What follows belongs to an exercise in optimizing a design on an open flow for small area and a short achievable clock period; a production flow would make more cautious choices.
At most, simulation tests tie the RTL to the original design; equivalence was not proved.
Some runs may be left out. An edit can pass the tests and still lose a function that they never use.
No functional check of the RTL was part of runs 1 to 4 and 6 to 10.

==> flow/design.v <==
`timescale 1ns/1ps
module cubic_fixed #(
    parameter int WID     = 16,    
    parameter int FBITS   = 8      
)(
    input  logic                        clk,
    input  logic                        rst,
    input  logic signed [WID-1:0]       x,
    input  logic signed [WID-1:0]       a0,
    input  logic signed [WID-1:0]       a1,
    input  logic signed [WID-1:0]       a2,
    output logic signed [WID-1:0]       y
);
    wire        s_in = x[15];
    wire [11:0] u = x[11:0] ^ {12{s_in}};
    wire        x2sat_in = (x >= 16'sd2897) || (x <= -16'sd2897);
    wire        x3sat_in = (x >= 16'sd1291) || (x <= -16'sd1291);
    wire sq_s0, sq_c0;
    wire sq_s1, sq_c1;
    wire sq_s2, sq_c2;
    wire sq_s3, sq_c3;
    wire sq_s4, sq_c4;
    wire sq_s5, sq_c5;
    wire sq_s6, sq_c6;
    wire sq_s7, sq_c7;
    wire sq_s8, sq_c8;
    wire sq_s9, sq_c9;
    wire sq_s10, sq_c10;
    wire sq_s11, sq_c11;
    wire sq_s12, sq_c12;
    wire sq_s13, sq_c13;
    wire sq_s14, sq_c14;
    wire sq_s15, sq_c15;
    wire sq_s16, sq_c16;
    wire sq_s17, sq_c17;
    wire sq_s18, sq_c18;
    wire sq_s19, sq_c19;
    wire sq_s20, sq_c20;
    wire sq_s21, sq_c21;
    wire sq_s22, sq_c22;
    wire sq_s23, sq_c23;
    wire sq_s24, sq_c24;
    wire sq_s25, sq_c25;
    wire sq_s26, sq_c26;
    wire sq_s27, sq_c27;
    wire sq_s28, sq_c28;
    wire sq_s29, sq_c29;
    wire sq_s30, sq_c30;
    wire sq_s31, sq_c31;
    wire sq_s32, sq_c32;
    wire sq_s33, sq_c33;
    wire sq_s34, sq_c34;
    wire sq_s35, sq_c35;
    wire sq_s36, sq_c36;
    wire sq_s37, sq_c37;
    wire sq_s38, sq_c38;
    wire sq_s39, sq_c39;
    wire sq_s40, sq_c40;
    wire sq_s41, sq_c41;
    wire sq_s42, sq_c42;
    wire sq_s43, sq_c43;
    wire sq_s44, sq_c44;
    wire sq_s45, sq_c45;
    wire sq_s46, sq_c46;
    wire sq_s47, sq_c47;
    wire sq_s48, sq_c48;
    wire sq_s49, sq_c49;
    wire sq_s50, sq_c50;
    wire sq_s51, sq_c51;
    wire sq_s52, sq_c52;
    wire sq_s53, sq_c53;
    wire sq_s54, sq_c54;
    wire [22:0] sq_in;
    cubic_ha u_sq_s0 (.a(x[6]), .b((x[0] & x[11])), .s(sq_s0), .co(sq_c0));
    assign sq_s1 = 1'b1 ^ ~((x[12] & x[0])) ^ (x[1] & x[11]);
    assign sq_c1 = (1'b1 & ~((x[12] & x[0]))) | (1'b1 & (x[1] & x[11])) | (~((x[12] & x[0])) & (x[1] & x[11]));
    cubic_fa u_sq_s2 (.a(x[7]), .b(~((x[12] & x[1]))), .c((x[2] & x[11])), .s(sq_s2), .co(sq_c2));
    cubic_ha u_sq_s3 (.a(x[4]), .b((x[0] & x[7])), .s(sq_s3), .co(sq_c3));
    cubic_ha u_sq_s4 (.a((x[0] & x[8])), .b((x[1] & x[7])), .s(sq_s4), .co(sq_c4));
    cubic_fa u_sq_s5 (.a(x[5]), .b((x[0] & x[9])), .c((x[1] & x[8])), .s(sq_s5), .co(sq_c5));
    cubic_ha u_sq_s6 (.a((x[2] & x[7])), .b((x[3] & x[6])), .s(sq_s6), .co(sq_c6));
    cubic_fa u_sq_s7 (.a((x[0] & x[10])), .b((x[1] & x[9])), .c((x[2] & x[8])), .s(sq_s7), .co(sq_c7));
    cubic_ha u_sq_s8 (.a((x[3] & x[7])), .b((x[4] & x[6])), .s(sq_s8), .co(sq_c8));
    cubic_fa u_sq_s9 (.a((x[1] & x[10])), .b((x[2] & x[9])), .c((x[3] & x[8])), .s(sq_s9), .co(sq_c9));
    cubic_fa u_sq_s10 (.a((x[4] & x[7])), .b((x[5] & x[6])), .c(sq_s0), .s(sq_s10), .co(sq_c10));
    cubic_fa u_sq_s11 (.a((x[2] & x[10])), .b((x[3] & x[9])), .c((x[4] & x[8])), .s(sq_s11), .co(sq_c11));
    cubic_fa u_sq_s12 (.a((x[5] & x[7])), .b(sq_c0), .c(sq_s1), .s(sq_s12), .co(sq_c12));
    cubic_fa u_sq_s13 (.a((x[3] & x[10])), .b((x[4] & x[9])), .c((x[5] & x[8])), .s(sq_s13), .co(sq_c13));
    cubic_fa u_sq_s14 (.a((x[6] & x[7])), .b(sq_c1), .c(sq_s2), .s(sq_s14), .co(sq_c14));
    cubic_fa u_sq_s15 (.a(~((x[12] & x[2]))), .b((x[3] & x[11])), .c((x[4] & x[10])), .s(sq_s15), .co(sq_c15));
    cubic_fa u_sq_s16 (.a((x[5] & x[9])), .b((x[6] & x[8])), .c(sq_c2), .s(sq_s16), .co(sq_c16));
    cubic_fa u_sq_s17 (.a(x[8]), .b(~((x[12] & x[3]))), .c((x[4] & x[11])), .s(sq_s17), .co(sq_c17));
    cubic_fa u_sq_s18 (.a((x[5] & x[10])), .b((x[6] & x[9])), .c((x[7] & x[8])), .s(sq_s18), .co(sq_c18));
    cubic_fa u_sq_s19 (.a(~((x[12] & x[4]))), .b((x[5] & x[11])), .c((x[6] & x[10])), .s(sq_s19), .co(sq_c19));
    cubic_fa u_sq_s20 (.a(x[9]), .b(~((x[12] & x[5]))), .c((x[6] & x[11])), .s(sq_s20), .co(sq_c20));
    cubic_ha u_sq_s21 (.a(x[3]), .b((x[0] & x[5])), .s(sq_s21), .co(sq_c21));
    cubic_ha u_sq_s22 (.a((x[0] & x[6])), .b((x[1] & x[5])), .s(sq_s22), .co(sq_c22));
    cubic_fa u_sq_s23 (.a((x[1] & x[6])), .b((x[2] & x[5])), .c((x[3] & x[4])), .s(sq_s23), .co(sq_c23));
    cubic_fa u_sq_s24 (.a((x[2] & x[6])), .b((x[3] & x[5])), .c(sq_c3), .s(sq_s24), .co(sq_c24));
    cubic_fa u_sq_s25 (.a((x[4] & x[5])), .b(sq_c4), .c(sq_s6), .s(sq_s25), .co(sq_c25));
    cubic_fa u_sq_s26 (.a(sq_c6), .b(sq_s8), .c(sq_c5), .s(sq_s26), .co(sq_c26));
    cubic_fa u_sq_s27 (.a(sq_c8), .b(sq_c7), .c(sq_s9), .s(sq_s27), .co(sq_c27));
    cubic_fa u_sq_s28 (.a(sq_c9), .b(sq_s11), .c(sq_c10), .s(sq_s28), .co(sq_c28));
    cubic_fa u_sq_s29 (.a(sq_c11), .b(sq_s13), .c(sq_c12), .s(sq_s29), .co(sq_c29));
    cubic_fa u_sq_s30 (.a(sq_c13), .b(sq_s15), .c(sq_s16), .s(sq_s30), .co(sq_c30));
    cubic_fa u_sq_s31 (.a(sq_c15), .b(sq_s17), .c(sq_s18), .s(sq_s31), .co(sq_c31));
    cubic_fa u_sq_s32 (.a((x[7] & x[9])), .b(sq_c17), .c(sq_c18), .s(sq_s32), .co(sq_c32));
    cubic_fa u_sq_s33 (.a((x[7] & x[10])), .b((x[8] & x[9])), .c(sq_c19), .s(sq_s33), .co(sq_c33));
    cubic_fa u_sq_s34 (.a(~((x[12] & x[6]))), .b((x[7] & x[11])), .c((x[8] & x[10])), .s(sq_s34), .co(sq_c34));
    cubic_fa u_sq_s35 (.a(x[10]), .b(~((x[12] & x[7]))), .c((x[8] & x[11])), .s(sq_s35), .co(sq_c35));
    cubic_ha u_sq_s36 (.a(x[2]), .b((x[0] & x[3])), .s(sq_s36), .co(sq_c36));
    cubic_ha u_sq_s37 (.a((x[0] & x[4])), .b((x[1] & x[3])), .s(sq_s37), .co(sq_c37));
    cubic_fa u_sq_s38 (.a((x[1] & x[4])), .b((x[2] & x[3])), .c(sq_s21), .s(sq_s38), .co(sq_c38));
    cubic_fa u_sq_s39 (.a((x[2] & x[4])), .b(sq_c21), .c(sq_s22), .s(sq_s39), .co(sq_c39));
    cubic_fa u_sq_s40 (.a(sq_c22), .b(sq_s3), .c(sq_s23), .s(sq_s40), .co(sq_c40));
    cubic_fa u_sq_s41 (.a(sq_s4), .b(sq_c23), .c(sq_s24), .s(sq_s41), .co(sq_c41));
    cubic_fa u_sq_s42 (.a(sq_s5), .b(sq_c24), .c(sq_s25), .s(sq_s42), .co(sq_c42));
    cubic_fa u_sq_s43 (.a(sq_s7), .b(sq_c25), .c(sq_s26), .s(sq_s43), .co(sq_c43));
    cubic_fa u_sq_s44 (.a(sq_s10), .b(sq_c26), .c(sq_s27), .s(sq_s44), .co(sq_c44));
    cubic_fa u_sq_s45 (.a(sq_c27), .b(sq_s12), .c(sq_s28), .s(sq_s45), .co(sq_c45));
    cubic_fa u_sq_s46 (.a(sq_s14), .b(sq_c28), .c(sq_s29), .s(sq_s46), .co(sq_c46));
    cubic_fa u_sq_s47 (.a(sq_c14), .b(sq_c29), .c(sq_s30), .s(sq_s47), .co(sq_c47));
    cubic_fa u_sq_s48 (.a(sq_c16), .b(sq_s31), .c(sq_c30), .s(sq_s48), .co(sq_c48));
    cubic_fa u_sq_s49 (.a(sq_s19), .b(sq_s32), .c(sq_c31), .s(sq_s49), .co(sq_c49));
    cubic_fa u_sq_s50 (.a(sq_s20), .b(sq_c32), .c(sq_s33), .s(sq_s50), .co(sq_c50));
    cubic_fa u_sq_s51 (.a(sq_c20), .b(sq_s34), .c(sq_c33), .s(sq_s51), .co(sq_c51));
    cubic_fa u_sq_s52 (.a((x[9] & x[10])), .b(sq_c34), .c(sq_s35), .s(sq_s52), .co(sq_c52));
    cubic_fa u_sq_s53 (.a(~((x[12] & x[8]))), .b((x[9] & x[11])), .c(sq_c35), .s(sq_s53), .co(sq_c53));
    cubic_fa u_sq_s54 (.a(x[11]), .b(~((x[12] & x[9]))), .c((x[10] & x[11])), .s(sq_s54), .co(sq_c54));
    assign sq_in = {sq_c53, sq_c52, sq_c51, sq_c50, sq_c49, sq_c48, sq_c47, sq_c46, sq_c45, sq_c44, sq_c43, sq_c42, sq_c41, sq_c40, sq_c39, sq_c38, sq_c37, sq_c36, sq_s36, (x[0] & x[2]), x[1], 1'b0, x[0]} + {sq_s54, sq_s53, sq_s52, sq_s51, sq_s50, sq_s49, sq_s48, sq_s47, sq_s46, sq_s45, sq_s44, sq_s43, sq_s42, sq_s41, sq_s40, sq_s39, sq_s38, sq_s37, (x[1] & x[2]), 1'b0, (x[0] & x[1]), 1'b0, 1'b0};
    logic               x3sat_s0, rst_s0, rst_s1;
    logic signed [15:0] x_s0, a1_s0, a2_s0;
    always_ff @(posedge clk) begin
        x3sat_s0 <= x3sat_in;
        x_s0     <= x;
        a1_s0    <= a1;
        a2_s0    <= a2;
        rst_s0   <= rst;
    end
    wire [3:0] xneg_hi;
    assign xneg_hi[0] = x[9]  & ~(x[8]  & x[7]);
    assign xneg_hi[1] = x[11] & ~(x[10] & x[9]);
    assign xneg_hi[2] = x[13] & ~(x[12] & x[11]);
    assign xneg_hi[3] = x[15] & ~(x[14] & x[13]);
    logic signed [16:0] a0n_s0;
    always_ff @(posedge clk)
        a0n_s0 <= a0 + $signed({1'b0, xneg_hi[3], 1'b0, xneg_hi[2], 1'b0, xneg_hi[1], 1'b0, xneg_hi[0]});
    logic [14:0] x2;
    logic [14:0] x2_s0;
    always_ff @(posedge clk)
        x2_s0 <= x2sat_in ? 15'h7fff : sq_in[22:8];
    assign x2 = x2_s0;
    wire bx_one0, bx_two0, bx_neg0;
    wire bx_one1, bx_two1, bx_neg1;
    wire bx_one2, bx_two2, bx_neg2;
    wire bx_one3, bx_two3, bx_neg3;
    wire bx_one4, bx_two4, bx_neg4;
    wire bx_one5, bx_two5, bx_neg5;
    wire bx_one6, bx_two6, bx_neg6;
    wire bx_one7, bx_two7, bx_neg7;
    wire ba_one0, ba_two0, ba_neg0;
    wire ba_one1, ba_two1, ba_neg1;
    wire ba_one2, ba_two2, ba_neg2;
    wire ba_one3, ba_two3, ba_neg3;
    wire ba_one4, ba_two4, ba_neg4;
    wire ba_one5, ba_two5, ba_neg5;
    wire ba_one6, ba_two6, ba_neg6;
    wire ba_one7, ba_two7, ba_neg7;
    wire p1_s55, p1_c55;
    wire p1_s56, p1_c56;
    wire p1_s57, p1_c57;
    wire p1_s58, p1_c58;
    wire p1_s59, p1_c59;
    wire p1_s60, p1_c60;
    wire p1_s61, p1_c61;
    wire p1_s62, p1_c62;
    wire p1_s63, p1_c63;
    wire p1_s64, p1_c64;
    wire p1_s65, p1_c65;
    wire p1_s66, p1_c66;
    wire p1_s67, p1_c67;
    wire p1_s68, p1_c68;
    wire p1_s69, p1_c69;
    wire p1_s70, p1_c70;
    wire p1_s71, p1_c71;
    wire p1_s72, p1_c72;
    wire p1_s73, p1_c73;
    wire p1_s74, p1_c74;
    wire p1_s75, p1_c75;
    wire p1_s76, p1_c76;
    wire p1_s77, p1_c77;
    wire p1_s78, p1_c78;
    wire p1_s79, p1_c79;
    wire p1_s80, p1_c80;
    wire p1_s81, p1_c81;
    wire p1_s82, p1_c82;
    wire p1_s83, p1_c83;
    wire p1_s84, p1_c84;
    wire p1_s85, p1_c85;
    wire p1_s86, p1_c86;
    wire p1_s87, p1_c87;
    wire p1_s88, p1_c88;
    wire p1_s89, p1_c89;
    wire p1_s90, p1_c90;
    wire p1_s91, p1_c91;
    wire p1_s92, p1_c92;
    wire p1_s93, p1_c93;
    wire p1_s94, p1_c94;
    wire p1_s95, p1_c95;
    wire p1_s96, p1_c96;
    wire p1_s97, p1_c97;
    wire p1_s98, p1_c98;
    wire p1_s99, p1_c99;
    wire p1_s100, p1_c100;
    wire p1_s101, p1_c101;
    wire p1_s102, p1_c102;
    wire p1_s103, p1_c103;
    wire p1_s104, p1_c104;
    wire p1_s105, p1_c105;
    wire p1_s106, p1_c106;
    wire p1_s107, p1_c107;
    wire p1_s108, p1_c108;
    wire p1_s109, p1_c109;
    wire p1_s110, p1_c110;
    wire p1_s111, p1_c111;
    wire p1_s112, p1_c112;
    wire p1_s113, p1_c113;
    wire p1_s114, p1_c114;
    wire p1_s115, p1_c115;
    wire p1_s116, p1_c116;
    wire p1_s117, p1_c117;
    wire p1_s118, p1_c118;
    wire p1_s119, p1_c119;
    wire p1_s120, p1_c120;
    wire p1_s121, p1_c121;
    wire p1_s122, p1_c122;
    wire p1_s123, p1_c123;
    wire p1_s124, p1_c124;
    wire p1_s125, p1_c125;
    wire p1_s126, p1_c126;
    wire p1_s127, p1_c127;
    wire p1_s128, p1_c128;
    wire p1_s129, p1_c129;
    wire p1_s130, p1_c130;
    wire p1_s131, p1_c131;
    wire p1_s132, p1_c132;
    wire p1_s133, p1_c133;
    wire p1_s134, p1_c134;
    wire p1_s135, p1_c135;
    wire p1_s136, p1_c136;
    wire p1_s137, p1_c137;
    wire p1_s138, p1_c138;
    wire p1_s139, p1_c139;
    wire p1_s140, p1_c140;
    wire p1_s141, p1_c141;
    wire p1_s142, p1_c142;
    wire p1_s143, p1_c143;
    wire p1_s144, p1_c144;
    wire p1_s145, p1_c145;
    wire p1_s146, p1_c146;
    wire p1_s147, p1_c147;
    wire p1_s148, p1_c148;
    wire p1_s149, p1_c149;
    wire p1_s150, p1_c150;
    wire p1_s151, p1_c151;
    wire p1_s152, p1_c152;
    wire p1_s153, p1_c153;
    wire p1_s154, p1_c154;
    wire p1_s155, p1_c155;
    wire p1_s156, p1_c156;
    wire p1_s157, p1_c157;
    wire p1_s158, p1_c158;
    wire p1_s159, p1_c159;
    wire p1_s160, p1_c160;
    wire p1_s161, p1_c161;
    wire p1_s162, p1_c162;
    wire p1_s163, p1_c163;
    wire p1_s164, p1_c164;
    wire p1_s165, p1_c165;
    wire p1_s166, p1_c166;
    wire p1_s167, p1_c167;
    wire p1_s168, p1_c168;
    wire p1_s169, p1_c169;
    wire p1_s170, p1_c170;
    wire p1_s171, p1_c171;
    wire p1_s172, p1_c172;
    wire p1_s173, p1_c173;
    wire [31:0] p1;
    wire p2_s174, p2_c174;
    wire p2_s175, p2_c175;
    wire p2_s176, p2_c176;
    wire p2_s177, p2_c177;
    wire p2_s178, p2_c178;
    wire p2_s179, p2_c179;
    wire p2_s180, p2_c180;
    wire p2_s181, p2_c181;
    wire p2_s182, p2_c182;
    wire p2_s183, p2_c183;
    wire p2_s184, p2_c184;
    wire p2_s185, p2_c185;
    wire p2_s186, p2_c186;
    wire p2_s187, p2_c187;
    wire p2_s188, p2_c188;
    wire p2_s189, p2_c189;
    wire p2_s190, p2_c190;
    wire p2_s191, p2_c191;
    wire p2_s192, p2_c192;
    wire p2_s193, p2_c193;
    wire p2_s194, p2_c194;
    wire p2_s195, p2_c195;
    wire p2_s196, p2_c196;
    wire p2_s197, p2_c197;
    wire p2_s198, p2_c198;
    wire p2_s199, p2_c199;
    wire p2_s200, p2_c200;
    wire p2_s201, p2_c201;
    wire p2_s202, p2_c202;
    wire p2_s203, p2_c203;
    wire p2_s204, p2_c204;
    wire p2_s205, p2_c205;
    wire p2_s206, p2_c206;
    wire p2_s207, p2_c207;
    wire p2_s208, p2_c208;
    wire p2_s209, p2_c209;
    wire p2_s210, p2_c210;
    wire p2_s211, p2_c211;
    wire p2_s212, p2_c212;
    wire p2_s213, p2_c213;
    wire p2_s214, p2_c214;
    wire p2_s215, p2_c215;
    wire p2_s216, p2_c216;
    wire p2_s217, p2_c217;
    wire p2_s218, p2_c218;
    wire p2_s219, p2_c219;
    wire p2_s220, p2_c220;
    wire p2_s221, p2_c221;
    wire p2_s222, p2_c222;
    wire p2_s223, p2_c223;
    wire p2_s224, p2_c224;
    wire p2_s225, p2_c225;
    wire p2_s226, p2_c226;
    wire p2_s227, p2_c227;
    wire p2_s228, p2_c228;
    wire p2_s229, p2_c229;
    wire p2_s230, p2_c230;
    wire p2_s231, p2_c231;
    wire p2_s232, p2_c232;
    wire p2_s233, p2_c233;
    wire p2_s234, p2_c234;
    wire p2_s235, p2_c235;
    wire p2_s236, p2_c236;
    wire p2_s237, p2_c237;
    wire p2_s238, p2_c238;
    wire p2_s239, p2_c239;
    wire p2_s240, p2_c240;
    wire p2_s241, p2_c241;
    wire p2_s242, p2_c242;
    wire p2_s243, p2_c243;
    wire p2_s244, p2_c244;
    wire p2_s245, p2_c245;
    wire p2_s246, p2_c246;
    wire p2_s247, p2_c247;
    wire p2_s248, p2_c248;
    wire p2_s249, p2_c249;
    wire p2_s250, p2_c250;
    wire p2_s251, p2_c251;
    wire p2_s252, p2_c252;
    wire p2_s253, p2_c253;
    wire p2_s254, p2_c254;
    wire p2_s255, p2_c255;
    wire p2_s256, p2_c256;
    wire p2_s257, p2_c257;
    wire p2_s258, p2_c258;
    wire p2_s259, p2_c259;
    wire p2_s260, p2_c260;
    wire p2_s261, p2_c261;
    wire p2_s262, p2_c262;
    wire p2_s263, p2_c263;
    wire p2_s264, p2_c264;
    wire p2_s265, p2_c265;
    wire p2_s266, p2_c266;
    wire p2_s267, p2_c267;
    wire p2_s268, p2_c268;
    wire p2_s269, p2_c269;
    wire p2_s270, p2_c270;
    wire p2_s271, p2_c271;
    wire p2_s272, p2_c272;
    wire p2_s273, p2_c273;
    wire p2_s274, p2_c274;
    wire p2_s275, p2_c275;
    wire p2_s276, p2_c276;
    wire p2_s277, p2_c277;
    wire p2_s278, p2_c278;
    wire p2_s279, p2_c279;
    wire p2_s280, p2_c280;
    wire p2_s281, p2_c281;
    wire p2_s282, p2_c282;
    wire p2_s283, p2_c283;
    wire p2_s284, p2_c284;
    wire p2_s285, p2_c285;
    wire p2_s286, p2_c286;
    wire [30:0] p2;
    wire p3_s287, p3_c287;
    wire p3_s288, p3_c288;
    wire p3_s289, p3_c289;
    wire p3_s290, p3_c290;
    wire p3_s291, p3_c291;
    wire p3_s292, p3_c292;
    wire p3_s293, p3_c293;
    wire p3_s294, p3_c294;
    wire p3_s295, p3_c295;
    wire p3_s296, p3_c296;
    wire p3_s297, p3_c297;
    wire p3_s298, p3_c298;
    wire p3_s299, p3_c299;
    wire p3_s300, p3_c300;
    wire p3_s301, p3_c301;
    wire p3_s302, p3_c302;
    wire p3_s303, p3_c303;
    wire p3_s304, p3_c304;
    wire p3_s305, p3_c305;
    wire p3_s306, p3_c306;
    wire p3_s307, p3_c307;
    wire p3_s308, p3_c308;
    wire p3_s309, p3_c309;
    wire p3_s310, p3_c310;
    wire p3_s311, p3_c311;
    wire p3_s312, p3_c312;
    wire p3_s313, p3_c313;
    wire p3_s314, p3_c314;
    wire p3_s315, p3_c315;
    wire p3_s316, p3_c316;
    wire p3_s317, p3_c317;
    wire p3_s318, p3_c318;
    wire p3_s319, p3_c319;
    wire p3_s320, p3_c320;
    wire p3_s321, p3_c321;
    wire p3_s322, p3_c322;
    wire p3_s323, p3_c323;
    wire p3_s324, p3_c324;
    wire p3_s325, p3_c325;
    wire p3_s326, p3_c326;
    wire p3_s327, p3_c327;
    wire p3_s328, p3_c328;
    wire p3_s329, p3_c329;
    wire p3_s330, p3_c330;
    wire p3_s331, p3_c331;
    wire p3_s332, p3_c332;
    wire p3_s333, p3_c333;
    wire p3_s334, p3_c334;
    wire p3_s335, p3_c335;
    wire p3_s336, p3_c336;
    wire p3_s337, p3_c337;
    wire p3_s338, p3_c338;
    wire p3_s339, p3_c339;
    wire p3_s340, p3_c340;
    wire p3_s341, p3_c341;
    wire p3_s342, p3_c342;
    wire p3_s343, p3_c343;
    wire p3_s344, p3_c344;
    wire p3_s345, p3_c345;
    wire p3_s346, p3_c346;
    wire p3_s347, p3_c347;
    wire p3_s348, p3_c348;
    wire p3_s349, p3_c349;
    wire p3_s350, p3_c350;
    wire p3_s351, p3_c351;
    wire p3_s352, p3_c352;
    wire p3_s353, p3_c353;
    wire p3_s354, p3_c354;
    wire p3_s355, p3_c355;
    wire p3_s356, p3_c356;
    wire p3_s357, p3_c357;
    wire [24:0] p3;
    assign bx_one0 = x_s0[0] ^ 1'b0;
    assign bx_two0 = (x_s0[1] & ~x_s0[0] & ~1'b0) | (~x_s0[1] & x_s0[0] & 1'b0);
    assign bx_neg0 = x_s0[1] & ~(x_s0[0] & 1'b0);
    assign bx_one1 = x_s0[2] ^ x_s0[1];
    assign bx_two1 = (x_s0[3] & ~x_s0[2] & ~x_s0[1]) | (~x_s0[3] & x_s0[2] & x_s0[1]);
    assign bx_neg1 = x_s0[3] & ~(x_s0[2] & x_s0[1]);
    assign bx_one2 = x_s0[4] ^ x_s0[3];
    assign bx_two2 = (x_s0[5] & ~x_s0[4] & ~x_s0[3]) | (~x_s0[5] & x_s0[4] & x_s0[3]);
    assign bx_neg2 = x_s0[5] & ~(x_s0[4] & x_s0[3]);
    assign bx_one3 = x_s0[6] ^ x_s0[5];
    assign bx_two3 = (x_s0[7] & ~x_s0[6] & ~x_s0[5]) | (~x_s0[7] & x_s0[6] & x_s0[5]);
    assign bx_neg3 = x_s0[7] & ~(x_s0[6] & x_s0[5]);
    assign bx_one4 = x_s0[8] ^ x_s0[7];
    assign bx_two4 = (x_s0[9] & ~x_s0[8] & ~x_s0[7]) | (~x_s0[9] & x_s0[8] & x_s0[7]);
    assign bx_neg4 = x_s0[9] & ~(x_s0[8] & x_s0[7]);
    assign bx_one5 = x_s0[10] ^ x_s0[9];
    assign bx_two5 = (x_s0[11] & ~x_s0[10] & ~x_s0[9]) | (~x_s0[11] & x_s0[10] & x_s0[9]);
    assign bx_neg5 = x_s0[11] & ~(x_s0[10] & x_s0[9]);
    assign bx_one6 = x_s0[12] ^ x_s0[11];
    assign bx_two6 = (x_s0[13] & ~x_s0[12] & ~x_s0[11]) | (~x_s0[13] & x_s0[12] & x_s0[11]);
    assign bx_neg6 = x_s0[13] & ~(x_s0[12] & x_s0[11]);
    assign bx_one7 = x_s0[14] ^ x_s0[13];
    assign bx_two7 = (x_s0[15] & ~x_s0[14] & ~x_s0[13]) | (~x_s0[15] & x_s0[14] & x_s0[13]);
    assign bx_neg7 = x_s0[15] & ~(x_s0[14] & x_s0[13]);
    assign ba_one0 = a2_s0[0] ^ 1'b0;
    assign ba_two0 = (a2_s0[1] & ~a2_s0[0] & ~1'b0) | (~a2_s0[1] & a2_s0[0] & 1'b0);
    assign ba_neg0 = a2_s0[1] & ~(a2_s0[0] & 1'b0);
    assign ba_one1 = a2_s0[2] ^ a2_s0[1];
    assign ba_two1 = (a2_s0[3] & ~a2_s0[2] & ~a2_s0[1]) | (~a2_s0[3] & a2_s0[2] & a2_s0[1]);
    assign ba_neg1 = a2_s0[3] & ~(a2_s0[2] & a2_s0[1]);
    assign ba_one2 = a2_s0[4] ^ a2_s0[3];
    assign ba_two2 = (a2_s0[5] & ~a2_s0[4] & ~a2_s0[3]) | (~a2_s0[5] & a2_s0[4] & a2_s0[3]);
    assign ba_neg2 = a2_s0[5] & ~(a2_s0[4] & a2_s0[3]);
    assign ba_one3 = a2_s0[6] ^ a2_s0[5];
    assign ba_two3 = (a2_s0[7] & ~a2_s0[6] & ~a2_s0[5]) | (~a2_s0[7] & a2_s0[6] & a2_s0[5]);
    assign ba_neg3 = a2_s0[7] & ~(a2_s0[6] & a2_s0[5]);
    assign ba_one4 = a2_s0[8] ^ a2_s0[7];
    assign ba_two4 = (a2_s0[9] & ~a2_s0[8] & ~a2_s0[7]) | (~a2_s0[9] & a2_s0[8] & a2_s0[7]);
    assign ba_neg4 = a2_s0[9] & ~(a2_s0[8] & a2_s0[7]);
    assign ba_one5 = a2_s0[10] ^ a2_s0[9];
    assign ba_two5 = (a2_s0[11] & ~a2_s0[10] & ~a2_s0[9]) | (~a2_s0[11] & a2_s0[10] & a2_s0[9]);
    assign ba_neg5 = a2_s0[11] & ~(a2_s0[10] & a2_s0[9]);
    assign ba_one6 = a2_s0[12] ^ a2_s0[11];
    assign ba_two6 = (a2_s0[13] & ~a2_s0[12] & ~a2_s0[11]) | (~a2_s0[13] & a2_s0[12] & a2_s0[11]);
    assign ba_neg6 = a2_s0[13] & ~(a2_s0[12] & a2_s0[11]);
    assign ba_one7 = a2_s0[14] ^ a2_s0[13];
    assign ba_two7 = (a2_s0[15] & ~a2_s0[14] & ~a2_s0[13]) | (~a2_s0[15] & a2_s0[14] & a2_s0[13]);
    assign ba_neg7 = a2_s0[15] & ~(a2_s0[14] & a2_s0[13]);
    cubic_ha u_p1_s55 (.a((((bx_one0 & a1_s0[10]) | (bx_two0 & a1_s0[9])) ^ bx_neg0)), .b((((bx_one1 & a1_s0[8]) | (bx_two1 & a1_s0[7])) ^ bx_neg1)), .s(p1_s55), .co(p1_c55));
    cubic_fa u_p1_s56 (.a((((bx_one0 & a1_s0[11]) | (bx_two0 & a1_s0[10])) ^ bx_neg0)), .b((((bx_one1 & a1_s0[9]) | (bx_two1 & a1_s0[8])) ^ bx_neg1)), .c((((bx_one2 & a1_s0[7]) | (bx_two2 & a1_s0[6])) ^ bx_neg2)), .s(p1_s56), .co(p1_c56));
    cubic_fa u_p1_s57 (.a((((bx_one0 & a1_s0[12]) | (bx_two0 & a1_s0[11])) ^ bx_neg0)), .b((((bx_one1 & a1_s0[10]) | (bx_two1 & a1_s0[9])) ^ bx_neg1)), .c((((bx_one2 & a1_s0[8]) | (bx_two2 & a1_s0[7])) ^ bx_neg2)), .s(p1_s57), .co(p1_c57));
    cubic_ha u_p1_s58 (.a((((bx_one3 & a1_s0[6]) | (bx_two3 & a1_s0[5])) ^ bx_neg3)), .b((((bx_one4 & a1_s0[4]) | (bx_two4 & a1_s0[3])) ^ bx_neg4)), .s(p1_s58), .co(p1_c58));
    cubic_fa u_p1_s59 (.a((((bx_one0 & a1_s0[13]) | (bx_two0 & a1_s0[12])) ^ bx_neg0)), .b((((bx_one1 & a1_s0[11]) | (bx_two1 & a1_s0[10])) ^ bx_neg1)), .c((((bx_one2 & a1_s0[9]) | (bx_two2 & a1_s0[8])) ^ bx_neg2)), .s(p1_s59), .co(p1_c59));
    cubic_fa u_p1_s60 (.a((((bx_one3 & a1_s0[7]) | (bx_two3 & a1_s0[6])) ^ bx_neg3)), .b((((bx_one4 & a1_s0[5]) | (bx_two4 & a1_s0[4])) ^ bx_neg4)), .c((((bx_one5 & a1_s0[3]) | (bx_two5 & a1_s0[2])) ^ bx_neg5)), .s(p1_s60), .co(p1_c60));
    cubic_fa u_p1_s61 (.a((((bx_one0 & a1_s0[14]) | (bx_two0 & a1_s0[13])) ^ bx_neg0)), .b((((bx_one1 & a1_s0[12]) | (bx_two1 & a1_s0[11])) ^ bx_neg1)), .c((((bx_one2 & a1_s0[10]) | (bx_two2 & a1_s0[9])) ^ bx_neg2)), .s(p1_s61), .co(p1_c61));
    cubic_fa u_p1_s62 (.a((((bx_one3 & a1_s0[8]) | (bx_two3 & a1_s0[7])) ^ bx_neg3)), .b((((bx_one4 & a1_s0[6]) | (bx_two4 & a1_s0[5])) ^ bx_neg4)), .c((((bx_one5 & a1_s0[4]) | (bx_two5 & a1_s0[3])) ^ bx_neg5)), .s(p1_s62), .co(p1_c62));
    cubic_ha u_p1_s63 (.a((((bx_one6 & a1_s0[2]) | (bx_two6 & a1_s0[1])) ^ bx_neg6)), .b(((bx_one7 & a1_s0[0]) ^ bx_neg7)), .s(p1_s63), .co(p1_c63));
    cubic_fa u_p1_s64 (.a((((bx_one0 & a1_s0[15]) | (bx_two0 & a1_s0[14])) ^ bx_neg0)), .b((((bx_one1 & a1_s0[13]) | (bx_two1 & a1_s0[12])) ^ bx_neg1)), .c((((bx_one2 & a1_s0[11]) | (bx_two2 & a1_s0[10])) ^ bx_neg2)), .s(p1_s64), .co(p1_c64));
    cubic_fa u_p1_s65 (.a((((bx_one3 & a1_s0[9]) | (bx_two3 & a1_s0[8])) ^ bx_neg3)), .b((((bx_one4 & a1_s0[7]) | (bx_two4 & a1_s0[6])) ^ bx_neg4)), .c((((bx_one5 & a1_s0[5]) | (bx_two5 & a1_s0[4])) ^ bx_neg5)), .s(p1_s65), .co(p1_c65));
    cubic_fa u_p1_s66 (.a((((bx_one6 & a1_s0[3]) | (bx_two6 & a1_s0[2])) ^ bx_neg6)), .b((((bx_one7 & a1_s0[1]) | (bx_two7 & a1_s0[0])) ^ bx_neg7)), .c(a0n_s0[7]), .s(p1_s66), .co(p1_c66));
    cubic_fa u_p1_s67 (.a((((bx_one1 & a1_s0[14]) | (bx_two1 & a1_s0[13])) ^ bx_neg1)), .b((((bx_one2 & a1_s0[12]) | (bx_two2 & a1_s0[11])) ^ bx_neg2)), .c((((bx_one3 & a1_s0[10]) | (bx_two3 & a1_s0[9])) ^ bx_neg3)), .s(p1_s67), .co(p1_c67));
    cubic_fa u_p1_s68 (.a((((bx_one4 & a1_s0[8]) | (bx_two4 & a1_s0[7])) ^ bx_neg4)), .b((((bx_one5 & a1_s0[6]) | (bx_two5 & a1_s0[5])) ^ bx_neg5)), .c((((bx_one6 & a1_s0[4]) | (bx_two6 & a1_s0[3])) ^ bx_neg6)), .s(p1_s68), .co(p1_c68));
    cubic_fa u_p1_s69 (.a((((bx_one7 & a1_s0[2]) | (bx_two7 & a1_s0[1])) ^ bx_neg7)), .b(a0n_s0[8]), .c((((bx_one0 & a1_s0[15]) | (bx_two0 & a1_s0[15])) ^ bx_neg0)), .s(p1_s69), .co(p1_c69));
    cubic_fa u_p1_s70 (.a((((bx_one1 & a1_s0[15]) | (bx_two1 & a1_s0[14])) ^ bx_neg1)), .b((((bx_one2 & a1_s0[13]) | (bx_two2 & a1_s0[12])) ^ bx_neg2)), .c((((bx_one3 & a1_s0[11]) | (bx_two3 & a1_s0[10])) ^ bx_neg3)), .s(p1_s70), .co(p1_c70));
    cubic_fa u_p1_s71 (.a((((bx_one4 & a1_s0[9]) | (bx_two4 & a1_s0[8])) ^ bx_neg4)), .b((((bx_one5 & a1_s0[7]) | (bx_two5 & a1_s0[6])) ^ bx_neg5)), .c((((bx_one6 & a1_s0[5]) | (bx_two6 & a1_s0[4])) ^ bx_neg6)), .s(p1_s71), .co(p1_c71));
    cubic_fa u_p1_s72 (.a((((bx_one7 & a1_s0[3]) | (bx_two7 & a1_s0[2])) ^ bx_neg7)), .b(a0n_s0[9]), .c((((bx_one0 & a1_s0[15]) | (bx_two0 & a1_s0[15])) ^ bx_neg0)), .s(p1_s72), .co(p1_c72));
    cubic_fa u_p1_s73 (.a(~((((bx_one1 & a1_s0[15]) | (bx_two1 & a1_s0[15])) ^ bx_neg1))), .b((((bx_one2 & a1_s0[14]) | (bx_two2 & a1_s0[13])) ^ bx_neg2)), .c((((bx_one3 & a1_s0[12]) | (bx_two3 & a1_s0[11])) ^ bx_neg3)), .s(p1_s73), .co(p1_c73));
    cubic_fa u_p1_s74 (.a((((bx_one4 & a1_s0[10]) | (bx_two4 & a1_s0[9])) ^ bx_neg4)), .b((((bx_one5 & a1_s0[8]) | (bx_two5 & a1_s0[7])) ^ bx_neg5)), .c((((bx_one6 & a1_s0[6]) | (bx_two6 & a1_s0[5])) ^ bx_neg6)), .s(p1_s74), .co(p1_c74));
    cubic_fa u_p1_s75 (.a((((bx_one7 & a1_s0[4]) | (bx_two7 & a1_s0[3])) ^ bx_neg7)), .b(a0n_s0[10]), .c(~((((bx_one0 & a1_s0[15]) | (bx_two0 & a1_s0[15])) ^ bx_neg0))), .s(p1_s75), .co(p1_c75));
    assign p1_s76 = 1'b1 ^ (((bx_one2 & a1_s0[15]) | (bx_two2 & a1_s0[14])) ^ bx_neg2) ^ (((bx_one3 & a1_s0[13]) | (bx_two3 & a1_s0[12])) ^ bx_neg3);
    assign p1_c76 = (1'b1 & (((bx_one2 & a1_s0[15]) | (bx_two2 & a1_s0[14])) ^ bx_neg2)) | (1'b1 & (((bx_one3 & a1_s0[13]) | (bx_two3 & a1_s0[12])) ^ bx_neg3)) | ((((bx_one2 & a1_s0[15]) | (bx_two2 & a1_s0[14])) ^ bx_neg2) & (((bx_one3 & a1_s0[13]) | (bx_two3 & a1_s0[12])) ^ bx_neg3));
    cubic_fa u_p1_s77 (.a((((bx_one4 & a1_s0[11]) | (bx_two4 & a1_s0[10])) ^ bx_neg4)), .b((((bx_one5 & a1_s0[9]) | (bx_two5 & a1_s0[8])) ^ bx_neg5)), .c((((bx_one6 & a1_s0[7]) | (bx_two6 & a1_s0[6])) ^ bx_neg6)), .s(p1_s77), .co(p1_c77));
    cubic_ha u_p1_s78 (.a((((bx_one7 & a1_s0[5]) | (bx_two7 & a1_s0[4])) ^ bx_neg7)), .b(a0n_s0[11]), .s(p1_s78), .co(p1_c78));
    cubic_fa u_p1_s79 (.a(~((((bx_one2 & a1_s0[15]) | (bx_two2 & a1_s0[15])) ^ bx_neg2))), .b((((bx_one3 & a1_s0[14]) | (bx_two3 & a1_s0[13])) ^ bx_neg3)), .c((((bx_one4 & a1_s0[12]) | (bx_two4 & a1_s0[11])) ^ bx_neg4)), .s(p1_s79), .co(p1_c79));
    cubic_fa u_p1_s80 (.a((((bx_one5 & a1_s0[10]) | (bx_two5 & a1_s0[9])) ^ bx_neg5)), .b((((bx_one6 & a1_s0[8]) | (bx_two6 & a1_s0[7])) ^ bx_neg6)), .c((((bx_one7 & a1_s0[6]) | (bx_two7 & a1_s0[5])) ^ bx_neg7)), .s(p1_s80), .co(p1_c80));
    assign p1_s81 = 1'b1 ^ (((bx_one3 & a1_s0[15]) | (bx_two3 & a1_s0[14])) ^ bx_neg3) ^ (((bx_one4 & a1_s0[13]) | (bx_two4 & a1_s0[12])) ^ bx_neg4);
    assign p1_c81 = (1'b1 & (((bx_one3 & a1_s0[15]) | (bx_two3 & a1_s0[14])) ^ bx_neg3)) | (1'b1 & (((bx_one4 & a1_s0[13]) | (bx_two4 & a1_s0[12])) ^ bx_neg4)) | ((((bx_one3 & a1_s0[15]) | (bx_two3 & a1_s0[14])) ^ bx_neg3) & (((bx_one4 & a1_s0[13]) | (bx_two4 & a1_s0[12])) ^ bx_neg4));
    cubic_ha u_p1_s82 (.a((((bx_one5 & a1_s0[11]) | (bx_two5 & a1_s0[10])) ^ bx_neg5)), .b((((bx_one6 & a1_s0[9]) | (bx_two6 & a1_s0[8])) ^ bx_neg6)), .s(p1_s82), .co(p1_c82));
    cubic_fa u_p1_s83 (.a(~((((bx_one3 & a1_s0[15]) | (bx_two3 & a1_s0[15])) ^ bx_neg3))), .b((((bx_one4 & a1_s0[14]) | (bx_two4 & a1_s0[13])) ^ bx_neg4)), .c((((bx_one5 & a1_s0[12]) | (bx_two5 & a1_s0[11])) ^ bx_neg5)), .s(p1_s83), .co(p1_c83));
    assign p1_s84 = 1'b1 ^ (((bx_one4 & a1_s0[15]) | (bx_two4 & a1_s0[14])) ^ bx_neg4);
    assign p1_c84 = 1'b1 & (((bx_one4 & a1_s0[15]) | (bx_two4 & a1_s0[14])) ^ bx_neg4);
    cubic_ha u_p1_s85 (.a((((bx_one0 & a1_s0[6]) | (bx_two0 & a1_s0[5])) ^ bx_neg0)), .b((((bx_one1 & a1_s0[4]) | (bx_two1 & a1_s0[3])) ^ bx_neg1)), .s(p1_s85), .co(p1_c85));
    cubic_ha u_p1_s86 (.a((((bx_one0 & a1_s0[7]) | (bx_two0 & a1_s0[6])) ^ bx_neg0)), .b((((bx_one1 & a1_s0[5]) | (bx_two1 & a1_s0[4])) ^ bx_neg1)), .s(p1_s86), .co(p1_c86));
    cubic_fa u_p1_s87 (.a((((bx_one0 & a1_s0[8]) | (bx_two0 & a1_s0[7])) ^ bx_neg0)), .b((((bx_one1 & a1_s0[6]) | (bx_two1 & a1_s0[5])) ^ bx_neg1)), .c((((bx_one2 & a1_s0[4]) | (bx_two2 & a1_s0[3])) ^ bx_neg2)), .s(p1_s87), .co(p1_c87));
    cubic_ha u_p1_s88 (.a((((bx_one3 & a1_s0[2]) | (bx_two3 & a1_s0[1])) ^ bx_neg3)), .b(((bx_one4 & a1_s0[0]) ^ bx_neg4)), .s(p1_s88), .co(p1_c88));
    cubic_fa u_p1_s89 (.a((((bx_one0 & a1_s0[9]) | (bx_two0 & a1_s0[8])) ^ bx_neg0)), .b((((bx_one1 & a1_s0[7]) | (bx_two1 & a1_s0[6])) ^ bx_neg1)), .c((((bx_one2 & a1_s0[5]) | (bx_two2 & a1_s0[4])) ^ bx_neg2)), .s(p1_s89), .co(p1_c89));
    cubic_fa u_p1_s90 (.a((((bx_one3 & a1_s0[3]) | (bx_two3 & a1_s0[2])) ^ bx_neg3)), .b((((bx_one4 & a1_s0[1]) | (bx_two4 & a1_s0[0])) ^ bx_neg4)), .c(a0n_s0[1]), .s(p1_s90), .co(p1_c90));
    cubic_fa u_p1_s91 (.a((((bx_one2 & a1_s0[6]) | (bx_two2 & a1_s0[5])) ^ bx_neg2)), .b((((bx_one3 & a1_s0[4]) | (bx_two3 & a1_s0[3])) ^ bx_neg3)), .c((((bx_one4 & a1_s0[2]) | (bx_two4 & a1_s0[1])) ^ bx_neg4)), .s(p1_s91), .co(p1_c91));
    cubic_fa u_p1_s92 (.a(((bx_one5 & a1_s0[0]) ^ bx_neg5)), .b(a0n_s0[2]), .c(p1_s55), .s(p1_s92), .co(p1_c92));
    cubic_fa u_p1_s93 (.a((((bx_one3 & a1_s0[5]) | (bx_two3 & a1_s0[4])) ^ bx_neg3)), .b((((bx_one4 & a1_s0[3]) | (bx_two4 & a1_s0[2])) ^ bx_neg4)), .c((((bx_one5 & a1_s0[1]) | (bx_two5 & a1_s0[0])) ^ bx_neg5)), .s(p1_s93), .co(p1_c93));
    cubic_fa u_p1_s94 (.a(a0n_s0[3]), .b(p1_c55), .c(p1_s56), .s(p1_s94), .co(p1_c94));
    cubic_fa u_p1_s95 (.a((((bx_one5 & a1_s0[2]) | (bx_two5 & a1_s0[1])) ^ bx_neg5)), .b(((bx_one6 & a1_s0[0]) ^ bx_neg6)), .c(a0n_s0[4]), .s(p1_s95), .co(p1_c95));
    cubic_fa u_p1_s96 (.a(p1_s58), .b(p1_c56), .c(p1_s57), .s(p1_s96), .co(p1_c96));
    cubic_fa u_p1_s97 (.a((((bx_one6 & a1_s0[1]) | (bx_two6 & a1_s0[0])) ^ bx_neg6)), .b(a0n_s0[5]), .c(p1_c58), .s(p1_s97), .co(p1_c97));
    cubic_fa u_p1_s98 (.a(p1_c57), .b(p1_s59), .c(p1_s60), .s(p1_s98), .co(p1_c98));
    cubic_fa u_p1_s99 (.a(a0n_s0[6]), .b(p1_s63), .c(p1_c59), .s(p1_s99), .co(p1_c99));
    cubic_fa u_p1_s100 (.a(p1_c60), .b(p1_s61), .c(p1_s62), .s(p1_s100), .co(p1_c100));
    cubic_fa u_p1_s101 (.a(p1_c63), .b(p1_c61), .c(p1_c62), .s(p1_s101), .co(p1_c101));
    cubic_fa u_p1_s102 (.a(p1_s64), .b(p1_s65), .c(p1_s66), .s(p1_s102), .co(p1_c102));
    cubic_fa u_p1_s103 (.a(p1_c64), .b(p1_c65), .c(p1_c66), .s(p1_s103), .co(p1_c103));
    cubic_fa u_p1_s104 (.a(p1_s67), .b(p1_s68), .c(p1_s69), .s(p1_s104), .co(p1_c104));
    cubic_fa u_p1_s105 (.a(p1_c67), .b(p1_c68), .c(p1_c69), .s(p1_s105), .co(p1_c105));
    cubic_fa u_p1_s106 (.a(p1_s70), .b(p1_s71), .c(p1_s72), .s(p1_s106), .co(p1_c106));
    cubic_fa u_p1_s107 (.a(p1_c70), .b(p1_c71), .c(p1_c72), .s(p1_s107), .co(p1_c107));
    cubic_fa u_p1_s108 (.a(p1_s73), .b(p1_s74), .c(p1_s75), .s(p1_s108), .co(p1_c108));
    cubic_fa u_p1_s109 (.a(p1_s78), .b(p1_c73), .c(p1_c74), .s(p1_s109), .co(p1_c109));
    cubic_fa u_p1_s110 (.a(p1_c75), .b(p1_s76), .c(p1_s77), .s(p1_s110), .co(p1_c110));
    cubic_fa u_p1_s111 (.a(a0n_s0[12]), .b(p1_c78), .c(p1_c76), .s(p1_s111), .co(p1_c111));
    cubic_fa u_p1_s112 (.a(p1_c77), .b(p1_s79), .c(p1_s80), .s(p1_s112), .co(p1_c112));
    cubic_fa u_p1_s113 (.a((((bx_one7 & a1_s0[7]) | (bx_two7 & a1_s0[6])) ^ bx_neg7)), .b(a0n_s0[13]), .c(p1_s82), .s(p1_s113), .co(p1_c113));
    cubic_fa u_p1_s114 (.a(p1_c79), .b(p1_c80), .c(p1_s81), .s(p1_s114), .co(p1_c114));
    cubic_fa u_p1_s115 (.a((((bx_one6 & a1_s0[10]) | (bx_two6 & a1_s0[9])) ^ bx_neg6)), .b((((bx_one7 & a1_s0[8]) | (bx_two7 & a1_s0[7])) ^ bx_neg7)), .c(a0n_s0[14]), .s(p1_s115), .co(p1_c115));
    cubic_fa u_p1_s116 (.a(p1_c82), .b(p1_c81), .c(p1_s83), .s(p1_s116), .co(p1_c116));
    cubic_fa u_p1_s117 (.a((((bx_one5 & a1_s0[13]) | (bx_two5 & a1_s0[12])) ^ bx_neg5)), .b((((bx_one6 & a1_s0[11]) | (bx_two6 & a1_s0[10])) ^ bx_neg6)), .c((((bx_one7 & a1_s0[9]) | (bx_two7 & a1_s0[8])) ^ bx_neg7)), .s(p1_s117), .co(p1_c117));
    cubic_fa u_p1_s118 (.a(a0n_s0[15]), .b(p1_s84), .c(p1_c83), .s(p1_s118), .co(p1_c118));
    cubic_fa u_p1_s119 (.a((((bx_one5 & a1_s0[14]) | (bx_two5 & a1_s0[13])) ^ bx_neg5)), .b((((bx_one6 & a1_s0[12]) | (bx_two6 & a1_s0[11])) ^ bx_neg6)), .c((((bx_one7 & a1_s0[10]) | (bx_two7 & a1_s0[9])) ^ bx_neg7)), .s(p1_s119), .co(p1_c119));
    cubic_fa u_p1_s120 (.a(~(a0n_s0[16])), .b((((bx_one4 & a1_s0[15]) | (bx_two4 & a1_s0[15])) ^ bx_neg4)), .c(p1_c84), .s(p1_s120), .co(p1_c120));
    cubic_fa u_p1_s121 (.a((((bx_one5 & a1_s0[15]) | (bx_two5 & a1_s0[14])) ^ bx_neg5)), .b((((bx_one6 & a1_s0[13]) | (bx_two6 & a1_s0[12])) ^ bx_neg6)), .c((((bx_one7 & a1_s0[11]) | (bx_two7 & a1_s0[10])) ^ bx_neg7)), .s(p1_s121), .co(p1_c121));
    cubic_ha u_p1_s122 (.a((((bx_one0 & a1_s0[4]) | (bx_two0 & a1_s0[3])) ^ bx_neg0)), .b((((bx_one1 & a1_s0[2]) | (bx_two1 & a1_s0[1])) ^ bx_neg1)), .s(p1_s122), .co(p1_c122));
    cubic_ha u_p1_s123 (.a((((bx_one0 & a1_s0[5]) | (bx_two0 & a1_s0[4])) ^ bx_neg0)), .b((((bx_one1 & a1_s0[3]) | (bx_two1 & a1_s0[2])) ^ bx_neg1)), .s(p1_s123), .co(p1_c123));
    cubic_fa u_p1_s124 (.a((((bx_one2 & a1_s0[2]) | (bx_two2 & a1_s0[1])) ^ bx_neg2)), .b(((bx_one3 & a1_s0[0]) ^ bx_neg3)), .c(bx_neg3), .s(p1_s124), .co(p1_c124));
    cubic_fa u_p1_s125 (.a((((bx_one2 & a1_s0[3]) | (bx_two2 & a1_s0[2])) ^ bx_neg2)), .b((((bx_one3 & a1_s0[1]) | (bx_two3 & a1_s0[0])) ^ bx_neg3)), .c(p1_c85), .s(p1_s125), .co(p1_c125));
    cubic_fa u_p1_s126 (.a(a0n_s0[0]), .b(p1_c86), .c(p1_s88), .s(p1_s126), .co(p1_c126));
    cubic_fa u_p1_s127 (.a(p1_c88), .b(p1_c87), .c(p1_s89), .s(p1_s127), .co(p1_c127));
    cubic_fa u_p1_s128 (.a(p1_c89), .b(p1_c90), .c(p1_s91), .s(p1_s128), .co(p1_c128));
    cubic_fa u_p1_s129 (.a(p1_c91), .b(p1_s93), .c(p1_c92), .s(p1_s129), .co(p1_c129));
    cubic_fa u_p1_s130 (.a(p1_c93), .b(p1_s95), .c(p1_c94), .s(p1_s130), .co(p1_c130));
    cubic_fa u_p1_s131 (.a(p1_c95), .b(p1_s97), .c(p1_c96), .s(p1_s131), .co(p1_c131));
    cubic_fa u_p1_s132 (.a(p1_c97), .b(p1_c98), .c(p1_s99), .s(p1_s132), .co(p1_c132));
    cubic_fa u_p1_s133 (.a(p1_c99), .b(p1_c100), .c(p1_s101), .s(p1_s133), .co(p1_c133));
    cubic_fa u_p1_s134 (.a(p1_c101), .b(p1_c102), .c(p1_s103), .s(p1_s134), .co(p1_c134));
    cubic_fa u_p1_s135 (.a(p1_c103), .b(p1_c104), .c(p1_s105), .s(p1_s135), .co(p1_c135));
    cubic_fa u_p1_s136 (.a(p1_c105), .b(p1_c106), .c(p1_s107), .s(p1_s136), .co(p1_c136));
    cubic_fa u_p1_s137 (.a(p1_c107), .b(p1_c108), .c(p1_s109), .s(p1_s137), .co(p1_c137));
    cubic_fa u_p1_s138 (.a(p1_c109), .b(p1_c110), .c(p1_s111), .s(p1_s138), .co(p1_c138));
    cubic_fa u_p1_s139 (.a(p1_s113), .b(p1_c111), .c(p1_c112), .s(p1_s139), .co(p1_c139));
    cubic_fa u_p1_s140 (.a(p1_s115), .b(p1_c113), .c(p1_c114), .s(p1_s140), .co(p1_c140));
    cubic_fa u_p1_s141 (.a(p1_c115), .b(p1_s117), .c(p1_c116), .s(p1_s141), .co(p1_c141));
    cubic_fa u_p1_s142 (.a(p1_c117), .b(p1_s119), .c(p1_s120), .s(p1_s142), .co(p1_c142));
    cubic_fa u_p1_s143 (.a(~((((bx_one4 & a1_s0[15]) | (bx_two4 & a1_s0[15])) ^ bx_neg4))), .b(p1_c119), .c(p1_s121), .s(p1_s143), .co(p1_c143));
    cubic_fa u_p1_s144 (.a(~((((bx_one5 & a1_s0[15]) | (bx_two5 & a1_s0[15])) ^ bx_neg5))), .b((((bx_one6 & a1_s0[14]) | (bx_two6 & a1_s0[13])) ^ bx_neg6)), .c((((bx_one7 & a1_s0[12]) | (bx_two7 & a1_s0[11])) ^ bx_neg7)), .s(p1_s144), .co(p1_c144));
    assign p1_s145 = 1'b1 ^ (((bx_one6 & a1_s0[15]) | (bx_two6 & a1_s0[14])) ^ bx_neg6);
    assign p1_c145 = 1'b1 & (((bx_one6 & a1_s0[15]) | (bx_two6 & a1_s0[14])) ^ bx_neg6);
    cubic_ha u_p1_s146 (.a((((bx_one0 & a1_s0[2]) | (bx_two0 & a1_s0[1])) ^ bx_neg0)), .b(((bx_one1 & a1_s0[0]) ^ bx_neg1)), .s(p1_s146), .co(p1_c146));
    cubic_ha u_p1_s147 (.a((((bx_one0 & a1_s0[3]) | (bx_two0 & a1_s0[2])) ^ bx_neg0)), .b((((bx_one1 & a1_s0[1]) | (bx_two1 & a1_s0[0])) ^ bx_neg1)), .s(p1_s147), .co(p1_c147));
    cubic_fa u_p1_s148 (.a(((bx_one2 & a1_s0[0]) ^ bx_neg2)), .b(bx_neg2), .c(p1_s122), .s(p1_s148), .co(p1_c148));
    cubic_fa u_p1_s149 (.a((((bx_one2 & a1_s0[1]) | (bx_two2 & a1_s0[0])) ^ bx_neg2)), .b(p1_c122), .c(p1_s123), .s(p1_s149), .co(p1_c149));
    cubic_fa u_p1_s150 (.a(p1_c123), .b(p1_s85), .c(p1_s124), .s(p1_s150), .co(p1_c150));
    cubic_fa u_p1_s151 (.a(p1_s86), .b(p1_c124), .c(p1_s125), .s(p1_s151), .co(p1_c151));
    cubic_fa u_p1_s152 (.a(p1_s87), .b(p1_c125), .c(p1_s126), .s(p1_s152), .co(p1_c152));
    cubic_fa u_p1_s153 (.a(p1_s90), .b(p1_c126), .c(p1_s127), .s(p1_s153), .co(p1_c153));
    cubic_fa u_p1_s154 (.a(p1_s92), .b(p1_c127), .c(p1_s128), .s(p1_s154), .co(p1_c154));
    cubic_fa u_p1_s155 (.a(p1_c128), .b(p1_s94), .c(p1_s129), .s(p1_s155), .co(p1_c155));
    cubic_fa u_p1_s156 (.a(p1_s96), .b(p1_c129), .c(p1_s130), .s(p1_s156), .co(p1_c156));
    cubic_fa u_p1_s157 (.a(p1_s98), .b(p1_c130), .c(p1_s131), .s(p1_s157), .co(p1_c157));
    cubic_fa u_p1_s158 (.a(p1_s100), .b(p1_c131), .c(p1_s132), .s(p1_s158), .co(p1_c158));
    cubic_fa u_p1_s159 (.a(p1_s102), .b(p1_c132), .c(p1_s133), .s(p1_s159), .co(p1_c159));
    cubic_fa u_p1_s160 (.a(p1_s104), .b(p1_c133), .c(p1_s134), .s(p1_s160), .co(p1_c160));
    cubic_fa u_p1_s161 (.a(p1_s106), .b(p1_c134), .c(p1_s135), .s(p1_s161), .co(p1_c161));
    cubic_fa u_p1_s162 (.a(p1_s108), .b(p1_c135), .c(p1_s136), .s(p1_s162), .co(p1_c162));
    cubic_fa u_p1_s163 (.a(p1_s110), .b(p1_c136), .c(p1_s137), .s(p1_s163), .co(p1_c163));
    cubic_fa u_p1_s164 (.a(p1_s112), .b(p1_c137), .c(p1_s138), .s(p1_s164), .co(p1_c164));
    cubic_fa u_p1_s165 (.a(p1_s114), .b(p1_c138), .c(p1_s139), .s(p1_s165), .co(p1_c165));
    cubic_fa u_p1_s166 (.a(p1_s116), .b(p1_c139), .c(p1_s140), .s(p1_s166), .co(p1_c166));
    cubic_fa u_p1_s167 (.a(p1_s118), .b(p1_c140), .c(p1_s141), .s(p1_s167), .co(p1_c167));
    cubic_fa u_p1_s168 (.a(p1_c118), .b(p1_s142), .c(p1_c141), .s(p1_s168), .co(p1_c168));
    cubic_fa u_p1_s169 (.a(p1_c120), .b(p1_s143), .c(p1_c142), .s(p1_s169), .co(p1_c169));
    cubic_fa u_p1_s170 (.a(p1_c121), .b(p1_s144), .c(p1_c143), .s(p1_s170), .co(p1_c170));
    cubic_fa u_p1_s171 (.a((((bx_one7 & a1_s0[13]) | (bx_two7 & a1_s0[12])) ^ bx_neg7)), .b(p1_s145), .c(p1_c144), .s(p1_s171), .co(p1_c171));
    cubic_fa u_p1_s172 (.a(~((((bx_one6 & a1_s0[15]) | (bx_two6 & a1_s0[15])) ^ bx_neg6))), .b((((bx_one7 & a1_s0[14]) | (bx_two7 & a1_s0[13])) ^ bx_neg7)), .c(p1_c145), .s(p1_s172), .co(p1_c172));
    assign p1_s173 = 1'b1 ^ (((bx_one7 & a1_s0[15]) | (bx_two7 & a1_s0[14])) ^ bx_neg7);
    assign p1_c173 = 1'b1 & (((bx_one7 & a1_s0[15]) | (bx_two7 & a1_s0[14])) ^ bx_neg7);
    assign p1 = {1'b1, p1_c173, p1_c172, p1_c171, p1_c170, p1_c169, p1_c168, p1_c167, p1_c166, p1_c165, p1_c164, p1_c163, p1_c162, p1_c161, p1_c160, p1_c159, p1_c158, p1_c157, p1_c156, p1_c155, p1_c154, p1_c153, p1_c152, p1_c151, p1_c150, p1_c149, p1_c148, p1_c147, p1_c146, p1_s146, (((bx_one0 & a1_s0[1]) | (bx_two0 & a1_s0[0])) ^ bx_neg0), ((bx_one0 & a1_s0[0]) ^ bx_neg0)} + {1'b0, ~((((bx_one7 & a1_s0[15]) | (bx_two7 & a1_s0[15])) ^ bx_neg7)), p1_s173, p1_s172, p1_s171, p1_s170, p1_s169, p1_s168, p1_s167, p1_s166, p1_s165, p1_s164, p1_s163, p1_s162, p1_s161, p1_s160, p1_s159, p1_s158, p1_s157, p1_s156, p1_s155, p1_s154, p1_s153, p1_s152, p1_s151, p1_s150, p1_s149, p1_s148, p1_s147, bx_neg1, 1'b0, bx_neg0};
    cubic_ha u_p2_s174 (.a((((ba_one0 & x2[10]) | (ba_two0 & x2[9])) ^ ba_neg0)), .b((((ba_one1 & x2[8]) | (ba_two1 & x2[7])) ^ ba_neg1)), .s(p2_s174), .co(p2_c174));
    cubic_ha u_p2_s175 (.a((((ba_one0 & x2[11]) | (ba_two0 & x2[10])) ^ ba_neg0)), .b((((ba_one1 & x2[9]) | (ba_two1 & x2[8])) ^ ba_neg1)), .s(p2_s175), .co(p2_c175));
    cubic_fa u_p2_s176 (.a((((ba_one0 & x2[12]) | (ba_two0 & x2[11])) ^ ba_neg0)), .b((((ba_one1 & x2[10]) | (ba_two1 & x2[9])) ^ ba_neg1)), .c((((ba_one2 & x2[8]) | (ba_two2 & x2[7])) ^ ba_neg2)), .s(p2_s176), .co(p2_c176));
    cubic_ha u_p2_s177 (.a((((ba_one3 & x2[6]) | (ba_two3 & x2[5])) ^ ba_neg3)), .b((((ba_one4 & x2[4]) | (ba_two4 & x2[3])) ^ ba_neg4)), .s(p2_s177), .co(p2_c177));
    cubic_fa u_p2_s178 (.a((((ba_one0 & x2[13]) | (ba_two0 & x2[12])) ^ ba_neg0)), .b((((ba_one1 & x2[11]) | (ba_two1 & x2[10])) ^ ba_neg1)), .c((((ba_one2 & x2[9]) | (ba_two2 & x2[8])) ^ ba_neg2)), .s(p2_s178), .co(p2_c178));
    cubic_ha u_p2_s179 (.a((((ba_one3 & x2[7]) | (ba_two3 & x2[6])) ^ ba_neg3)), .b((((ba_one4 & x2[5]) | (ba_two4 & x2[4])) ^ ba_neg4)), .s(p2_s179), .co(p2_c179));
    cubic_fa u_p2_s180 (.a((((ba_one0 & x2[14]) | (ba_two0 & x2[13])) ^ ba_neg0)), .b((((ba_one1 & x2[12]) | (ba_two1 & x2[11])) ^ ba_neg1)), .c((((ba_one2 & x2[10]) | (ba_two2 & x2[9])) ^ ba_neg2)), .s(p2_s180), .co(p2_c180));
    cubic_fa u_p2_s181 (.a((((ba_one3 & x2[8]) | (ba_two3 & x2[7])) ^ ba_neg3)), .b((((ba_one4 & x2[6]) | (ba_two4 & x2[5])) ^ ba_neg4)), .c((((ba_one5 & x2[4]) | (ba_two5 & x2[3])) ^ ba_neg5)), .s(p2_s181), .co(p2_c181));
    cubic_ha u_p2_s182 (.a((((ba_one6 & x2[2]) | (ba_two6 & x2[1])) ^ ba_neg6)), .b(((ba_one7 & x2[0]) ^ ba_neg7)), .s(p2_s182), .co(p2_c182));
    cubic_fa u_p2_s183 (.a(((ba_two0 & x2[14]) ^ ba_neg0)), .b((((ba_one1 & x2[13]) | (ba_two1 & x2[12])) ^ ba_neg1)), .c((((ba_one2 & x2[11]) | (ba_two2 & x2[10])) ^ ba_neg2)), .s(p2_s183), .co(p2_c183));
    cubic_fa u_p2_s184 (.a((((ba_one3 & x2[9]) | (ba_two3 & x2[8])) ^ ba_neg3)), .b((((ba_one4 & x2[7]) | (ba_two4 & x2[6])) ^ ba_neg4)), .c((((ba_one5 & x2[5]) | (ba_two5 & x2[4])) ^ ba_neg5)), .s(p2_s184), .co(p2_c184));
    cubic_ha u_p2_s185 (.a((((ba_one6 & x2[3]) | (ba_two6 & x2[2])) ^ ba_neg6)), .b((((ba_one7 & x2[1]) | (ba_two7 & x2[0])) ^ ba_neg7)), .s(p2_s185), .co(p2_c185));
    cubic_fa u_p2_s186 (.a((((ba_one1 & x2[14]) | (ba_two1 & x2[13])) ^ ba_neg1)), .b((((ba_one2 & x2[12]) | (ba_two2 & x2[11])) ^ ba_neg2)), .c((((ba_one3 & x2[10]) | (ba_two3 & x2[9])) ^ ba_neg3)), .s(p2_s186), .co(p2_c186));
    cubic_fa u_p2_s187 (.a((((ba_one4 & x2[8]) | (ba_two4 & x2[7])) ^ ba_neg4)), .b((((ba_one5 & x2[6]) | (ba_two5 & x2[5])) ^ ba_neg5)), .c((((ba_one6 & x2[4]) | (ba_two6 & x2[3])) ^ ba_neg6)), .s(p2_s187), .co(p2_c187));
    cubic_ha u_p2_s188 (.a((((ba_one7 & x2[2]) | (ba_two7 & x2[1])) ^ ba_neg7)), .b(ba_neg0), .s(p2_s188), .co(p2_c188));
    cubic_fa u_p2_s189 (.a(((ba_two1 & x2[14]) ^ ba_neg1)), .b((((ba_one2 & x2[13]) | (ba_two2 & x2[12])) ^ ba_neg2)), .c((((ba_one3 & x2[11]) | (ba_two3 & x2[10])) ^ ba_neg3)), .s(p2_s189), .co(p2_c189));
    cubic_fa u_p2_s190 (.a((((ba_one4 & x2[9]) | (ba_two4 & x2[8])) ^ ba_neg4)), .b((((ba_one5 & x2[7]) | (ba_two5 & x2[6])) ^ ba_neg5)), .c((((ba_one6 & x2[5]) | (ba_two6 & x2[4])) ^ ba_neg6)), .s(p2_s190), .co(p2_c190));
    cubic_ha u_p2_s191 (.a((((ba_one7 & x2[3]) | (ba_two7 & x2[2])) ^ ba_neg7)), .b(ba_neg0), .s(p2_s191), .co(p2_c191));
    cubic_fa u_p2_s192 (.a(~(ba_neg1)), .b((((ba_one2 & x2[14]) | (ba_two2 & x2[13])) ^ ba_neg2)), .c((((ba_one3 & x2[12]) | (ba_two3 & x2[11])) ^ ba_neg3)), .s(p2_s192), .co(p2_c192));
    cubic_fa u_p2_s193 (.a((((ba_one4 & x2[10]) | (ba_two4 & x2[9])) ^ ba_neg4)), .b((((ba_one5 & x2[8]) | (ba_two5 & x2[7])) ^ ba_neg5)), .c((((ba_one6 & x2[6]) | (ba_two6 & x2[5])) ^ ba_neg6)), .s(p2_s193), .co(p2_c193));
    cubic_ha u_p2_s194 (.a((((ba_one7 & x2[4]) | (ba_two7 & x2[3])) ^ ba_neg7)), .b(~(ba_neg0)), .s(p2_s194), .co(p2_c194));
    assign p2_s195 = 1'b1 ^ ((ba_two2 & x2[14]) ^ ba_neg2) ^ (((ba_one3 & x2[13]) | (ba_two3 & x2[12])) ^ ba_neg3);
    assign p2_c195 = (1'b1 & ((ba_two2 & x2[14]) ^ ba_neg2)) | (1'b1 & (((ba_one3 & x2[13]) | (ba_two3 & x2[12])) ^ ba_neg3)) | (((ba_two2 & x2[14]) ^ ba_neg2) & (((ba_one3 & x2[13]) | (ba_two3 & x2[12])) ^ ba_neg3));
    cubic_fa u_p2_s196 (.a((((ba_one4 & x2[11]) | (ba_two4 & x2[10])) ^ ba_neg4)), .b((((ba_one5 & x2[9]) | (ba_two5 & x2[8])) ^ ba_neg5)), .c((((ba_one6 & x2[7]) | (ba_two6 & x2[6])) ^ ba_neg6)), .s(p2_s196), .co(p2_c196));
    cubic_fa u_p2_s197 (.a(~(ba_neg2)), .b((((ba_one3 & x2[14]) | (ba_two3 & x2[13])) ^ ba_neg3)), .c((((ba_one4 & x2[12]) | (ba_two4 & x2[11])) ^ ba_neg4)), .s(p2_s197), .co(p2_c197));
    assign p2_s198 = 1'b1 ^ ((ba_two3 & x2[14]) ^ ba_neg3);
    assign p2_c198 = 1'b1 & ((ba_two3 & x2[14]) ^ ba_neg3);
    cubic_ha u_p2_s199 (.a((((ba_one0 & x2[6]) | (ba_two0 & x2[5])) ^ ba_neg0)), .b((((ba_one1 & x2[4]) | (ba_two1 & x2[3])) ^ ba_neg1)), .s(p2_s199), .co(p2_c199));
    cubic_ha u_p2_s200 (.a((((ba_one0 & x2[7]) | (ba_two0 & x2[6])) ^ ba_neg0)), .b((((ba_one1 & x2[5]) | (ba_two1 & x2[4])) ^ ba_neg1)), .s(p2_s200), .co(p2_c200));
    cubic_fa u_p2_s201 (.a((((ba_one0 & x2[8]) | (ba_two0 & x2[7])) ^ ba_neg0)), .b((((ba_one1 & x2[6]) | (ba_two1 & x2[5])) ^ ba_neg1)), .c((((ba_one2 & x2[4]) | (ba_two2 & x2[3])) ^ ba_neg2)), .s(p2_s201), .co(p2_c201));
    cubic_ha u_p2_s202 (.a((((ba_one3 & x2[2]) | (ba_two3 & x2[1])) ^ ba_neg3)), .b(((ba_one4 & x2[0]) ^ ba_neg4)), .s(p2_s202), .co(p2_c202));
    cubic_fa u_p2_s203 (.a((((ba_one0 & x2[9]) | (ba_two0 & x2[8])) ^ ba_neg0)), .b((((ba_one1 & x2[7]) | (ba_two1 & x2[6])) ^ ba_neg1)), .c((((ba_one2 & x2[5]) | (ba_two2 & x2[4])) ^ ba_neg2)), .s(p2_s203), .co(p2_c203));
    cubic_ha u_p2_s204 (.a((((ba_one3 & x2[3]) | (ba_two3 & x2[2])) ^ ba_neg3)), .b((((ba_one4 & x2[1]) | (ba_two4 & x2[0])) ^ ba_neg4)), .s(p2_s204), .co(p2_c204));
    cubic_fa u_p2_s205 (.a((((ba_one2 & x2[6]) | (ba_two2 & x2[5])) ^ ba_neg2)), .b((((ba_one3 & x2[4]) | (ba_two3 & x2[3])) ^ ba_neg3)), .c((((ba_one4 & x2[2]) | (ba_two4 & x2[1])) ^ ba_neg4)), .s(p2_s205), .co(p2_c205));
    cubic_fa u_p2_s206 (.a(((ba_one5 & x2[0]) ^ ba_neg5)), .b(ba_neg5), .c(p2_s174), .s(p2_s206), .co(p2_c206));
    cubic_fa u_p2_s207 (.a((((ba_one2 & x2[7]) | (ba_two2 & x2[6])) ^ ba_neg2)), .b((((ba_one3 & x2[5]) | (ba_two3 & x2[4])) ^ ba_neg3)), .c((((ba_one4 & x2[3]) | (ba_two4 & x2[2])) ^ ba_neg4)), .s(p2_s207), .co(p2_c207));
    cubic_fa u_p2_s208 (.a((((ba_one5 & x2[1]) | (ba_two5 & x2[0])) ^ ba_neg5)), .b(p2_c174), .c(p2_s175), .s(p2_s208), .co(p2_c208));
    cubic_fa u_p2_s209 (.a((((ba_one5 & x2[2]) | (ba_two5 & x2[1])) ^ ba_neg5)), .b(((ba_one6 & x2[0]) ^ ba_neg6)), .c(ba_neg6), .s(p2_s209), .co(p2_c209));
    cubic_fa u_p2_s210 (.a(p2_c175), .b(p2_s177), .c(p2_s176), .s(p2_s210), .co(p2_c210));
    cubic_fa u_p2_s211 (.a((((ba_one5 & x2[3]) | (ba_two5 & x2[2])) ^ ba_neg5)), .b((((ba_one6 & x2[1]) | (ba_two6 & x2[0])) ^ ba_neg6)), .c(p2_c177), .s(p2_s211), .co(p2_c211));
    cubic_fa u_p2_s212 (.a(p2_s179), .b(p2_c176), .c(p2_s178), .s(p2_s212), .co(p2_c212));
    cubic_fa u_p2_s213 (.a(ba_neg7), .b(p2_c179), .c(p2_s182), .s(p2_s213), .co(p2_c213));
    cubic_fa u_p2_s214 (.a(p2_c178), .b(p2_s180), .c(p2_s181), .s(p2_s214), .co(p2_c214));
    cubic_fa u_p2_s215 (.a(p2_c182), .b(p2_s185), .c(p2_c180), .s(p2_s215), .co(p2_c215));
    cubic_fa u_p2_s216 (.a(p2_c181), .b(p2_s183), .c(p2_s184), .s(p2_s216), .co(p2_c216));
    cubic_fa u_p2_s217 (.a(p2_c185), .b(p2_s188), .c(p2_c183), .s(p2_s217), .co(p2_c217));
    cubic_fa u_p2_s218 (.a(p2_c184), .b(p2_s186), .c(p2_s187), .s(p2_s218), .co(p2_c218));
    cubic_fa u_p2_s219 (.a(p2_c188), .b(p2_s191), .c(p2_c186), .s(p2_s219), .co(p2_c219));
    cubic_fa u_p2_s220 (.a(p2_c187), .b(p2_s189), .c(p2_s190), .s(p2_s220), .co(p2_c220));
    cubic_fa u_p2_s221 (.a(p2_c191), .b(p2_s194), .c(p2_c189), .s(p2_s221), .co(p2_c221));
    cubic_fa u_p2_s222 (.a(p2_c190), .b(p2_s192), .c(p2_s193), .s(p2_s222), .co(p2_c222));
    cubic_fa u_p2_s223 (.a((((ba_one7 & x2[5]) | (ba_two7 & x2[4])) ^ ba_neg7)), .b(p2_c194), .c(p2_c192), .s(p2_s223), .co(p2_c223));
    cubic_fa u_p2_s224 (.a(p2_c193), .b(p2_s195), .c(p2_s196), .s(p2_s224), .co(p2_c224));
    cubic_fa u_p2_s225 (.a((((ba_one5 & x2[10]) | (ba_two5 & x2[9])) ^ ba_neg5)), .b((((ba_one6 & x2[8]) | (ba_two6 & x2[7])) ^ ba_neg6)), .c((((ba_one7 & x2[6]) | (ba_two7 & x2[5])) ^ ba_neg7)), .s(p2_s225), .co(p2_c225));
    cubic_fa u_p2_s226 (.a(p2_c195), .b(p2_c196), .c(p2_s197), .s(p2_s226), .co(p2_c226));
    cubic_fa u_p2_s227 (.a((((ba_one4 & x2[13]) | (ba_two4 & x2[12])) ^ ba_neg4)), .b((((ba_one5 & x2[11]) | (ba_two5 & x2[10])) ^ ba_neg5)), .c((((ba_one6 & x2[9]) | (ba_two6 & x2[8])) ^ ba_neg6)), .s(p2_s227), .co(p2_c227));
    cubic_fa u_p2_s228 (.a((((ba_one7 & x2[7]) | (ba_two7 & x2[6])) ^ ba_neg7)), .b(p2_s198), .c(p2_c197), .s(p2_s228), .co(p2_c228));
    cubic_fa u_p2_s229 (.a(~(ba_neg3)), .b((((ba_one4 & x2[14]) | (ba_two4 & x2[13])) ^ ba_neg4)), .c((((ba_one5 & x2[12]) | (ba_two5 & x2[11])) ^ ba_neg5)), .s(p2_s229), .co(p2_c229));
    cubic_fa u_p2_s230 (.a((((ba_one6 & x2[10]) | (ba_two6 & x2[9])) ^ ba_neg6)), .b((((ba_one7 & x2[8]) | (ba_two7 & x2[7])) ^ ba_neg7)), .c(p2_c198), .s(p2_s230), .co(p2_c230));
    assign p2_s231 = 1'b1 ^ ((ba_two4 & x2[14]) ^ ba_neg4) ^ (((ba_one5 & x2[13]) | (ba_two5 & x2[12])) ^ ba_neg5);
    assign p2_c231 = (1'b1 & ((ba_two4 & x2[14]) ^ ba_neg4)) | (1'b1 & (((ba_one5 & x2[13]) | (ba_two5 & x2[12])) ^ ba_neg5)) | (((ba_two4 & x2[14]) ^ ba_neg4) & (((ba_one5 & x2[13]) | (ba_two5 & x2[12])) ^ ba_neg5));
    cubic_ha u_p2_s232 (.a((((ba_one6 & x2[11]) | (ba_two6 & x2[10])) ^ ba_neg6)), .b((((ba_one7 & x2[9]) | (ba_two7 & x2[8])) ^ ba_neg7)), .s(p2_s232), .co(p2_c232));
    cubic_fa u_p2_s233 (.a(~(ba_neg4)), .b((((ba_one5 & x2[14]) | (ba_two5 & x2[13])) ^ ba_neg5)), .c((((ba_one6 & x2[12]) | (ba_two6 & x2[11])) ^ ba_neg6)), .s(p2_s233), .co(p2_c233));
    assign p2_s234 = 1'b1 ^ ((ba_two5 & x2[14]) ^ ba_neg5);
    assign p2_c234 = 1'b1 & ((ba_two5 & x2[14]) ^ ba_neg5);
    cubic_ha u_p2_s235 (.a((((ba_one0 & x2[4]) | (ba_two0 & x2[3])) ^ ba_neg0)), .b((((ba_one1 & x2[2]) | (ba_two1 & x2[1])) ^ ba_neg1)), .s(p2_s235), .co(p2_c235));
    cubic_ha u_p2_s236 (.a((((ba_one0 & x2[5]) | (ba_two0 & x2[4])) ^ ba_neg0)), .b((((ba_one1 & x2[3]) | (ba_two1 & x2[2])) ^ ba_neg1)), .s(p2_s236), .co(p2_c236));
    cubic_fa u_p2_s237 (.a((((ba_one2 & x2[2]) | (ba_two2 & x2[1])) ^ ba_neg2)), .b(((ba_one3 & x2[0]) ^ ba_neg3)), .c(ba_neg3), .s(p2_s237), .co(p2_c237));
    cubic_fa u_p2_s238 (.a((((ba_one2 & x2[3]) | (ba_two2 & x2[2])) ^ ba_neg2)), .b((((ba_one3 & x2[1]) | (ba_two3 & x2[0])) ^ ba_neg3)), .c(p2_c199), .s(p2_s238), .co(p2_c238));
    cubic_fa u_p2_s239 (.a(ba_neg4), .b(p2_c200), .c(p2_s202), .s(p2_s239), .co(p2_c239));
    cubic_fa u_p2_s240 (.a(p2_c202), .b(p2_s204), .c(p2_c201), .s(p2_s240), .co(p2_c240));
    cubic_fa u_p2_s241 (.a(p2_c204), .b(p2_c203), .c(p2_s205), .s(p2_s241), .co(p2_c241));
    cubic_fa u_p2_s242 (.a(p2_c205), .b(p2_s207), .c(p2_c206), .s(p2_s242), .co(p2_c242));
    cubic_fa u_p2_s243 (.a(p2_c207), .b(p2_s209), .c(p2_c208), .s(p2_s243), .co(p2_c243));
    cubic_fa u_p2_s244 (.a(p2_c209), .b(p2_s211), .c(p2_c210), .s(p2_s244), .co(p2_c244));
    cubic_fa u_p2_s245 (.a(p2_c211), .b(p2_s213), .c(p2_c212), .s(p2_s245), .co(p2_c245));
    cubic_fa u_p2_s246 (.a(p2_c213), .b(p2_s215), .c(p2_c214), .s(p2_s246), .co(p2_c246));
    cubic_fa u_p2_s247 (.a(p2_c215), .b(p2_s217), .c(p2_c216), .s(p2_s247), .co(p2_c247));
    cubic_fa u_p2_s248 (.a(p2_c217), .b(p2_s219), .c(p2_c218), .s(p2_s248), .co(p2_c248));
    cubic_fa u_p2_s249 (.a(p2_c219), .b(p2_s221), .c(p2_c220), .s(p2_s249), .co(p2_c249));
    cubic_fa u_p2_s250 (.a(p2_c221), .b(p2_s223), .c(p2_c222), .s(p2_s250), .co(p2_c250));
    cubic_fa u_p2_s251 (.a(p2_s225), .b(p2_c223), .c(p2_c224), .s(p2_s251), .co(p2_c251));
    cubic_fa u_p2_s252 (.a(p2_c225), .b(p2_s227), .c(p2_s228), .s(p2_s252), .co(p2_c252));
    cubic_fa u_p2_s253 (.a(p2_c227), .b(p2_s229), .c(p2_s230), .s(p2_s253), .co(p2_c253));
    cubic_fa u_p2_s254 (.a(p2_s232), .b(p2_c229), .c(p2_s231), .s(p2_s254), .co(p2_c254));
    cubic_fa u_p2_s255 (.a((((ba_one7 & x2[10]) | (ba_two7 & x2[9])) ^ ba_neg7)), .b(p2_c232), .c(p2_c231), .s(p2_s255), .co(p2_c255));
    cubic_fa u_p2_s256 (.a((((ba_one6 & x2[13]) | (ba_two6 & x2[12])) ^ ba_neg6)), .b((((ba_one7 & x2[11]) | (ba_two7 & x2[10])) ^ ba_neg7)), .c(p2_s234), .s(p2_s256), .co(p2_c256));
    cubic_fa u_p2_s257 (.a(~(ba_neg5)), .b((((ba_one6 & x2[14]) | (ba_two6 & x2[13])) ^ ba_neg6)), .c((((ba_one7 & x2[12]) | (ba_two7 & x2[11])) ^ ba_neg7)), .s(p2_s257), .co(p2_c257));
    assign p2_s258 = 1'b1 ^ ((ba_two6 & x2[14]) ^ ba_neg6);
    assign p2_c258 = 1'b1 & ((ba_two6 & x2[14]) ^ ba_neg6);
    cubic_ha u_p2_s259 (.a((((ba_one0 & x2[2]) | (ba_two0 & x2[1])) ^ ba_neg0)), .b(((ba_one1 & x2[0]) ^ ba_neg1)), .s(p2_s259), .co(p2_c259));
    cubic_ha u_p2_s260 (.a((((ba_one0 & x2[3]) | (ba_two0 & x2[2])) ^ ba_neg0)), .b((((ba_one1 & x2[1]) | (ba_two1 & x2[0])) ^ ba_neg1)), .s(p2_s260), .co(p2_c260));
    cubic_fa u_p2_s261 (.a(((ba_one2 & x2[0]) ^ ba_neg2)), .b(ba_neg2), .c(p2_s235), .s(p2_s261), .co(p2_c261));
    cubic_fa u_p2_s262 (.a((((ba_one2 & x2[1]) | (ba_two2 & x2[0])) ^ ba_neg2)), .b(p2_c235), .c(p2_s236), .s(p2_s262), .co(p2_c262));
    cubic_fa u_p2_s263 (.a(p2_c236), .b(p2_s199), .c(p2_s237), .s(p2_s263), .co(p2_c263));
    cubic_fa u_p2_s264 (.a(p2_s200), .b(p2_c237), .c(p2_s238), .s(p2_s264), .co(p2_c264));
    cubic_fa u_p2_s265 (.a(p2_s201), .b(p2_c238), .c(p2_s239), .s(p2_s265), .co(p2_c265));
    cubic_fa u_p2_s266 (.a(p2_s203), .b(p2_c239), .c(p2_s240), .s(p2_s266), .co(p2_c266));
    cubic_fa u_p2_s267 (.a(p2_s206), .b(p2_c240), .c(p2_s241), .s(p2_s267), .co(p2_c267));
    cubic_fa u_p2_s268 (.a(p2_s208), .b(p2_c241), .c(p2_s242), .s(p2_s268), .co(p2_c268));
    cubic_fa u_p2_s269 (.a(p2_s210), .b(p2_c242), .c(p2_s243), .s(p2_s269), .co(p2_c269));
    cubic_fa u_p2_s270 (.a(p2_s212), .b(p2_c243), .c(p2_s244), .s(p2_s270), .co(p2_c270));
    cubic_fa u_p2_s271 (.a(p2_s214), .b(p2_c244), .c(p2_s245), .s(p2_s271), .co(p2_c271));
    cubic_fa u_p2_s272 (.a(p2_s216), .b(p2_c245), .c(p2_s246), .s(p2_s272), .co(p2_c272));
    cubic_fa u_p2_s273 (.a(p2_s218), .b(p2_c246), .c(p2_s247), .s(p2_s273), .co(p2_c273));
    cubic_fa u_p2_s274 (.a(p2_s220), .b(p2_c247), .c(p2_s248), .s(p2_s274), .co(p2_c274));
    cubic_fa u_p2_s275 (.a(p2_s222), .b(p2_c248), .c(p2_s249), .s(p2_s275), .co(p2_c275));
    cubic_fa u_p2_s276 (.a(p2_s224), .b(p2_c249), .c(p2_s250), .s(p2_s276), .co(p2_c276));
    cubic_fa u_p2_s277 (.a(p2_s226), .b(p2_c250), .c(p2_s251), .s(p2_s277), .co(p2_c277));
    cubic_fa u_p2_s278 (.a(p2_c226), .b(p2_c251), .c(p2_s252), .s(p2_s278), .co(p2_c278));
    cubic_fa u_p2_s279 (.a(p2_c228), .b(p2_s253), .c(p2_c252), .s(p2_s279), .co(p2_c279));
    cubic_fa u_p2_s280 (.a(p2_c230), .b(p2_s254), .c(p2_c253), .s(p2_s280), .co(p2_c280));
    cubic_fa u_p2_s281 (.a(p2_s233), .b(p2_s255), .c(p2_c254), .s(p2_s281), .co(p2_c281));
    cubic_fa u_p2_s282 (.a(p2_c233), .b(p2_s256), .c(p2_c255), .s(p2_s282), .co(p2_c282));
    cubic_fa u_p2_s283 (.a(p2_c234), .b(p2_s257), .c(p2_c256), .s(p2_s283), .co(p2_c283));
    cubic_fa u_p2_s284 (.a((((ba_one7 & x2[13]) | (ba_two7 & x2[12])) ^ ba_neg7)), .b(p2_s258), .c(p2_c257), .s(p2_s284), .co(p2_c284));
    cubic_fa u_p2_s285 (.a(~(ba_neg6)), .b((((ba_one7 & x2[14]) | (ba_two7 & x2[13])) ^ ba_neg7)), .c(p2_c258), .s(p2_s285), .co(p2_c285));
    assign p2_s286 = 1'b1 ^ ((ba_two7 & x2[14]) ^ ba_neg7);
    assign p2_c286 = 1'b1 & ((ba_two7 & x2[14]) ^ ba_neg7);
    assign p2 = {p2_c286, p2_c285, p2_c284, p2_c283, p2_c282, p2_c281, p2_c280, p2_c279, p2_c278, p2_c277, p2_c276, p2_c275, p2_c274, p2_c273, p2_c272, p2_c271, p2_c270, p2_c269, p2_c268, p2_c267, p2_c266, p2_c265, p2_c264, p2_c263, p2_c262, p2_c261, p2_c260, p2_c259, p2_s259, (((ba_one0 & x2[1]) | (ba_two0 & x2[0])) ^ ba_neg0), ((ba_one0 & x2[0]) ^ ba_neg0)} + {~(ba_neg7), p2_s286, p2_s285, p2_s284, p2_s283, p2_s282, p2_s281, p2_s280, p2_s279, p2_s278, p2_s277, p2_s276, p2_s275, p2_s274, p2_s273, p2_s272, p2_s271, p2_s270, p2_s269, p2_s268, p2_s267, p2_s266, p2_s265, p2_s264, p2_s263, p2_s262, p2_s261, p2_s260, ba_neg1, 1'b0, ba_neg0};
    cubic_ha u_p3_s287 (.a((((bx_one0 & x2[10]) | (bx_two0 & x2[9])) ^ bx_neg0)), .b((((bx_one1 & x2[8]) | (bx_two1 & x2[7])) ^ bx_neg1)), .s(p3_s287), .co(p3_c287));
    cubic_ha u_p3_s288 (.a((((bx_one0 & x2[11]) | (bx_two0 & x2[10])) ^ bx_neg0)), .b((((bx_one1 & x2[9]) | (bx_two1 & x2[8])) ^ bx_neg1)), .s(p3_s288), .co(p3_c288));
    cubic_ha u_p3_s289 (.a((((bx_one0 & x2[12]) | (bx_two0 & x2[11])) ^ bx_neg0)), .b((((bx_one1 & x2[10]) | (bx_two1 & x2[9])) ^ bx_neg1)), .s(p3_s289), .co(p3_c289));
    cubic_ha u_p3_s290 (.a(((bx_two0 & x2[12]) ^ bx_neg0)), .b((((bx_one1 & x2[11]) | (bx_two1 & x2[10])) ^ bx_neg1)), .s(p3_s290), .co(p3_c290));
    cubic_ha u_p3_s291 (.a((((bx_one1 & x2[12]) | (bx_two1 & x2[11])) ^ bx_neg1)), .b((((bx_one2 & x2[10]) | (bx_two2 & x2[9])) ^ bx_neg2)), .s(p3_s291), .co(p3_c291));
    cubic_ha u_p3_s292 (.a(((bx_two1 & x2[12]) ^ bx_neg1)), .b((((bx_one2 & x2[11]) | (bx_two2 & x2[10])) ^ bx_neg2)), .s(p3_s292), .co(p3_c292));
    cubic_ha u_p3_s293 (.a(~(bx_neg1)), .b((((bx_one2 & x2[12]) | (bx_two2 & x2[11])) ^ bx_neg2)), .s(p3_s293), .co(p3_c293));
    cubic_ha u_p3_s294 (.a((((bx_one0 & x2[6]) | (bx_two0 & x2[5])) ^ bx_neg0)), .b((((bx_one1 & x2[4]) | (bx_two1 & x2[3])) ^ bx_neg1)), .s(p3_s294), .co(p3_c294));
    cubic_ha u_p3_s295 (.a((((bx_one0 & x2[7]) | (bx_two0 & x2[6])) ^ bx_neg0)), .b((((bx_one1 & x2[5]) | (bx_two1 & x2[4])) ^ bx_neg1)), .s(p3_s295), .co(p3_c295));
    cubic_fa u_p3_s296 (.a((((bx_one0 & x2[8]) | (bx_two0 & x2[7])) ^ bx_neg0)), .b((((bx_one1 & x2[6]) | (bx_two1 & x2[5])) ^ bx_neg1)), .c((((bx_one2 & x2[4]) | (bx_two2 & x2[3])) ^ bx_neg2)), .s(p3_s296), .co(p3_c296));
    cubic_ha u_p3_s297 (.a((((bx_one3 & x2[2]) | (bx_two3 & x2[1])) ^ bx_neg3)), .b(((bx_one4 & x2[0]) ^ bx_neg4)), .s(p3_s297), .co(p3_c297));
    cubic_fa u_p3_s298 (.a((((bx_one0 & x2[9]) | (bx_two0 & x2[8])) ^ bx_neg0)), .b((((bx_one1 & x2[7]) | (bx_two1 & x2[6])) ^ bx_neg1)), .c((((bx_one2 & x2[5]) | (bx_two2 & x2[4])) ^ bx_neg2)), .s(p3_s298), .co(p3_c298));
    cubic_ha u_p3_s299 (.a((((bx_one3 & x2[3]) | (bx_two3 & x2[2])) ^ bx_neg3)), .b((((bx_one4 & x2[1]) | (bx_two4 & x2[0])) ^ bx_neg4)), .s(p3_s299), .co(p3_c299));
    cubic_fa u_p3_s300 (.a((((bx_one2 & x2[6]) | (bx_two2 & x2[5])) ^ bx_neg2)), .b((((bx_one3 & x2[4]) | (bx_two3 & x2[3])) ^ bx_neg3)), .c((((bx_one4 & x2[2]) | (bx_two4 & x2[1])) ^ bx_neg4)), .s(p3_s300), .co(p3_c300));
    cubic_fa u_p3_s301 (.a(((bx_one5 & x2[0]) ^ bx_neg5)), .b(bx_neg5), .c(p3_s287), .s(p3_s301), .co(p3_c301));
    cubic_fa u_p3_s302 (.a((((bx_one2 & x2[7]) | (bx_two2 & x2[6])) ^ bx_neg2)), .b((((bx_one3 & x2[5]) | (bx_two3 & x2[4])) ^ bx_neg3)), .c((((bx_one4 & x2[3]) | (bx_two4 & x2[2])) ^ bx_neg4)), .s(p3_s302), .co(p3_c302));
    cubic_fa u_p3_s303 (.a((((bx_one5 & x2[1]) | (bx_two5 & x2[0])) ^ bx_neg5)), .b(p3_c287), .c(p3_s288), .s(p3_s303), .co(p3_c303));
    cubic_fa u_p3_s304 (.a((((bx_one2 & x2[8]) | (bx_two2 & x2[7])) ^ bx_neg2)), .b((((bx_one3 & x2[6]) | (bx_two3 & x2[5])) ^ bx_neg3)), .c((((bx_one4 & x2[4]) | (bx_two4 & x2[3])) ^ bx_neg4)), .s(p3_s304), .co(p3_c304));
    cubic_fa u_p3_s305 (.a((((bx_one5 & x2[2]) | (bx_two5 & x2[1])) ^ bx_neg5)), .b(p3_c288), .c(p3_s289), .s(p3_s305), .co(p3_c305));
    cubic_fa u_p3_s306 (.a((((bx_one2 & x2[9]) | (bx_two2 & x2[8])) ^ bx_neg2)), .b((((bx_one3 & x2[7]) | (bx_two3 & x2[6])) ^ bx_neg3)), .c((((bx_one4 & x2[5]) | (bx_two4 & x2[4])) ^ bx_neg4)), .s(p3_s306), .co(p3_c306));
    cubic_fa u_p3_s307 (.a((((bx_one5 & x2[3]) | (bx_two5 & x2[2])) ^ bx_neg5)), .b(p3_c289), .c(p3_s290), .s(p3_s307), .co(p3_c307));
    cubic_fa u_p3_s308 (.a((((bx_one3 & x2[8]) | (bx_two3 & x2[7])) ^ bx_neg3)), .b((((bx_one4 & x2[6]) | (bx_two4 & x2[5])) ^ bx_neg4)), .c((((bx_one5 & x2[4]) | (bx_two5 & x2[3])) ^ bx_neg5)), .s(p3_s308), .co(p3_c308));
    cubic_fa u_p3_s309 (.a(bx_neg0), .b(p3_c290), .c(p3_s291), .s(p3_s309), .co(p3_c309));
    cubic_fa u_p3_s310 (.a((((bx_one3 & x2[9]) | (bx_two3 & x2[8])) ^ bx_neg3)), .b((((bx_one4 & x2[7]) | (bx_two4 & x2[6])) ^ bx_neg4)), .c((((bx_one5 & x2[5]) | (bx_two5 & x2[4])) ^ bx_neg5)), .s(p3_s310), .co(p3_c310));
    cubic_fa u_p3_s311 (.a(bx_neg0), .b(p3_c291), .c(p3_s292), .s(p3_s311), .co(p3_c311));
    cubic_fa u_p3_s312 (.a((((bx_one3 & x2[10]) | (bx_two3 & x2[9])) ^ bx_neg3)), .b((((bx_one4 & x2[8]) | (bx_two4 & x2[7])) ^ bx_neg4)), .c((((bx_one5 & x2[6]) | (bx_two5 & x2[5])) ^ bx_neg5)), .s(p3_s312), .co(p3_c312));
    cubic_fa u_p3_s313 (.a(~(bx_neg0)), .b(p3_c292), .c(p3_s293), .s(p3_s313), .co(p3_c313));
    assign p3_s314 = 1'b1 ^ ((bx_two2 & x2[12]) ^ bx_neg2) ^ (((bx_one3 & x2[11]) | (bx_two3 & x2[10])) ^ bx_neg3);
    assign p3_c314 = (1'b1 & ((bx_two2 & x2[12]) ^ bx_neg2)) | (1'b1 & (((bx_one3 & x2[11]) | (bx_two3 & x2[10])) ^ bx_neg3)) | (((bx_two2 & x2[12]) ^ bx_neg2) & (((bx_one3 & x2[11]) | (bx_two3 & x2[10])) ^ bx_neg3));
    cubic_fa u_p3_s315 (.a((((bx_one4 & x2[9]) | (bx_two4 & x2[8])) ^ bx_neg4)), .b((((bx_one5 & x2[7]) | (bx_two5 & x2[6])) ^ bx_neg5)), .c(p3_c293), .s(p3_s315), .co(p3_c315));
    cubic_fa u_p3_s316 (.a(~(bx_neg2)), .b((((bx_one3 & x2[12]) | (bx_two3 & x2[11])) ^ bx_neg3)), .c((((bx_one4 & x2[10]) | (bx_two4 & x2[9])) ^ bx_neg4)), .s(p3_s316), .co(p3_c316));
    assign p3_s317 = 1'b1 ^ ((bx_two3 & x2[12]) ^ bx_neg3);
    assign p3_c317 = 1'b1 & ((bx_two3 & x2[12]) ^ bx_neg3);
    cubic_ha u_p3_s318 (.a((((bx_one0 & x2[4]) | (bx_two0 & x2[3])) ^ bx_neg0)), .b((((bx_one1 & x2[2]) | (bx_two1 & x2[1])) ^ bx_neg1)), .s(p3_s318), .co(p3_c318));
    cubic_ha u_p3_s319 (.a((((bx_one0 & x2[5]) | (bx_two0 & x2[4])) ^ bx_neg0)), .b((((bx_one1 & x2[3]) | (bx_two1 & x2[2])) ^ bx_neg1)), .s(p3_s319), .co(p3_c319));
    cubic_fa u_p3_s320 (.a((((bx_one2 & x2[2]) | (bx_two2 & x2[1])) ^ bx_neg2)), .b(((bx_one3 & x2[0]) ^ bx_neg3)), .c(bx_neg3), .s(p3_s320), .co(p3_c320));
    cubic_fa u_p3_s321 (.a((((bx_one2 & x2[3]) | (bx_two2 & x2[2])) ^ bx_neg2)), .b((((bx_one3 & x2[1]) | (bx_two3 & x2[0])) ^ bx_neg3)), .c(p3_c294), .s(p3_s321), .co(p3_c321));
    cubic_fa u_p3_s322 (.a(bx_neg4), .b(p3_c295), .c(p3_s297), .s(p3_s322), .co(p3_c322));
    cubic_fa u_p3_s323 (.a(p3_c297), .b(p3_s299), .c(p3_c296), .s(p3_s323), .co(p3_c323));
    cubic_fa u_p3_s324 (.a(p3_c299), .b(p3_c298), .c(p3_s300), .s(p3_s324), .co(p3_c324));
    cubic_fa u_p3_s325 (.a(p3_c300), .b(p3_s302), .c(p3_c301), .s(p3_s325), .co(p3_c325));
    cubic_fa u_p3_s326 (.a(p3_c302), .b(p3_s304), .c(p3_c303), .s(p3_s326), .co(p3_c326));
    cubic_fa u_p3_s327 (.a(p3_c304), .b(p3_s306), .c(p3_c305), .s(p3_s327), .co(p3_c327));
    cubic_fa u_p3_s328 (.a(p3_c306), .b(p3_s308), .c(p3_c307), .s(p3_s328), .co(p3_c328));
    cubic_fa u_p3_s329 (.a(p3_c308), .b(p3_s310), .c(p3_c309), .s(p3_s329), .co(p3_c329));
    cubic_fa u_p3_s330 (.a(p3_c310), .b(p3_s312), .c(p3_c311), .s(p3_s330), .co(p3_c330));
    cubic_fa u_p3_s331 (.a(p3_c312), .b(p3_s314), .c(p3_c313), .s(p3_s331), .co(p3_c331));
    cubic_fa u_p3_s332 (.a((((bx_one5 & x2[8]) | (bx_two5 & x2[7])) ^ bx_neg5)), .b(p3_c314), .c(p3_s316), .s(p3_s332), .co(p3_c332));
    cubic_fa u_p3_s333 (.a((((bx_one4 & x2[11]) | (bx_two4 & x2[10])) ^ bx_neg4)), .b((((bx_one5 & x2[9]) | (bx_two5 & x2[8])) ^ bx_neg5)), .c(p3_s317), .s(p3_s333), .co(p3_c333));
    cubic_fa u_p3_s334 (.a(~(bx_neg3)), .b((((bx_one4 & x2[12]) | (bx_two4 & x2[11])) ^ bx_neg4)), .c((((bx_one5 & x2[10]) | (bx_two5 & x2[9])) ^ bx_neg5)), .s(p3_s334), .co(p3_c334));
    assign p3_s335 = 1'b1 ^ ((bx_two4 & x2[12]) ^ bx_neg4);
    assign p3_c335 = 1'b1 & ((bx_two4 & x2[12]) ^ bx_neg4);
    cubic_ha u_p3_s336 (.a((((bx_one0 & x2[2]) | (bx_two0 & x2[1])) ^ bx_neg0)), .b(((bx_one1 & x2[0]) ^ bx_neg1)), .s(p3_s336), .co(p3_c336));
    cubic_ha u_p3_s337 (.a((((bx_one0 & x2[3]) | (bx_two0 & x2[2])) ^ bx_neg0)), .b((((bx_one1 & x2[1]) | (bx_two1 & x2[0])) ^ bx_neg1)), .s(p3_s337), .co(p3_c337));
    cubic_fa u_p3_s338 (.a(((bx_one2 & x2[0]) ^ bx_neg2)), .b(bx_neg2), .c(p3_s318), .s(p3_s338), .co(p3_c338));
    cubic_fa u_p3_s339 (.a((((bx_one2 & x2[1]) | (bx_two2 & x2[0])) ^ bx_neg2)), .b(p3_c318), .c(p3_s319), .s(p3_s339), .co(p3_c339));
    cubic_fa u_p3_s340 (.a(p3_c319), .b(p3_s294), .c(p3_s320), .s(p3_s340), .co(p3_c340));
    cubic_fa u_p3_s341 (.a(p3_s295), .b(p3_c320), .c(p3_s321), .s(p3_s341), .co(p3_c341));
    cubic_fa u_p3_s342 (.a(p3_s296), .b(p3_c321), .c(p3_s322), .s(p3_s342), .co(p3_c342));
    cubic_fa u_p3_s343 (.a(p3_s298), .b(p3_c322), .c(p3_s323), .s(p3_s343), .co(p3_c343));
    cubic_fa u_p3_s344 (.a(p3_s301), .b(p3_c323), .c(p3_s324), .s(p3_s344), .co(p3_c344));
    cubic_fa u_p3_s345 (.a(p3_s303), .b(p3_c324), .c(p3_s325), .s(p3_s345), .co(p3_c345));
    cubic_fa u_p3_s346 (.a(p3_s305), .b(p3_c325), .c(p3_s326), .s(p3_s346), .co(p3_c346));
    cubic_fa u_p3_s347 (.a(p3_s307), .b(p3_c326), .c(p3_s327), .s(p3_s347), .co(p3_c347));
    cubic_fa u_p3_s348 (.a(p3_s309), .b(p3_c327), .c(p3_s328), .s(p3_s348), .co(p3_c348));
    cubic_fa u_p3_s349 (.a(p3_s311), .b(p3_c328), .c(p3_s329), .s(p3_s349), .co(p3_c349));
    cubic_fa u_p3_s350 (.a(p3_s313), .b(p3_c329), .c(p3_s330), .s(p3_s350), .co(p3_c350));
    cubic_fa u_p3_s351 (.a(p3_s315), .b(p3_c330), .c(p3_s331), .s(p3_s351), .co(p3_c351));
    cubic_fa u_p3_s352 (.a(p3_c315), .b(p3_s332), .c(p3_c331), .s(p3_s352), .co(p3_c352));
    cubic_fa u_p3_s353 (.a(p3_c316), .b(p3_s333), .c(p3_c332), .s(p3_s353), .co(p3_c353));
    cubic_fa u_p3_s354 (.a(p3_c317), .b(p3_s334), .c(p3_c333), .s(p3_s354), .co(p3_c354));
    cubic_fa u_p3_s355 (.a((((bx_one5 & x2[11]) | (bx_two5 & x2[10])) ^ bx_neg5)), .b(p3_s335), .c(p3_c334), .s(p3_s355), .co(p3_c355));
    cubic_fa u_p3_s356 (.a(~(bx_neg4)), .b((((bx_one5 & x2[12]) | (bx_two5 & x2[11])) ^ bx_neg5)), .c(p3_c335), .s(p3_s356), .co(p3_c356));
    assign p3_s357 = 1'b1 ^ ((bx_two5 & x2[12]) ^ bx_neg5);
    assign p3_c357 = 1'b1 & ((bx_two5 & x2[12]) ^ bx_neg5);
    assign p3 = {p3_c357, p3_c356, p3_c355, p3_c354, p3_c353, p3_c352, p3_c351, p3_c350, p3_c349, p3_c348, p3_c347, p3_c346, p3_c345, p3_c344, p3_c343, p3_c342, p3_c341, p3_c340, p3_c339, p3_c338, p3_c337, p3_c336, p3_s336, (((bx_one0 & x2[1]) | (bx_two0 & x2[0])) ^ bx_neg0), ((bx_one0 & x2[0]) ^ bx_neg0)} + {~(bx_neg5), p3_s357, p3_s356, p3_s355, p3_s354, p3_s353, p3_s352, p3_s351, p3_s350, p3_s349, p3_s348, p3_s347, p3_s346, p3_s345, p3_s344, p3_s343, p3_s342, p3_s341, p3_s340, p3_s339, p3_s338, p3_s337, bx_neg1, 1'b0, bx_neg0};
    logic signed [15:0] ax1_n, ax2_n, x3_n;
    assign ax1_n = (&p1[31:23] | ~|p1[31:23]) ? p1[23:8] : {p1[31], {15{~p1[31]}}};
    assign ax2_n = (&p2[30:23] | ~|p2[30:23]) ? p2[23:8] : {p2[30], {15{~p2[30]}}};
    assign x3_n  = x3sat_s0 ? {x_s0[15], {15{~x_s0[15]}}} : p3[23:8];
    wire [15:0] cs_s = ax1_n ^ ax2_n ^ x3_n;
    wire [16:1] cs_c = (ax1_n & ax2_n) | (ax1_n & x3_n) | (ax2_n & x3_n);
    logic [15:0] cs_s_s1;
    logic [16:1] cs_c_s1;
    always_ff @(posedge clk) begin
        cs_s_s1 <= cs_s;
        cs_c_s1 <= cs_c;
        rst_s1  <= rst | rst_s0;
    end
    logic [17:0] sum;
    assign sum = {{2{cs_s_s1[15]}}, cs_s_s1} + {cs_c_s1[16], cs_c_s1, 1'b0};
    wire pos = ~sum[17] & (sum[16] | sum[15]);
    wire neg =  sum[17] & ~(sum[16] & sum[15]);
    assign y[15]   = ~rst_s1 & (neg | (~pos & sum[15]));
    assign y[14:0] = {15{~rst_s1}} & ({15{pos}} | ({15{~neg}} & sum[14:0]));
endmodule
module cubic_fa (
    input  logic a, b, c,
    output logic s, co
);
    assign s  = a ^ b ^ c;
    assign co = (a & b) | (a & c) | (b & c);
endmodule
module cubic_ha (
    input  logic a, b,
    output logic s, co
);
    assign s  = a ^ b;
    assign co = a & b;
endmodule
==> flow/flow/run.sh <==
#!/bin/bash
# Standard ORFS layout (standard.sh) with two changes:
#  - port buffers use buf_4 instead of the default delay-buffer cell;
#  - timing repair (after floorplan, CTS and global routing) aims for
#    8.5 ns of setup slack at the 15 ns clock, so the resizer sizes the
#    critical paths.  The SDC (clock period, I/O delays, load) is unchanged.
# Each ORFS step writes its own log under orfs/logs/; make's output goes to
# standard.log.
set -euo pipefail
export BUFFER_PORTS_ARGS="-buffer_cell sky130_fd_sc_hd__buf_4"
export SETUP_SLACK_MARGIN=8.5
bash standard.sh > standard.log 2>&1
==> flow/standard.sh <==
#!/bin/bash
# synth_recipe.tcl (not shown) runs the flow's synth.tcl, then flattens the netlist and writes it again
# the make line also repeats each setting of config.mk as NAME=value (left out here)
make -C /OpenROAD-flow-scripts/flow DESIGN_CONFIG=/design/flow/config.mk WORK_HOME=/design/flow/orfs CLKGATE_MAP_FILE= SYNTH_SCRIPT=/design/flow/synth_recipe.tcl "${@:-finish}"
==> flow/config.mk <==
export PLATFORM = sky130hd
export DESIGN_NAME = cubic_fixed
export DESIGN_NICKNAME = cubic_fixed
export VERILOG_FILES = /design/flow/design.v
export SDC_FILE = /design/flow/constraint.sdc
export NUM_CORES = 4
export LEC_CHECK = 0
export ABC_AREA = 1
export CAP_MARGIN = 20
export CORE_MARGIN = 2
export CORE_UTILIZATION = 40
export SLEW_MARGIN = 20
export SYNTH_HIERARCHICAL = 1
==> flow/constraint.sdc <==
create_clock -name core_clock -period 15.0 [get_ports {clk}]
set_input_delay 3.0000 -clock core_clock [delete_from_list [all_inputs] [get_ports {clk}]]
set_output_delay 3.0000 -clock core_clock [all_outputs]
set_load 0.01 [all_outputs]
==> summary.txt, run 1 <==
The post-layout minimum cycle time was 6.199 ns. The share of the yosys chip area belonging to registers came out at 0.09676. The die is 247.9 µm tall. The run gives 0 ns as the total negative slack for setup checks. The core region is 0.05891 mm². The hold violation count in the final report was 0.

The worst register-to-register path has a setup slack of 8.82 ns. After legalization and detailed placement, the total HPWL measured 56.41 mm. The tools report the fmax as 161.3 MHz. A synthesized cell averages 7.763 µm².

The number of global-route vias before repair was 20,810; the standard cell area after detailed placement was 0.02502 mm². The critical path class was in -> reg. The clock input transition at the sequential cells of the worst setup and hold paths is 0.07 ns. Setup violations remaining at the end of the flow were counted as 0. The synthesized design contains 115 register bits. At the pin with the least slew margin, the transition time is 0.7623 ns. The tools report the data required time at the worst endpoint as 15.36 ns. The run gives 5,959 as the fill cell total of the finished layout. After synthesis, the cell types taking the most area are fa_1, xor2_1, ha_1, dfxtp_1, nand2_1. Counting every instance in the synthesized netlist gives 3,065.

The number of antenna violations at the first check in global routing came out at 0. The number of cell rows was 89. The H-tree was split into 4 levels.

Met2 wirelength from detailed routing: 31.04 mm. The count of hold-fix buffers inserted at cts is 0. The detailed router placed 21,380 vias in this run. For the clock sink count, the log shows 115. Buffers placed on the I/O ports in this run total 81.

From synthesis to final layout, the design area changed by 10.17%. The area share of the largest cell type after synthesis was 0.2566. The signal on the critical path passes through buf_4 -> nand2_1 -> inv_1 -> fa_1 -> fa_1 -> fa_1 -> fa_1 -> ha_2 -> a21oi_2 -> o21ai_0 -> a21oi_1 -> o21ai_2 -> nand2_1 -> nand2_1 -> nand2_1 -> o211ai_1 -> a21boi_0 -> o21ai_0. In the routed layout, each cell is associated on average with a via count of 5.531. The count of nets left with antenna violations once routing finished came out at 0. The critical-path maximum fanout works out to 14. The final clock period utilization by the worst path is 0.4133, and the number of slew-limit violations in the final report is 0.

The post-synthesis async set-or-reset flop share came out at 0. Yosys printed 7 warnings. The type of the most critical hold path is reg -> reg. The relative max-transition margin was 0.4906. The endpoint of the worst-slack reg-to-reg timing path is cs_s_s1[6]. The run finished with no timing, DRC or antenna violations.

For the netlist area before placement, the log shows 0.02379 mm². The most common cell after layout, fill and taps aside is nand2_1. Counting cells, the worst reg-to-reg path comes to 26.
## run 1: cell families after synthesis
kind of cell,count (synthesis),share of synthesized area
compound gates,629,0.1562
fa+ha+maj,491,0.3544
xor+xnor,407,0.1498
flops,115,0.09676
simple gates,917,0.1605
buf+inv,506,0.08224
## run 1: registers in the layout, indices dropped and copies added, names as in the netlist
signal,flops
x2_s0,15
rst_s0,1
x_s0,16
cs_s_s1,16
x3sat_s0,1
cs_c_s1,16
a1_s0,16
a2_s0,16
rst_s1,1
a0n_s0,17
## run 1: cell type report
class	count	area [µm²]	share of cell area
clock inverters	15	146.4	0.005584
clock buffers	17	425.4	0.01623
flip-flops and latches	115	2311	0.08815
repair buffers	137	1131	0.04315
well taps	773	967.2	0.03689
inverters	362	1418	0.05408
multi-input cells	2446	19820	0.7559
## run 1: per-module statistics from Yosys, one instance, submodules excluded
module | area, µm² | times used | flip-flops and latches
cubic_ha | 12.51 | 54 | 0
cubic_fa | 20.02 | 288 | 0
cubic_fixed | 17350 | 1 | 115
## run 1: repair_timing
action,in CTS,in global routing
pin swaps,0,12
setup buffers,0,30
gates resized for setup,8,83
setup endpoints to repair,30,32
gates cloned,0,4
## run 1: routing by layer
| metal | GRT usage | vias to the layer above |
|---|---|---|
| met3 | 0.06034 | 124 |
| met4 | 0.07855 | 0 |
| met1 | 0.3498 | 10140 |
| li1 | - | 10140 |
| met2 | 0.3526 | 975 |
| met5 | 0.009539 | - |
## run 1: worst max path at each step
stage / start / to / cells after the start
5_1_grt: a2_s0[11] / cs_s_s1[9] / 25
2_1_floorplan: x[2] / x2_s0[12] / 17
4_1_cts: x_s0[3] / cs_s_s1[0] / 24
6_report: x[2] / x2_s0[14] / 18
3_3_place_gp: x_s0[1] / cs_s_s1[9] / 27
3_5_place_dp: x_s0[1] / cs_s_s1[12] / 27
## run 1: cell usage after synthesis (all sizes together) (6+ instances only)
library cell and count:
or2 10, buf 52, nor4 11, nand4 16, o211ai 6, ha 186
dfxtp 115, o21ai 115, a31oi 13, xor2 364, nor2 171, nor3 14
xnor2 43, fa 305, o21a 10, a21boi 11, a21o 8, clkbuf 92
nand2 582, o21bai 16, a21oi 140, inv 360, nand3 102, o22ai 299
## run 1: critical path: cells and delay by family
family          cells  cell delay, ns
buf+inv             2            0.23
compound gates      7            0.86
fa+ha+maj           5            2.13
simple gates        4            0.34
## run 1: metrics by stage
stage / util / setup WS (ns) / std cells
final: 0.4450 / 8.801 / 3865
after global routing: 0.4450 / 8.491 / 3865
after CTS: 0.4350 / 8.514 / 3831
after detailed placement: 0.4247 / 8.096 / 3799
after global placement: 0.4242 / 8.120 / 3797
after floorplan: - / 8.554 / 3065
Run 1, sequential cells grouped by signal name:
Other sequential cells in the stronger grey, the rest of the logic in the fainter grey.
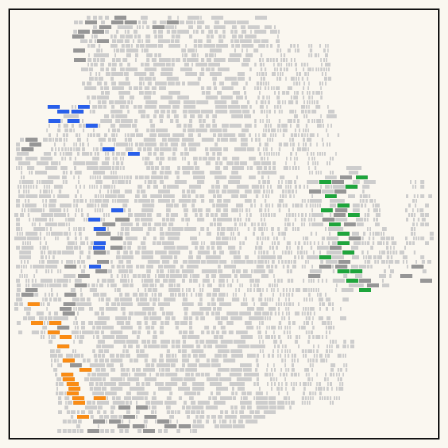
legend:
  `a0n_s0`:
    colour: orange
    sequential_cells: 17
    where: bottom left
  `x2_s0`:
    colour: blue
    sequential_cells: 15
  `cs_s_s1`:
    colour: green
    sequential_cells: 16
    where: right middle

Run 1, full-chip view from the flow's report step:
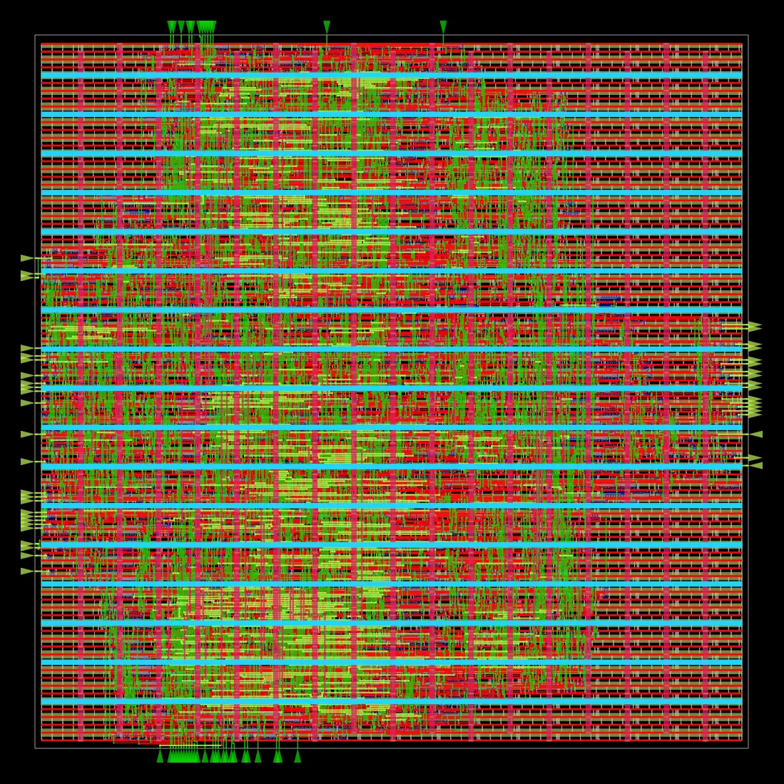
die area: 0.06145 mm²
Top Ports: 82
Post-Route WL: 74.49 mm

Run 1, logic cells by family:
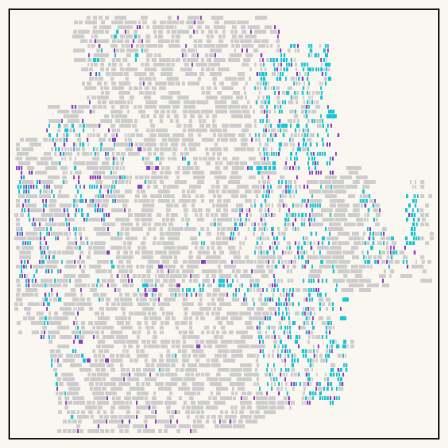
legend:
  nand cells:
    colour: cyan
    cells: 707
    most_used: nand2_1
    where: spread over the die
  inv cells:
    colour: purple
    cells: 362
    most_used: inv_1
    where: spread over the die
proportion of cell area occupied by multi-input gates: 0.7559
Post-Layout Cell Count: 3,865

Run 1, routing congestion:
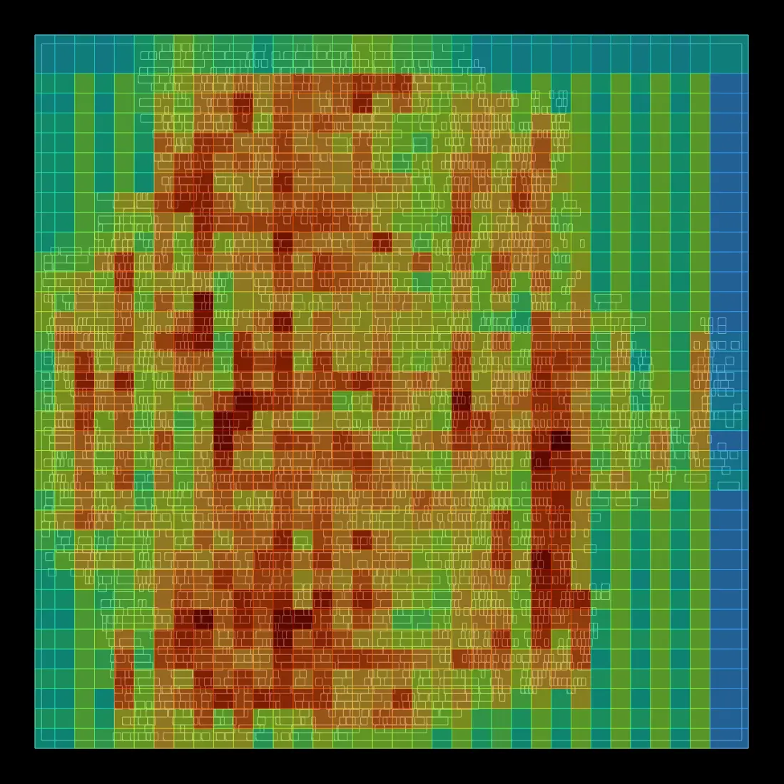
met2 demand-to-capacity share in global routing: 0.3526
total global-route track usage: 0.2429
Global Route met1 Usage: 0.3498
Finished Core Util: 0.4450

Run 1, wiring by layer:
The bar under the picture is 50 µm long. Two of the layers only.
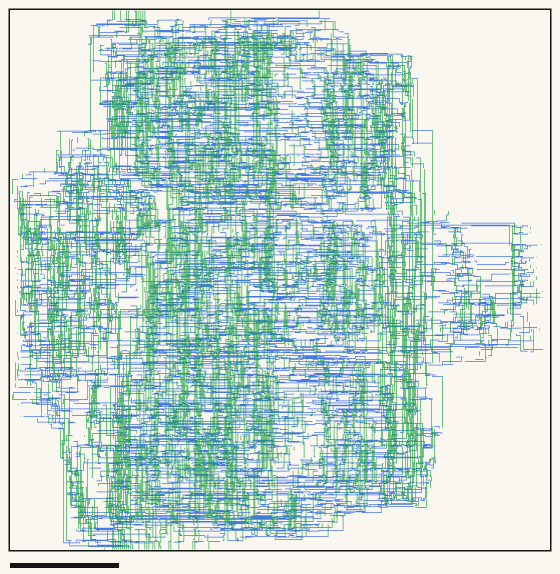

==> run 2: changes to the inputs <==
--- a/flow/config.mk
+++ b/flow/config.mk
@@ -6,5 +6,5 @@
 export NUM_CORES = 4
 export LEC_CHECK = 0
-export ABC_AREA = 1
+export ABC_AREA = 0
 export CAP_MARGIN = 20
 export CORE_MARGIN = 2
Run 2, wiring by layer:
The bar under the picture is 50 µm long. Two of the layers only.
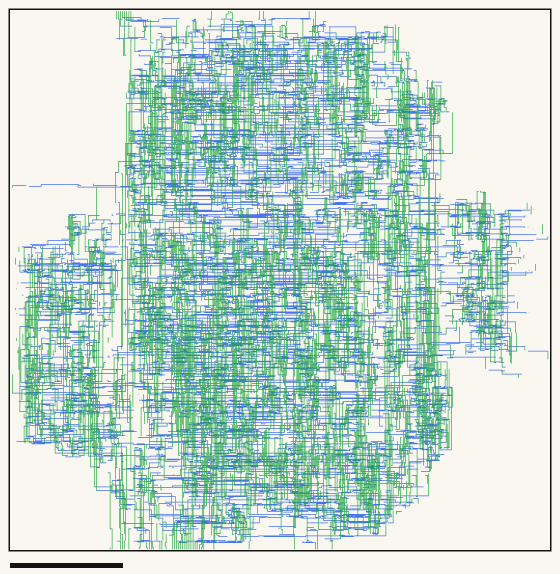
legend:
  M2:
    colour: green
    wire_length: 32.3 mm
  M1:
    colour: blue
    wire_length: 29.5 mm

==> summary.txt, run 2 <==
For the number of cell rows, the log shows 86 (-3.4%). The growth of design area from synthesis to finish is 18.30%. Sorting the synthesized cells by area gives the leading types as fa_1, xnor2_1, ha_1, dfxtp_1, a22oi_1. The critical path is of the reg -> reg type.

Residual antenna-violating net count after detailed routing: 0 (unchanged). Count of mapped cells out of synthesis: 2,346 (-23%). The number of port buffers works out to 81 (unchanged). Global routing finished with a remaining overflow of 0.

The run gives 8.55 ns (-0.27 ns) as the worst reg-to-reg setup slack. The post-layout minimum cycle time works out to 6.448 ns (+0.2490 ns). The netlist area before placement is 0.02219 mm² (-6.8%). The final clock period utilization by the worst path came out at 0.4299 (+0.01660). The number of antenna violations at the first check in global routing is 0 (unchanged), and the share of the yosys chip area belonging to registers is 0.1038 (+0.007018).

Y dimension of the die: 239.5 µm (-3.4%). xnor2_1 is the most common cell in the netlist. More flip-flops sit in one register than any other, and that register is a0n_s0. The fmax was 155.1 MHz (-3.9%); the buffering stage count on the worst path with inverters included was 4 (+2).

The depth of the CTS H-tree was 4 (unchanged). The run gives 0.2398 (-0.003124) as the global-route total usage across every layer. Critical-path maximum fanout: 7 (-7).

STA classifies the critical path startpoint as a flop. The average size of a mapped cell was 9.457 µm² (+22%); the clock input transition at the sequential cells of the worst setup and hold paths was 0.06 ns (about the same). The commonest cells after synthesis are xnor2_1, fa_1, a22oi_1. The post-synthesis async set-or-reset flop share works out to 0 (unchanged). The area of the die came out at 0.05736 mm² (-6.7%). The number of setup violations in the final report came out at 0 (unchanged). Clock sink count: 115 (unchanged).

The number of slew-limit violations in the final report came out at 0 (unchanged). The floorplan core area came out at 0.05499 mm² (-6.7%). The register bit total from synthesis works out to 115 (unchanged). For the worst setup path, the data arrival time is 6.78 ns. For the number of global-route vias before repair, the log shows 18,840 (-9.5%). The library cell used most frequently in the layout, excluding fill and tap cells, is xnor2_1. The detailed-route via count is 18,540 (-13%), and the total negative slack for setup checks is 0 ns (unchanged). The flow ran to the end and the layout has no timing, DRC or antenna violations. The count of hold-fix buffers inserted at cts is 0 (unchanged), and the data required time at the worst endpoint is 15.33 ns (-0.03 ns).

The number of top-level pins was 82 (unchanged). The half-perimeter wire length after detailed placement is 47.23 mm (-16%). The area share of the largest cell type after synthesis works out to 0.2752 (+0.01861). The kind of cell with the highest combined delay along the critical path is adder cells. The via-per-instance ratio was 5.907 (+6.8%); the relative max-transition margin was 0.3655 (-0.1251). The run gives 7 (unchanged) as the Yosys warning count.

The number of flip-flops in the largest register is 17 (unchanged).
Run 2, I/O pins on the die edge:
The bar under the picture is 50 µm long. Pins as bars across the die edge, other pins in grey.
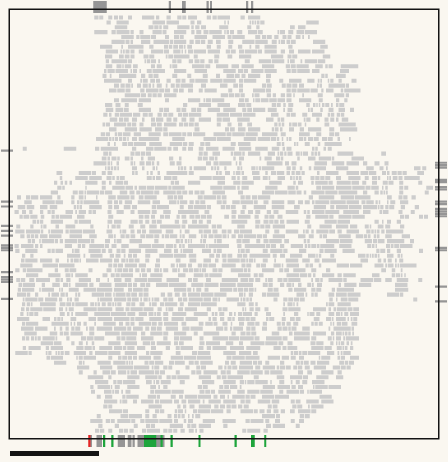
legend:
  `a1`:
    colour: green
    pins: 16
    direction: input
    edge: bottom
  `clk`:
    colour: red
    pins: 1
    direction: input
    edge: bottom
all pins by edge: 36 bottom, 17 right, 15 top, 14 left

-- run 2: changes by cell type in the layout (fill, tap and decap cells not counted), sizes merged, moves of 75 or more --
| cell | previous run | this run |
|---|---|---|
| xnor2 | 43 | 327 |
| o22ai | 299 | 2 |
| nand3 | 102 | 22 |
| inv | 359 | 72 |
| xor2 | 364 | 98 |
| nor2 | 171 | 65 |
| nand2 | 584 | 123 |
| a22oi | 1 | 260 |
| and2 | 1 | 76 |
-- run 2: logic make-up after synthesis --
| logic type | count (synthesis) | synth area share |
|---|---|---|
| muxes | 3 | 0.001410 |
| and+or+nand+nor | 421 | 0.09706 |
| DFF | 115 | 0.1038 |
| AOI/OAI and AO/OA | 628 | 0.2034 |
| adders and majority gates | 492 | 0.3806 |
| buffers and inverters | 262 | 0.04568 |
| xor gates and xnor gates | 425 | 0.1681 |
-- run 2: Yosys stat by module, one instance, submodules excluded --
| module | flops+latches | cells inside |
|---|---|---|
| cubic_fa | 0 | 1 |
| cubic_ha | 0 | 1 |
| cubic_fixed | 115 | 2004 |
-- run 2: layout make-up --
type / count / area (µm²)
clock buffers: 19 / 442.9
multi-input cells: 1976 / 20050
fillers: 5025 / 28740
flip-flops and latches: 115 / 2350
well taps: 748 / 935.9
inverters: 66 / 314.1
clock inverters: 13 / 123.9
repair buffers: 199 / 2011
repair inverters: 2 / 17.52
-- run 2: path summary, 6_finish.rpt --
check               start         end  depth (start not counted)
setup / recovery  x_s0[1]  cs_s_s1[4]                         24
hold / removal     rst_s0      rst_s1                          1
setup reg to reg  x_s0[1]  cs_s_s1[4]                         24
hold reg to reg    rst_s0      rst_s1                          1
-- run 2: repair_timing --
action | CTS | global route
gates cloned | 17 | 5
setup endpoints to repair | 49 | 47
endpoints found under the hold margin | 0 | 0
pin swaps | 46 | 81
gates resized for setup | 187 | 118
buffers inserted | 44 | 28
-- run 2: routing by layer --
layer  GRT usage  up-vias
met1      0.3168     9299
li1            -     8265
met5           0        -
met2      0.3834      806
met3     0.05417      165
met4     0.08788        0
-- run 2: metrics by stage --
step                      hold WS (ns)    util  std cells  setup WS [ns]  area, µm²
final                           0.4159  0.4773       3138          8.552      26240
after detailed placement        0.4015  0.4237       3012          7.137      23300
after global placement          0.4025  0.4237       3012          7.341      23300
after global routing            0.4225  0.4773       3138          8.339      26240
after CTS                       0.4175  0.4622       3105          8.479      25420
after floorplan                 0.3925       -       2346          8.379      22290
Run 2, logic cells by family:
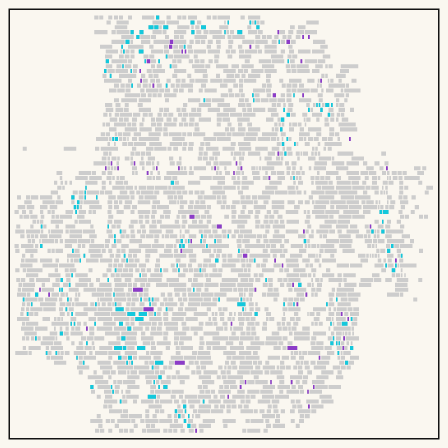

==> run 3: changes to the inputs <==
==> flow/flow/run.sh (replaced) <==
#!/bin/bash
# Standard ORFS layout (standard.sh) with two changes:
#  - port buffers use buf_1 instead of the default delay-buffer cell;
#  - timing repair (after floorplan, CTS and global routing) aims for
#    8.5 ns of setup slack at the 15 ns clock, so the resizer sizes the
#    critical paths.  The SDC (clock period, I/O delays, load) is unchanged.
# Each ORFS step writes its own log under orfs/logs/; make's output goes to
# standard.log.
set -euo pipefail
export BUFFER_PORTS_ARGS="-buffer_cell sky130_fd_sc_hd__buf_1"
export SETUP_SLACK_MARGIN=8.5
bash standard.sh > standard.log 2>&1
--- a/flow/config.mk
+++ b/flow/config.mk
@@ -6,5 +6,5 @@
 export NUM_CORES = 4
 export LEC_CHECK = 0
-export ABC_AREA = 0
+export ABC_AREA = 1
 export CAP_MARGIN = 20
 export CORE_MARGIN = 2
Run 3, logic cells by family:
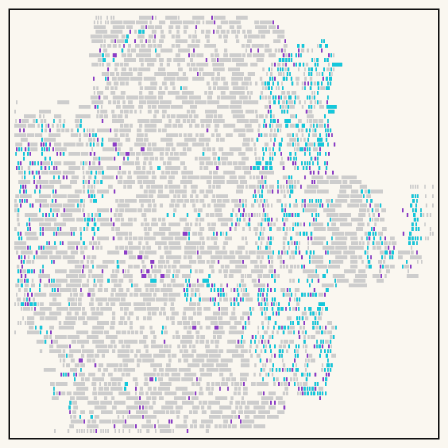
legend:
  inv cells:
    colour: purple
    cells: 363
    most_used: inv_1
    where: spread over the die
  nand cells:
    colour: cyan
    cells: 708
    most_used: nand2_1
    where: spread over the die
most common library cell in the layout ignoring fill and taps: nand2_1
Post-Layout Cell Count: 3,854
proportion of cell area occupied by multi-input gates: 0.7675

Run 3, full-chip view from the flow's report step:
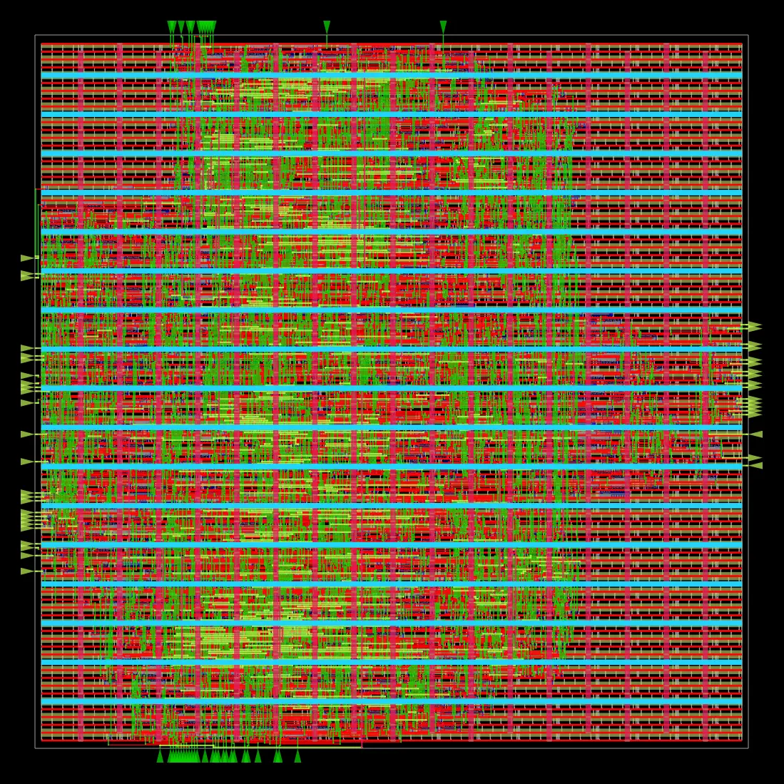
Finished Core Util: 0.4387
Post-Route WL: 73.41 mm
die outline width: 247.9 µm
num rows: 89
post-route cell area: 0.02584 mm²

==> summary.txt, run 3 <==
The area of the die came out at 0.06145 mm² (+7.1%). The half-perimeter wire length after detailed placement is 55.36 mm (+17%), and the area share of the largest cell type after synthesis is 0.2566 (-0.01861). The endpoint identified for the worst register-to-register timing path is cs_s_s1[5]. The depth of the most critical reg-to-reg path came out at 25 (+4.2%). The depth of the CTS H-tree is 4 (unchanged). The flow ran to the end and the layout has no timing, DRC or antenna violations.

By instance count, the leading cell after synthesis is nand2_1. The post-layout minimum cycle time was 6.192 ns (-0.2563 ns); the number of stages on the worst hold path was 1 (unchanged). Growth of design area from synthesis to finish: 8.603%. Yosys warning count: 7 (unchanged). By area the synthesized netlist is led by fa_1, xor2_1, ha_1, dfxtp_1, nand2_1.

Remaining global-route overflow: 0 (unchanged). The congestion estimate from routability-driven global placement came to 0.9297. The register bit total from synthesis came out at 115 (unchanged).

More flip-flops sit in one register than any other, and that register is a0n_s0. The logs give 0.5074 (+0.1419) for the relative max-transition margin and 0 (unchanged) for the number of slew-limit violations in the final report. The number of top-level pins is 82 (unchanged), and the netlist area before placement is 0.02379 mm² (+7.3%).

The path class of the tightest hold or removal check is reg -> reg. Average size of a mapped cell: 7.763 µm² (-18%). Met1 global-route usage: 0.3514 (+0.03465).

The tools report the count of mapped cells out of synthesis as 3,065 (+31%). The number of antenna violations at the first check in global routing is 0 (unchanged), and the critical-path maximum fanout is 16 (+9). Fmax: 161.5 MHz (+4.1%). Number of port buffers: 81 (unchanged). The clock sink count is 115 (unchanged), and the total negative slack for setup checks is 0 ns (unchanged). The run gives 15.36 ns (+0.03 ns) as the data required time at the worst endpoint. Worst reg-to-reg setup slack: 8.84 ns (+0.29 ns).

The startpoint type of the worst setup path is a primary input. The number of setup violations in the final report is 0 (unchanged), and the via-per-instance ratio is 5.481 (-7.2%). Counting instances in the post-synthesis netlist gives the leading cell types as nand2_1, xor2_1, inv_1. The floorplan core area is 0.05891 mm² (+7.1%). The tools report the arrival time of the worst setup path as 6.55 ns (-0.23 ns).

The run gives 20,300 (+7.7%) as the number of global-route vias before repair. Busiest layer in global routing: met2. Worst hold slack after final layout: 0.4129 ns (-0.002996 ns). In this run the most critical hold path is launched from rst_s0. Global-route total usage across every layer: 0.2393 (-0.0005173). The critical path is of the in -> reg type. The share of the yosys chip area belonging to registers came out at 0.09676 (-0.007018).

The logs give 0 for the number of DRC violations after detailed routing and 0 (unchanged) for the residual antenna-violating net count after detailed routing. For the detailed-route via count, the log shows 21,120 (+14%). The reg-to-reg critical path startpoint is x_s0[1]. Clock input transition at the sequential cells of the worst setup and hold paths: 0.06 ns (about the same).

The final clock period utilization by the worst path is 0.4128 (-0.01709). Fraction of met3 tracks used by global routing: 0.05504 (+0.0008727). The met2 global-route usage came out at 0.3543 (-0.02915). The endpoint of the worst hold path is rst_s1.
-- run 3: changes by cell type in the layout (fill, tap and decap cells not counted), sizes merged, moves of 81 or more --
cell,change
nand3,+81
xor2,+266
inv,+287
nand2,+461
a22oi,-259
xnor2,-284
o22ai,+297
nor2,+106
-- run 3: modules after synthesis (local to each module, per instance) --
| module | cells | area (µm²) | copies in the design | flip-flops and latches |
|---|---|---|---|---|
| cubic_fixed | 2723 | 17350 | 1 | 115 |
| cubic_ha | 1 | 12.51 | 54 | 0 |
| cubic_fa | 1 | 20.02 | 288 | 0 |
-- run 3: stage by stage --
step / cell area (µm²) / setup slack [ns]
floorplan: 23800 / 8.554
global placement: 24680 / 7.882
detailed placement: 24690 / 7.904
CTS: 25290 / 8.522
global route: 25840 / 8.486
finish: 25840 / 8.808
-- run 3: area by class of cell --
type	count	area [µm²]
multi-input combinational	2447	19830
clock inverter	14	142.6
tap	773	967.2
clock buffer	18	429.2
fill	5976	33070
timing repair inverter	1	5.005
timing repair buffer	124	734.5
sequential	115	2310
inverter	362	1419
-- run 3: critical path, delay by kind of cell --
kind	cells	cell delay, ns
AOI/OAI and AO/OA	6	1.02
adders and majority gates	4	1.74
buffers and inverters	2	0.41
and+or+nand+nor	2	0.38
-- run 3: how the worst max path moves through the flow --
stage	start	end	slack, ns	cells after the start
2_1_floorplan	x[2]	x2_s0[12]	8.55	17
3_3_place_gp	x[12]	x2_s0[12]	7.88	16
3_5_place_dp	x[1]	x2_s0[12]	7.90	16
4_1_cts	x_s0[1]	cs_s_s1[5]	8.52	28
5_1_grt	a2_s0[1]	cs_s_s1[5]	8.49	28
6_report	x[9]	x2_s0[11]	8.81	14
-- run 3: routing by layer --
metal | part of all wire | routed length, µm
met5 | 0 | 0
met4 | 0.013 | 955
met3 | 0.087 | 6351
met2 | 0.43 | 31670
met1 | 0.47 | 34430
-- run 3: cells by family after synthesis --
logic type	Yosys count	share of synthesized area
AO/OA/AOI/OAI	629	0.1562
XOR/XNOR	407	0.1498
adder cells (fa/ha/maj)	491	0.3544
buffers and inverters	506	0.08224
flip-flops	115	0.09676
AND/OR/NAND/NOR	917	0.1605
-- run 3: repair_timing --
| item | CTS | global route |
|---|---|---|
| hold buffers | 0 | 0 |
| cloned | 0 | 5 |
| resized for setup | 8 | 117 |
| pin swaps | 0 | 15 |
| endpoints found under the setup margin | 32 | 35 |
| buffers inserted | 0 | 21 |
Run 3, I/O pins on the die edge:
The bar under the picture is 50 µm long. Pins as bars across the die edge, other pins in grey.
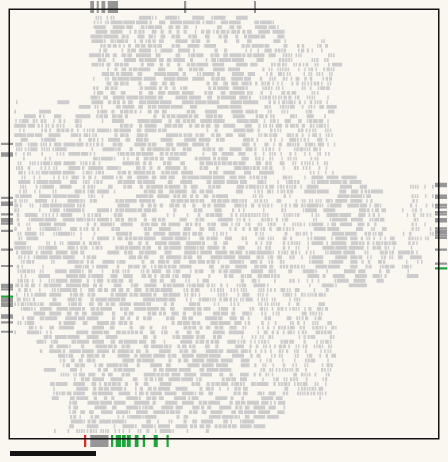

==> run 4: changes to the inputs <==
==> flow/flow/run.sh (replaced) <==
#!/bin/bash
# Standard ORFS layout (standard.sh) with two changes:
#  - port buffers use buf_2 instead of the default delay-buffer cell;
#  - timing repair (after floorplan, CTS and global routing) aims for
#    8.5 ns of setup slack at the 15 ns clock, so the resizer sizes the
#    critical paths.  The SDC (clock period, I/O delays, load) is unchanged.
# Each ORFS step writes its own log under orfs/logs/; make's output goes to
# standard.log.
set -euo pipefail
export BUFFER_PORTS_ARGS="-buffer_cell sky130_fd_sc_hd__buf_2"
export SETUP_SLACK_MARGIN=8.5
bash standard.sh > standard.log 2>&1
Run 4, I/O pins on the die edge:
The bar under the picture is 50 µm long. Pins as bars across the die edge, other pins in grey.
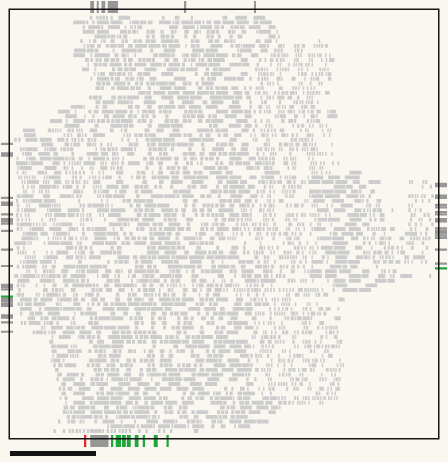
legend:
  `a1`:
    colour: green
    pins: 16
    direction: input
    edge: 14 bottom, 1 left, 1 right
  `clk`:
    colour: red
    pins: 1
    direction: input
    edge: bottom

==> summary.txt, run 4 <==
The average size of a mapped cell was 7.763 µm² (unchanged); the number of cell rows was 89 (unchanged). The register bit total from synthesis works out to 115 (unchanged). The tools report the clock sink count as 115 (unchanged). The critical path in this run is classified as in -> reg. By count the netlist is led by nand2_1, xor2_1, inv_1.

The number of slew-limit violations in the final report was 0 (unchanged). The residual antenna-violating net count after detailed routing is 0 (unchanged), and the area share of the largest cell type after synthesis is 0.2566 (unchanged). The run gives 0.4864 (-0.02093) as the relative max-transition margin. The count of mapped cells out of synthesis is 3,065 (unchanged), and the post-layout minimum cycle time is 6.247 ns (+0.05556 ns). The global-route total usage across every layer is 0.2411 (+0.001782). Register with the highest flop count: a0n_s0. The count of hold-fix buffers inserted at cts is 0 (unchanged). The register area is 0.002305 mm² (-0.22%). The critical-path maximum fanout is 14 (-2), and the fill cell total of the finished layout is 6,008 (+0.54%). The Yosys warning count was 7 (unchanged); the floorplan core area was 0.05891 mm² (unchanged). The share of the yosys chip area belonging to registers was 0.09676 (unchanged).

The area of the multi-input gates is 0.01976 mm² (-0.40%). The global placer's final weighted congestion is 0.9096 (-2.2%), and the maximum count of clock buffers along a single path is 2. Type of the most critical hold path: reg -> reg.

The wire length of the first global-routing pass was 115.4 mm. The tools report the remaining global-route overflow as 0 (unchanged). The logs give 0 (unchanged) for the number of DRC violations after detailed routing and 21,300 (+0.81%) for the detailed-route via count.

STA classifies the critical path startpoint as a primary input. The worst hold slack after final layout is 0.4285 ns (+0.01557 ns). The arrival time of the worst setup path came out at 6.61 ns (+0.06 ns). Compared with the post-synthesis result, the final layout area differs by 8.461%. The logs give 0 ns (unchanged) for the total negative slack for setup checks and 0.02379 mm² (unchanged) for the netlist area before placement.

The number of setup violations in the final report is 0 (unchanged), and the number of antenna violations at the first check in global routing is 0 (unchanged). The final clock period utilization by the worst path works out to 0.4165 (+0.003704). The horizontal die dimension works out to 247.9 µm (unchanged). The area of the die is 0.06145 mm² (unchanged), and the clock input transition at the sequential cells of the worst setup and hold paths is 0.07 ns (about the same). Number of global-route vias before repair: 20,530 (+1.2%). The fmax is 160.1 MHz (-0.89%), and the depth of the CTS H-tree is 4 (unchanged).

Data required time at the worst endpoint: 15.37 ns (about the same). The tools report the number of top-level pins as 82 (unchanged). The via-per-instance ratio works out to 5.534 (+0.97%). The standard cell area after detailed placement was 0.02480 mm² (+0.44%); the post-detailed-routing wire length was 73.96 mm (+0.75%). Half-perimeter wire length after detailed placement: 56.02 mm (+1.2%). The flow ran to the end and the layout has no timing, DRC or antenna violations.

Ranked by total cell area, the synthesized netlist is headed by fa_1, xor2_1, ha_1, dfxtp_1, nand2_1. The area of all placed cells without fillers is 0.02581 mm² (-0.13%). Leaving out fill and tap cells, the most frequent cell in the layout is nand2_1. nand2_1 is the most common cell in the netlist. The number of port buffers works out to 81 (unchanged).
Run 4, logic cells by family:
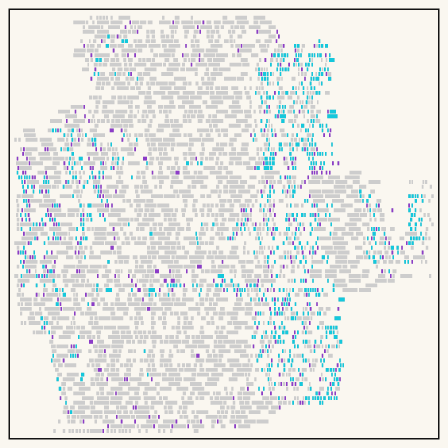
legend:
  inv cells:
    colour: purple
    cells: 362
    most_used: inv_1
    where: spread over the die
  nand cells:
    colour: cyan
    cells: 707
    most_used: nand2_1
    where: spread over the die

-- run 4: repair_timing --
action                                  in CTS  in global routing
hold endpoints to repair                     0                  0
resized for setup                            9                 78
endpoints found under the setup margin      30                 33
cloned                                       0                  3
setup buffers                                0                 16
pin swaps                                    0                  8
-- run 4: cells by family after synthesis --
kind of cell | share of synthesized area
AO/OA/AOI/OAI | 0.1562
buffers and inverters | 0.08224
adder cells (fa/ha/maj) | 0.3544
XOR/XNOR | 0.1498
AND/OR/NAND/NOR | 0.1605
flip-flops | 0.09676
-- run 4: final cells by class --
class | count | share of cell area
clock buffer | 17 | 0.01648
clock inverter | 15 | 0.006254
timing repair buffer | 120 | 0.03054
sequential | 115 | 0.08930
tap | 773 | 0.03748
inverter | 362 | 0.05445
multi-input combinational | 2446 | 0.7655
-- run 4: per-module statistics from Yosys, one instance, submodules excluded --
module	cells	cell area, µm²	copies in the design
cubic_fixed	2723	17350	1
cubic_fa	1	20.02	288
cubic_ha	1	12.51	54
-- run 4: critical path, delay by kind of cell --
kind                     cells  cell delay [ns]
buffers and inverters        2             0.25
adder cells (fa/ha/maj)      5             2.15
AO/OA/AOI/OAI                7             0.90
AND/OR/NAND/NOR              3             0.31
-- run 4: final timing paths --
kind,from,slack [ns],endpoint,cells after the start
max,x[2],8.75,x2_s0[12],17
min,rst_s0,0.43,rst_s1,1
max reg2reg,x_s0[3],8.76,cs_s_s1[7],22
min reg2reg,rst_s0,0.43,rst_s1,1
-- run 4: stage by stage --
stage	setup WS, ns	util	instances
6_report	8.753	0.4381	3848
5_1_grt	8.487	0.4381	3848
4_1_cts	8.507	0.4315	3829
3_5_place_dp	8.105	0.4210	3797
3_3_place_gp	8.181	0.4208	3797
2_1_floorplan	8.554	-	3065
-- run 4: metal layers --
metal / GRT usage / part of all wire
met1: 0.3527 / 0.46
met2: 0.3543 / 0.42
met3: 0.05774 / 0.097
met4: 0.05988 / 0.017
met5: 0 / 0
Run 4, routing congestion:
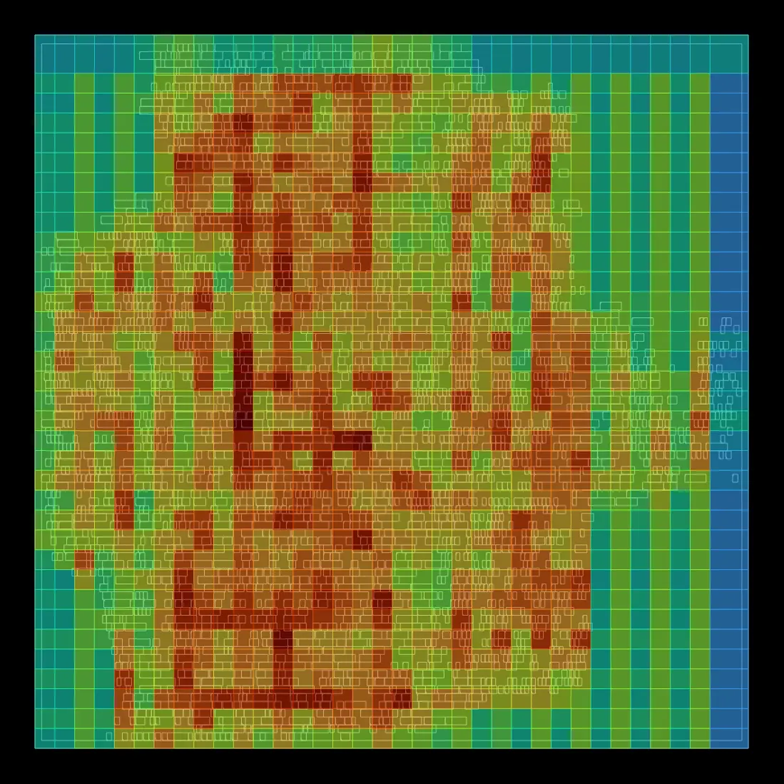

==> run 5: changes to the inputs <==
--- a/flow/design.v
+++ b/flow/design.v
@@ -145,5 +145,5 @@
     logic signed [16:0] a0n_s0;
     always_ff @(posedge clk)
-        a0n_s0 <= a0 + $signed({1'b0, xneg_hi[3], 1'b0, xneg_hi[2], 1'b0, xneg_hi[1], 1'b0, xneg_hi[0]});
+        a0n_s0 <= {a0[15], a0} + {10'd0, xneg_hi[3], 1'b0, xneg_hi[2], 1'b0, xneg_hi[1], 1'b0, xneg_hi[0]};
     logic [14:0] x2;
     logic [14:0] x2_s0;
==> flow/flow/run.sh (replaced) <==
#!/bin/bash
# Standard ORFS layout (standard.sh) with two changes:
#  - port buffers use buf_1 instead of the default delay-buffer cell;
#  - timing repair (after floorplan, CTS and global routing) aims for
#    8.5 ns of setup slack at the 15 ns clock, so the resizer sizes the
#    critical paths.  The SDC (clock period, I/O delays, load) is unchanged.
# Each ORFS step writes its own log under orfs/logs/; make's output goes to
# standard.log.
set -euo pipefail
export BUFFER_PORTS_ARGS="-buffer_cell sky130_fd_sc_hd__buf_1"
export SETUP_SLACK_MARGIN=8.5
bash standard.sh > standard.log 2>&1
Run 5, routing congestion:
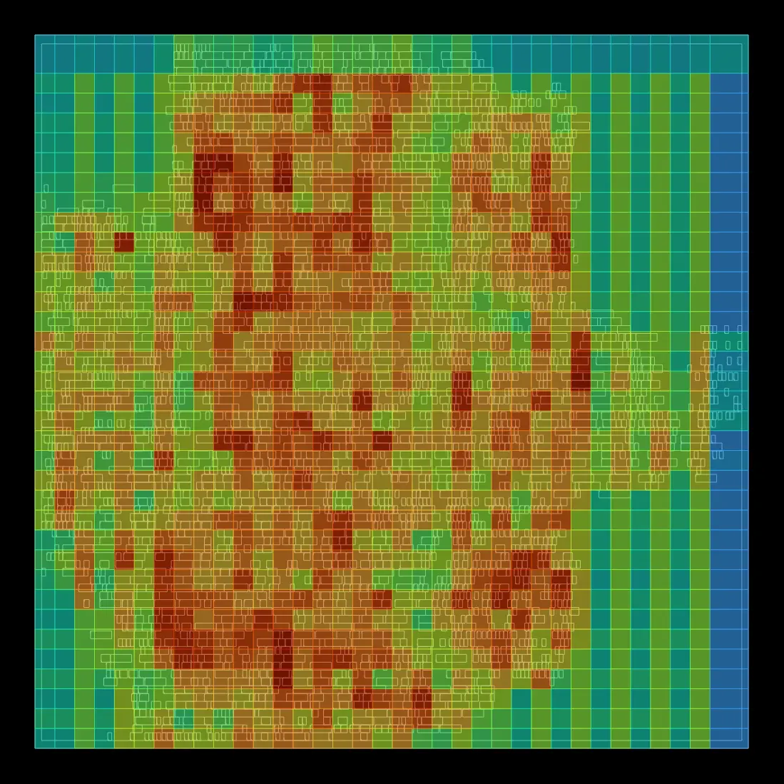
met2 demand-to-capacity share in global routing: 0.3543
total global-route track usage: 0.2393
met3 Usage GRT: 0.05504

==> summary.txt, run 5 <==
The number of DRC violations after detailed routing was 0 (unchanged). The run finished with no timing, DRC or antenna violations. The count of mapped cells out of synthesis came out at 3,065 (unchanged).

Leaving out fill and tap cells, the most frequent cell in the layout is nand2_1. By area the synthesized netlist is led by fa_1, xor2_1, ha_1, dfxtp_1, nand2_1. The post-detailed-routing wire length is 73.41 mm (-0.75%).

Total negative slack for setup checks: 0 ns (unchanged). Among cell families on the critical path, the largest total delay comes from adder cells. The clock input transition at the sequential cells of the worst setup and hold paths works out to 0.06 ns (about the same).

The register bit total from synthesis is 115 (unchanged), and the fmax is 161.5 MHz (+0.90%). The tools report the source of the worst hold timing path as rst_s0. The tools report the half-perimeter wire length after detailed placement as 55.36 mm (-1.2%).

The netlist area before placement came out at 0.02379 mm² (unchanged). The number of stages on the worst hold path was 1 (unchanged). The average size of a mapped cell was 7.763 µm² (unchanged); the number of cell rows was 89 (unchanged). The via-per-instance ratio is 5.481 (-0.96%). The logs give 3,796 (-0.026%) for the cell count after placement and 3,854 (+0.16%) for the post-layout instance count excluding filler cells. The tools report the worst reg-to-reg setup slack as 8.84 ns (+0.08 ns). The startpoint type of the worst setup path is a primary input. The tools report the depth of the CTS H-tree as 4 (unchanged). The endpoint of the worst hold path was rst_s1.

The critical path is of the in -> reg type. The Yosys warning count is 7 (unchanged), and the share of the yosys chip area belonging to registers is 0.09676 (unchanged). The clock sink count was 115 (unchanged). The type of the most critical hold path was reg -> reg.

The growth of design area from synthesis to finish works out to 8.603%. The endpoint identified for the worst register-to-register timing path is cs_s_s1[5].
Run 5, sequential cells grouped by signal name:
Other sequential cells in the stronger grey, the rest of the logic in the fainter grey.
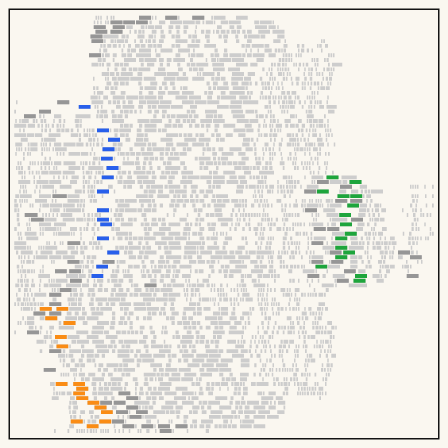
legend:
  `cs_s_s1`:
    colour: green
    sequential_cells: 16
    where: right middle
  `a0n_s0`:
    colour: orange
    sequential_cells: 17
    where: bottom left
  `x2_s0`:
    colour: blue
    sequential_cells: 15
    where: left middle

## run 5: routing by layer
layer  track usage  vias to the layer above  wire, µm
met5             0                        -         0
met4       0.05442                        0       955
met3       0.05504                       64      6351
met2        0.3543                      811     31670
met1        0.3514                    10100     34430
li1              -                    10150         -
## run 5: worst max-delay path by stage
| stage | cells past startpoint | slack, ns | from | end |
|---|---|---|---|---|
| floorplan | 17 | 8.55 | x[2] | x2_s0[12] |
| global placement | 16 | 7.88 | x[12] | x2_s0[12] |
| detailed placement | 16 | 7.90 | x[1] | x2_s0[12] |
| CTS | 28 | 8.52 | x_s0[1] | cs_s_s1[5] |
| global route | 28 | 8.49 | a2_s0[1] | cs_s_s1[5] |
| finish | 14 | 8.81 | x[9] | x2_s0[11] |
## run 5: metrics by stage
stage	cell area [µm²]	hold slack, ns	util
floorplan	23800	0.3925	-
global placement	24680	0.3950	0.4190
detailed placement	24690	0.3977	0.4191
CTS	25290	0.4126	0.4293
global route	25840	0.4178	0.4387
finish	25840	0.4129	0.4387
## run 5: cell type report
cell class                      instances  area [µm²]  share of cell area
Clock inverter                         14       142.6            0.005520
Timing Repair inverter                  1       5.005           0.0001937
Timing Repair Buffer                  124       734.5             0.02842
Sequential cell                       115        2310             0.08938
Tap cell                              773       967.2             0.03743
Multi-Input combinational cell       2447       19830              0.7675
Inverter                              362        1419             0.05491
Clock buffer                           18       429.2             0.01661
## run 5: cells by family after synthesis
kind of cell	Yosys count	share of synthesized area
simple gates	917	0.1605
compound gates	629	0.1562
buf+inv	506	0.08224
fa+ha+maj	491	0.3544
xor+xnor	407	0.1498
flops	115	0.09676
## run 5: Yosys stat by module (local to each module, per instance)
module       flops+latches  times used
cubic_ha                 0          54
cubic_fa                 0         288
cubic_fixed            115           1
## run 5: what timing repair did
action,in CTS,in global routing
gates resized for setup,8,117
setup buffers,0,21
pin swaps,0,15
gates cloned,0,5
setup endpoints to repair,32,35
Run 5, wiring by layer:
The bar under the picture is 50 µm long. Two of the layers only.
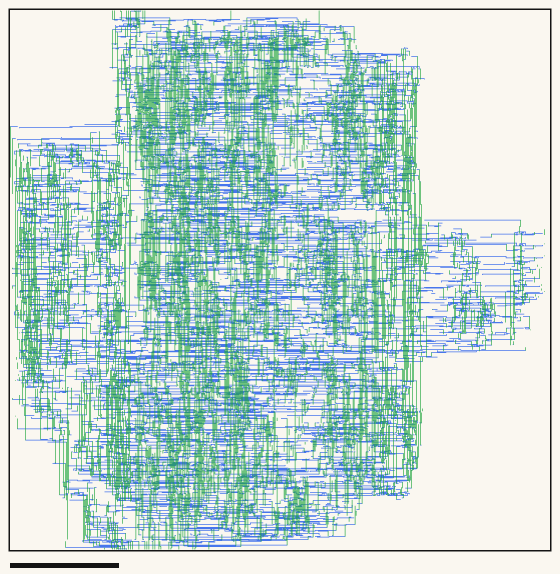

==> run 6: changes to the inputs <==
--- a/flow/design.v
+++ b/flow/design.v
@@ -72,4 +72,20 @@
     wire sq_s54, sq_c54;
     wire [22:0] sq_in;
+    wire bxi_one0, bxi_two0, bxi_neg0;
+    wire bxi_one1, bxi_two1, bxi_neg1;
+    wire bxi_one2, bxi_two2, bxi_neg2;
+    wire bxi_one3, bxi_two3, bxi_neg3;
+    wire bxi_one4, bxi_two4, bxi_neg4;
+    wire bxi_one5, bxi_two5, bxi_neg5;
+    wire bxi_one6, bxi_two6, bxi_neg6;
+    wire bxi_one7, bxi_two7, bxi_neg7;
+    wire bai_one0, bai_two0, bai_neg0;
+    wire bai_one1, bai_two1, bai_neg1;
+    wire bai_one2, bai_two2, bai_neg2;
+    wire bai_one3, bai_two3, bai_neg3;
+    wire bai_one4, bai_two4, bai_neg4;
+    wire bai_one5, bai_two5, bai_neg5;
+    wire bai_one6, bai_two6, bai_neg6;
+    wire bai_one7, bai_two7, bai_neg7;
     cubic_ha u_sq_s0 (.a(x[6]), .b((x[0] & x[11])), .s(sq_s0), .co(sq_c0));
     assign sq_s1 = 1'b1 ^ ~((x[12] & x[0])) ^ (x[1] & x[11]);
@@ -129,13 +145,111 @@
     cubic_fa u_sq_s54 (.a(x[11]), .b(~((x[12] & x[9]))), .c((x[10] & x[11])), .s(sq_s54), .co(sq_c54));
     assign sq_in = {sq_c53, sq_c52, sq_c51, sq_c50, sq_c49, sq_c48, sq_c47, sq_c46, sq_c45, sq_c44, sq_c43, sq_c42, sq_c41, sq_c40, sq_c39, sq_c38, sq_c37, sq_c36, sq_s36, (x[0] & x[2]), x[1], 1'b0, x[0]} + {sq_s54, sq_s53, sq_s52, sq_s51, sq_s50, sq_s49, sq_s48, sq_s47, sq_s46, sq_s45, sq_s44, sq_s43, sq_s42, sq_s41, sq_s40, sq_s39, sq_s38, sq_s37, (x[1] & x[2]), 1'b0, (x[0] & x[1]), 1'b0, 1'b0};
-    logic               x3sat_s0, rst_s0, rst_s1;
-    logic signed [15:0] x_s0, a1_s0, a2_s0;
+    assign bxi_one0 = x[0] ^ 1'b0;
+    assign bxi_two0 = (x[1] & ~x[0] & ~1'b0) | (~x[1] & x[0] & 1'b0);
+    assign bxi_neg0 = x[1] & ~(x[0] & 1'b0);
+    assign bxi_one1 = x[2] ^ x[1];
+    assign bxi_two1 = (x[3] & ~x[2] & ~x[1]) | (~x[3] & x[2] & x[1]);
+    assign bxi_neg1 = x[3] & ~(x[2] & x[1]);
+    assign bxi_one2 = x[4] ^ x[3];
+    assign bxi_two2 = (x[5] & ~x[4] & ~x[3]) | (~x[5] & x[4] & x[3]);
+    assign bxi_neg2 = x[5] & ~(x[4] & x[3]);
+    assign bxi_one3 = x[6] ^ x[5];
+    assign bxi_two3 = (x[7] & ~x[6] & ~x[5]) | (~x[7] & x[6] & x[5]);
+    assign bxi_neg3 = x[7] & ~(x[6] & x[5]);
+    assign bxi_one4 = x[8] ^ x[7];
+    assign bxi_two4 = (x[9] & ~x[8] & ~x[7]) | (~x[9] & x[8] & x[7]);
+    assign bxi_neg4 = x[9] & ~(x[8] & x[7]);
+    assign bxi_one5 = x[10] ^ x[9];
+    assign bxi_two5 = (x[11] & ~x[10] & ~x[9]) | (~x[11] & x[10] & x[9]);
+    assign bxi_neg5 = x[11] & ~(x[10] & x[9]);
+    assign bxi_one6 = x[12] ^ x[11];
+    assign bxi_two6 = (x[13] & ~x[12] & ~x[11]) | (~x[13] & x[12] & x[11]);
+    assign bxi_neg6 = x[13] & ~(x[12] & x[11]);
+    assign bxi_one7 = x[14] ^ x[13];
+    assign bxi_two7 = (x[15] & ~x[14] & ~x[13]) | (~x[15] & x[14] & x[13]);
+    assign bxi_neg7 = x[15] & ~(x[14] & x[13]);
+    assign bai_one0 = a2[0] ^ 1'b0;
+    assign bai_two0 = (a2[1] & ~a2[0] & ~1'b0) | (~a2[1] & a2[0] & 1'b0);
+    assign bai_neg0 = a2[1] & ~(a2[0] & 1'b0);
+    assign bai_one1 = a2[2] ^ a2[1];
+    assign bai_two1 = (a2[3] & ~a2[2] & ~a2[1]) | (~a2[3] & a2[2] & a2[1]);
+    assign bai_neg1 = a2[3] & ~(a2[2] & a2[1]);
+    assign bai_one2 = a2[4] ^ a2[3];
+    assign bai_two2 = (a2[5] & ~a2[4] & ~a2[3]) | (~a2[5] & a2[4] & a2[3]);
+    assign bai_neg2 = a2[5] & ~(a2[4] & a2[3]);
+    assign bai_one3 = a2[6] ^ a2[5];
+    assign bai_two3 = (a2[7] & ~a2[6] & ~a2[5]) | (~a2[7] & a2[6] & a2[5]);
+    assign bai_neg3 = a2[7] & ~(a2[6] & a2[5]);
+    assign bai_one4 = a2[8] ^ a2[7];
+    assign bai_two4 = (a2[9] & ~a2[8] & ~a2[7]) | (~a2[9] & a2[8] & a2[7]);
+    assign bai_neg4 = a2[9] & ~(a2[8] & a2[7]);
+    assign bai_one5 = a2[10] ^ a2[9];
+    assign bai_two5 = (a2[11] & ~a2[10] & ~a2[9]) | (~a2[11] & a2[10] & a2[9]);
+    assign bai_neg5 = a2[11] & ~(a2[10] & a2[9]);
+    assign bai_one6 = a2[12] ^ a2[11];
+    assign bai_two6 = (a2[13] & ~a2[12] & ~a2[11]) | (~a2[13] & a2[12] & a2[11]);
+    assign bai_neg6 = a2[13] & ~(a2[12] & a2[11]);
+    assign bai_one7 = a2[14] ^ a2[13];
+    assign bai_two7 = (a2[15] & ~a2[14] & ~a2[13]) | (~a2[15] & a2[14] & a2[13]);
+    assign bai_neg7 = a2[15] & ~(a2[14] & a2[13]);
+    logic               x3sat_s0, xneg_s0, rst_s0, rst_s1;
+    logic signed [15:0] a1_s0;
     always_ff @(posedge clk) begin
         x3sat_s0 <= x3sat_in;
-        x_s0     <= x;
+        xneg_s0  <= x[15];
         a1_s0    <= a1;
-        a2_s0    <= a2;
         rst_s0   <= rst;
     end
+    logic bx_one0, bx_two0, bx_neg0, bx_one1, bx_two1, bx_neg1, bx_one2, bx_two2, bx_neg2, bx_one3, bx_two3, bx_neg3, bx_one4, bx_two4, bx_neg4, bx_one5, bx_two5, bx_neg5, bx_one6, bx_two6, bx_neg6, bx_one7, bx_two7, bx_neg7, ba_one0, ba_two0, ba_neg0, ba_one1, ba_two1, ba_neg1, ba_one2, ba_two2, ba_neg2, ba_one3, ba_two3, ba_neg3, ba_one4, ba_two4, ba_neg4, ba_one5, ba_two5, ba_neg5, ba_one6, ba_two6, ba_neg6, ba_one7, ba_two7, ba_neg7;
+    always_ff @(posedge clk) begin
+        bx_one0 <= bxi_one0;
+        bx_two0 <= bxi_two0;
+        bx_neg0 <= bxi_neg0;
+        bx_one1 <= bxi_one1;
+        bx_two1 <= bxi_two1;
+        bx_neg1 <= bxi_neg1;
+        bx_one2 <= bxi_one2;
+        bx_two2 <= bxi_two2;
+        bx_neg2 <= bxi_neg2;
+        bx_one3 <= bxi_one3;
+        bx_two3 <= bxi_two3;
+        bx_neg3 <= bxi_neg3;
+        bx_one4 <= bxi_one4;
+        bx_two4 <= bxi_two4;
+        bx_neg4 <= bxi_neg4;
+        bx_one5 <= bxi_one5;
+        bx_two5 <= bxi_two5;
+        bx_neg5 <= bxi_neg5;
+        bx_one6 <= bxi_one6;
+        bx_two6 <= bxi_two6;
+        bx_neg6 <= bxi_neg6;
+        bx_one7 <= bxi_one7;
+        bx_two7 <= bxi_two7;
+        bx_neg7 <= bxi_neg7;
+        ba_one0 <= bai_one0;
+        ba_two0 <= bai_two0;
+        ba_neg0 <= bai_neg0;
+        ba_one1 <= bai_one1;
+        ba_two1 <= bai_two1;
+        ba_neg1 <= bai_neg1;
+        ba_one2 <= bai_one2;
+        ba_two2 <= bai_two2;
+        ba_neg2 <= bai_neg2;
+        ba_one3 <= bai_one3;
+        ba_two3 <= bai_two3;
+        ba_neg3 <= bai_neg3;
+        ba_one4 <= bai_one4;
+        ba_two4 <= bai_two4;
+        ba_neg4 <= bai_neg4;
+        ba_one5 <= bai_one5;
+        ba_two5 <= bai_two5;
+        ba_neg5 <= bai_neg5;
+        ba_one6 <= bai_one6;
+        ba_two6 <= bai_two6;
+        ba_neg6 <= bai_neg6;
+        ba_one7 <= bai_one7;
+        ba_two7 <= bai_two7;
+        ba_neg7 <= bai_neg7;
+    end
     wire [3:0] xneg_hi;
     assign xneg_hi[0] = x[9]  & ~(x[8]  & x[7]);
@@ -145,5 +259,5 @@
     logic signed [16:0] a0n_s0;
     always_ff @(posedge clk)
-        a0n_s0 <= {a0[15], a0} + {10'd0, xneg_hi[3], 1'b0, xneg_hi[2], 1'b0, xneg_hi[1], 1'b0, xneg_hi[0]};
+        a0n_s0 <= a0 + $signed({1'b0, xneg_hi[3], 1'b0, xneg_hi[2], 1'b0, xneg_hi[1], 1'b0, xneg_hi[0]});
     logic [14:0] x2;
     logic [14:0] x2_s0;
@@ -151,20 +265,4 @@
         x2_s0 <= x2sat_in ? 15'h7fff : sq_in[22:8];
     assign x2 = x2_s0;
-    wire bx_one0, bx_two0, bx_neg0;
-    wire bx_one1, bx_two1, bx_neg1;
-    wire bx_one2, bx_two2, bx_neg2;
-    wire bx_one3, bx_two3, bx_neg3;
-    wire bx_one4, bx_two4, bx_neg4;
-    wire bx_one5, bx_two5, bx_neg5;
-    wire bx_one6, bx_two6, bx_neg6;
-    wire bx_one7, bx_two7, bx_neg7;
-    wire ba_one0, ba_two0, ba_neg0;
-    wire ba_one1, ba_two1, ba_neg1;
-    wire ba_one2, ba_two2, ba_neg2;
-    wire ba_one3, ba_two3, ba_neg3;
-    wire ba_one4, ba_two4, ba_neg4;
-    wire ba_one5, ba_two5, ba_neg5;
-    wire ba_one6, ba_two6, ba_neg6;
-    wire ba_one7, ba_two7, ba_neg7;
     wire p1_s55, p1_c55;
     wire p1_s56, p1_c56;
@@ -473,52 +571,4 @@
     wire p3_s357, p3_c357;
     wire [24:0] p3;
-    assign bx_one0 = x_s0[0] ^ 1'b0;
-    assign bx_two0 = (x_s0[1] & ~x_s0[0] & ~1'b0) | (~x_s0[1] & x_s0[0] & 1'b0);
-    assign bx_neg0 = x_s0[1] & ~(x_s0[0] & 1'b0);
-    assign bx_one1 = x_s0[2] ^ x_s0[1];
-    assign bx_two1 = (x_s0[3] & ~x_s0[2] & ~x_s0[1]) | (~x_s0[3] & x_s0[2] & x_s0[1]);
-    assign bx_neg1 = x_s0[3] & ~(x_s0[2] & x_s0[1]);
-    assign bx_one2 = x_s0[4] ^ x_s0[3];
-    assign bx_two2 = (x_s0[5] & ~x_s0[4] & ~x_s0[3]) | (~x_s0[5] & x_s0[4] & x_s0[3]);
-    assign bx_neg2 = x_s0[5] & ~(x_s0[4] & x_s0[3]);
-    assign bx_one3 = x_s0[6] ^ x_s0[5];
-    assign bx_two3 = (x_s0[7] & ~x_s0[6] & ~x_s0[5]) | (~x_s0[7] & x_s0[6] & x_s0[5]);
-    assign bx_neg3 = x_s0[7] & ~(x_s0[6] & x_s0[5]);
-    assign bx_one4 = x_s0[8] ^ x_s0[7];
-    assign bx_two4 = (x_s0[9] & ~x_s0[8] & ~x_s0[7]) | (~x_s0[9] & x_s0[8] & x_s0[7]);
-    assign bx_neg4 = x_s0[9] & ~(x_s0[8] & x_s0[7]);
-    assign bx_one5 = x_s0[10] ^ x_s0[9];
-    assign bx_two5 = (x_s0[11] & ~x_s0[10] & ~x_s0[9]) | (~x_s0[11] & x_s0[10] & x_s0[9]);
-    assign bx_neg5 = x_s0[11] & ~(x_s0[10] & x_s0[9]);
-    assign bx_one6 = x_s0[12] ^ x_s0[11];
-    assign bx_two6 = (x_s0[13] & ~x_s0[12] & ~x_s0[11]) | (~x_s0[13] & x_s0[12] & x_s0[11]);
-    assign bx_neg6 = x_s0[13] & ~(x_s0[12] & x_s0[11]);
-    assign bx_one7 = x_s0[14] ^ x_s0[13];
-    assign bx_two7 = (x_s0[15] & ~x_s0[14] & ~x_s0[13]) | (~x_s0[15] & x_s0[14] & x_s0[13]);
-    assign bx_neg7 = x_s0[15] & ~(x_s0[14] & x_s0[13]);
-    assign ba_one0 = a2_s0[0] ^ 1'b0;
-    assign ba_two0 = (a2_s0[1] & ~a2_s0[0] & ~1'b0) | (~a2_s0[1] & a2_s0[0] & 1'b0);
-    assign ba_neg0 = a2_s0[1] & ~(a2_s0[0] & 1'b0);
-    assign ba_one1 = a2_s0[2] ^ a2_s0[1];
-    assign ba_two1 = (a2_s0[3] & ~a2_s0[2] & ~a2_s0[1]) | (~a2_s0[3] & a2_s0[2] & a2_s0[1]);
-    assign ba_neg1 = a2_s0[3] & ~(a2_s0[2] & a2_s0[1]);
-    assign ba_one2 = a2_s0[4] ^ a2_s0[3];
-    assign ba_two2 = (a2_s0[5] & ~a2_s0[4] & ~a2_s0[3]) | (~a2_s0[5] & a2_s0[4] & a2_s0[3]);
-    assign ba_neg2 = a2_s0[5] & ~(a2_s0[4] & a2_s0[3]);
-    assign ba_one3 = a2_s0[6] ^ a2_s0[5];
-    assign ba_two3 = (a2_s0[7] & ~a2_s0[6] & ~a2_s0[5]) | (~a2_s0[7] & a2_s0[6] & a2_s0[5]);
-    assign ba_neg3 = a2_s0[7] & ~(a2_s0[6] & a2_s0[5]);
-    assign ba_one4 = a2_s0[8] ^ a2_s0[7];
-    assign ba_two4 = (a2_s0[9] & ~a2_s0[8] & ~a2_s0[7]) | (~a2_s0[9] & a2_s0[8] & a2_s0[7]);
-    assign ba_neg4 = a2_s0[9] & ~(a2_s0[8] & a2_s0[7]);
-    assign ba_one5 = a2_s0[10] ^ a2_s0[9];
-    assign ba_two5 = (a2_s0[11] & ~a2_s0[10] & ~a2_s0[9]) | (~a2_s0[11] & a2_s0[10] & a2_s0[9]);
-    assign ba_neg5 = a2_s0[11] & ~(a2_s0[10] & a2_s0[9]);
-    assign ba_one6 = a2_s0[12] ^ a2_s0[11];
-    assign ba_two6 = (a2_s0[13] & ~a2_s0[12] & ~a2_s0[11]) | (~a2_s0[13] & a2_s0[12] & a2_s0[11]);
-    assign ba_neg6 = a2_s0[13] & ~(a2_s0[12] & a2_s0[11]);
-    assign ba_one7 = a2_s0[14] ^ a2_s0[13];
-    assign ba_two7 = (a2_s0[15] & ~a2_s0[14] & ~a2_s0[13]) | (~a2_s0[15] & a2_s0[14] & a2_s0[13]);
-    assign ba_neg7 = a2_s0[15] & ~(a2_s0[14] & a2_s0[13]);
     cubic_ha u_p1_s55 (.a((((bx_one0 & a1_s0[10]) | (bx_two0 & a1_s0[9])) ^ bx_neg0)), .b((((bx_one1 & a1_s0[8]) | (bx_two1 & a1_s0[7])) ^ bx_neg1)), .s(p1_s55), .co(p1_c55));
     cubic_fa u_p1_s56 (.a((((bx_one0 & a1_s0[11]) | (bx_two0 & a1_s0[10])) ^ bx_neg0)), .b((((bx_one1 & a1_s0[9]) | (bx_two1 & a1_s0[8])) ^ bx_neg1)), .c((((bx_one2 & a1_s0[7]) | (bx_two2 & a1_s0[6])) ^ bx_neg2)), .s(p1_s56), .co(p1_c56));
@@ -845,5 +895,5 @@
     assign ax1_n = (&p1[31:23] | ~|p1[31:23]) ? p1[23:8] : {p1[31], {15{~p1[31]}}};
     assign ax2_n = (&p2[30:23] | ~|p2[30:23]) ? p2[23:8] : {p2[30], {15{~p2[30]}}};
-    assign x3_n  = x3sat_s0 ? {x_s0[15], {15{~x_s0[15]}}} : p3[23:8];
+    assign x3_n  = x3sat_s0 ? {xneg_s0, {15{~xneg_s0}}} : p3[23:8];
     wire [15:0] cs_s = ax1_n ^ ax2_n ^ x3_n;
     wire [16:1] cs_c = (ax1_n & ax2_n) | (ax1_n & x3_n) | (ax2_n & x3_n);
==> flow/flow/run.sh (replaced) <==
#!/bin/bash
# Standard ORFS layout (standard.sh) with two changes:
#  - port buffers use buf_4 instead of the default delay-buffer cell;
#  - timing repair (after floorplan, CTS and global routing) aims for
#    8.5 ns of setup slack at the 15 ns clock, so the resizer sizes the
#    critical paths.  The SDC (clock period, I/O delays, load) is unchanged.
# Each ORFS step writes its own log under orfs/logs/; make's output goes to
# standard.log.
set -euo pipefail
export BUFFER_PORTS_ARGS="-buffer_cell sky130_fd_sc_hd__buf_4"
export SETUP_SLACK_MARGIN=8.5
bash standard.sh > standard.log 2>&1
Run 6, wiring by layer:
The bar under the picture is 100 µm long. Two of the layers only.
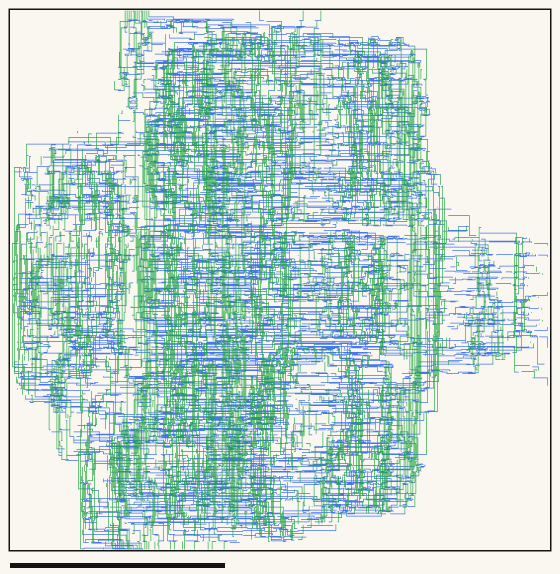
legend:
  M1:
    colour: blue
    wire_length: 34.5 mm
  M2:
    colour: green
    wire_length: 32.0 mm
Post-Route WL: 75.47 mm
total global-route track usage: 0.2415
via total after detailed routing: 21,400
wire per inst: 19.21 µm

Run 6, sequential cells grouped by signal name:
Other sequential cells in the stronger grey, the rest of the logic in the fainter grey.
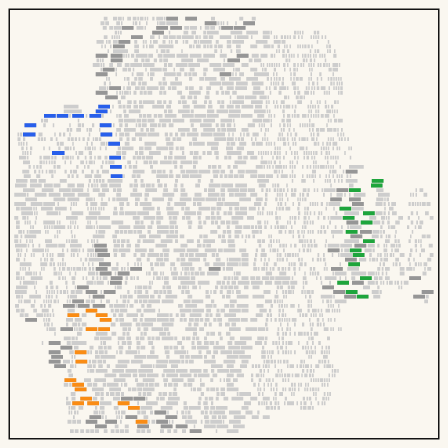
legend:
  `cs_s_s1`:
    colour: green
    sequential_cells: 16
    where: right middle
  `x2_s0`:
    colour: blue
    sequential_cells: 15
    where: top left
  `a0n_s0`:
    colour: orange
    sequential_cells: 17
    where: bottom left

==> summary.txt, run 6 <==
The logs give 50 for the number of distinct standard cells referenced by the synthesized netlist and 0 ns (unchanged) for the total negative slack for setup checks. For the register area, the log shows 0.002654 mm² (+15%). The count of mapped cells out of synthesis came out at 3,171 (+3.5%).

Largest family of logic cells by synthesized area: adder cells. For this run, the leading register cell type out of synthesis is dfxtp_1. Yosys mapped a number of flops with a built-in enable equal to 0.

Count of routing violations after the opening detailed-route iteration: 1,780. The run finished with no timing, DRC or antenna violations. The transition time at the pin with the least slew margin came out at 1.092 ns.

The min-delay analysis places its worst path in the category reg -> reg. The depth of the CTS H-tree came out at 4 (unchanged). The via-per-instance ratio came out at 5.448 (-0.60%). The floorplan step defined a die boundary enclosing 0.06312 mm². The area share of the largest cell type after synthesis was 0.2497; the number of antenna violations at the first check in global routing was 1.

Counting the buffers created by CTS gives 17. The startpoint type of the worst setup path is a primary input. The fmax came out at 159.6 MHz (-1.2%). The number of DRC violations after detailed routing is 0 (unchanged). The first detailed-routing pass ran for 5 iterations.

The tools report the number of cell rows as 90 (+1.1%). The clock input transition at the sequential cells of the worst setup and hold paths is 0.07 ns (about the same). The average size of a mapped cell was 7.710 µm² (-0.68%); the fraction of synthesized cell area in xor and xnor cells was 0.1465 (-0.003301). The run gives 132 (+15%) as the clock sink count. On the critical path the largest part of the delay comes from adder cells. In this run the tool buffered the top-level ports with 81 buffer cells. The share of the yosys chip area belonging to registers came out at 0.1081 (+0.01132). The worst hold slack after final layout is 0.4137 ns (+0.0008320 ns), and the number of slew-limit violations in the final report is 0. The multiplexer share of the synthesized area works out to 0 (unchanged). Yosys attributes the largest share of cell area to fa_1, xor2_1, dfxtp_1, ha_1, nand2_1. Growth of design area from synthesis to finish: 7.088%. Entering global routing, the biggest net connects 34 pins. TritonCTS built the clock tree. The netlist area before placement was 0.02445 mm² (+2.8%); the Yosys warning count was 7 (unchanged). The complex-gate fraction of the synthesized area works out to 0.1377 (-0.01857). The half-perimeter wire length after detailed placement was 57.50 mm (+3.9%). The simple-gate share of the synthesized area is 0.1740 (+0.01350), and the area share of fa/ha/maj cells after synthesis is 0.3505 (-0.003875).

The y dimension of the die came out at 251.2 µm. The register bit total from synthesis was 132 (+15%); the maximum count of clock buffers along a single path was 2. The critical path is of the in -> reg type. The relative max-transition margin is 0.2718, and the area of the multi-input gates is 0.01979 mm² (-0.23%). The fill cell total of the finished layout came out at 6,192. The clock period could shrink to 6.267 ns. The first global-routing pass estimated 119.4 mm of wire. The most common cell after layout, fill and taps aside was nand2_1.
## run 6: cell count changes after synthesis, moves of 16 or more
cell	delta
xnor2_1	-24
nand3_1	+22
nand2_1	+75
dfxtp_1	+17
o21ai_0	-32
nor2_1	+16
xor2_1	+26
## run 6: area by class of cell
cell class	instances	share of cell area
inverter	378	0.05534
multi-input combinational	2509	0.7558
timing repair buffer	93	0.02681
timing repair inverter	1	0.0001911
sequential	132	0.1014
clock inverter	14	0.006260
antenna	1	0.00009557
clock buffer	18	0.01677
tap	782	0.03737
## run 6: final timing paths
path	to	cells after the start	start	slack (ns)
worst min register to register	rst_s1	1	rst_s0	0.41
worst max register to register	cs_s_s1[1]	19	bx_neg3	8.80
worst max-delay path	x2_s0[14]	17	x[1]	8.73
worst min-delay path	rst_s1	1	rst_s0	0.41
## run 6: metal layers
| metal | global-route usage | part of all wire | vias to the layer above | wire length, µm |
|---|---|---|---|---|
| li1 | - | - | 10300 | - |
| met1 | 0.3385 | 0.46 | 10130 | 34520 |
| met2 | 0.3566 | 0.42 | 863 | 31990 |
| met3 | 0.06554 | 0.092 | 105 | 6927 |
| met4 | 0.08350 | 0.027 | 0 | 2030 |
| met5 | 0 | 0 | - | 0 |
## run 6: what timing repair did
action / CTS / global route
pin swaps: 0 / 1
setup endpoints to repair: 30 / 31
resized for setup: 8 / 13
buffers inserted: 0 / 3
gates cloned: 0 / 1
## run 6: metrics by stage
step / cells / worst slack, ns / utilization / area [µm²]
2_1_floorplan: 3171 / 8.505 / - / 24470
3_3_place_gp: 3891 / 8.271 / 0.4226 / 25510
3_5_place_dp: 3891 / 8.211 / 0.4226 / 25510
4_1_cts: 3923 / 8.631 / 0.4327 / 26120
5_1_grt: 3927 / 8.497 / 0.4337 / 26180
6_report: 3928 / 8.733 / 0.4338 / 26180
## run 6: logic make-up after synthesis
| family | count (synthesis) |
|---|---|
| AOI/OAI and AO/OA | 565 |
| xor gates and xnor gates | 409 |
| adders and majority gates | 502 |
| buffers and inverters | 530 |
| DFF | 132 |
| and+or+nand+nor | 1033 |
## run 6: per-module statistics from Yosys (local to each module, per instance)
module / flip-flops and latches / copies in the design / cells
cubic_fa: 0 / 288 / 1
cubic_fixed: 132 / 1 / 2829
cubic_ha: 0 / 54 / 1
Run 6, logic cells by family:
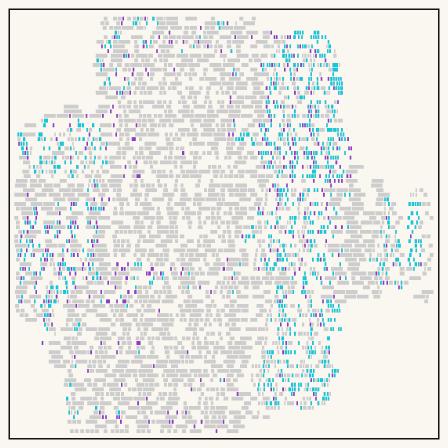

==> run 7: too many edits to list; what changed since run 6 <==
flow/design.v: 927 -> 882 lines; modules unchanged: 2
  cubic_fixed: edited, 912 -> 867 lines
==> flow/flow/run.sh (replaced) <==
#!/bin/bash
# Standard ORFS layout (standard.sh) with two changes:
#  - port buffers use buf_1 instead of the default delay-buffer cell;
#  - timing repair (after floorplan, CTS and global routing) aims for
#    8.5 ns of setup slack at the 15 ns clock, so the resizer sizes the
#    critical paths.  The SDC (clock period, I/O delays, load) is unchanged.
# Each ORFS step writes its own log under orfs/logs/; make's output goes to
# standard.log.
set -euo pipefail
export BUFFER_PORTS_ARGS="-buffer_cell sky130_fd_sc_hd__buf_1"
export SETUP_SLACK_MARGIN=8.5
bash standard.sh > standard.log 2>&1
Run 7, logic cells by family:
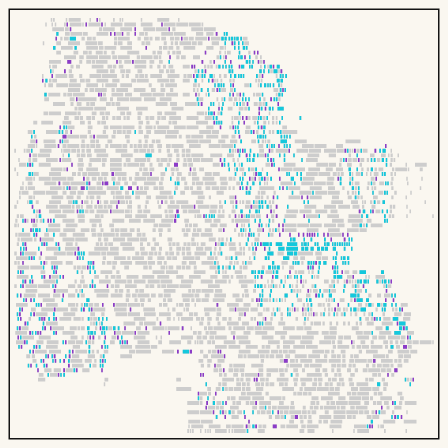
legend:
  nand cells:
    colour: cyan
    cells: 694
    most_used: nand2_1
  inv cells:
    colour: purple
    cells: 356
    most_used: inv_1
    where: spread over the die

Run 7, sequential cells grouped by signal name:
Other sequential cells in the stronger grey, the rest of the logic in the fainter grey.
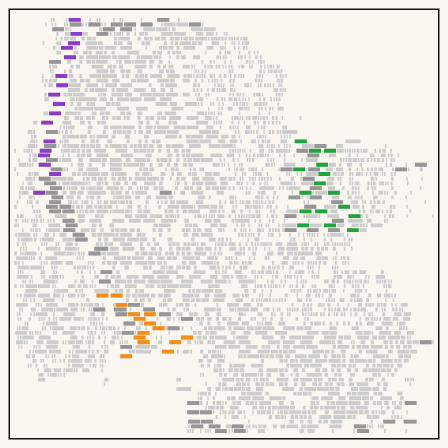
legend:
  `q_s0`:
    colour: orange
    sequential_cells: 15
  `cs_s_s1`:
    colour: green
    sequential_cells: 16
    where: right middle
  `a0n_s0`:
    colour: purple
    sequential_cells: 17
    where: top left
flip-flop and latch area: 0.002590 mm²
register share of the cell area: 0.09942

==> summary.txt, run 7 <==
The flow ran to the end and the layout has no timing, DRC or antenna violations. The number of port buffers came out at 81 (unchanged). Ranked by total cell area, the synthesized netlist is headed by fa_1, xor2_1, dfxtp_1, ha_1, nand2_1. TritonCTS built the clock tree. The most common cell after layout, fill and taps aside was nand2_1. The run gives 17 (unchanged) as the CTS buffer count. The fraction of synthesized cell area in xor and xnor cells is 0.1518 (+0.005309), and the netlist area before placement is 0.02405 mm² (-1.6%).

Clock sink count: 129 (-2.3%). The detailed-route via count was 20,760 (-3.0%); the maximum number of pins on one net before global-route repair was 33 (-2.9%). The tools report the global-route total usage across every layer as 0.2291 (-0.01239). The number of stages on the worst hold path is 1 (unchanged). Complex-gate fraction of the synthesized area: 0.1478 (+0.01010).

The tools report the standard cell area after detailed placement as 0.02502 mm² (-1.9%). The count of flip-flops with a built-in enable after synthesis is 0 (unchanged), and the register bit total from synthesis is 129 (-2.3%). By startpoint and endpoint, the worst setup path is classified as in -> reg. The post-detailed-routing wire length is 70.43 mm (-6.7%). The y dimension of the die was 249.2 µm (-0.81%). The total negative slack for setup checks came out at 0 ns (unchanged). The endpoint of the worst hold path was rst_s1. The run gives 7 (unchanged) as the Yosys warning count. STA classifies the critical path startpoint as a primary input. The logs give 8.81 ns (about the same) for the worst reg-to-reg setup slack and 0.1074 (-0.0006923) for the share of the yosys chip area belonging to registers. The number of DRC violations after detailed routing came out at 0 (unchanged). The maximum count of clock buffers along a single path came out at 2 (unchanged). In this run the most critical hold path is launched from rst_s0. The area of the multi-input gates is 0.01966 mm² (-0.65%). The via-per-instance ratio was 5.408 (-0.74%). The tools report the total iterations of the first detailed-routing run as 5 (unchanged). The tools report the endpoint of the worst-slack reg-to-reg timing path as cs_s_s1[5]. The area share of fa/ha/maj cells after synthesis is 0.3507 (about the same).
==> run 7: cell count changes in the layout (fill, tap and decap cells not counted), moves of 12 or more <==
cell	delta
nand2_1	-95
buf_1	+70
buf_4	-46
nand3_1	-36
nor2_1	-33
a21oi_1	+25
nand2_2	+23
xnor2_1	+22
inv_1	-18
nand2_4	+16
xor2_1	-16
nor2_4	+13
ha_1	-12
o21ai_1	+12
==> run 7: per-module statistics from Yosys (local to each module, per instance) <==
module       area, µm²  cells  flip-flops and latches
cubic_fixed      17610   2696                     129
cubic_ha         12.51      1                       0
cubic_fa         20.02      1                       0
==> run 7: cell families (layout without fill, tap and decap cells) <==
family,after synthesis,in the layout
simple gates,903,904
compound gates,598,598
flops,129,129
xor+xnor,416,416
buf+inv,501,528
fa+ha+maj,491,491
==> run 7: worst max-delay path by stage <==
stage | cells past startpoint | end | from
after floorplan | 18 | q_s0[12] | x[11]
after global placement | 24 | cs_s_s1[2] | x_s0[1]
after detailed placement | 24 | cs_s_s1[14] | x_s0[1]
after CTS | 25 | cs_s_s1[4] | a2_s0[3]
after global routing | 28 | cs_s_s1[4] | a2_s0[1]
final | 18 | q_s0[12] | x[11]
==> run 7: routing by layer <==
layer,vias to the layer above,global-route usage,share of wire,wire (µm)
met5,-,0,0,0
met4,0,0.06196,0.017,1189
met3,76,0.04222,0.077,5416
met2,749,0.3513,0.43,30480
met1,9931,0.3294,0.47,33350
li1,10010,-,-,-
==> run 7: final cells by class <==
type,instances,share of cell area
repair buffers,140,0.03285
flip-flops and latches,129,0.09942
well taps,773,0.03713
clock inverters,14,0.006436
multi-input cells,2409,0.7547
inverters,353,0.05245
clock buffers,18,0.01647
repair inverters,3,0.0005763
==> run 7: repair_timing <==
item	4_1_cts	5_1_grt
setup endpoints to repair	31	55
pin swaps	0	3
setup buffers	1	23
cloned	1	3
resized for setup	8	63
==> run 7: metrics by stage <==
stage	hold slack (ns)	setup slack, ns	std cells	util
3_3_place_gp	0.4049	7.757	3778	0.4223
4_1_cts	0.4323	8.517	3812	0.4330
3_5_place_dp	0.4128	7.731	3778	0.4223
2_1_floorplan	0.3925	8.670	3038	-
5_1_grt	0.4503	8.481	3839	0.4397
6_report	0.4264	8.761	3839	0.4397
Run 7, I/O pins on the die edge:
The bar under the picture is 50 µm long. Pins as bars across the die edge, other pins in grey.
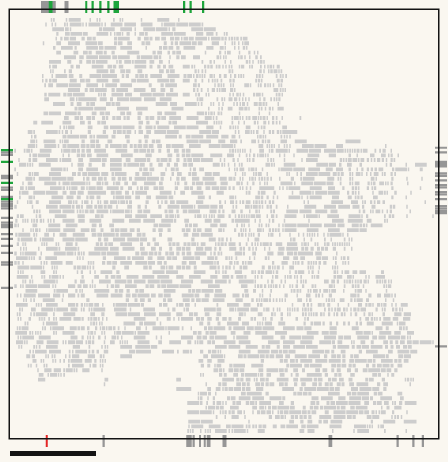

==> run 8: changes to the inputs <==
--- a/flow/design.v
+++ b/flow/design.v
@@ -145,5 +145,5 @@
     logic signed [16:0] a0n_s0;
     always_ff @(posedge clk)
-        a0n_s0 <= a0 + $signed({1'b0, xneg_hi[3], 1'b0, xneg_hi[2], 1'b0, xneg_hi[1], 1'b0, xneg_hi[0]});
+        a0n_s0 <= {a0[15], a0} + {10'd0, xneg_hi[3], 1'b0, xneg_hi[2], 1'b0, xneg_hi[1], 1'b0, xneg_hi[0]};
     logic [14:0] x2;
     logic [14:0] q_s0;
==> flow/flow/run.sh (replaced) <==
#!/bin/bash
# Standard ORFS layout (standard.sh) with two changes:
#  - port buffers use buf_1 instead of the default delay-buffer cell;
#  - timing repair (after floorplan, CTS and global routing) aims for
#    9 ns of setup slack at the 15 ns clock, so the resizer sizes the
#    critical paths.  The SDC (clock period, I/O delays, load) is unchanged.
# Each ORFS step writes its own log under orfs/logs/; make's output goes to
# standard.log.
set -euo pipefail
export BUFFER_PORTS_ARGS="-buffer_cell sky130_fd_sc_hd__buf_1"
export SETUP_SLACK_MARGIN=9
bash standard.sh > standard.log 2>&1
Run 8, I/O pins on the die edge:
The bar under the picture is 50 µm long. Pins as bars across the die edge, other pins in grey.
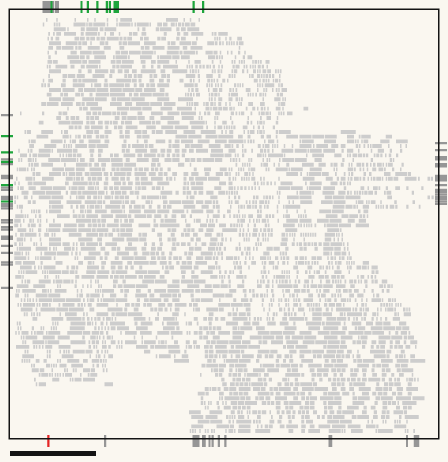
legend:
  `clk`:
    colour: red
    pins: 1
    direction: input
    edge: bottom
  `a1`:
    colour: green
    pins: 16
    direction: input
    edge: 11 top, 5 left

Run 8, wiring by layer:
The bar under the picture is 50 µm long. Two of the layers only.
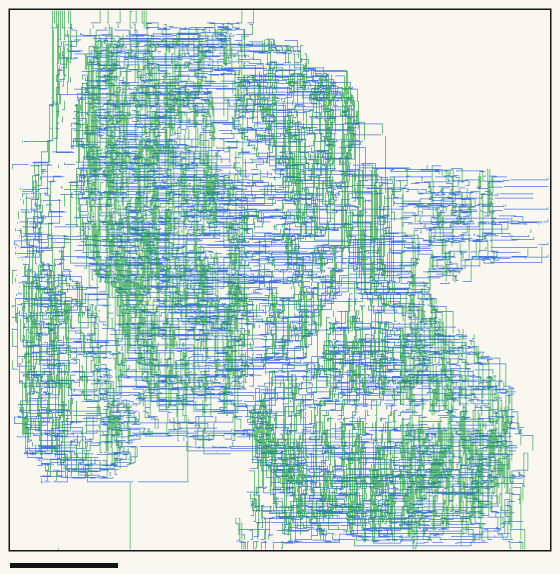
legend:
  M2:
    colour: green
    wire_length: 32.2 mm
  M1:
    colour: blue
    wire_length: 33.9 mm
via total after detailed routing: 21,470
Post-Route WL: 73.70 mm
wire per inst: 18.86 µm

==> summary.txt, run 8 <==
For the area of the multi-input gates, the log shows 0.02103 mm² (+7.0%). The most common cell after layout, fill and taps aside is nand2_1. Synthesis produced a netlist whose cell count is 3,038. The tools report the total iterations of the first detailed-routing run as 5 (unchanged). The half-perimeter wire length after detailed placement is 54.69 mm, and the met1 global-route usage is 0.3278 (-0.001607).

The run gives 2 (unchanged) as the maximum count of clock buffers along a single path. The pre-CTS worst setup slack was 7.896 ns (+0.1647 ns); the netlist area before placement was 0.02405 mm² (unchanged). The final clock period utilization by the worst path works out to 0.3906.

For this run, the leading register cell type out of synthesis is dfxtp_1. The tools report the hold violation count in the final report as 0. Number of slew-limit violations in the final report: 0.

The via-per-instance ratio was 5.493 (+1.6%). Counting I/O delays and the setup requirement, the final critical path takes 5.859 ns. By area the synthesized netlist is led by fa_1, xor2_1, dfxtp_1, ha_1, nand2_1. Counting instances in the post-synthesis netlist gives the leading cell types as nand2_1, xor2_1, inv_1. The critical path class is in -> reg.

Register area: 0.002616 mm² (+1.0%). Busiest layer in global routing: met2. The number of global-route vias before repair is 21,220. The run gives 0.4779 as the relative max-transition margin. The global-route total usage across every layer is 0.2322 (+0.003129).

For the CTS buffer count, the log shows 17 (unchanged). Number of port buffers: 81 (unchanged). The run finished with no timing, DRC or antenna violations.

The tools report the share of the yosys chip area belonging to registers as 0.1074 (unchanged). After floorplanning, the core was sized to cover 0.05924 mm². The transition time at the pin with the least slew margin is 0.7823 ns, and the fraction of met3 tracks used by global routing is 0.04786 (+0.005643).

The y dimension of the die is 249.2 µm (unchanged), and the maximum number of pins on one net before global-route repair is 33 (unchanged). For the clock sink count, the log shows 129 (unchanged). The worst setup path is launched from a primary input. The filler cells instantiated in the layout total 5,790.

The count of flip-flops with a built-in enable after synthesis came out at 0 (unchanged). Net count after synthesis: 3,595.

The final critical-path setup slack is 9.141 ns (+0.3793 ns), and the met2 global-route usage is 0.3577 (+0.006385). The tools report the number of DRC violations after detailed routing as 0 (unchanged).

The total negative slack for setup checks is 0 ns (unchanged), and the clock input transition at the sequential cells of the worst setup and hold paths is 0.07 ns. CTS built an H-tree with a depth of 4. The Yosys warning count was 7 (unchanged). The register bit total from synthesis is 129 (unchanged). TritonCTS built the clock tree.

The tools report the number of distinct standard cells referenced by the synthesized netlist as 60.
==> run 8: stage by stage <==
step	cell area [µm²]	instances	hold WS (ns)	utilization
after global routing	28240	3908	0.4561	0.4768
after detailed placement	25070	3777	0.4048	0.4231
after floorplan	24160	3038	0.3925	-
final	28240	3908	0.4193	0.4768
after CTS	26370	3843	0.4278	0.4452
after global placement	25070	3777	0.4070	0.4231
==> run 8: routing by layer <==
metal,routed length [µm],vias up
met5,0,-
met4,1689,0
li1,-,10150
met3,5871,110
met1,33940,10340
met2,32200,872
==> run 8: cell families after synthesis <==
kind of cell    count (synthesis)  synth area share
simple gates                  903            0.1612
flops                         129            0.1074
compound gates                598            0.1478
fa+ha+maj                     491            0.3507
buf+inv                       501           0.08117
xor+xnor                      416            0.1518
==> run 8: what timing repair did <==
| item | 4_1_cts | 5_1_grt |
|---|---|---|
| setup buffers | 27 | 57 |
| cloned | 7 | 8 |
| pin swaps | 16 | 109 |
| gates resized for setup | 140 | 307 |
| setup endpoints to repair | 63 | 56 |
==> run 8: area by class of cell <==
| type | instances | area share |
|---|---|---|
| sequential | 129 | 0.09263 |
| timing repair buffer | 201 | 0.05639 |
| inverter | 353 | 0.04975 |
| clock buffer | 18 | 0.01555 |
| tap | 773 | 0.03424 |
| timing repair inverter | 7 | 0.001772 |
| multi-input combinational | 2413 | 0.7446 |
| clock inverter | 14 | 0.005050 |
==> run 8: modules after synthesis, one instance, submodules excluded <==
module       cells  cell area, µm²  copies in the design
cubic_fixed   2696           17610                     1
cubic_ha         1           12.51                    54
cubic_fa         1           20.02                   288
==> run 8: worst paths after layout <==
path           endpoint  startpoint  cells after the start  slack [ns]
max            q_s0[12]        x[1]                     17        9.14
min              rst_s1      rst_s0                      1        0.42
max reg2reg  cs_s_s1[6]     x_s0[1]                     27        9.15
min reg2reg      rst_s1      rst_s0                      1        0.42
==> run 8: critical path, stage by stage <==
cell	delay, ns
clkbuf_4	0.20
nand2_1	0.09
inv_1	0.06
fa_2	0.58
fa_1	0.42
fa_1	0.50
ha_4	0.33
nand2_2	0.07
nor4_2	0.17
nand2_1	0.11
nand3_2	0.09
nand2_1	0.05
nand2_1	0.09
nand2_1	0.06
o211ai_1	0.12
xor2_1	0.20
inv_1	0.08
Run 8, routing congestion:
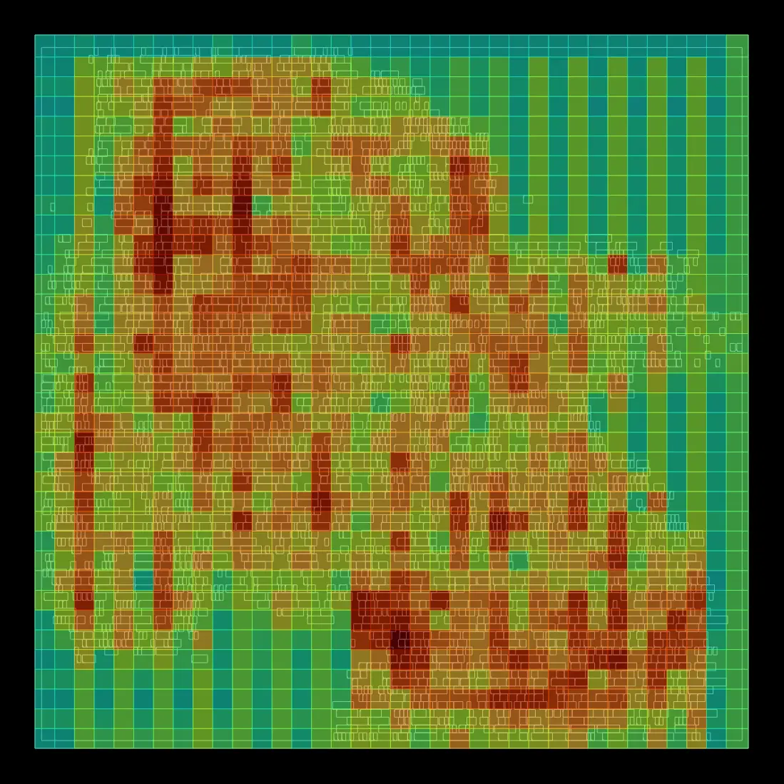

==> run 9: changes to the inputs <==
--- a/flow/config.mk
+++ b/flow/config.mk
@@ -12,2 +12,3 @@
 export SLEW_MARGIN = 20
 export SYNTH_HIERARCHICAL = 1
+export TNS_END_PERCENT = 0
Run 9, routing congestion:
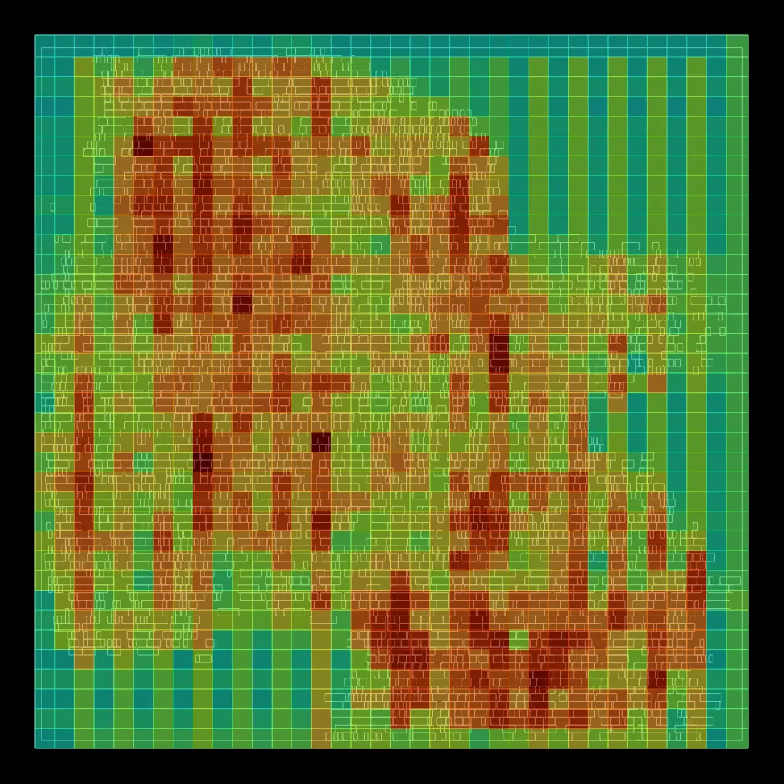
met3 Usage GRT: 0.04138
Finished Core Util: 0.4805
Global Route met1 Usage: 0.3351
wire per inst: 18.92 µm
global route hottest layer: met2

Run 9, full-chip view from the flow's report step:
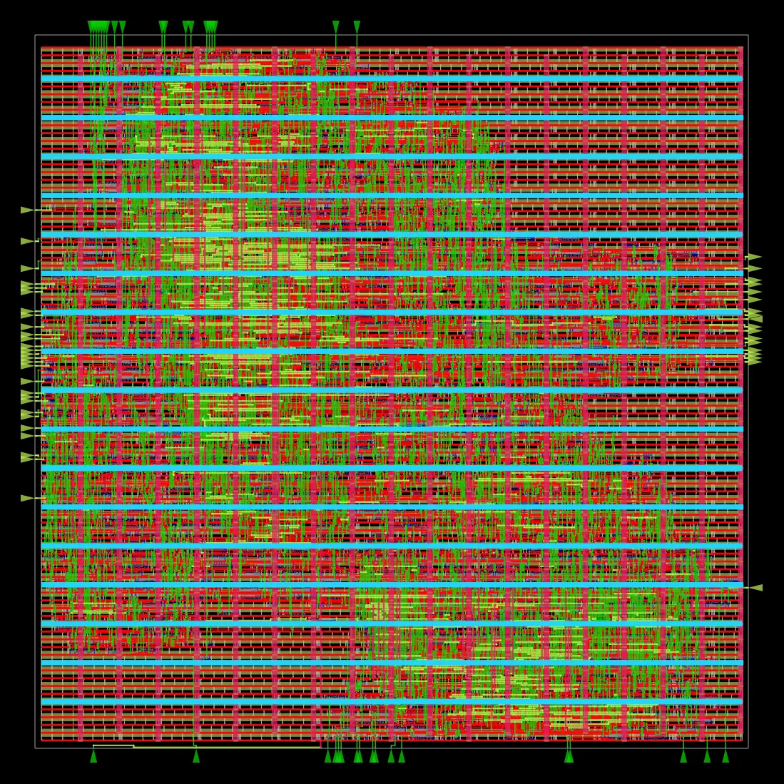
Post-Layout Cell Count: 3,922
die outline width: 249.2 µm
post-route cell area: 0.02847 mm²

==> summary.txt, run 9 <==
The most used flip-flop cell after synthesis is dfxtp_1. The detailed-route via count is 21,470 (+0.028%). Sorting the synthesized cells by area gives the leading types as fa_1, xor2_1, dfxtp_1, ha_1, nand2_1.

Cell count after placement: 3,776 (-0.026%). The worst hold path terminates at rst_s1. The tools report the floorplan core area as 0.05924 mm² (unchanged). The fraction of synthesized cell area in xor and xnor cells was 0.1518 (unchanged); the share of the yosys chip area belonging to registers was 0.1074 (unchanged). The Yosys warning count is 7 (unchanged). The area share of fa/ha/maj cells after synthesis works out to 0.3507 (unchanged). In this run the critical register-to-register path is launched from x_s0[3]. The number of distinct standard cells referenced by the synthesized netlist is 60 (unchanged), and the total iterations of the first detailed-routing run is 6 (+1). The number of slew-limit violations in the final report is 0 (unchanged). The run finished with no timing, DRC or antenna violations. The maximum count of clock buffers along a single path is 2 (unchanged). The most common cell after layout, fill and taps aside was nand2_1.

The netlist area before placement was 0.02405 mm² (unchanged). The maximum number of pins on one net before global-route repair is 33 (unchanged). The congestion estimate from routability-driven global placement came to 0.9037. Count of flip-flops with a built-in enable after synthesis: 0 (unchanged). Depth of the CTS H-tree: 4 (unchanged). The run gives 54.61 mm (-0.16%) as the half-perimeter wire length after detailed placement.

The clock input transition at the sequential cells of the worst setup and hold paths is 0.06 ns (about the same), and the worst reg-to-reg setup slack is 9.01 ns (-0.14 ns). Relative max-transition margin: 0.3276 (-0.1503). The post-detailed-routing wire length is 74.22 mm (+0.70%). TritonCTS built the clock tree.

The worst setup path is of the reg -> reg kind. The source of the worst hold timing path is rst_s0. Counting instances in the post-synthesis netlist gives the leading cell types as nand2_1, xor2_1, inv_1. STA classifies the critical path startpoint as a flop. The number of stages on the worst hold path was 1 (unchanged).

The register bit total from synthesis was 129 (unchanged). The largest family of logic cells by synthesized area was adder cells. The CTS buffer count was 17 (unchanged); the number of global-route vias before repair was 21,270 (+0.22%). The complex-gate fraction of the synthesized area is 0.1478 (unchanged). The total negative slack for setup checks is 0 ns (unchanged), and the number of port buffers is 81 (unchanged).

The depth of the most critical reg-to-reg path is 24 (-11%), and the transition time at the pin with the least slew margin is 1.008 ns (+0.2253 ns). The via-per-instance ratio works out to 5.475 (-0.33%). The final clock period utilization by the worst path is 0.3993 (+0.008714).

Post-layout minimum cycle time: 5.990 ns (+0.1307 ns). For the global-route total usage across every layer, the log shows 0.2342 (+0.002037). The clock sink count came out at 129 (unchanged).
## run 9: area by class of cell
cell class                      instances  area [µm²]
Clock buffer                           18       439.2
Timing Repair Buffer                  215        1648
Sequential cell                       129        2606
Timing Repair inverter                  7       50.05
Fill cell                            5802       30780
Tap cell                              773       967.2
Inverter                              353        1403
Clock inverter                         14       141.4
Multi-Input combinational cell       2413       21210
## run 9: cell families after synthesis
kind of cell	after synthesis
AO/OA/AOI/OAI	598
XOR/XNOR	416
adder cells (fa/ha/maj)	491
buffers and inverters	501
flip-flops	129
AND/OR/NAND/NOR	903
## run 9: worst max-delay path by stage
stage                      end  cells past startpoint  startpoint
global route        cs_s_s1[0]                     25     x_s0[3]
finish              cs_s_s1[5]                     24     x_s0[3]
detailed placement  cs_s_s1[8]                     23     x_s0[1]
global placement    cs_s_s1[2]                     24     x_s0[1]
CTS                       y[5]                     15  cs_s_s1[1]
floorplan             q_s0[12]                     18       x[11]
## run 9: per-layer routing
layer / GRT usage / part of all wire
met5: 0 / 0
met4: 0.06661 / 0.024
met3: 0.04138 / 0.081
met2: 0.3612 / 0.44
met1: 0.3351 / 0.46
## run 9: per-stage QoR
step                      setup WS, ns  area [µm²]  hold slack (ns)
after floorplan                  8.823       24110           0.3925
after global placement           7.901       25040           0.4070
after detailed placement         7.940       25040           0.4038
after CTS                        8.978       26330           0.4236
after global routing             8.815       28470           0.4314
final                            9.010       28470           0.4191
## run 9: modules after synthesis (local to each module, per instance)
module / flip-flops and latches / cells / cell area [µm²] / times used
cubic_ha: 0 / 1 / 12.51 / 54
cubic_fa: 0 / 1 / 20.02 / 288
cubic_fixed: 129 / 2696 / 17610 / 1
## run 9: worst max-delay path, cell delays in order (launching register included)
cell        delay [ns]
dfxtp_4           0.37
ha_4              0.30
clkinvlp_4        0.20
buf_6             0.18
buf_4             0.12
o22ai_2           0.17
xor2_1            0.23
fa_2              0.48
fa_2              0.37
fa_1              0.47
fa_1              0.60
ha_4              0.26
nand2_2           0.07
nand2_2           0.07
nand2_2           0.06
nand2_1           0.06
o21bai_2          0.23
a21oi_2           0.15
nand3_1           0.11
a21oi_1           0.15
nand2_1           0.06
nand3b_1          0.31
nand2_4           0.28
nand2_2           0.09
fa_1              0.52
## run 9: timing repair
item,in CTS,in global routing
pin swaps,9,125
endpoints found under the setup margin,63,58
cloned,6,8
hold buffers,0,0
resized for setup,119,357
buffers inserted,28,72
Run 9, I/O pins on the die edge:
The bar under the picture is 50 µm long. Pins as bars across the die edge, other pins in grey.
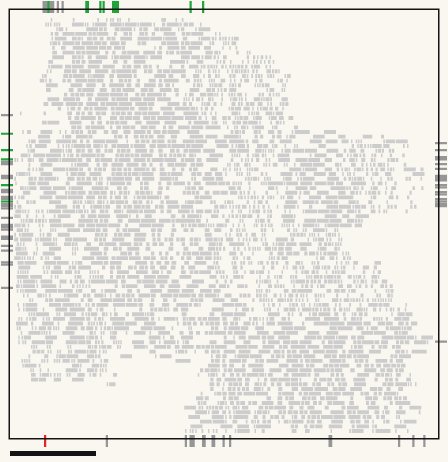

==> run 10: changes to the inputs <==
==> flow/flow/run.sh (replaced) <==
#!/bin/bash
# Standard ORFS layout (standard.sh) with two changes:
#  - port buffers use buf_1 instead of the default delay-buffer cell;
#  - timing repair (after floorplan, CTS and global routing) aims for
#    9.5 ns of setup slack at the 15 ns clock, so the resizer sizes the
#    critical paths.  The SDC (clock period, I/O delays, load) is unchanged.
# Each ORFS step writes its own log under orfs/logs/; make's output goes to
# standard.log.
set -euo pipefail
export BUFFER_PORTS_ARGS="-buffer_cell sky130_fd_sc_hd__buf_1"
export SETUP_SLACK_MARGIN=9.5
bash standard.sh > standard.log 2>&1
--- a/flow/config.mk
+++ b/flow/config.mk
@@ -12,3 +12,2 @@
 export SLEW_MARGIN = 20
 export SYNTH_HIERARCHICAL = 1
-export TNS_END_PERCENT = 0
Run 10, I/O pins on the die edge:
The bar under the picture is 50 µm long. Pins as bars across the die edge, other pins in grey.
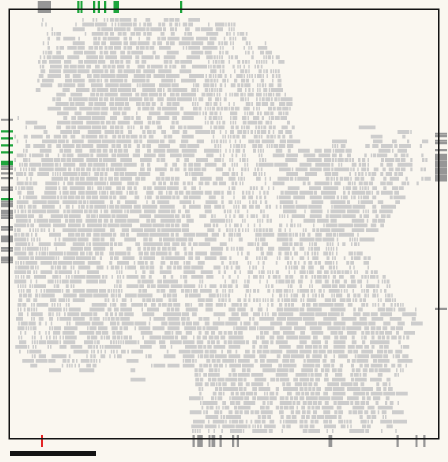
legend:
  `a1`:
    colour: green
    pins: 16
    direction: input
    edge: 9 top, 7 left
  `clk`:
    colour: red
    pins: 1
    direction: input
    edge: bottom
IO buf count: 81
height of the chip: 249.2 µm

Run 10, sequential cells grouped by signal name:
Other sequential cells in the stronger grey, the rest of the logic in the fainter grey.
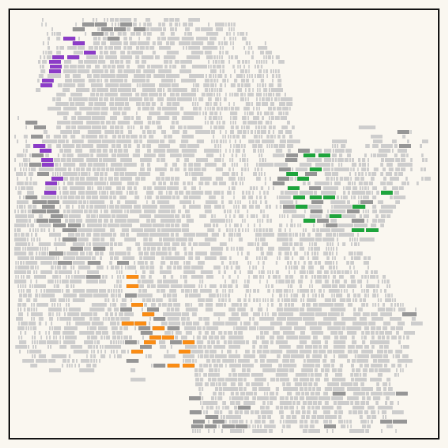
legend:
  `cs_s_s1`:
    colour: green
    sequential_cells: 16
  `q_s0`:
    colour: orange
    sequential_cells: 15
  `a0n_s0`:
    colour: purple
    sequential_cells: 17
    where: top left
not coloured: 81
flip-flop and latch area: 0.002638 mm²
Finished Core Util: 0.5328
register share of the cell area: 0.08357

==> summary.txt, run 10 <==
The logs give 0.02405 mm² (unchanged) for the netlist area before placement and 0.03156 mm² (+11%) for the area of all placed cells without fillers. Walking the worst path, the cells encountered are buf_12 -> nand2_4 -> inv_2 -> ha_4 -> fa_2 -> fa_1 -> fa_1 -> ha_4 -> buf_6 -> a211oi_4 -> nand3_2 -> nand2_2 -> nand2_2 -> nand2_2 -> o211ai_1 -> nand2_1 -> nand2_1 -> nand2_1 -> nand2_1. Count of hold-fix buffers inserted at cts: 0 (unchanged). Synthesis handed over a netlist of 3,038 instances. The most frequent cell on the critical path is nand2_1. The length of routed wiring on met1 is 34.14 mm (+0.99%). The horizontal die dimension was 249.2 µm (unchanged).

The post-layout instance count excluding filler cells was 4,059 (+3.5%). The detailed router used layers up to and including met4. Sorting the synthesized cells by area gives the leading types as fa_1, xor2_1, dfxtp_1, ha_1, nand2_1.

The half-perimeter wire length after detailed placement was 53.65 mm (-1.7%); the complex-gate fraction of the synthesized area was 0.1478 (unchanged). In the synthesized netlist the dominant register cell turns out to be dfxtp_1. For the hold violation count in the final report, the log shows 0.

The tools report the depth of the CTS H-tree as 4 (unchanged). The post-detailed-routing wire length is 77.98 mm (+5.1%), and the transition time at the pin with the least slew margin is 0.9337 ns (-0.07384 ns). The clock sink count came out at 129 (unchanged).

For the pre-CTS worst setup slack, the log shows 8.164 ns (+0.2238 ns). The flow ran to the end and the layout has no timing, DRC or antenna violations. The cell count after placement is 3,767 (-0.24%). The count of flip-flops with a built-in enable after synthesis works out to 0 (unchanged). Global placer's final weighted congestion: 0.8914 (-1.4%). The most frequent cell after synthesis is nand2_1. The Yosys warning count was 7 (unchanged). The register bit total from synthesis is 129 (unchanged), and the total met3 wirelength after detailed routing is 6.091 mm (+1.6%). The cell type of the slowest stage on the worst timing path was fa_1. The later pin in the worst-skew pair is clocked with a latency of 0.49 ns.

The startpoint type of the worst setup path is a primary input. The tools report the number of global-route vias before repair as 22,340 (+5.1%). The run gives 0.4210 ns (+0.001910 ns) as the worst hold slack after final layout. The worst setup path is of the in -> reg kind. The clock input transition at the sequential cells of the worst setup and hold paths is 0.06 ns (about the same).

The global-route total usage across every layer was 0.2441 (+0.009824); the fraction of synthesized cell area in xor and xnor cells was 0.1518 (unchanged). The total negative slack for setup checks came out at 0 ns (unchanged). By area, the combinational part of the netlist is dominated by adder cells. The stage delay of the slowest cell on the critical path was 0.57 ns (-0.03 ns).

The floorplan core area is 0.05924 mm² (unchanged). TritonCTS built the clock tree. The number of distinct standard cells referenced by the synthesized netlist was 60 (unchanged); the relative max-transition margin was 0.3767 (+0.04910). The fill cell total of the finished layout is 5,322 (-8.3%). The logs give 0 (unchanged) for the number of slew-limit violations in the final report and 22,390 (+4.3%) for the detailed-route via count.

For the met2 wirelength from detailed routing, the log shows 35.48 mm (+8.7%). For the maximum count of clock buffers along a single path, the log shows 2 (unchanged). The final clock period utilization by the worst path is 0.3841 (-0.01520).

The via-per-instance ratio works out to 5.517 (+0.77%). The area share of fa/ha/maj cells after synthesis is 0.3507 (unchanged), and the mean routed wirelength per cell is 19.21 µm (+1.5%).
run 10: cell counts after synthesis:
Identical to the previous run, type by type.
run 10: cell families (layout without fill, tap and decap cells):
| kind of cell | after synthesis | in the layout |
|---|---|---|
| AO/OA/AOI/OAI | 598 | 598 |
| XOR/XNOR | 416 | 416 |
| adder cells (fa/ha/maj) | 491 | 491 |
| buffers and inverters | 501 | 743 |
| flip-flops | 129 | 129 |
| AND/OR/NAND/NOR | 903 | 909 |
run 10: final timing paths:
| check | from | endpoint | slack, ns | cells after the start |
|---|---|---|---|---|
| setup / recovery | x[11] | q_s0[13] | 9.24 | 19 |
| hold / removal | rst_s0 | rst_s1 | 0.42 | 1 |
| setup reg to reg | x_s0[13] | cs_s_s1[11] | 9.26 | 26 |
| hold reg to reg | rst_s0 | rst_s1 | 0.42 | 1 |
run 10: area by class of cell:
class	count	share of cell area
Clock buffer	18	0.01391
Clock inverter	14	0.006026
Inverter	353	0.04575
Multi-Input combinational cell	2414	0.7123
Sequential cell	129	0.08357
Tap cell	773	0.03064
Timing Repair Buffer	354	0.1069
Timing Repair inverter	4	0.0008722
run 10: what timing repair did:
item,CTS,global route
cloned,16,6
setup endpoints to repair,75,63
setup buffers,168,70
pin swaps,168,153
gates resized for setup,520,279
run 10: per-module statistics from Yosys (local to each module, per instance):
module,times used,flops+latches
cubic_fa,288,0
cubic_fixed,1,129
cubic_ha,54,0
run 10: critical path: cells and delay by family:
family / cells / cell delay, ns
compound gates: 2 / 0.33
fa+ha+maj: 5 / 1.83
simple gates: 9 / 0.69
buf+inv: 3 / 0.27
run 10: metal layers:
metal / vias up / track usage
li1: 10450 / -
met2: 1002 / 0.3838
met1: 10770 / 0.3355
met4: 0 / 0.08709
met5: - / 0
met3: 165 / 0.04441
Run 10, wiring by layer:
The bar under the picture is 50 µm long. Two of the layers only.
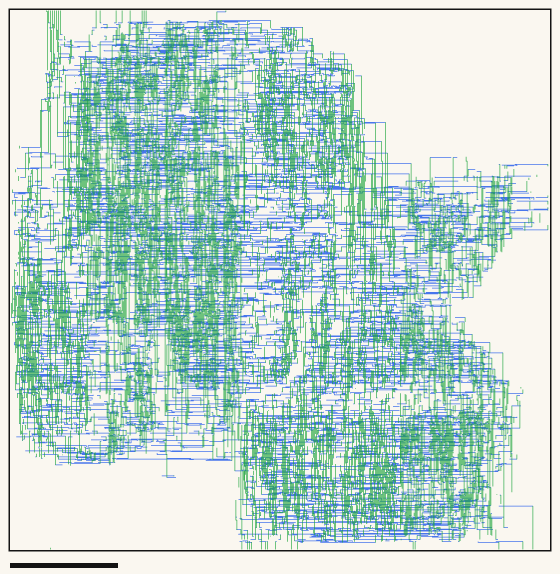

## Run 11: large edit since run 10, in outline
flow/design.v: 882 -> 897 lines; modules unchanged: 2
  cubic_fixed: edited, 867 -> 882 lines
==> flow/flow/run.sh (replaced) <==
#!/bin/bash
# Standard ORFS layout (standard.sh) with two changes:
#  - port buffers use buf_1 instead of the default delay-buffer cell;
#  - timing repair (after floorplan, CTS and global routing) aims for
#    8.5 ns of setup slack at the 15 ns clock, so the resizer sizes the
#    critical paths.  The SDC (clock period, I/O delays, load) is unchanged.
# Each ORFS step writes its own log under orfs/logs/; make's output goes to
# standard.log.
set -euo pipefail
export BUFFER_PORTS_ARGS="-buffer_cell sky130_fd_sc_hd__buf_1"
export SETUP_SLACK_MARGIN=8.5
bash standard.sh > standard.log 2>&1
Run 11, wiring by layer:
The bar under the picture is 100 µm long. Two of the layers only.
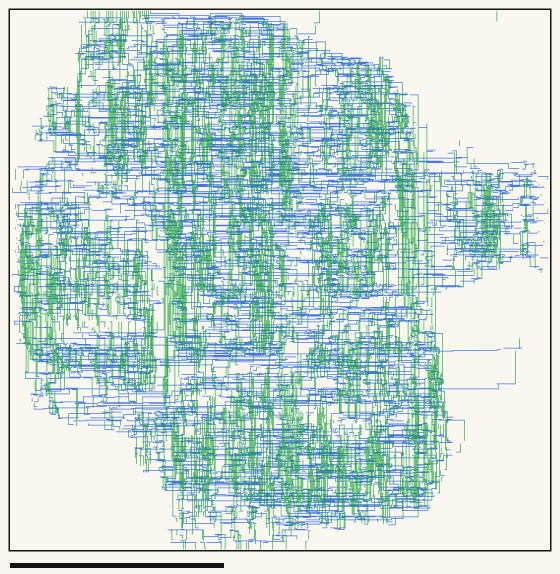
legend:
  M1:
    colour: blue
    wire_length: 33.6 mm
  M2:
    colour: green
    wire_length: 32.3 mm
total global-route track usage: 0.2296
via total after detailed routing: 21,510

Run 11, routing congestion:
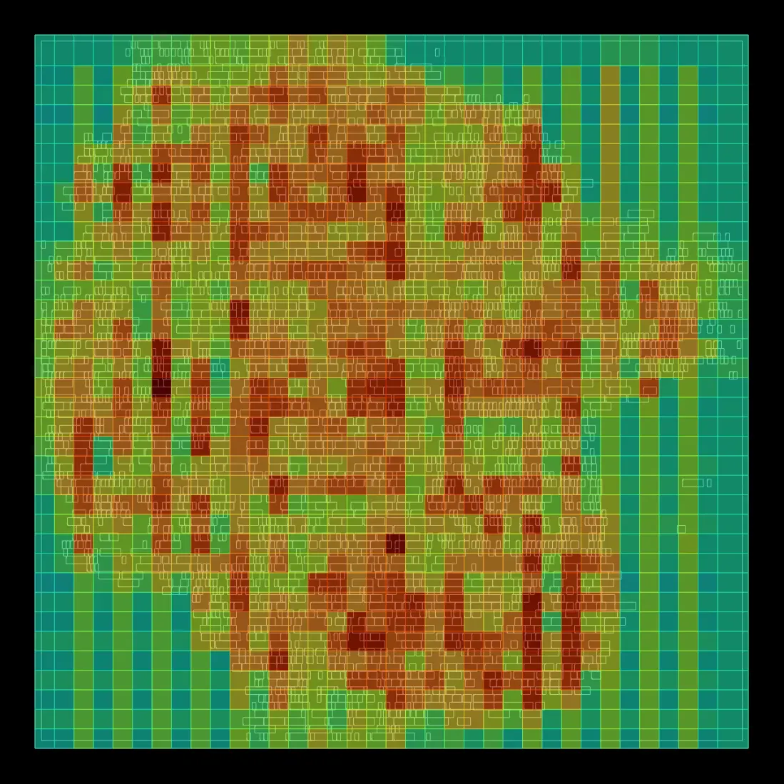
Global Route met1 Usage: 0.3239
wire per inst: 18.27 µm
met3 Usage GRT: 0.03800
met2 demand-to-capacity share in global routing: 0.3580

==> summary.txt, run 11 <==
The worst-skew pair later-pin latency is 0.49 ns (about the same), and the number of stages on the worst hold path is 1 (unchanged). Horizontal die dimension: 252.4 µm (+1.3%). The maximum count of clock buffers along a single path is 2 (unchanged), and the buffering stage count on the worst path with inverters included is 3 (unchanged).

The depth of the CTS H-tree is 4 (unchanged). By area the synthesized netlist is led by fa_1, xor2_1, ha_1, dfxtp_1, nand2_1. The hold violation count in the final report was 0 (unchanged). The endpoint of the worst-slack reg-to-reg timing path was cs_s_s1[15]. In this run the most critical hold path is launched from rst_s0. The depth of the most critical reg-to-reg path was 21 (-19%).

Register bit total from synthesis: 129 (unchanged). In this design, the largest share of critical-path delay is due to adder cells. The number of distinct standard cells referenced by the synthesized netlist was 49 (-18%). Yosys warning count: 7 (unchanged).

The clock sink count was 129 (unchanged). The netlist area before placement was 0.02467 mm² (+2.6%); the post-detailed-routing wire length was 72.18 mm (-7.4%). The relative max-transition margin was 0.2867 (-0.08997). The most used flip-flop cell after synthesis is dfxtp_1. The final clock period utilization by the worst path was 0.4155 (+0.03134); the post-layout instance count excluding filler cells was 3,950 (-2.7%). The worst register-to-register path begins at a2_s0[1]. Most frequent cell after synthesis: nand2_1.

The tools report the fill cell total of the finished layout as 6,261 (+18%). The run finished with no timing, DRC or antenna violations. The worst reg-to-reg setup slack was 8.88 ns (-0.38 ns).

The run gives 0.8966 (+0.58%) as the global placer's final weighted congestion. The y dimension of the die came out at 252.4 µm (+1.3%). The core occupancy in the finished layout came out at 0.4302 (-0.1025). The count of hold-fix buffers inserted at cts was 0 (unchanged); the clock input transition at the sequential cells of the worst setup and hold paths was 0.06 ns (about the same).

The area of all placed cells without fillers was 0.02640 mm² (-16%). The logs give 21,210 (-5.1%) for the number of global-route vias before repair and 0.06137 mm² (+3.6%) for the floorplan core area. Critical path class: in -> reg. The endpoint of the worst hold path was rst_s1.

TritonCTS built the clock tree. Among the stages of the critical path, the cell type that occurs most often is fa_1.
==> run 11: area by class of cell <==
| type | instances | area, µm² | share of cell area |
|---|---|---|---|
| clock buffer | 18 | 439.2 | 0.01663 |
| clock inverter | 13 | 152.6 | 0.005781 |
| inverter | 396 | 1508 | 0.05710 |
| multi-input combinational | 2476 | 20050 | 0.7592 |
| sequential | 129 | 2585 | 0.09790 |
| tap | 790 | 988.4 | 0.03744 |
| timing repair buffer | 126 | 674.4 | 0.02554 |
| timing repair inverter | 2 | 10.01 | 0.0003791 |
==> run 11: how the worst max path moves through the flow <==
stage | to | slack [ns] | cells after the start
floorplan | q_s0[11] | 8.63 | 15
global placement | q_s0[11] | 7.83 | 13
detailed placement | q_s0[11] | 7.74 | 13
CTS | q_s0[11] | 8.50 | 13
global route | cs_s_s1[8] | 8.47 | 23
finish | q_s0[11] | 8.77 | 13
==> run 11: repair_timing <==
item / CTS / global route
buffers inserted: 0 / 5
pin swaps: 0 / 2
hold endpoints to repair: 0 / 0
setup endpoints to repair: 37 / 42
cloned: 0 / 2
resized for setup: 7 / 38
==> run 11: layer usage <==
metal,wire length [µm],GRT usage,vias to the layer above
met2,32320,0.3580,678
met3,4516,0.03800,96
met1,33600,0.3239,10420
li1,-,-,10310
met5,0,0,-
met4,1737,0.07320,0
==> run 11: worst reg2reg max path, delay by kind of cell (launching register included) <==
family          cells  cell delay, ns
xor+xnor            1            0.21
simple gates        8            1.22
compound gates      3            0.60
flops               1            0.31
buf+inv             2            0.56
fa+ha+maj           7            3.09
==> run 11: modules after synthesis (local to each module, per instance) <==
module,copies in the design,cells inside
cubic_fa,286,1
cubic_fixed,1,2807
cubic_ha,58,1
==> run 11: cell families after synthesis <==
group | count (synthesis) | share of synthesized area
AND/OR/NAND/NOR | 970 | 0.1677
AO/OA/AOI/OAI | 575 | 0.1393
buffers and inverters | 546 | 0.08581
adder cells (fa/ha/maj) | 521 | 0.3570
XOR/XNOR | 410 | 0.1455
flip-flops | 129 | 0.1047
==> run 11: metrics by stage <==
step | hold slack [ns]
6_report | 0.4126
3_3_place_gp | 0.3954
4_1_cts | 0.4144
3_5_place_dp | 0.3989
5_1_grt | 0.4418
2_1_floorplan | 0.3925
Run 11, sequential cells grouped by signal name:
Other sequential cells in the stronger grey, the rest of the logic in the fainter grey.
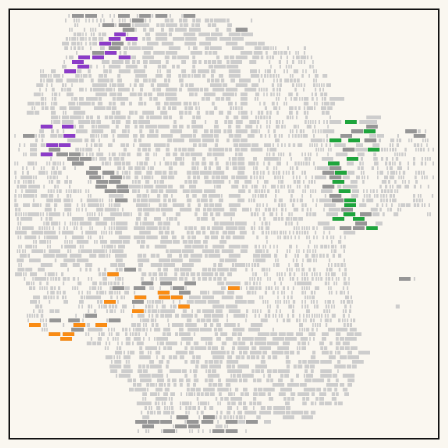

==> run 12: changes to the inputs <==
==> flow/flow/run.sh (replaced) <==
#!/bin/bash
# Standard ORFS layout (standard.sh) with two changes:
#  - port buffers use buf_1 instead of the default delay-buffer cell;
#  - timing repair (after floorplan, CTS and global routing) aims for
#    9.5 ns of setup slack at the 15 ns clock, so the resizer sizes the
#    critical paths.  The SDC (clock period, I/O delays, load) is unchanged.
# Each ORFS step writes its own log under orfs/logs/; make's output goes to
# standard.log.
set -euo pipefail
export BUFFER_PORTS_ARGS="-buffer_cell sky130_fd_sc_hd__buf_1"
export SETUP_SLACK_MARGIN=9.5
bash standard.sh > standard.log 2>&1
Run 12, sequential cells grouped by signal name:
Other sequential cells in the stronger grey, the rest of the logic in the fainter grey.
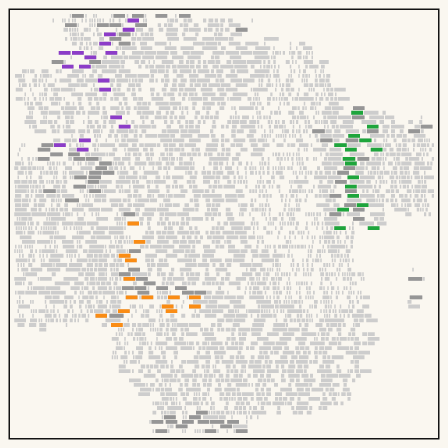
legend:
  `cs_s_s1`:
    colour: green
    sequential_cells: 16
  `q_s0`:
    colour: orange
    sequential_cells: 15
  `a0n_s0`:
    colour: purple
    sequential_cells: 17
    where: top left
not coloured: 81
register share of the cell area: 0.08680
flip-flop and latch area: 0.002619 mm²
Finished Core Util: 0.4916

Run 12, full-chip view from the flow's report step:
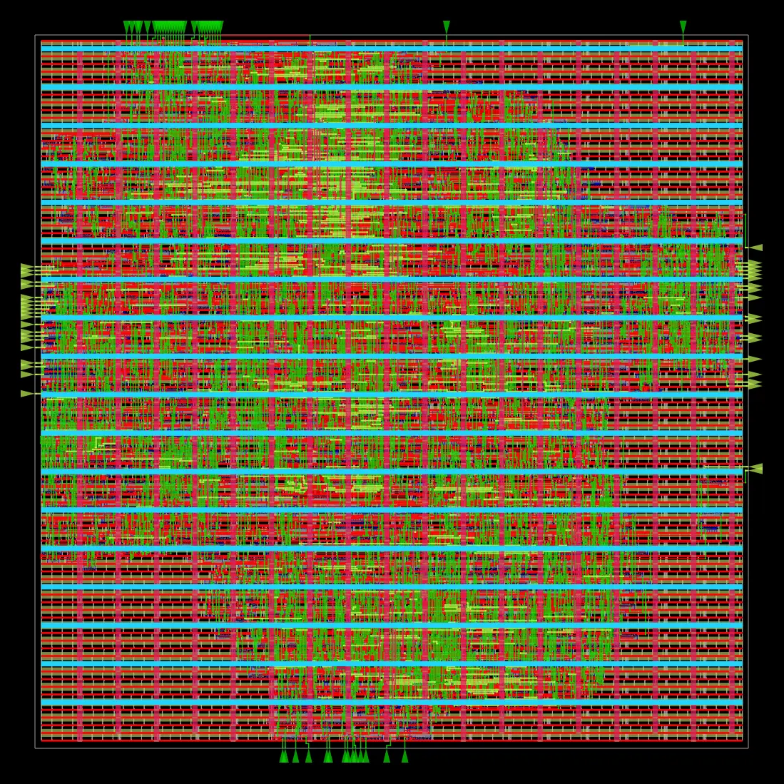
die outline width: 252.4 µm
Post-Layout Cell Count: 4,092

==> summary.txt, run 12 <==
The run finished with no timing, DRC or antenna violations. The floorplan core area is 0.06137 mm² (unchanged), and the simple-gate share of the synthesized area is 0.1677 (unchanged). The commonest cells after synthesis are nand2_1, xor2_1, inv_1. The number of DRC violations after detailed routing is 0. The run gives 0.50 ns (about the same) as the worst-skew pair later-pin latency. For the depth of the CTS H-tree, the log shows 4 (unchanged). By area, the combinational part of the netlist is dominated by adder cells. The depth of the most critical reg-to-reg path is 23 (+9.5%). The transition time at the pin with the least slew margin was 0.8605 ns.

The area share of fa/ha/maj cells after synthesis came out at 0.3570 (unchanged). The number of port buffers was 81. The tools report the number of global-route vias before repair as 22,360 (+5.4%). The floorplan has 91 rows.

The fraction of synthesized cell area in xor and xnor cells was 0.1455 (unchanged). The register bit total from synthesis is 129 (unchanged). The worst reg-to-reg setup slack was 9.29 ns (+0.41 ns); the mean routed wirelength per cell was 19.11 µm (+4.6%). For the clock sink count, the log shows 129 (unchanged).

TritonCTS built the clock tree. The share of the yosys chip area belonging to registers was 0.1047. The detailed-route via count came out at 22,530 (+4.8%).

The hold violation count in the final report was 0 (unchanged). In the post-synthesis netlist, the biggest area contributors are fa_1, xor2_1, ha_1, dfxtp_1, nand2_1. The Yosys warning count is 7 (unchanged), and the complex-gate fraction of the synthesized area is 0.1393 (unchanged).

The global placer's final weighted congestion was 0.9381 (+4.6%); the post-detailed-routing wire length was 78.19 mm (+8.3%). The count of hold-fix buffers inserted at cts was 0 (unchanged); the maximum count of clock buffers along a single path was 2 (unchanged). The final clock period utilization by the worst path came out at 0.3816 (-0.03387). The run gives 0.02467 mm² (unchanged) as the netlist area before placement. The multiplexer share of the synthesized area was 0 (unchanged); the clock input transition at the sequential cells of the worst setup and hold paths was 0.07 ns (about the same).

The worst setup path is of the in -> reg kind. The fmax came out at 174.7 MHz. The global-route total usage across every layer came out at 0.2410 (+0.01137). The worst hold slack after final layout came out at 0.4131 ns (+0.0005040 ns). The number of stages on the worst hold path is 1 (unchanged), and the fill cell total of the finished layout is 5,803 (-7.3%). For the relative max-transition margin, the log shows 0.4222 (+0.1355). nand2_1 is the most common cell in the netlist. The number of distinct standard cells referenced by the synthesized netlist was 49 (unchanged). The most frequently used flop master after synthesis is dfxtp_1.
run 12: changes by cell type in the layout (fill, tap and decap cells not counted), moves of 27 or more:
cell     previous run  this run
ha_1              214       157
nand3_1           123        95
a21oi_1           123        94
ha_4                0        53
nand2_2            20        82
fa_1              305       263
buf_4              43       141
inv_1             373       336
nand2_4             2        29
fa_2                0        42
nand2_1           540       449
run 12: worst max-delay path, cell delays in order:
cell     delay [ns]
buf_6          0.09
buf_6          0.11
buf_6          0.12
nand2_2        0.06
inv_2          0.04
fa_2           0.55
fa_1           0.45
fa_2           0.51
ha_4           0.35
nand2_4        0.08
nor4_4         0.28
nand3_1        0.13
nand3_2        0.10
xor2_1         0.17
inv_1          0.05
run 12: area by class of cell:
type,count,area share
well taps,790,0.03276
flip-flops and latches,129,0.08680
multi-input cells,2481,0.7372
repair inverters,4,0.001037
repair buffers,259,0.06996
diodes,1,0.00008294
clock inverters,15,0.005433
clock buffers,17,0.01410
inverters,396,0.05259
run 12: final timing paths:
| check | start | end |
|---|---|---|
| max | x[9] | q_s0[11] |
| min | rst_s0 | rst_s1 |
| max reg2reg | x_s0[1] | cs_s_s1[6] |
| min reg2reg | rst_s0 | rst_s1 |
run 12: stage by stage:
step                utilization  instances  cell area (µm²)
finish                   0.4916       4092            30170
global route             0.4916       4092            30170
CTS                      0.4624       4035            28380
detailed placement       0.4227       3914            25940
global placement         0.4227       3914            25940
floorplan                     -       3151            25040
run 12: timing repair:
item / in CTS / in global routing
pin swaps: 105 / 167
resized for setup: 277 / 325
gates cloned: 9 / 4
buffers inserted: 80 / 52
endpoints found under the setup margin: 75 / 73
run 12: logic make-up after synthesis:
| family | after synthesis |
|---|---|
| flip-flops | 129 |
| AO/OA/AOI/OAI | 575 |
| adder cells (fa/ha/maj) | 521 |
| AND/OR/NAND/NOR | 970 |
| buffers and inverters | 546 |
| XOR/XNOR | 410 |
run 12: metal layers:
layer  wire length, µm  global-route usage
met5                 0                   0
met2             35700              0.3784
met1             35420              0.3397
met4              1857             0.07134
met3              5204             0.04016
run 12: modules after synthesis (local to each module, per instance):
module / cells inside / cell area (µm²)
cubic_fa: 1 / 20.02
cubic_ha: 1 / 12.51
cubic_fixed: 2807 / 18220
Run 12, I/O pins on the die edge:
The bar under the picture is 100 µm long. Pins as bars across the die edge, other pins in grey.
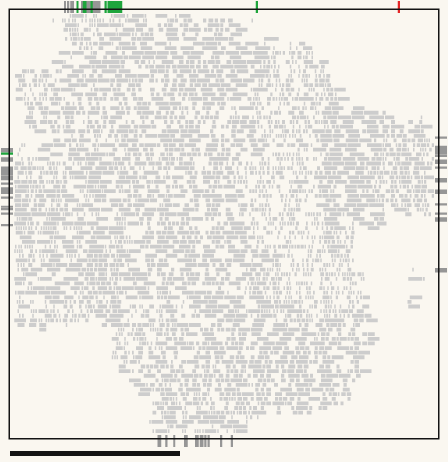

==> run 13: changes to the inputs <==
==> flow/flow/run.sh (replaced) <==
#!/bin/bash
# Standard ORFS layout (standard.sh) with two changes:
#  - port buffers use buf_1 instead of the default delay-buffer cell;
#  - timing repair (after floorplan, CTS and global routing) aims for
#    10 ns of setup slack at the 15 ns clock, so the resizer sizes the
#    critical paths.  The SDC (clock period, I/O delays, load) is unchanged.
# Each ORFS step writes its own log under orfs/logs/; make's output goes to
# standard.log.
set -euo pipefail
export BUFFER_PORTS_ARGS="-buffer_cell sky130_fd_sc_hd__buf_1"
export SETUP_SLACK_MARGIN=10
bash standard.sh > standard.log 2>&1
Run 13, I/O pins on the die edge:
The bar under the picture is 100 µm long. Pins as bars across the die edge, other pins in grey.
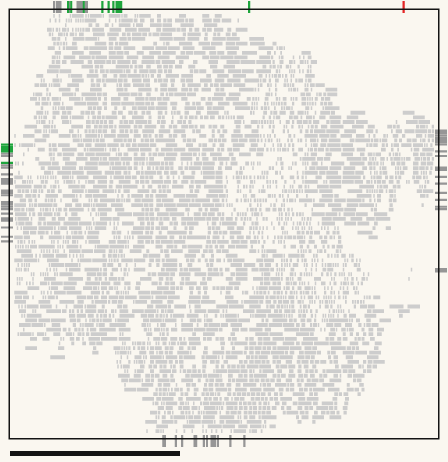
legend:
  `clk`:
    colour: red
    pins: 1
    direction: input
    edge: top
  `a1`:
    colour: green
    pins: 16
    direction: input
    edge: 11 top, 5 left
height of the chip: 252.4 µm

Run 13, full-chip view from the flow's report step:
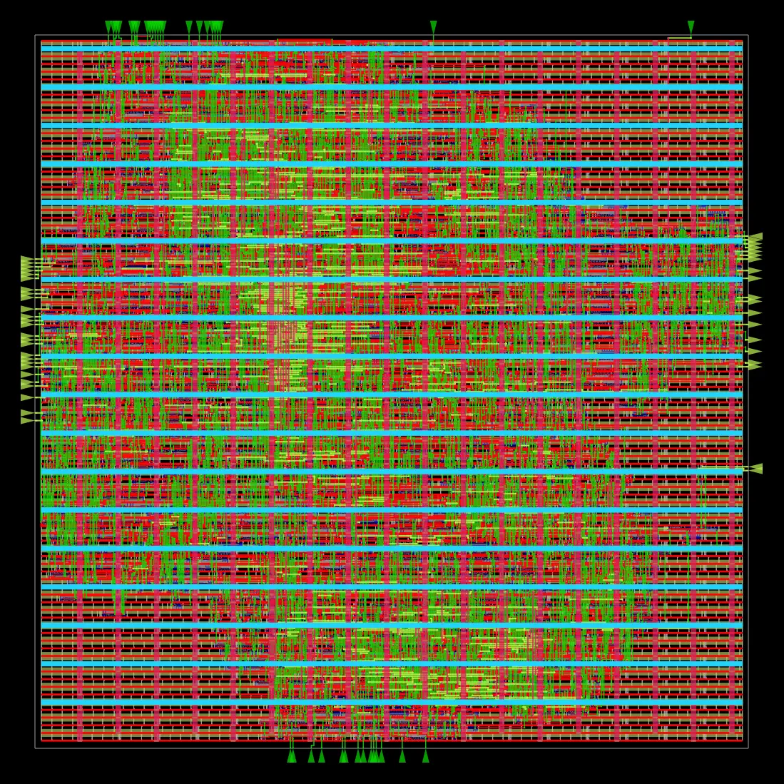
die area: 0.06368 mm²
num rows: 91
post-route cell area: 0.03236 mm²
Finished Core Util: 0.5272

==> summary.txt, run 13 <==
The number of DRC violations after detailed routing came out at 0 (unchanged). The run gives 0.49 ns (about the same) as the worst-skew pair later-pin latency. The hold violation count in the final report is 0 (unchanged). The mean routed wirelength per cell was 18.95 µm (-0.84%). The commonest cells after synthesis are nand2_1, xor2_1, inv_1. The detailed-route via count is 22,970 (+2.0%), and the clock sink count is 129 (unchanged). Area share of the largest cell type after synthesis: 0.2475. The worst register-to-register path begins at a2_s0[1]. The depth of the most critical reg-to-reg path works out to 22 (-4.3%). The most frequently used flop master after synthesis was dfxtp_1. The run gives 4,191 (+2.4%) as the post-layout instance count excluding filler cells.

Among all cell types in the netlist, the one instantiated most often is nand2_1. The number of port buffers came out at 81 (unchanged). The fmax was 174.1 MHz (-0.37%); the transition time at the pin with the least slew margin was 0.8034 ns (-0.05712 ns).

Tracing the worst setup path back leads to its startpoint at x[7]. The worst register-to-register path ends at cs_s_s1[11]. For the number of global-route vias before repair, the log shows 22,620 (+1.2%). STA classifies the critical path endpoint as a flop. The netlist area before placement was 0.02467 mm² (unchanged); the worst reg-to-reg setup slack was 9.52 ns (+0.23 ns).

The number of distinct standard cells referenced by the synthesized netlist came out at 49 (unchanged). The tools report the worst hold slack after final layout as 0.4119 ns (-0.001236 ns). The tools report the global placer's final weighted congestion as 0.8858 (-5.6%).

Sorting the synthesized cells by area gives the leading types as fa_1, xor2_1, ha_1, dfxtp_1, nand2_1. The tools report the global-route total usage across every layer as 0.2450 (+0.004080). Relative to the synthesized area, the layout overhead comes to 31.14%. The Yosys warning count is 7 (unchanged). Register with the highest flop count: a0n_s0. The horizontal die dimension came out at 252.4 µm (unchanged). The cell count after placement came out at 3,892 (-0.56%). In this run the worst setup path terminates at q_s0[12]. The maximum count of clock buffers along a single path was 2 (unchanged). For the post-detailed-routing wire length, the log shows 79.41 mm (+1.6%). The relative max-transition margin was 0.4638 (+0.04161); the register bit total from synthesis was 129 (unchanged). The count of hold-fix buffers inserted at cts was 0 (unchanged).

The depth of the CTS H-tree is 4 (unchanged). The library cell with the largest summed area after synthesis was fa_1. The final clock period utilization by the worst path is 0.3830 (+0.001397), and the share of the yosys chip area belonging to registers is 0.1047 (unchanged). The total inserted antenna cells came out at 0 (-1). The critical path is of the in -> reg type.

The clock input transition at the sequential cells of the worst setup and hold paths is 0.06 ns (about the same). The run finished with no timing, DRC or antenna violations. STA classifies the critical path startpoint as a primary input. TritonCTS built the clock tree.
run 13: critical path, stage by stage:
cell        delay (ns)
buf_12            0.09
clkinvlp_4        0.12
buf_6             0.15
nor4_4            0.15
fa_1              0.45
fa_1              0.47
fa_1              0.59
ha_4              0.23
buf_4             0.15
inv_4             0.05
o221ai_2          0.10
a21oi_2           0.12
nand2_2           0.11
a21oi_4           0.16
inv_2             0.05
nand2_1           0.06
nand2_1           0.05
run 13: through the flow:
step           instance area, µm²    util  worst slack, ns
3_5_place_dp                26550  0.4326            8.009
4_1_cts                     30520  0.4973            9.305
3_3_place_gp                26550  0.4326            8.089
5_1_grt                     32360  0.5272            9.121
2_1_floorplan               26250       -            8.991
6_report                    32360  0.5272            9.255
run 13: how the worst min path moves through the flow:
stage	startpoint	to	slack (ns)	depth (start not counted)
after detailed placement	rst_s0	rst_s1	0.40	1
after floorplan	rst_s0	rst_s1	0.39	1
after global routing	rst_s0	rst_s1	0.43	1
after global placement	rst_s0	rst_s1	0.39	1
final	rst_s0	rst_s1	0.41	1
after CTS	rst_s0	rst_s1	0.42	1
run 13: layout make-up:
cell class,instances,area (µm²)
clock buffers,18,439.2
multi-input cells,2485,23200
fillers,5513,29010
well taps,790,988.4
flip-flops and latches,129,2638
clock inverters,14,170.2
repair buffers,356,3257
inverters,396,1647
repair inverters,3,20.02
run 13: Yosys stat by module, one instance, submodules excluded:
module | flip-flops and latches | cells | cell area [µm²] | copies in the design
cubic_fixed | 129 | 2807 | 18220 | 1
cubic_fa | 0 | 1 | 20.02 | 286
cubic_ha | 0 | 1 | 12.51 | 58
run 13: cells by family (layout without fill, tap and decap cells):
kind of cell               after synthesis  count (layout)  synth area share
and+or+nand+nor                        970             978            0.1677
DFF                                    129             129            0.1047
buffers and inverters                  546             787           0.08581
xor gates and xnor gates               410             410            0.1455
AOI/OAI and AO/OA                      575             576            0.1393
adders and majority gates              521             521            0.3570
run 13: layer usage:
metal  up-vias  GRT usage  part of all wire
li1      10830          -                 -
met1     11090     0.3397              0.45
met2       911     0.3888              0.46
met3       148    0.04274             0.070
met4         0    0.07625             0.025
met5         -          0                 0
run 13: timing repair:
action                     CTS  global route
setup endpoints to repair   81            80
pin swaps                  197           177
buffers inserted           156            90
resized for setup          473           224
cloned                      16             5
Run 13, routing congestion:
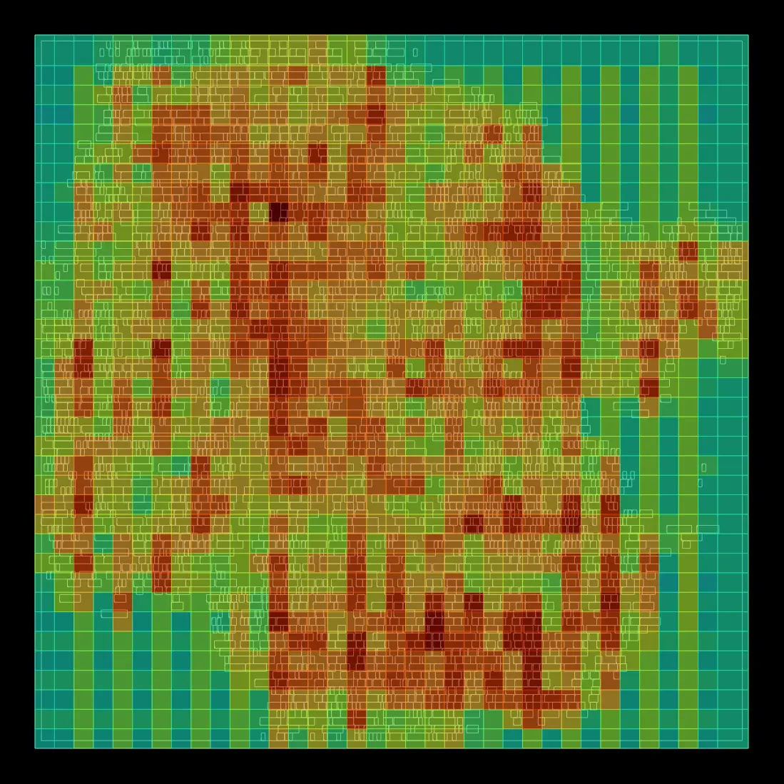

==> run 14: changes to the inputs <==
==> flow/flow/run.sh (replaced) <==
#!/bin/bash
# Standard ORFS layout (standard.sh) with two changes:
#  - port buffers use buf_1 instead of the default delay-buffer cell;
#  - timing repair (after floorplan, CTS and global routing) aims for
#    9.25 ns of setup slack at the 15 ns clock, so the resizer sizes the
#    critical paths.  The SDC (clock period, I/O delays, load) is unchanged.
# Each ORFS step writes its own log under orfs/logs/; make's output goes to
# standard.log.
set -euo pipefail
export BUFFER_PORTS_ARGS="-buffer_cell sky130_fd_sc_hd__buf_1"
export SETUP_SLACK_MARGIN=9.25
bash standard.sh > standard.log 2>&1
Run 14, routing congestion:
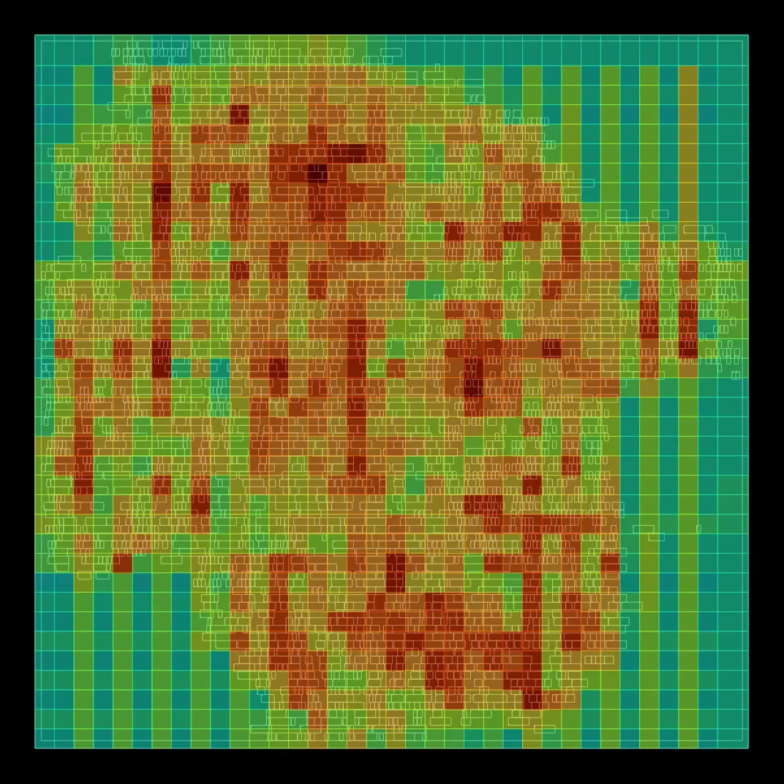
Global Route met1 Usage: 0.3255
Finished Core Util: 0.4658
total global-route track usage: 0.2328
wire per inst: 18.38 µm

Run 14, sequential cells grouped by signal name:
Other sequential cells in the stronger grey, the rest of the logic in the fainter grey.
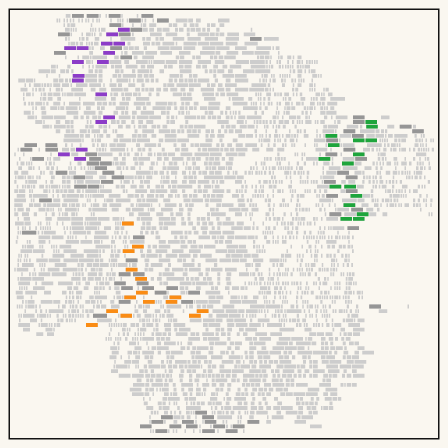
legend:
  `cs_s_s1`:
    colour: green
    sequential_cells: 16
  `a0n_s0`:
    colour: purple
    sequential_cells: 17
    where: top left
  `q_s0`:
    colour: orange
    sequential_cells: 15
not coloured: 81

==> summary.txt, run 14 <==
The worst setup path is of the in -> reg kind. Counting instances in the post-synthesis netlist gives the leading cell types as nand2_1, xor2_1, inv_1. The worst hold slack after final layout was 0.4121 ns (+0.0002470 ns). The flow ran to the end and the layout has no timing, DRC or antenna violations.

The register with the highest flop count was a0n_s0. The logs give 21,700 (-4.1%) for the number of global-route vias before repair and 0 (unchanged) for the total inserted antenna cells. The transition time at the pin with the least slew margin is 0.8170 ns (+0.01354 ns). The logs give 0.06368 mm² (unchanged) for the area of the die and 0.02467 mm² (unchanged) for the netlist area before placement. The run gives 0.02858 mm² (-12%) as the area of all placed cells without fillers.

The clock input transition at the sequential cells of the worst setup and hold paths is 0.06 ns (about the same), and the detailed-route via count is 22,020 (-4.1%). The logs give 91 (unchanged) for the number of cell rows and 49 (unchanged) for the number of distinct standard cells referenced by the synthesized netlist. STA classifies the critical path endpoint as a flop. Walking the worst path, the cells encountered are buf_1 -> buf_6 -> clkinvlp_4 -> nor4_4 -> fa_1 -> fa_1 -> fa_1 -> ha_4 -> buf_4 -> nand2_4 -> o221ai_2 -> a21oi_2 -> nand2_2 -> a21oi_4 -> inv_2 -> nand2_1 -> nand2_1. The standard cell area after detailed placement was 0.02590 mm² (-2.5%); the length of routed wiring on met1 was 33.45 mm (-5.6%).

The run gives 33.54 mm (-7.9%) as the met2 wirelength from detailed routing. Sorting the synthesized cells by area gives the leading types as fa_1, xor2_1, ha_1, dfxtp_1, nand2_1. The run gives 4 (unchanged) as the depth of the CTS H-tree.

TritonCTS built the clock tree. For the maximum count of clock buffers along a single path, the log shows 2 (unchanged).
==> run 14: cell counts after synthesis <==
No cell type changed its count.
==> run 14: per-layer routing <==
metal / vias to the layer above / GRT usage
li1: 10550 / -
met1: 10470 / 0.3255
met2: 874 / 0.3610
met3: 130 / 0.04552
met4: 0 / 0.07489
met5: - / 0
==> run 14: per-stage QoR <==
step	worst slack (ns)	std cells	util
floorplan	8.991	3151	-
global placement	8.163	3915	0.4220
detailed placement	8.073	3915	0.4220
CTS	9.252	3967	0.4396
global route	9.113	4050	0.4658
finish	9.208	4050	0.4658
==> run 14: path summary, 6_finish.rpt <==
| path | from | slack [ns] | cells after the start | end |
|---|---|---|---|---|
| min | rst_s0 | 0.41 | 1 | rst_s1 |
| max | x[5] | 9.21 | 17 | q_s0[12] |
| max reg2reg | x_s0[1] | 9.39 | 23 | cs_s_s1[1] |
| min reg2reg | rst_s0 | 0.41 | 1 | rst_s1 |
==> run 14: per-module statistics from Yosys (local to each module, per instance) <==
module	cell area (µm²)	cells inside	copies in the design	flops+latches
cubic_fa	20.02	1	286	0
cubic_fixed	18220	2807	1	129
cubic_ha	12.51	1	58	0
==> run 14: final cells by class <==
type | instances | area (µm²)
Clock inverter | 13 | 153.9
Inverter | 396 | 1575
Tap cell | 790 | 988.4
Fill cell | 5971 | 32790
Timing Repair inverter | 4 | 28.78
Multi-Input combinational cell | 2480 | 21200
Clock buffer | 18 | 429.2
Sequential cell | 129 | 2601
Timing Repair Buffer | 220 | 1610
==> run 14: timing repair <==
| action | CTS | global route |
|---|---|---|
| pin swaps | 9 | 74 |
| cloned | 2 | 8 |
| gates resized for setup | 84 | 220 |
| endpoints found under the setup margin | 70 | 60 |
| buffers inserted | 19 | 75 |
==> run 14: cell families after synthesis <==
| logic type | share of synthesized area |
|---|---|
| AO/OA/AOI/OAI | 0.1393 |
| XOR/XNOR | 0.1455 |
| AND/OR/NAND/NOR | 0.1677 |
| flip-flops | 0.1047 |
| adder cells (fa/ha/maj) | 0.3570 |
| buffers and inverters | 0.08581 |
==> run 14: critical path, delay by kind of cell <==
kind                     cells  cell delay (ns)
AO/OA/AOI/OAI                3             0.39
adder cells (fa/ha/maj)      4             1.71
AND/OR/NAND/NOR              5             0.53
buffers and inverters        5             0.53
Run 14, I/O pins on the die edge:
The bar under the picture is 100 µm long. Pins as bars across the die edge, other pins in grey.
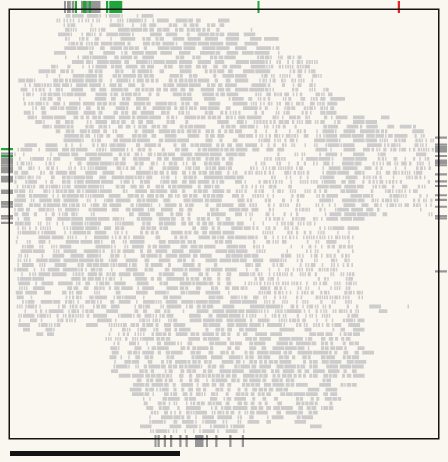

==> run 15: changes to the inputs <==
==> flow/flow/run.sh (replaced) <==
#!/bin/bash
# Standard ORFS layout (standard.sh) with two changes:
#  - port buffers use buf_1 instead of the default delay-buffer cell;
#  - timing repair (after floorplan, CTS and global routing) aims for
#    9 ns of setup slack at the 15 ns clock, so the resizer sizes the
#    critical paths.  The SDC (clock period, I/O delays, load) is unchanged.
# Each ORFS step writes its own log under orfs/logs/; make's output goes to
# standard.log.
set -euo pipefail
export BUFFER_PORTS_ARGS="-buffer_cell sky130_fd_sc_hd__buf_1"
export SETUP_SLACK_MARGIN=9
bash standard.sh > standard.log 2>&1
--- a/flow/config.mk
+++ b/flow/config.mk
@@ -10,4 +10,5 @@
 export CORE_MARGIN = 2
 export CORE_UTILIZATION = 40
+export GPL_TIMING_DRIVEN = 0
 export SLEW_MARGIN = 20
 export SYNTH_HIERARCHICAL = 1
Run 15, I/O pins on the die edge:
The bar under the picture is 100 µm long. Pins as bars across the die edge, other pins in grey.
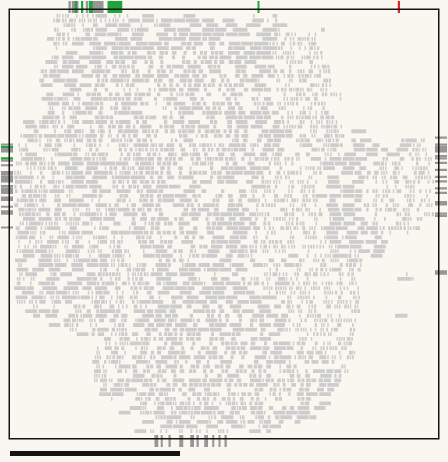
legend:
  `a1`:
    colour: green
    pins: 16
    direction: input
    edge: 14 top, 2 left
  `clk`:
    colour: red
    pins: 1
    direction: input
    edge: top

Run 15, routing congestion:
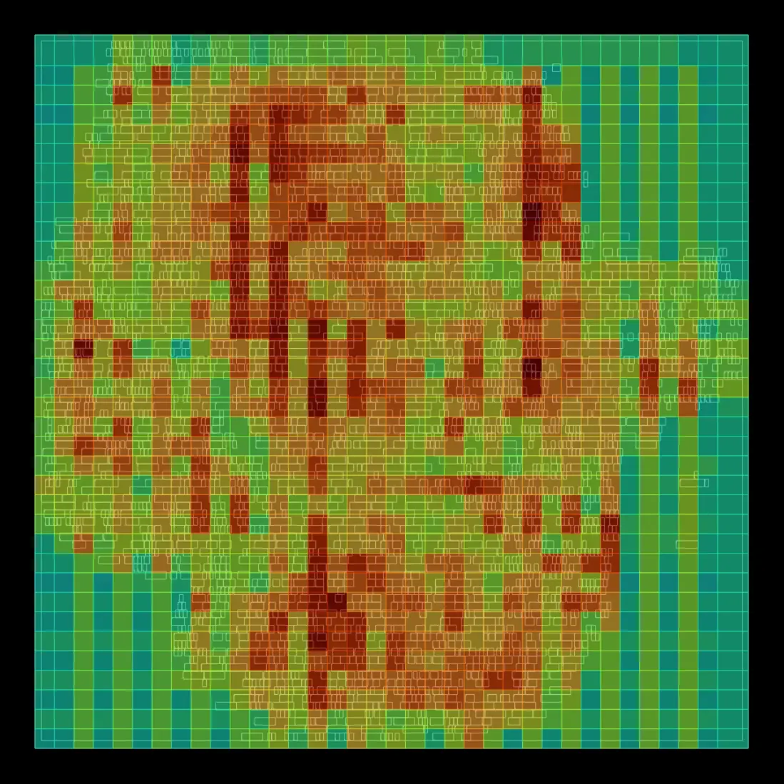
Finished Core Util: 0.4619
total global-route track usage: 0.2455
Global Route met1 Usage: 0.3424

==> summary.txt, run 15 <==
The depth of the CTS H-tree came out at 4 (unchanged). The number of distinct standard cells referenced by the synthesized netlist is 49 (unchanged), and the number of stages on the worst hold path is 1 (unchanged). The transition time at the pin with the least slew margin is 0.8379 ns (+0.02092 ns). The maximum count of clock buffers along a single path was 2 (unchanged).

Endpoint of the worst hold path: rst_s1. The depth of the most critical reg-to-reg path came out at 23 (unchanged). The tools report the total inserted antenna cells as 0 (unchanged). The clock sink count is 129. From synthesis to final layout, the design area changed by 14.90%. The number of cell rows came out at 91 (unchanged). The run finished with no timing, DRC or antenna violations. The max-capacitance violation count is 0.

The tools report the detailed-route via count as 22,270 (+1.1%). The hold violation count in the final report was 0. The startpoint identified for the worst register-to-register timing path is x_s0[8]. The wire-length estimate of the detail-placed layout is 63.61 mm.

The clock input transition at the sequential cells of the worst setup and hold paths came out at 0.07 ns (about the same). Fill cell total of the finished layout: 6,063 (+1.5%). By area the synthesized netlist is led by fa_1, xor2_1, ha_1, dfxtp_1, nand2_1. The type of destination of the critical path is a flop.

The logs give 0.02467 mm² (unchanged) for the netlist area before placement and 9.16 ns (-0.23 ns) for the worst reg-to-reg setup slack. Area of the die: 0.06368 mm² (unchanged). TritonCTS built the clock tree. In this run the critical register-to-register path is captured at cs_s_s1[11].

The mean routed wirelength per cell came out at 18.99 µm (+3.3%). The commonest cells after synthesis are nand2_1, xor2_1, inv_1.

The number of global-route vias before repair is 21,990 (+1.3%). Critical path class: in -> reg. The worst hold slack after final layout is 0.4267 ns (+0.01459 ns).
==> run 15: cell counts after synthesis <==
No cell type changed its count.
==> run 15: Yosys stat by module (local to each module, per instance) <==
module	copies in the design	flops+latches	cells inside	area [µm²]
cubic_fixed	1	129	2807	18220
cubic_fa	286	0	1	20.02
cubic_ha	58	0	1	12.51
==> run 15: final cells by class <==
class	instances	area, µm²	share of cell area
inverters	396	1514	0.05340
multi-input cells	2476	20920	0.7379
flip-flops and latches	129	2609	0.09202
clock buffers	17	425.4	0.01501
repair buffers	116	611.8	0.02158
well taps	790	988.4	0.03487
clock inverters	15	181.4	0.006400
plain buffers	150	1100	0.03879
==> run 15: worst max-delay path by stage <==
stage | end | from | depth (start not counted) | slack [ns]
after floorplan | q_s0[11] | x[6] | 15 | 8.99
after global placement | cs_s_s1[11] | x_s0[9] | 22 | 8.03
after detailed placement | cs_s_s1[11] | x_s0[1] | 21 | 8.05
after CTS | cs_s_s1[11] | x_s0[1] | 25 | 8.99
after global routing | cs_s_s1[11] | x_s0[4] | 22 | 8.96
final | q_s0[11] | x[6] | 14 | 9.10
==> run 15: through the flow <==
stage / setup slack [ns] / cells / instance area, µm²
after detailed placement: 8.045 / 4022 / 26250
after CTS: 8.992 / 4059 / 27370
after floorplan: 8.990 / 3151 / 24940
after global routing: 8.957 / 4089 / 28350
after global placement: 8.033 / 4022 / 26230
final: 9.095 / 4089 / 28350
==> run 15: per-layer routing <==
metal,vias up,GRT usage,wire [µm]
met4,0,0.07625,2117
met5,-,0,0
met3,127,0.05396,6293
li1,10620,-,-
met1,10650,0.3424,35070
met2,870,0.3783,34150
==> run 15: cell families after synthesis <==
group / after synthesis / share of synthesized area
and+or+nand+nor: 970 / 0.1677
DFF: 129 / 0.1047
adders and majority gates: 521 / 0.3570
AOI/OAI and AO/OA: 575 / 0.1393
xor gates and xnor gates: 410 / 0.1455
buffers and inverters: 546 / 0.08581
==> run 15: timing repair <==
| action | in CTS | in global routing |
|---|---|---|
| hold buffers | 0 | 0 |
| pin swaps | 14 | 57 |
| gates resized for setup | 166 | 306 |
| buffers inserted | 5 | 30 |
| setup endpoints to repair | 51 | 57 |
==> run 15: critical path: stages <==
cell       delay, ns
buf_2           0.16
clkbuf_16       0.18
inv_8           0.05
nor4_4          0.22
fa_1            0.50
fa_1            0.48
fa_1            0.52
ha_4            0.33
nand2_4         0.07
nor4_4          0.30
nand3_1         0.12
nand3_2         0.10
xor2_1          0.18
inv_1           0.05
Run 15, logic cells by family:
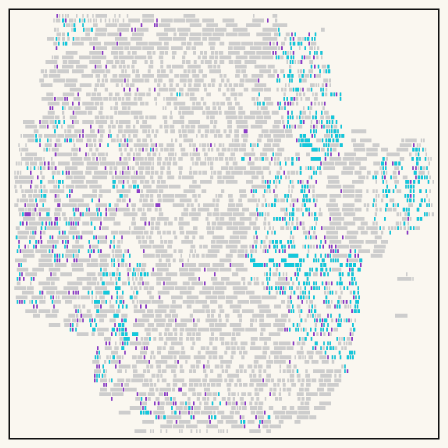

==> run 16: changes to the inputs <==
--- a/flow/config.mk
+++ b/flow/config.mk
@@ -10,5 +10,4 @@
 export CORE_MARGIN = 2
 export CORE_UTILIZATION = 40
-export GPL_TIMING_DRIVEN = 0
 export SLEW_MARGIN = 20
 export SYNTH_HIERARCHICAL = 1
Run 16, logic cells by family:
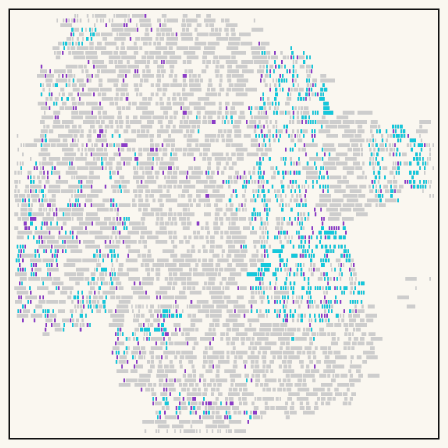
legend:
  nand cells:
    colour: cyan
    cells: 719
    most_used: nand2_1
  inv cells:
    colour: purple
    cells: 401
    most_used: inv_1
    where: spread over the die

Run 16, routing congestion:
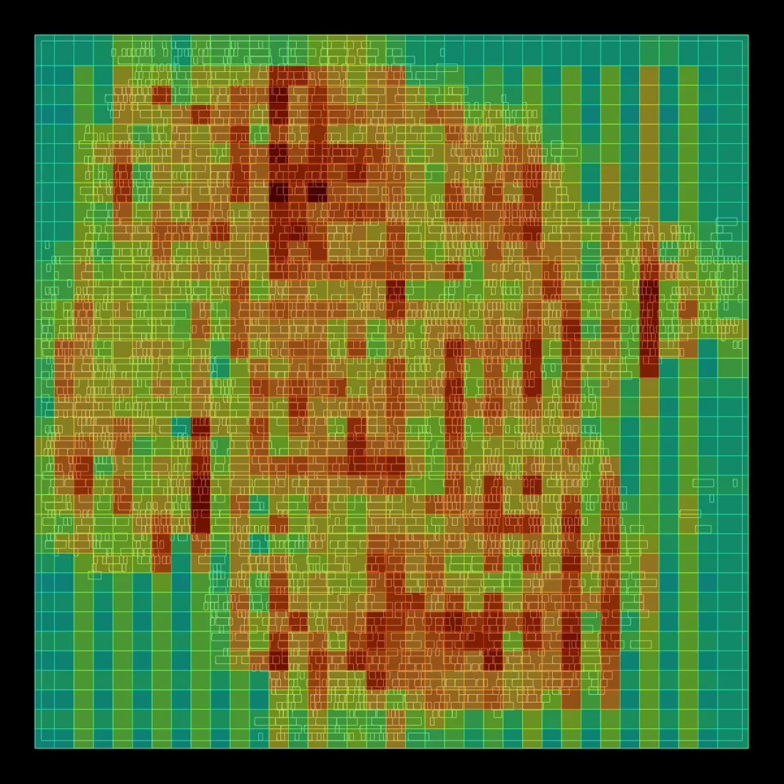
wire per inst: 18.33 µm
met3 Usage GRT: 0.04459
met2 demand-to-capacity share in global routing: 0.3578

==> summary.txt, run 16 <==
The core occupancy in the finished layout is 0.4437 (-0.01829). The logs give 3,993 (-2.3%) for the post-layout instance count excluding filler cells and 3,911 (-2.8%) for the cell count after placement. The worst reg-to-reg setup slack was 9.30 ns (+0.14 ns). The clock sink count is 129 (unchanged), and the number of distinct standard cells referenced by the synthesized netlist is 49 (unchanged). The worst hold slack after final layout came out at 0.4148 ns (-0.01188 ns). For the half-perimeter wire length after detailed placement, the log shows 55.13 mm (-13%).

The critical path class is in -> reg. Detailed-route via count: 21,760 (-2.3%). Ranked by total cell area, the synthesized netlist is headed by fa_1, xor2_1, ha_1, dfxtp_1, nand2_1. The run finished with no timing, DRC or antenna violations.

Growth of design area from synthesis to finish: 10.36%. The area of the multi-input gates came out at 0.02040 mm² (-2.5%). After synthesis, the most frequently instantiated cells are nand2_1, xor2_1, inv_1.

The pre-CTS worst setup slack is 8.007 ns (-0.03812 ns). The complex-gate fraction of the synthesized area works out to 0.1393 (unchanged). For the max-capacitance violation count, the log shows 0 (unchanged). The type of destination of the critical path was a flop. The stage delay of the slowest cell on the critical path came out at 0.58 ns (+0.06 ns). The depth of the CTS H-tree is 4 (unchanged), and the total inserted antenna cells is 0 (unchanged). Walking the worst path, the cells encountered are buf_6 -> clkinvlp_4 -> ha_4 -> nand2_1 -> inv_1 -> fa_2 -> fa_1 -> fa_2 -> ha_4 -> a21oi_2 -> o21ai_1 -> a211oi_2 -> nand3_1 -> xor2_1 -> inv_1. The final critical-path setup slack is 9.133 ns (+0.03805 ns), and the clock input transition at the sequential cells of the worst setup and hold paths is 0.06 ns (about the same). The number of global-route vias before repair came out at 21,560 (-2.0%).

The buffering stage count on the worst path with inverters included works out to 4 (unchanged). The maximum count of clock buffers along a single path is 2 (unchanged).

The cell type of the slowest stage on the worst timing path was fa_2. The logs give 91 (unchanged) for the number of cell rows and 6,188 (+2.1%) for the fill cell total of the finished layout. Grouping stages by cell kind, the critical path spends the most delay in adder cells. TritonCTS built the clock tree.

The multiplexer share of the synthesized area is 0 (unchanged), and the standard cell area after detailed placement is 0.02585 mm² (-1.5%). The area share of fa/ha/maj cells after synthesis came out at 0.3570 (unchanged). By area, the combinational part of the netlist is dominated by adder cells.
## run 16: cell types whose count changed in the layout (fill, tap and decap cells not counted), sizes merged
| cell | delta |
|---|---|
| buf | -13 |
| inv | -11 |
| clkinvlp | +17 |
| clkbuf | -89 |
| nand3 | +1 |
| clkinv | -1 |
## run 16: worst paths after layout
check | from | end | cells after the start
setup / recovery | x[7] | q_s0[11] | 15
hold / removal | rst_s0 | rst_s1 | 1
setup reg to reg | x_s0[13] | cs_s_s1[5] | 22
hold reg to reg | rst_s0 | rst_s1 | 1
## run 16: timing repair
item | in CTS | in global routing
gates resized for setup | 27 | 101
pin swaps | 0 | 4
hold buffers | 0 | 0
cloned | 2 | 5
setup buffers | 5 | 38
endpoints found under the setup margin | 48 | 56
## run 16: cell families (layout without fill, tap and decap cells)
logic type | Yosys count | count (layout)
buf+inv | 546 | 597
compound gates | 575 | 575
fa+ha+maj | 521 | 521
xor+xnor | 410 | 410
simple gates | 970 | 971
flops | 129 | 129
## run 16: area by class of cell
class | instances | share of cell area
Inverter | 396 | 0.05712
Clock inverter | 15 | 0.005239
Sequential cell | 129 | 0.09535
Timing Repair inverter | 5 | 0.001195
Tap cell | 790 | 0.03630
Clock buffer | 17 | 0.01562
Multi-Input combinational cell | 2477 | 0.7494
Timing Repair Buffer | 164 | 0.03980
## run 16: per-layer routing
metal	vias to the layer above	global-route usage	share of wire
met3	107	0.04459	0.071
met1	10410	0.3223	0.46
li1	10410	-	-
met2	839	0.3578	0.45
met5	-	0	0
met4	0	0.06982	0.021
## run 16: per-module statistics from Yosys (local to each module, per instance)
| module | flops+latches | area, µm² | cells inside |
|---|---|---|---|
| cubic_fixed | 129 | 18220 | 2807 |
| cubic_fa | 0 | 20.02 | 1 |
| cubic_ha | 0 | 12.51 | 1 |

==> gallery <==
Full-chip view from the flow's report step.
Plate I
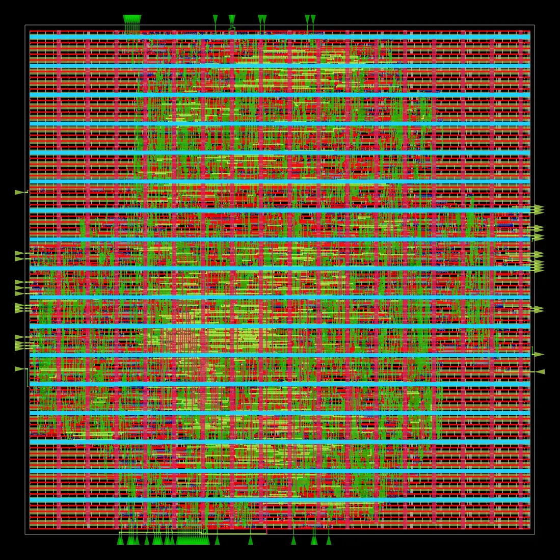
Plate II
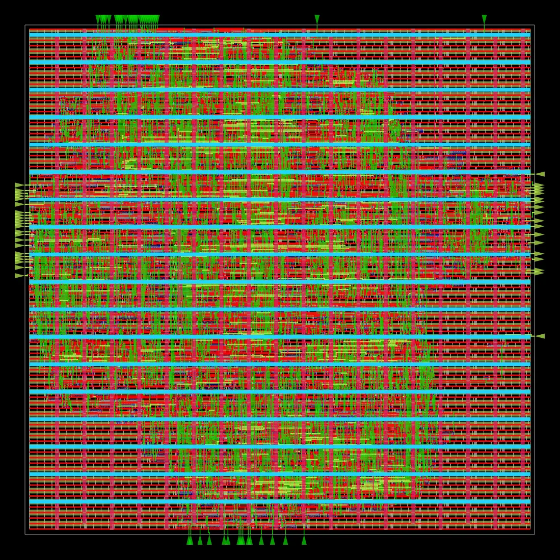
Plate III
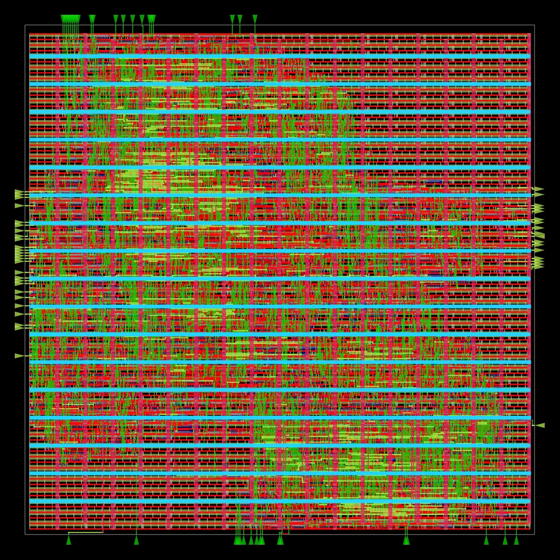
- fewest cells: Plate I
Plate III: run 7
Plate I: run 2
Plate II: run 11

==> afterwards: timing with drivers on the ports <==
In the flow no input, the clock included, has a driving cell. The finished layouts below were timed again as built, in two steps.
Step 1 assumes that a clkbuf_16 drives the clock port and a buf_2 every other input.
Step 2 times the ports against the registers' clock, not the clock port: input delays grow and output delays shrink by t, the midpoint of the rising clock arrivals with the driver on.
Slacks: no drivers / after step 1 / after step 2; pairs: no drivers / after step 1.
run	shift t [ns]	setup WS [ns]	worst hold slack (ns)	worst setup path after step 2	clock arrival spread, ns
run 1	0.534	8.801 / 8.818 / 8.309	0.416 / 0.416 / 0.416	input to register	0.023 / 0.023
run 2	0.510	8.552 / 8.518 / 8.051	0.416 / 0.416 / 0.416	input to register	0.013 / 0.013
run 3	0.526	8.808 / 8.838 / 8.318	0.413 / 0.413 / 0.413	input to register	0.019 / 0.019
run 4	0.534	8.753 / 8.756 / 8.259	0.428 / 0.428 / 0.428	input to register	0.015 / 0.015
run 5	0.526	8.808 / 8.838 / 8.318	0.413 / 0.413 / 0.413	input to register	0.019 / 0.019
run 6	0.544	8.733 / 8.768 / 8.224	0.414 / 0.414 / 0.414	input to register	0.025 / 0.025
run 7	0.533	8.761 / 8.794 / 8.261	0.426 / 0.426 / 0.426	input to register	0.025 / 0.026
run 8	0.530	9.141 / 9.147 / 8.637	0.419 / 0.419 / 0.419	input to register	0.017 / 0.017
run 9	0.530	9.010 / 9.010 / 8.545	0.419 / 0.419 / 0.419	input to register	0.021 / 0.022
run 10	0.532	9.238 / 9.233 / 8.707	0.421 / 0.421 / 0.421	input to register	0.019 / 0.019
run 11	0.540	8.768 / 8.800 / 8.261	0.413 / 0.413 / 0.413	input to register	0.022 / 0.021
run 12	0.540	9.276 / 9.291 / 8.764	0.413 / 0.413 / 0.413	input to register	0.029 / 0.030
run 13	0.537	9.255 / 9.257 / 8.720	0.412 / 0.412 / 0.412	input to register	0.024 / 0.024
run 14	0.535	9.208 / 9.245 / 8.710	0.412 / 0.412 / 0.412	input to register	0.021 / 0.020
run 15	0.549	9.095 / 9.136 / 8.587	0.427 / 0.427 / 0.427	input to register	0.038 / 0.038
run 16	0.532	9.133 / 9.155 / 8.623	0.415 / 0.415 / 0.415	input to register	0.020 / 0.020
After both steps setup and hold are still met in every run listed. The setup slack of run 13, which loses most, moves by +0.002 ns with the drivers and by -0.535 ns with both steps.
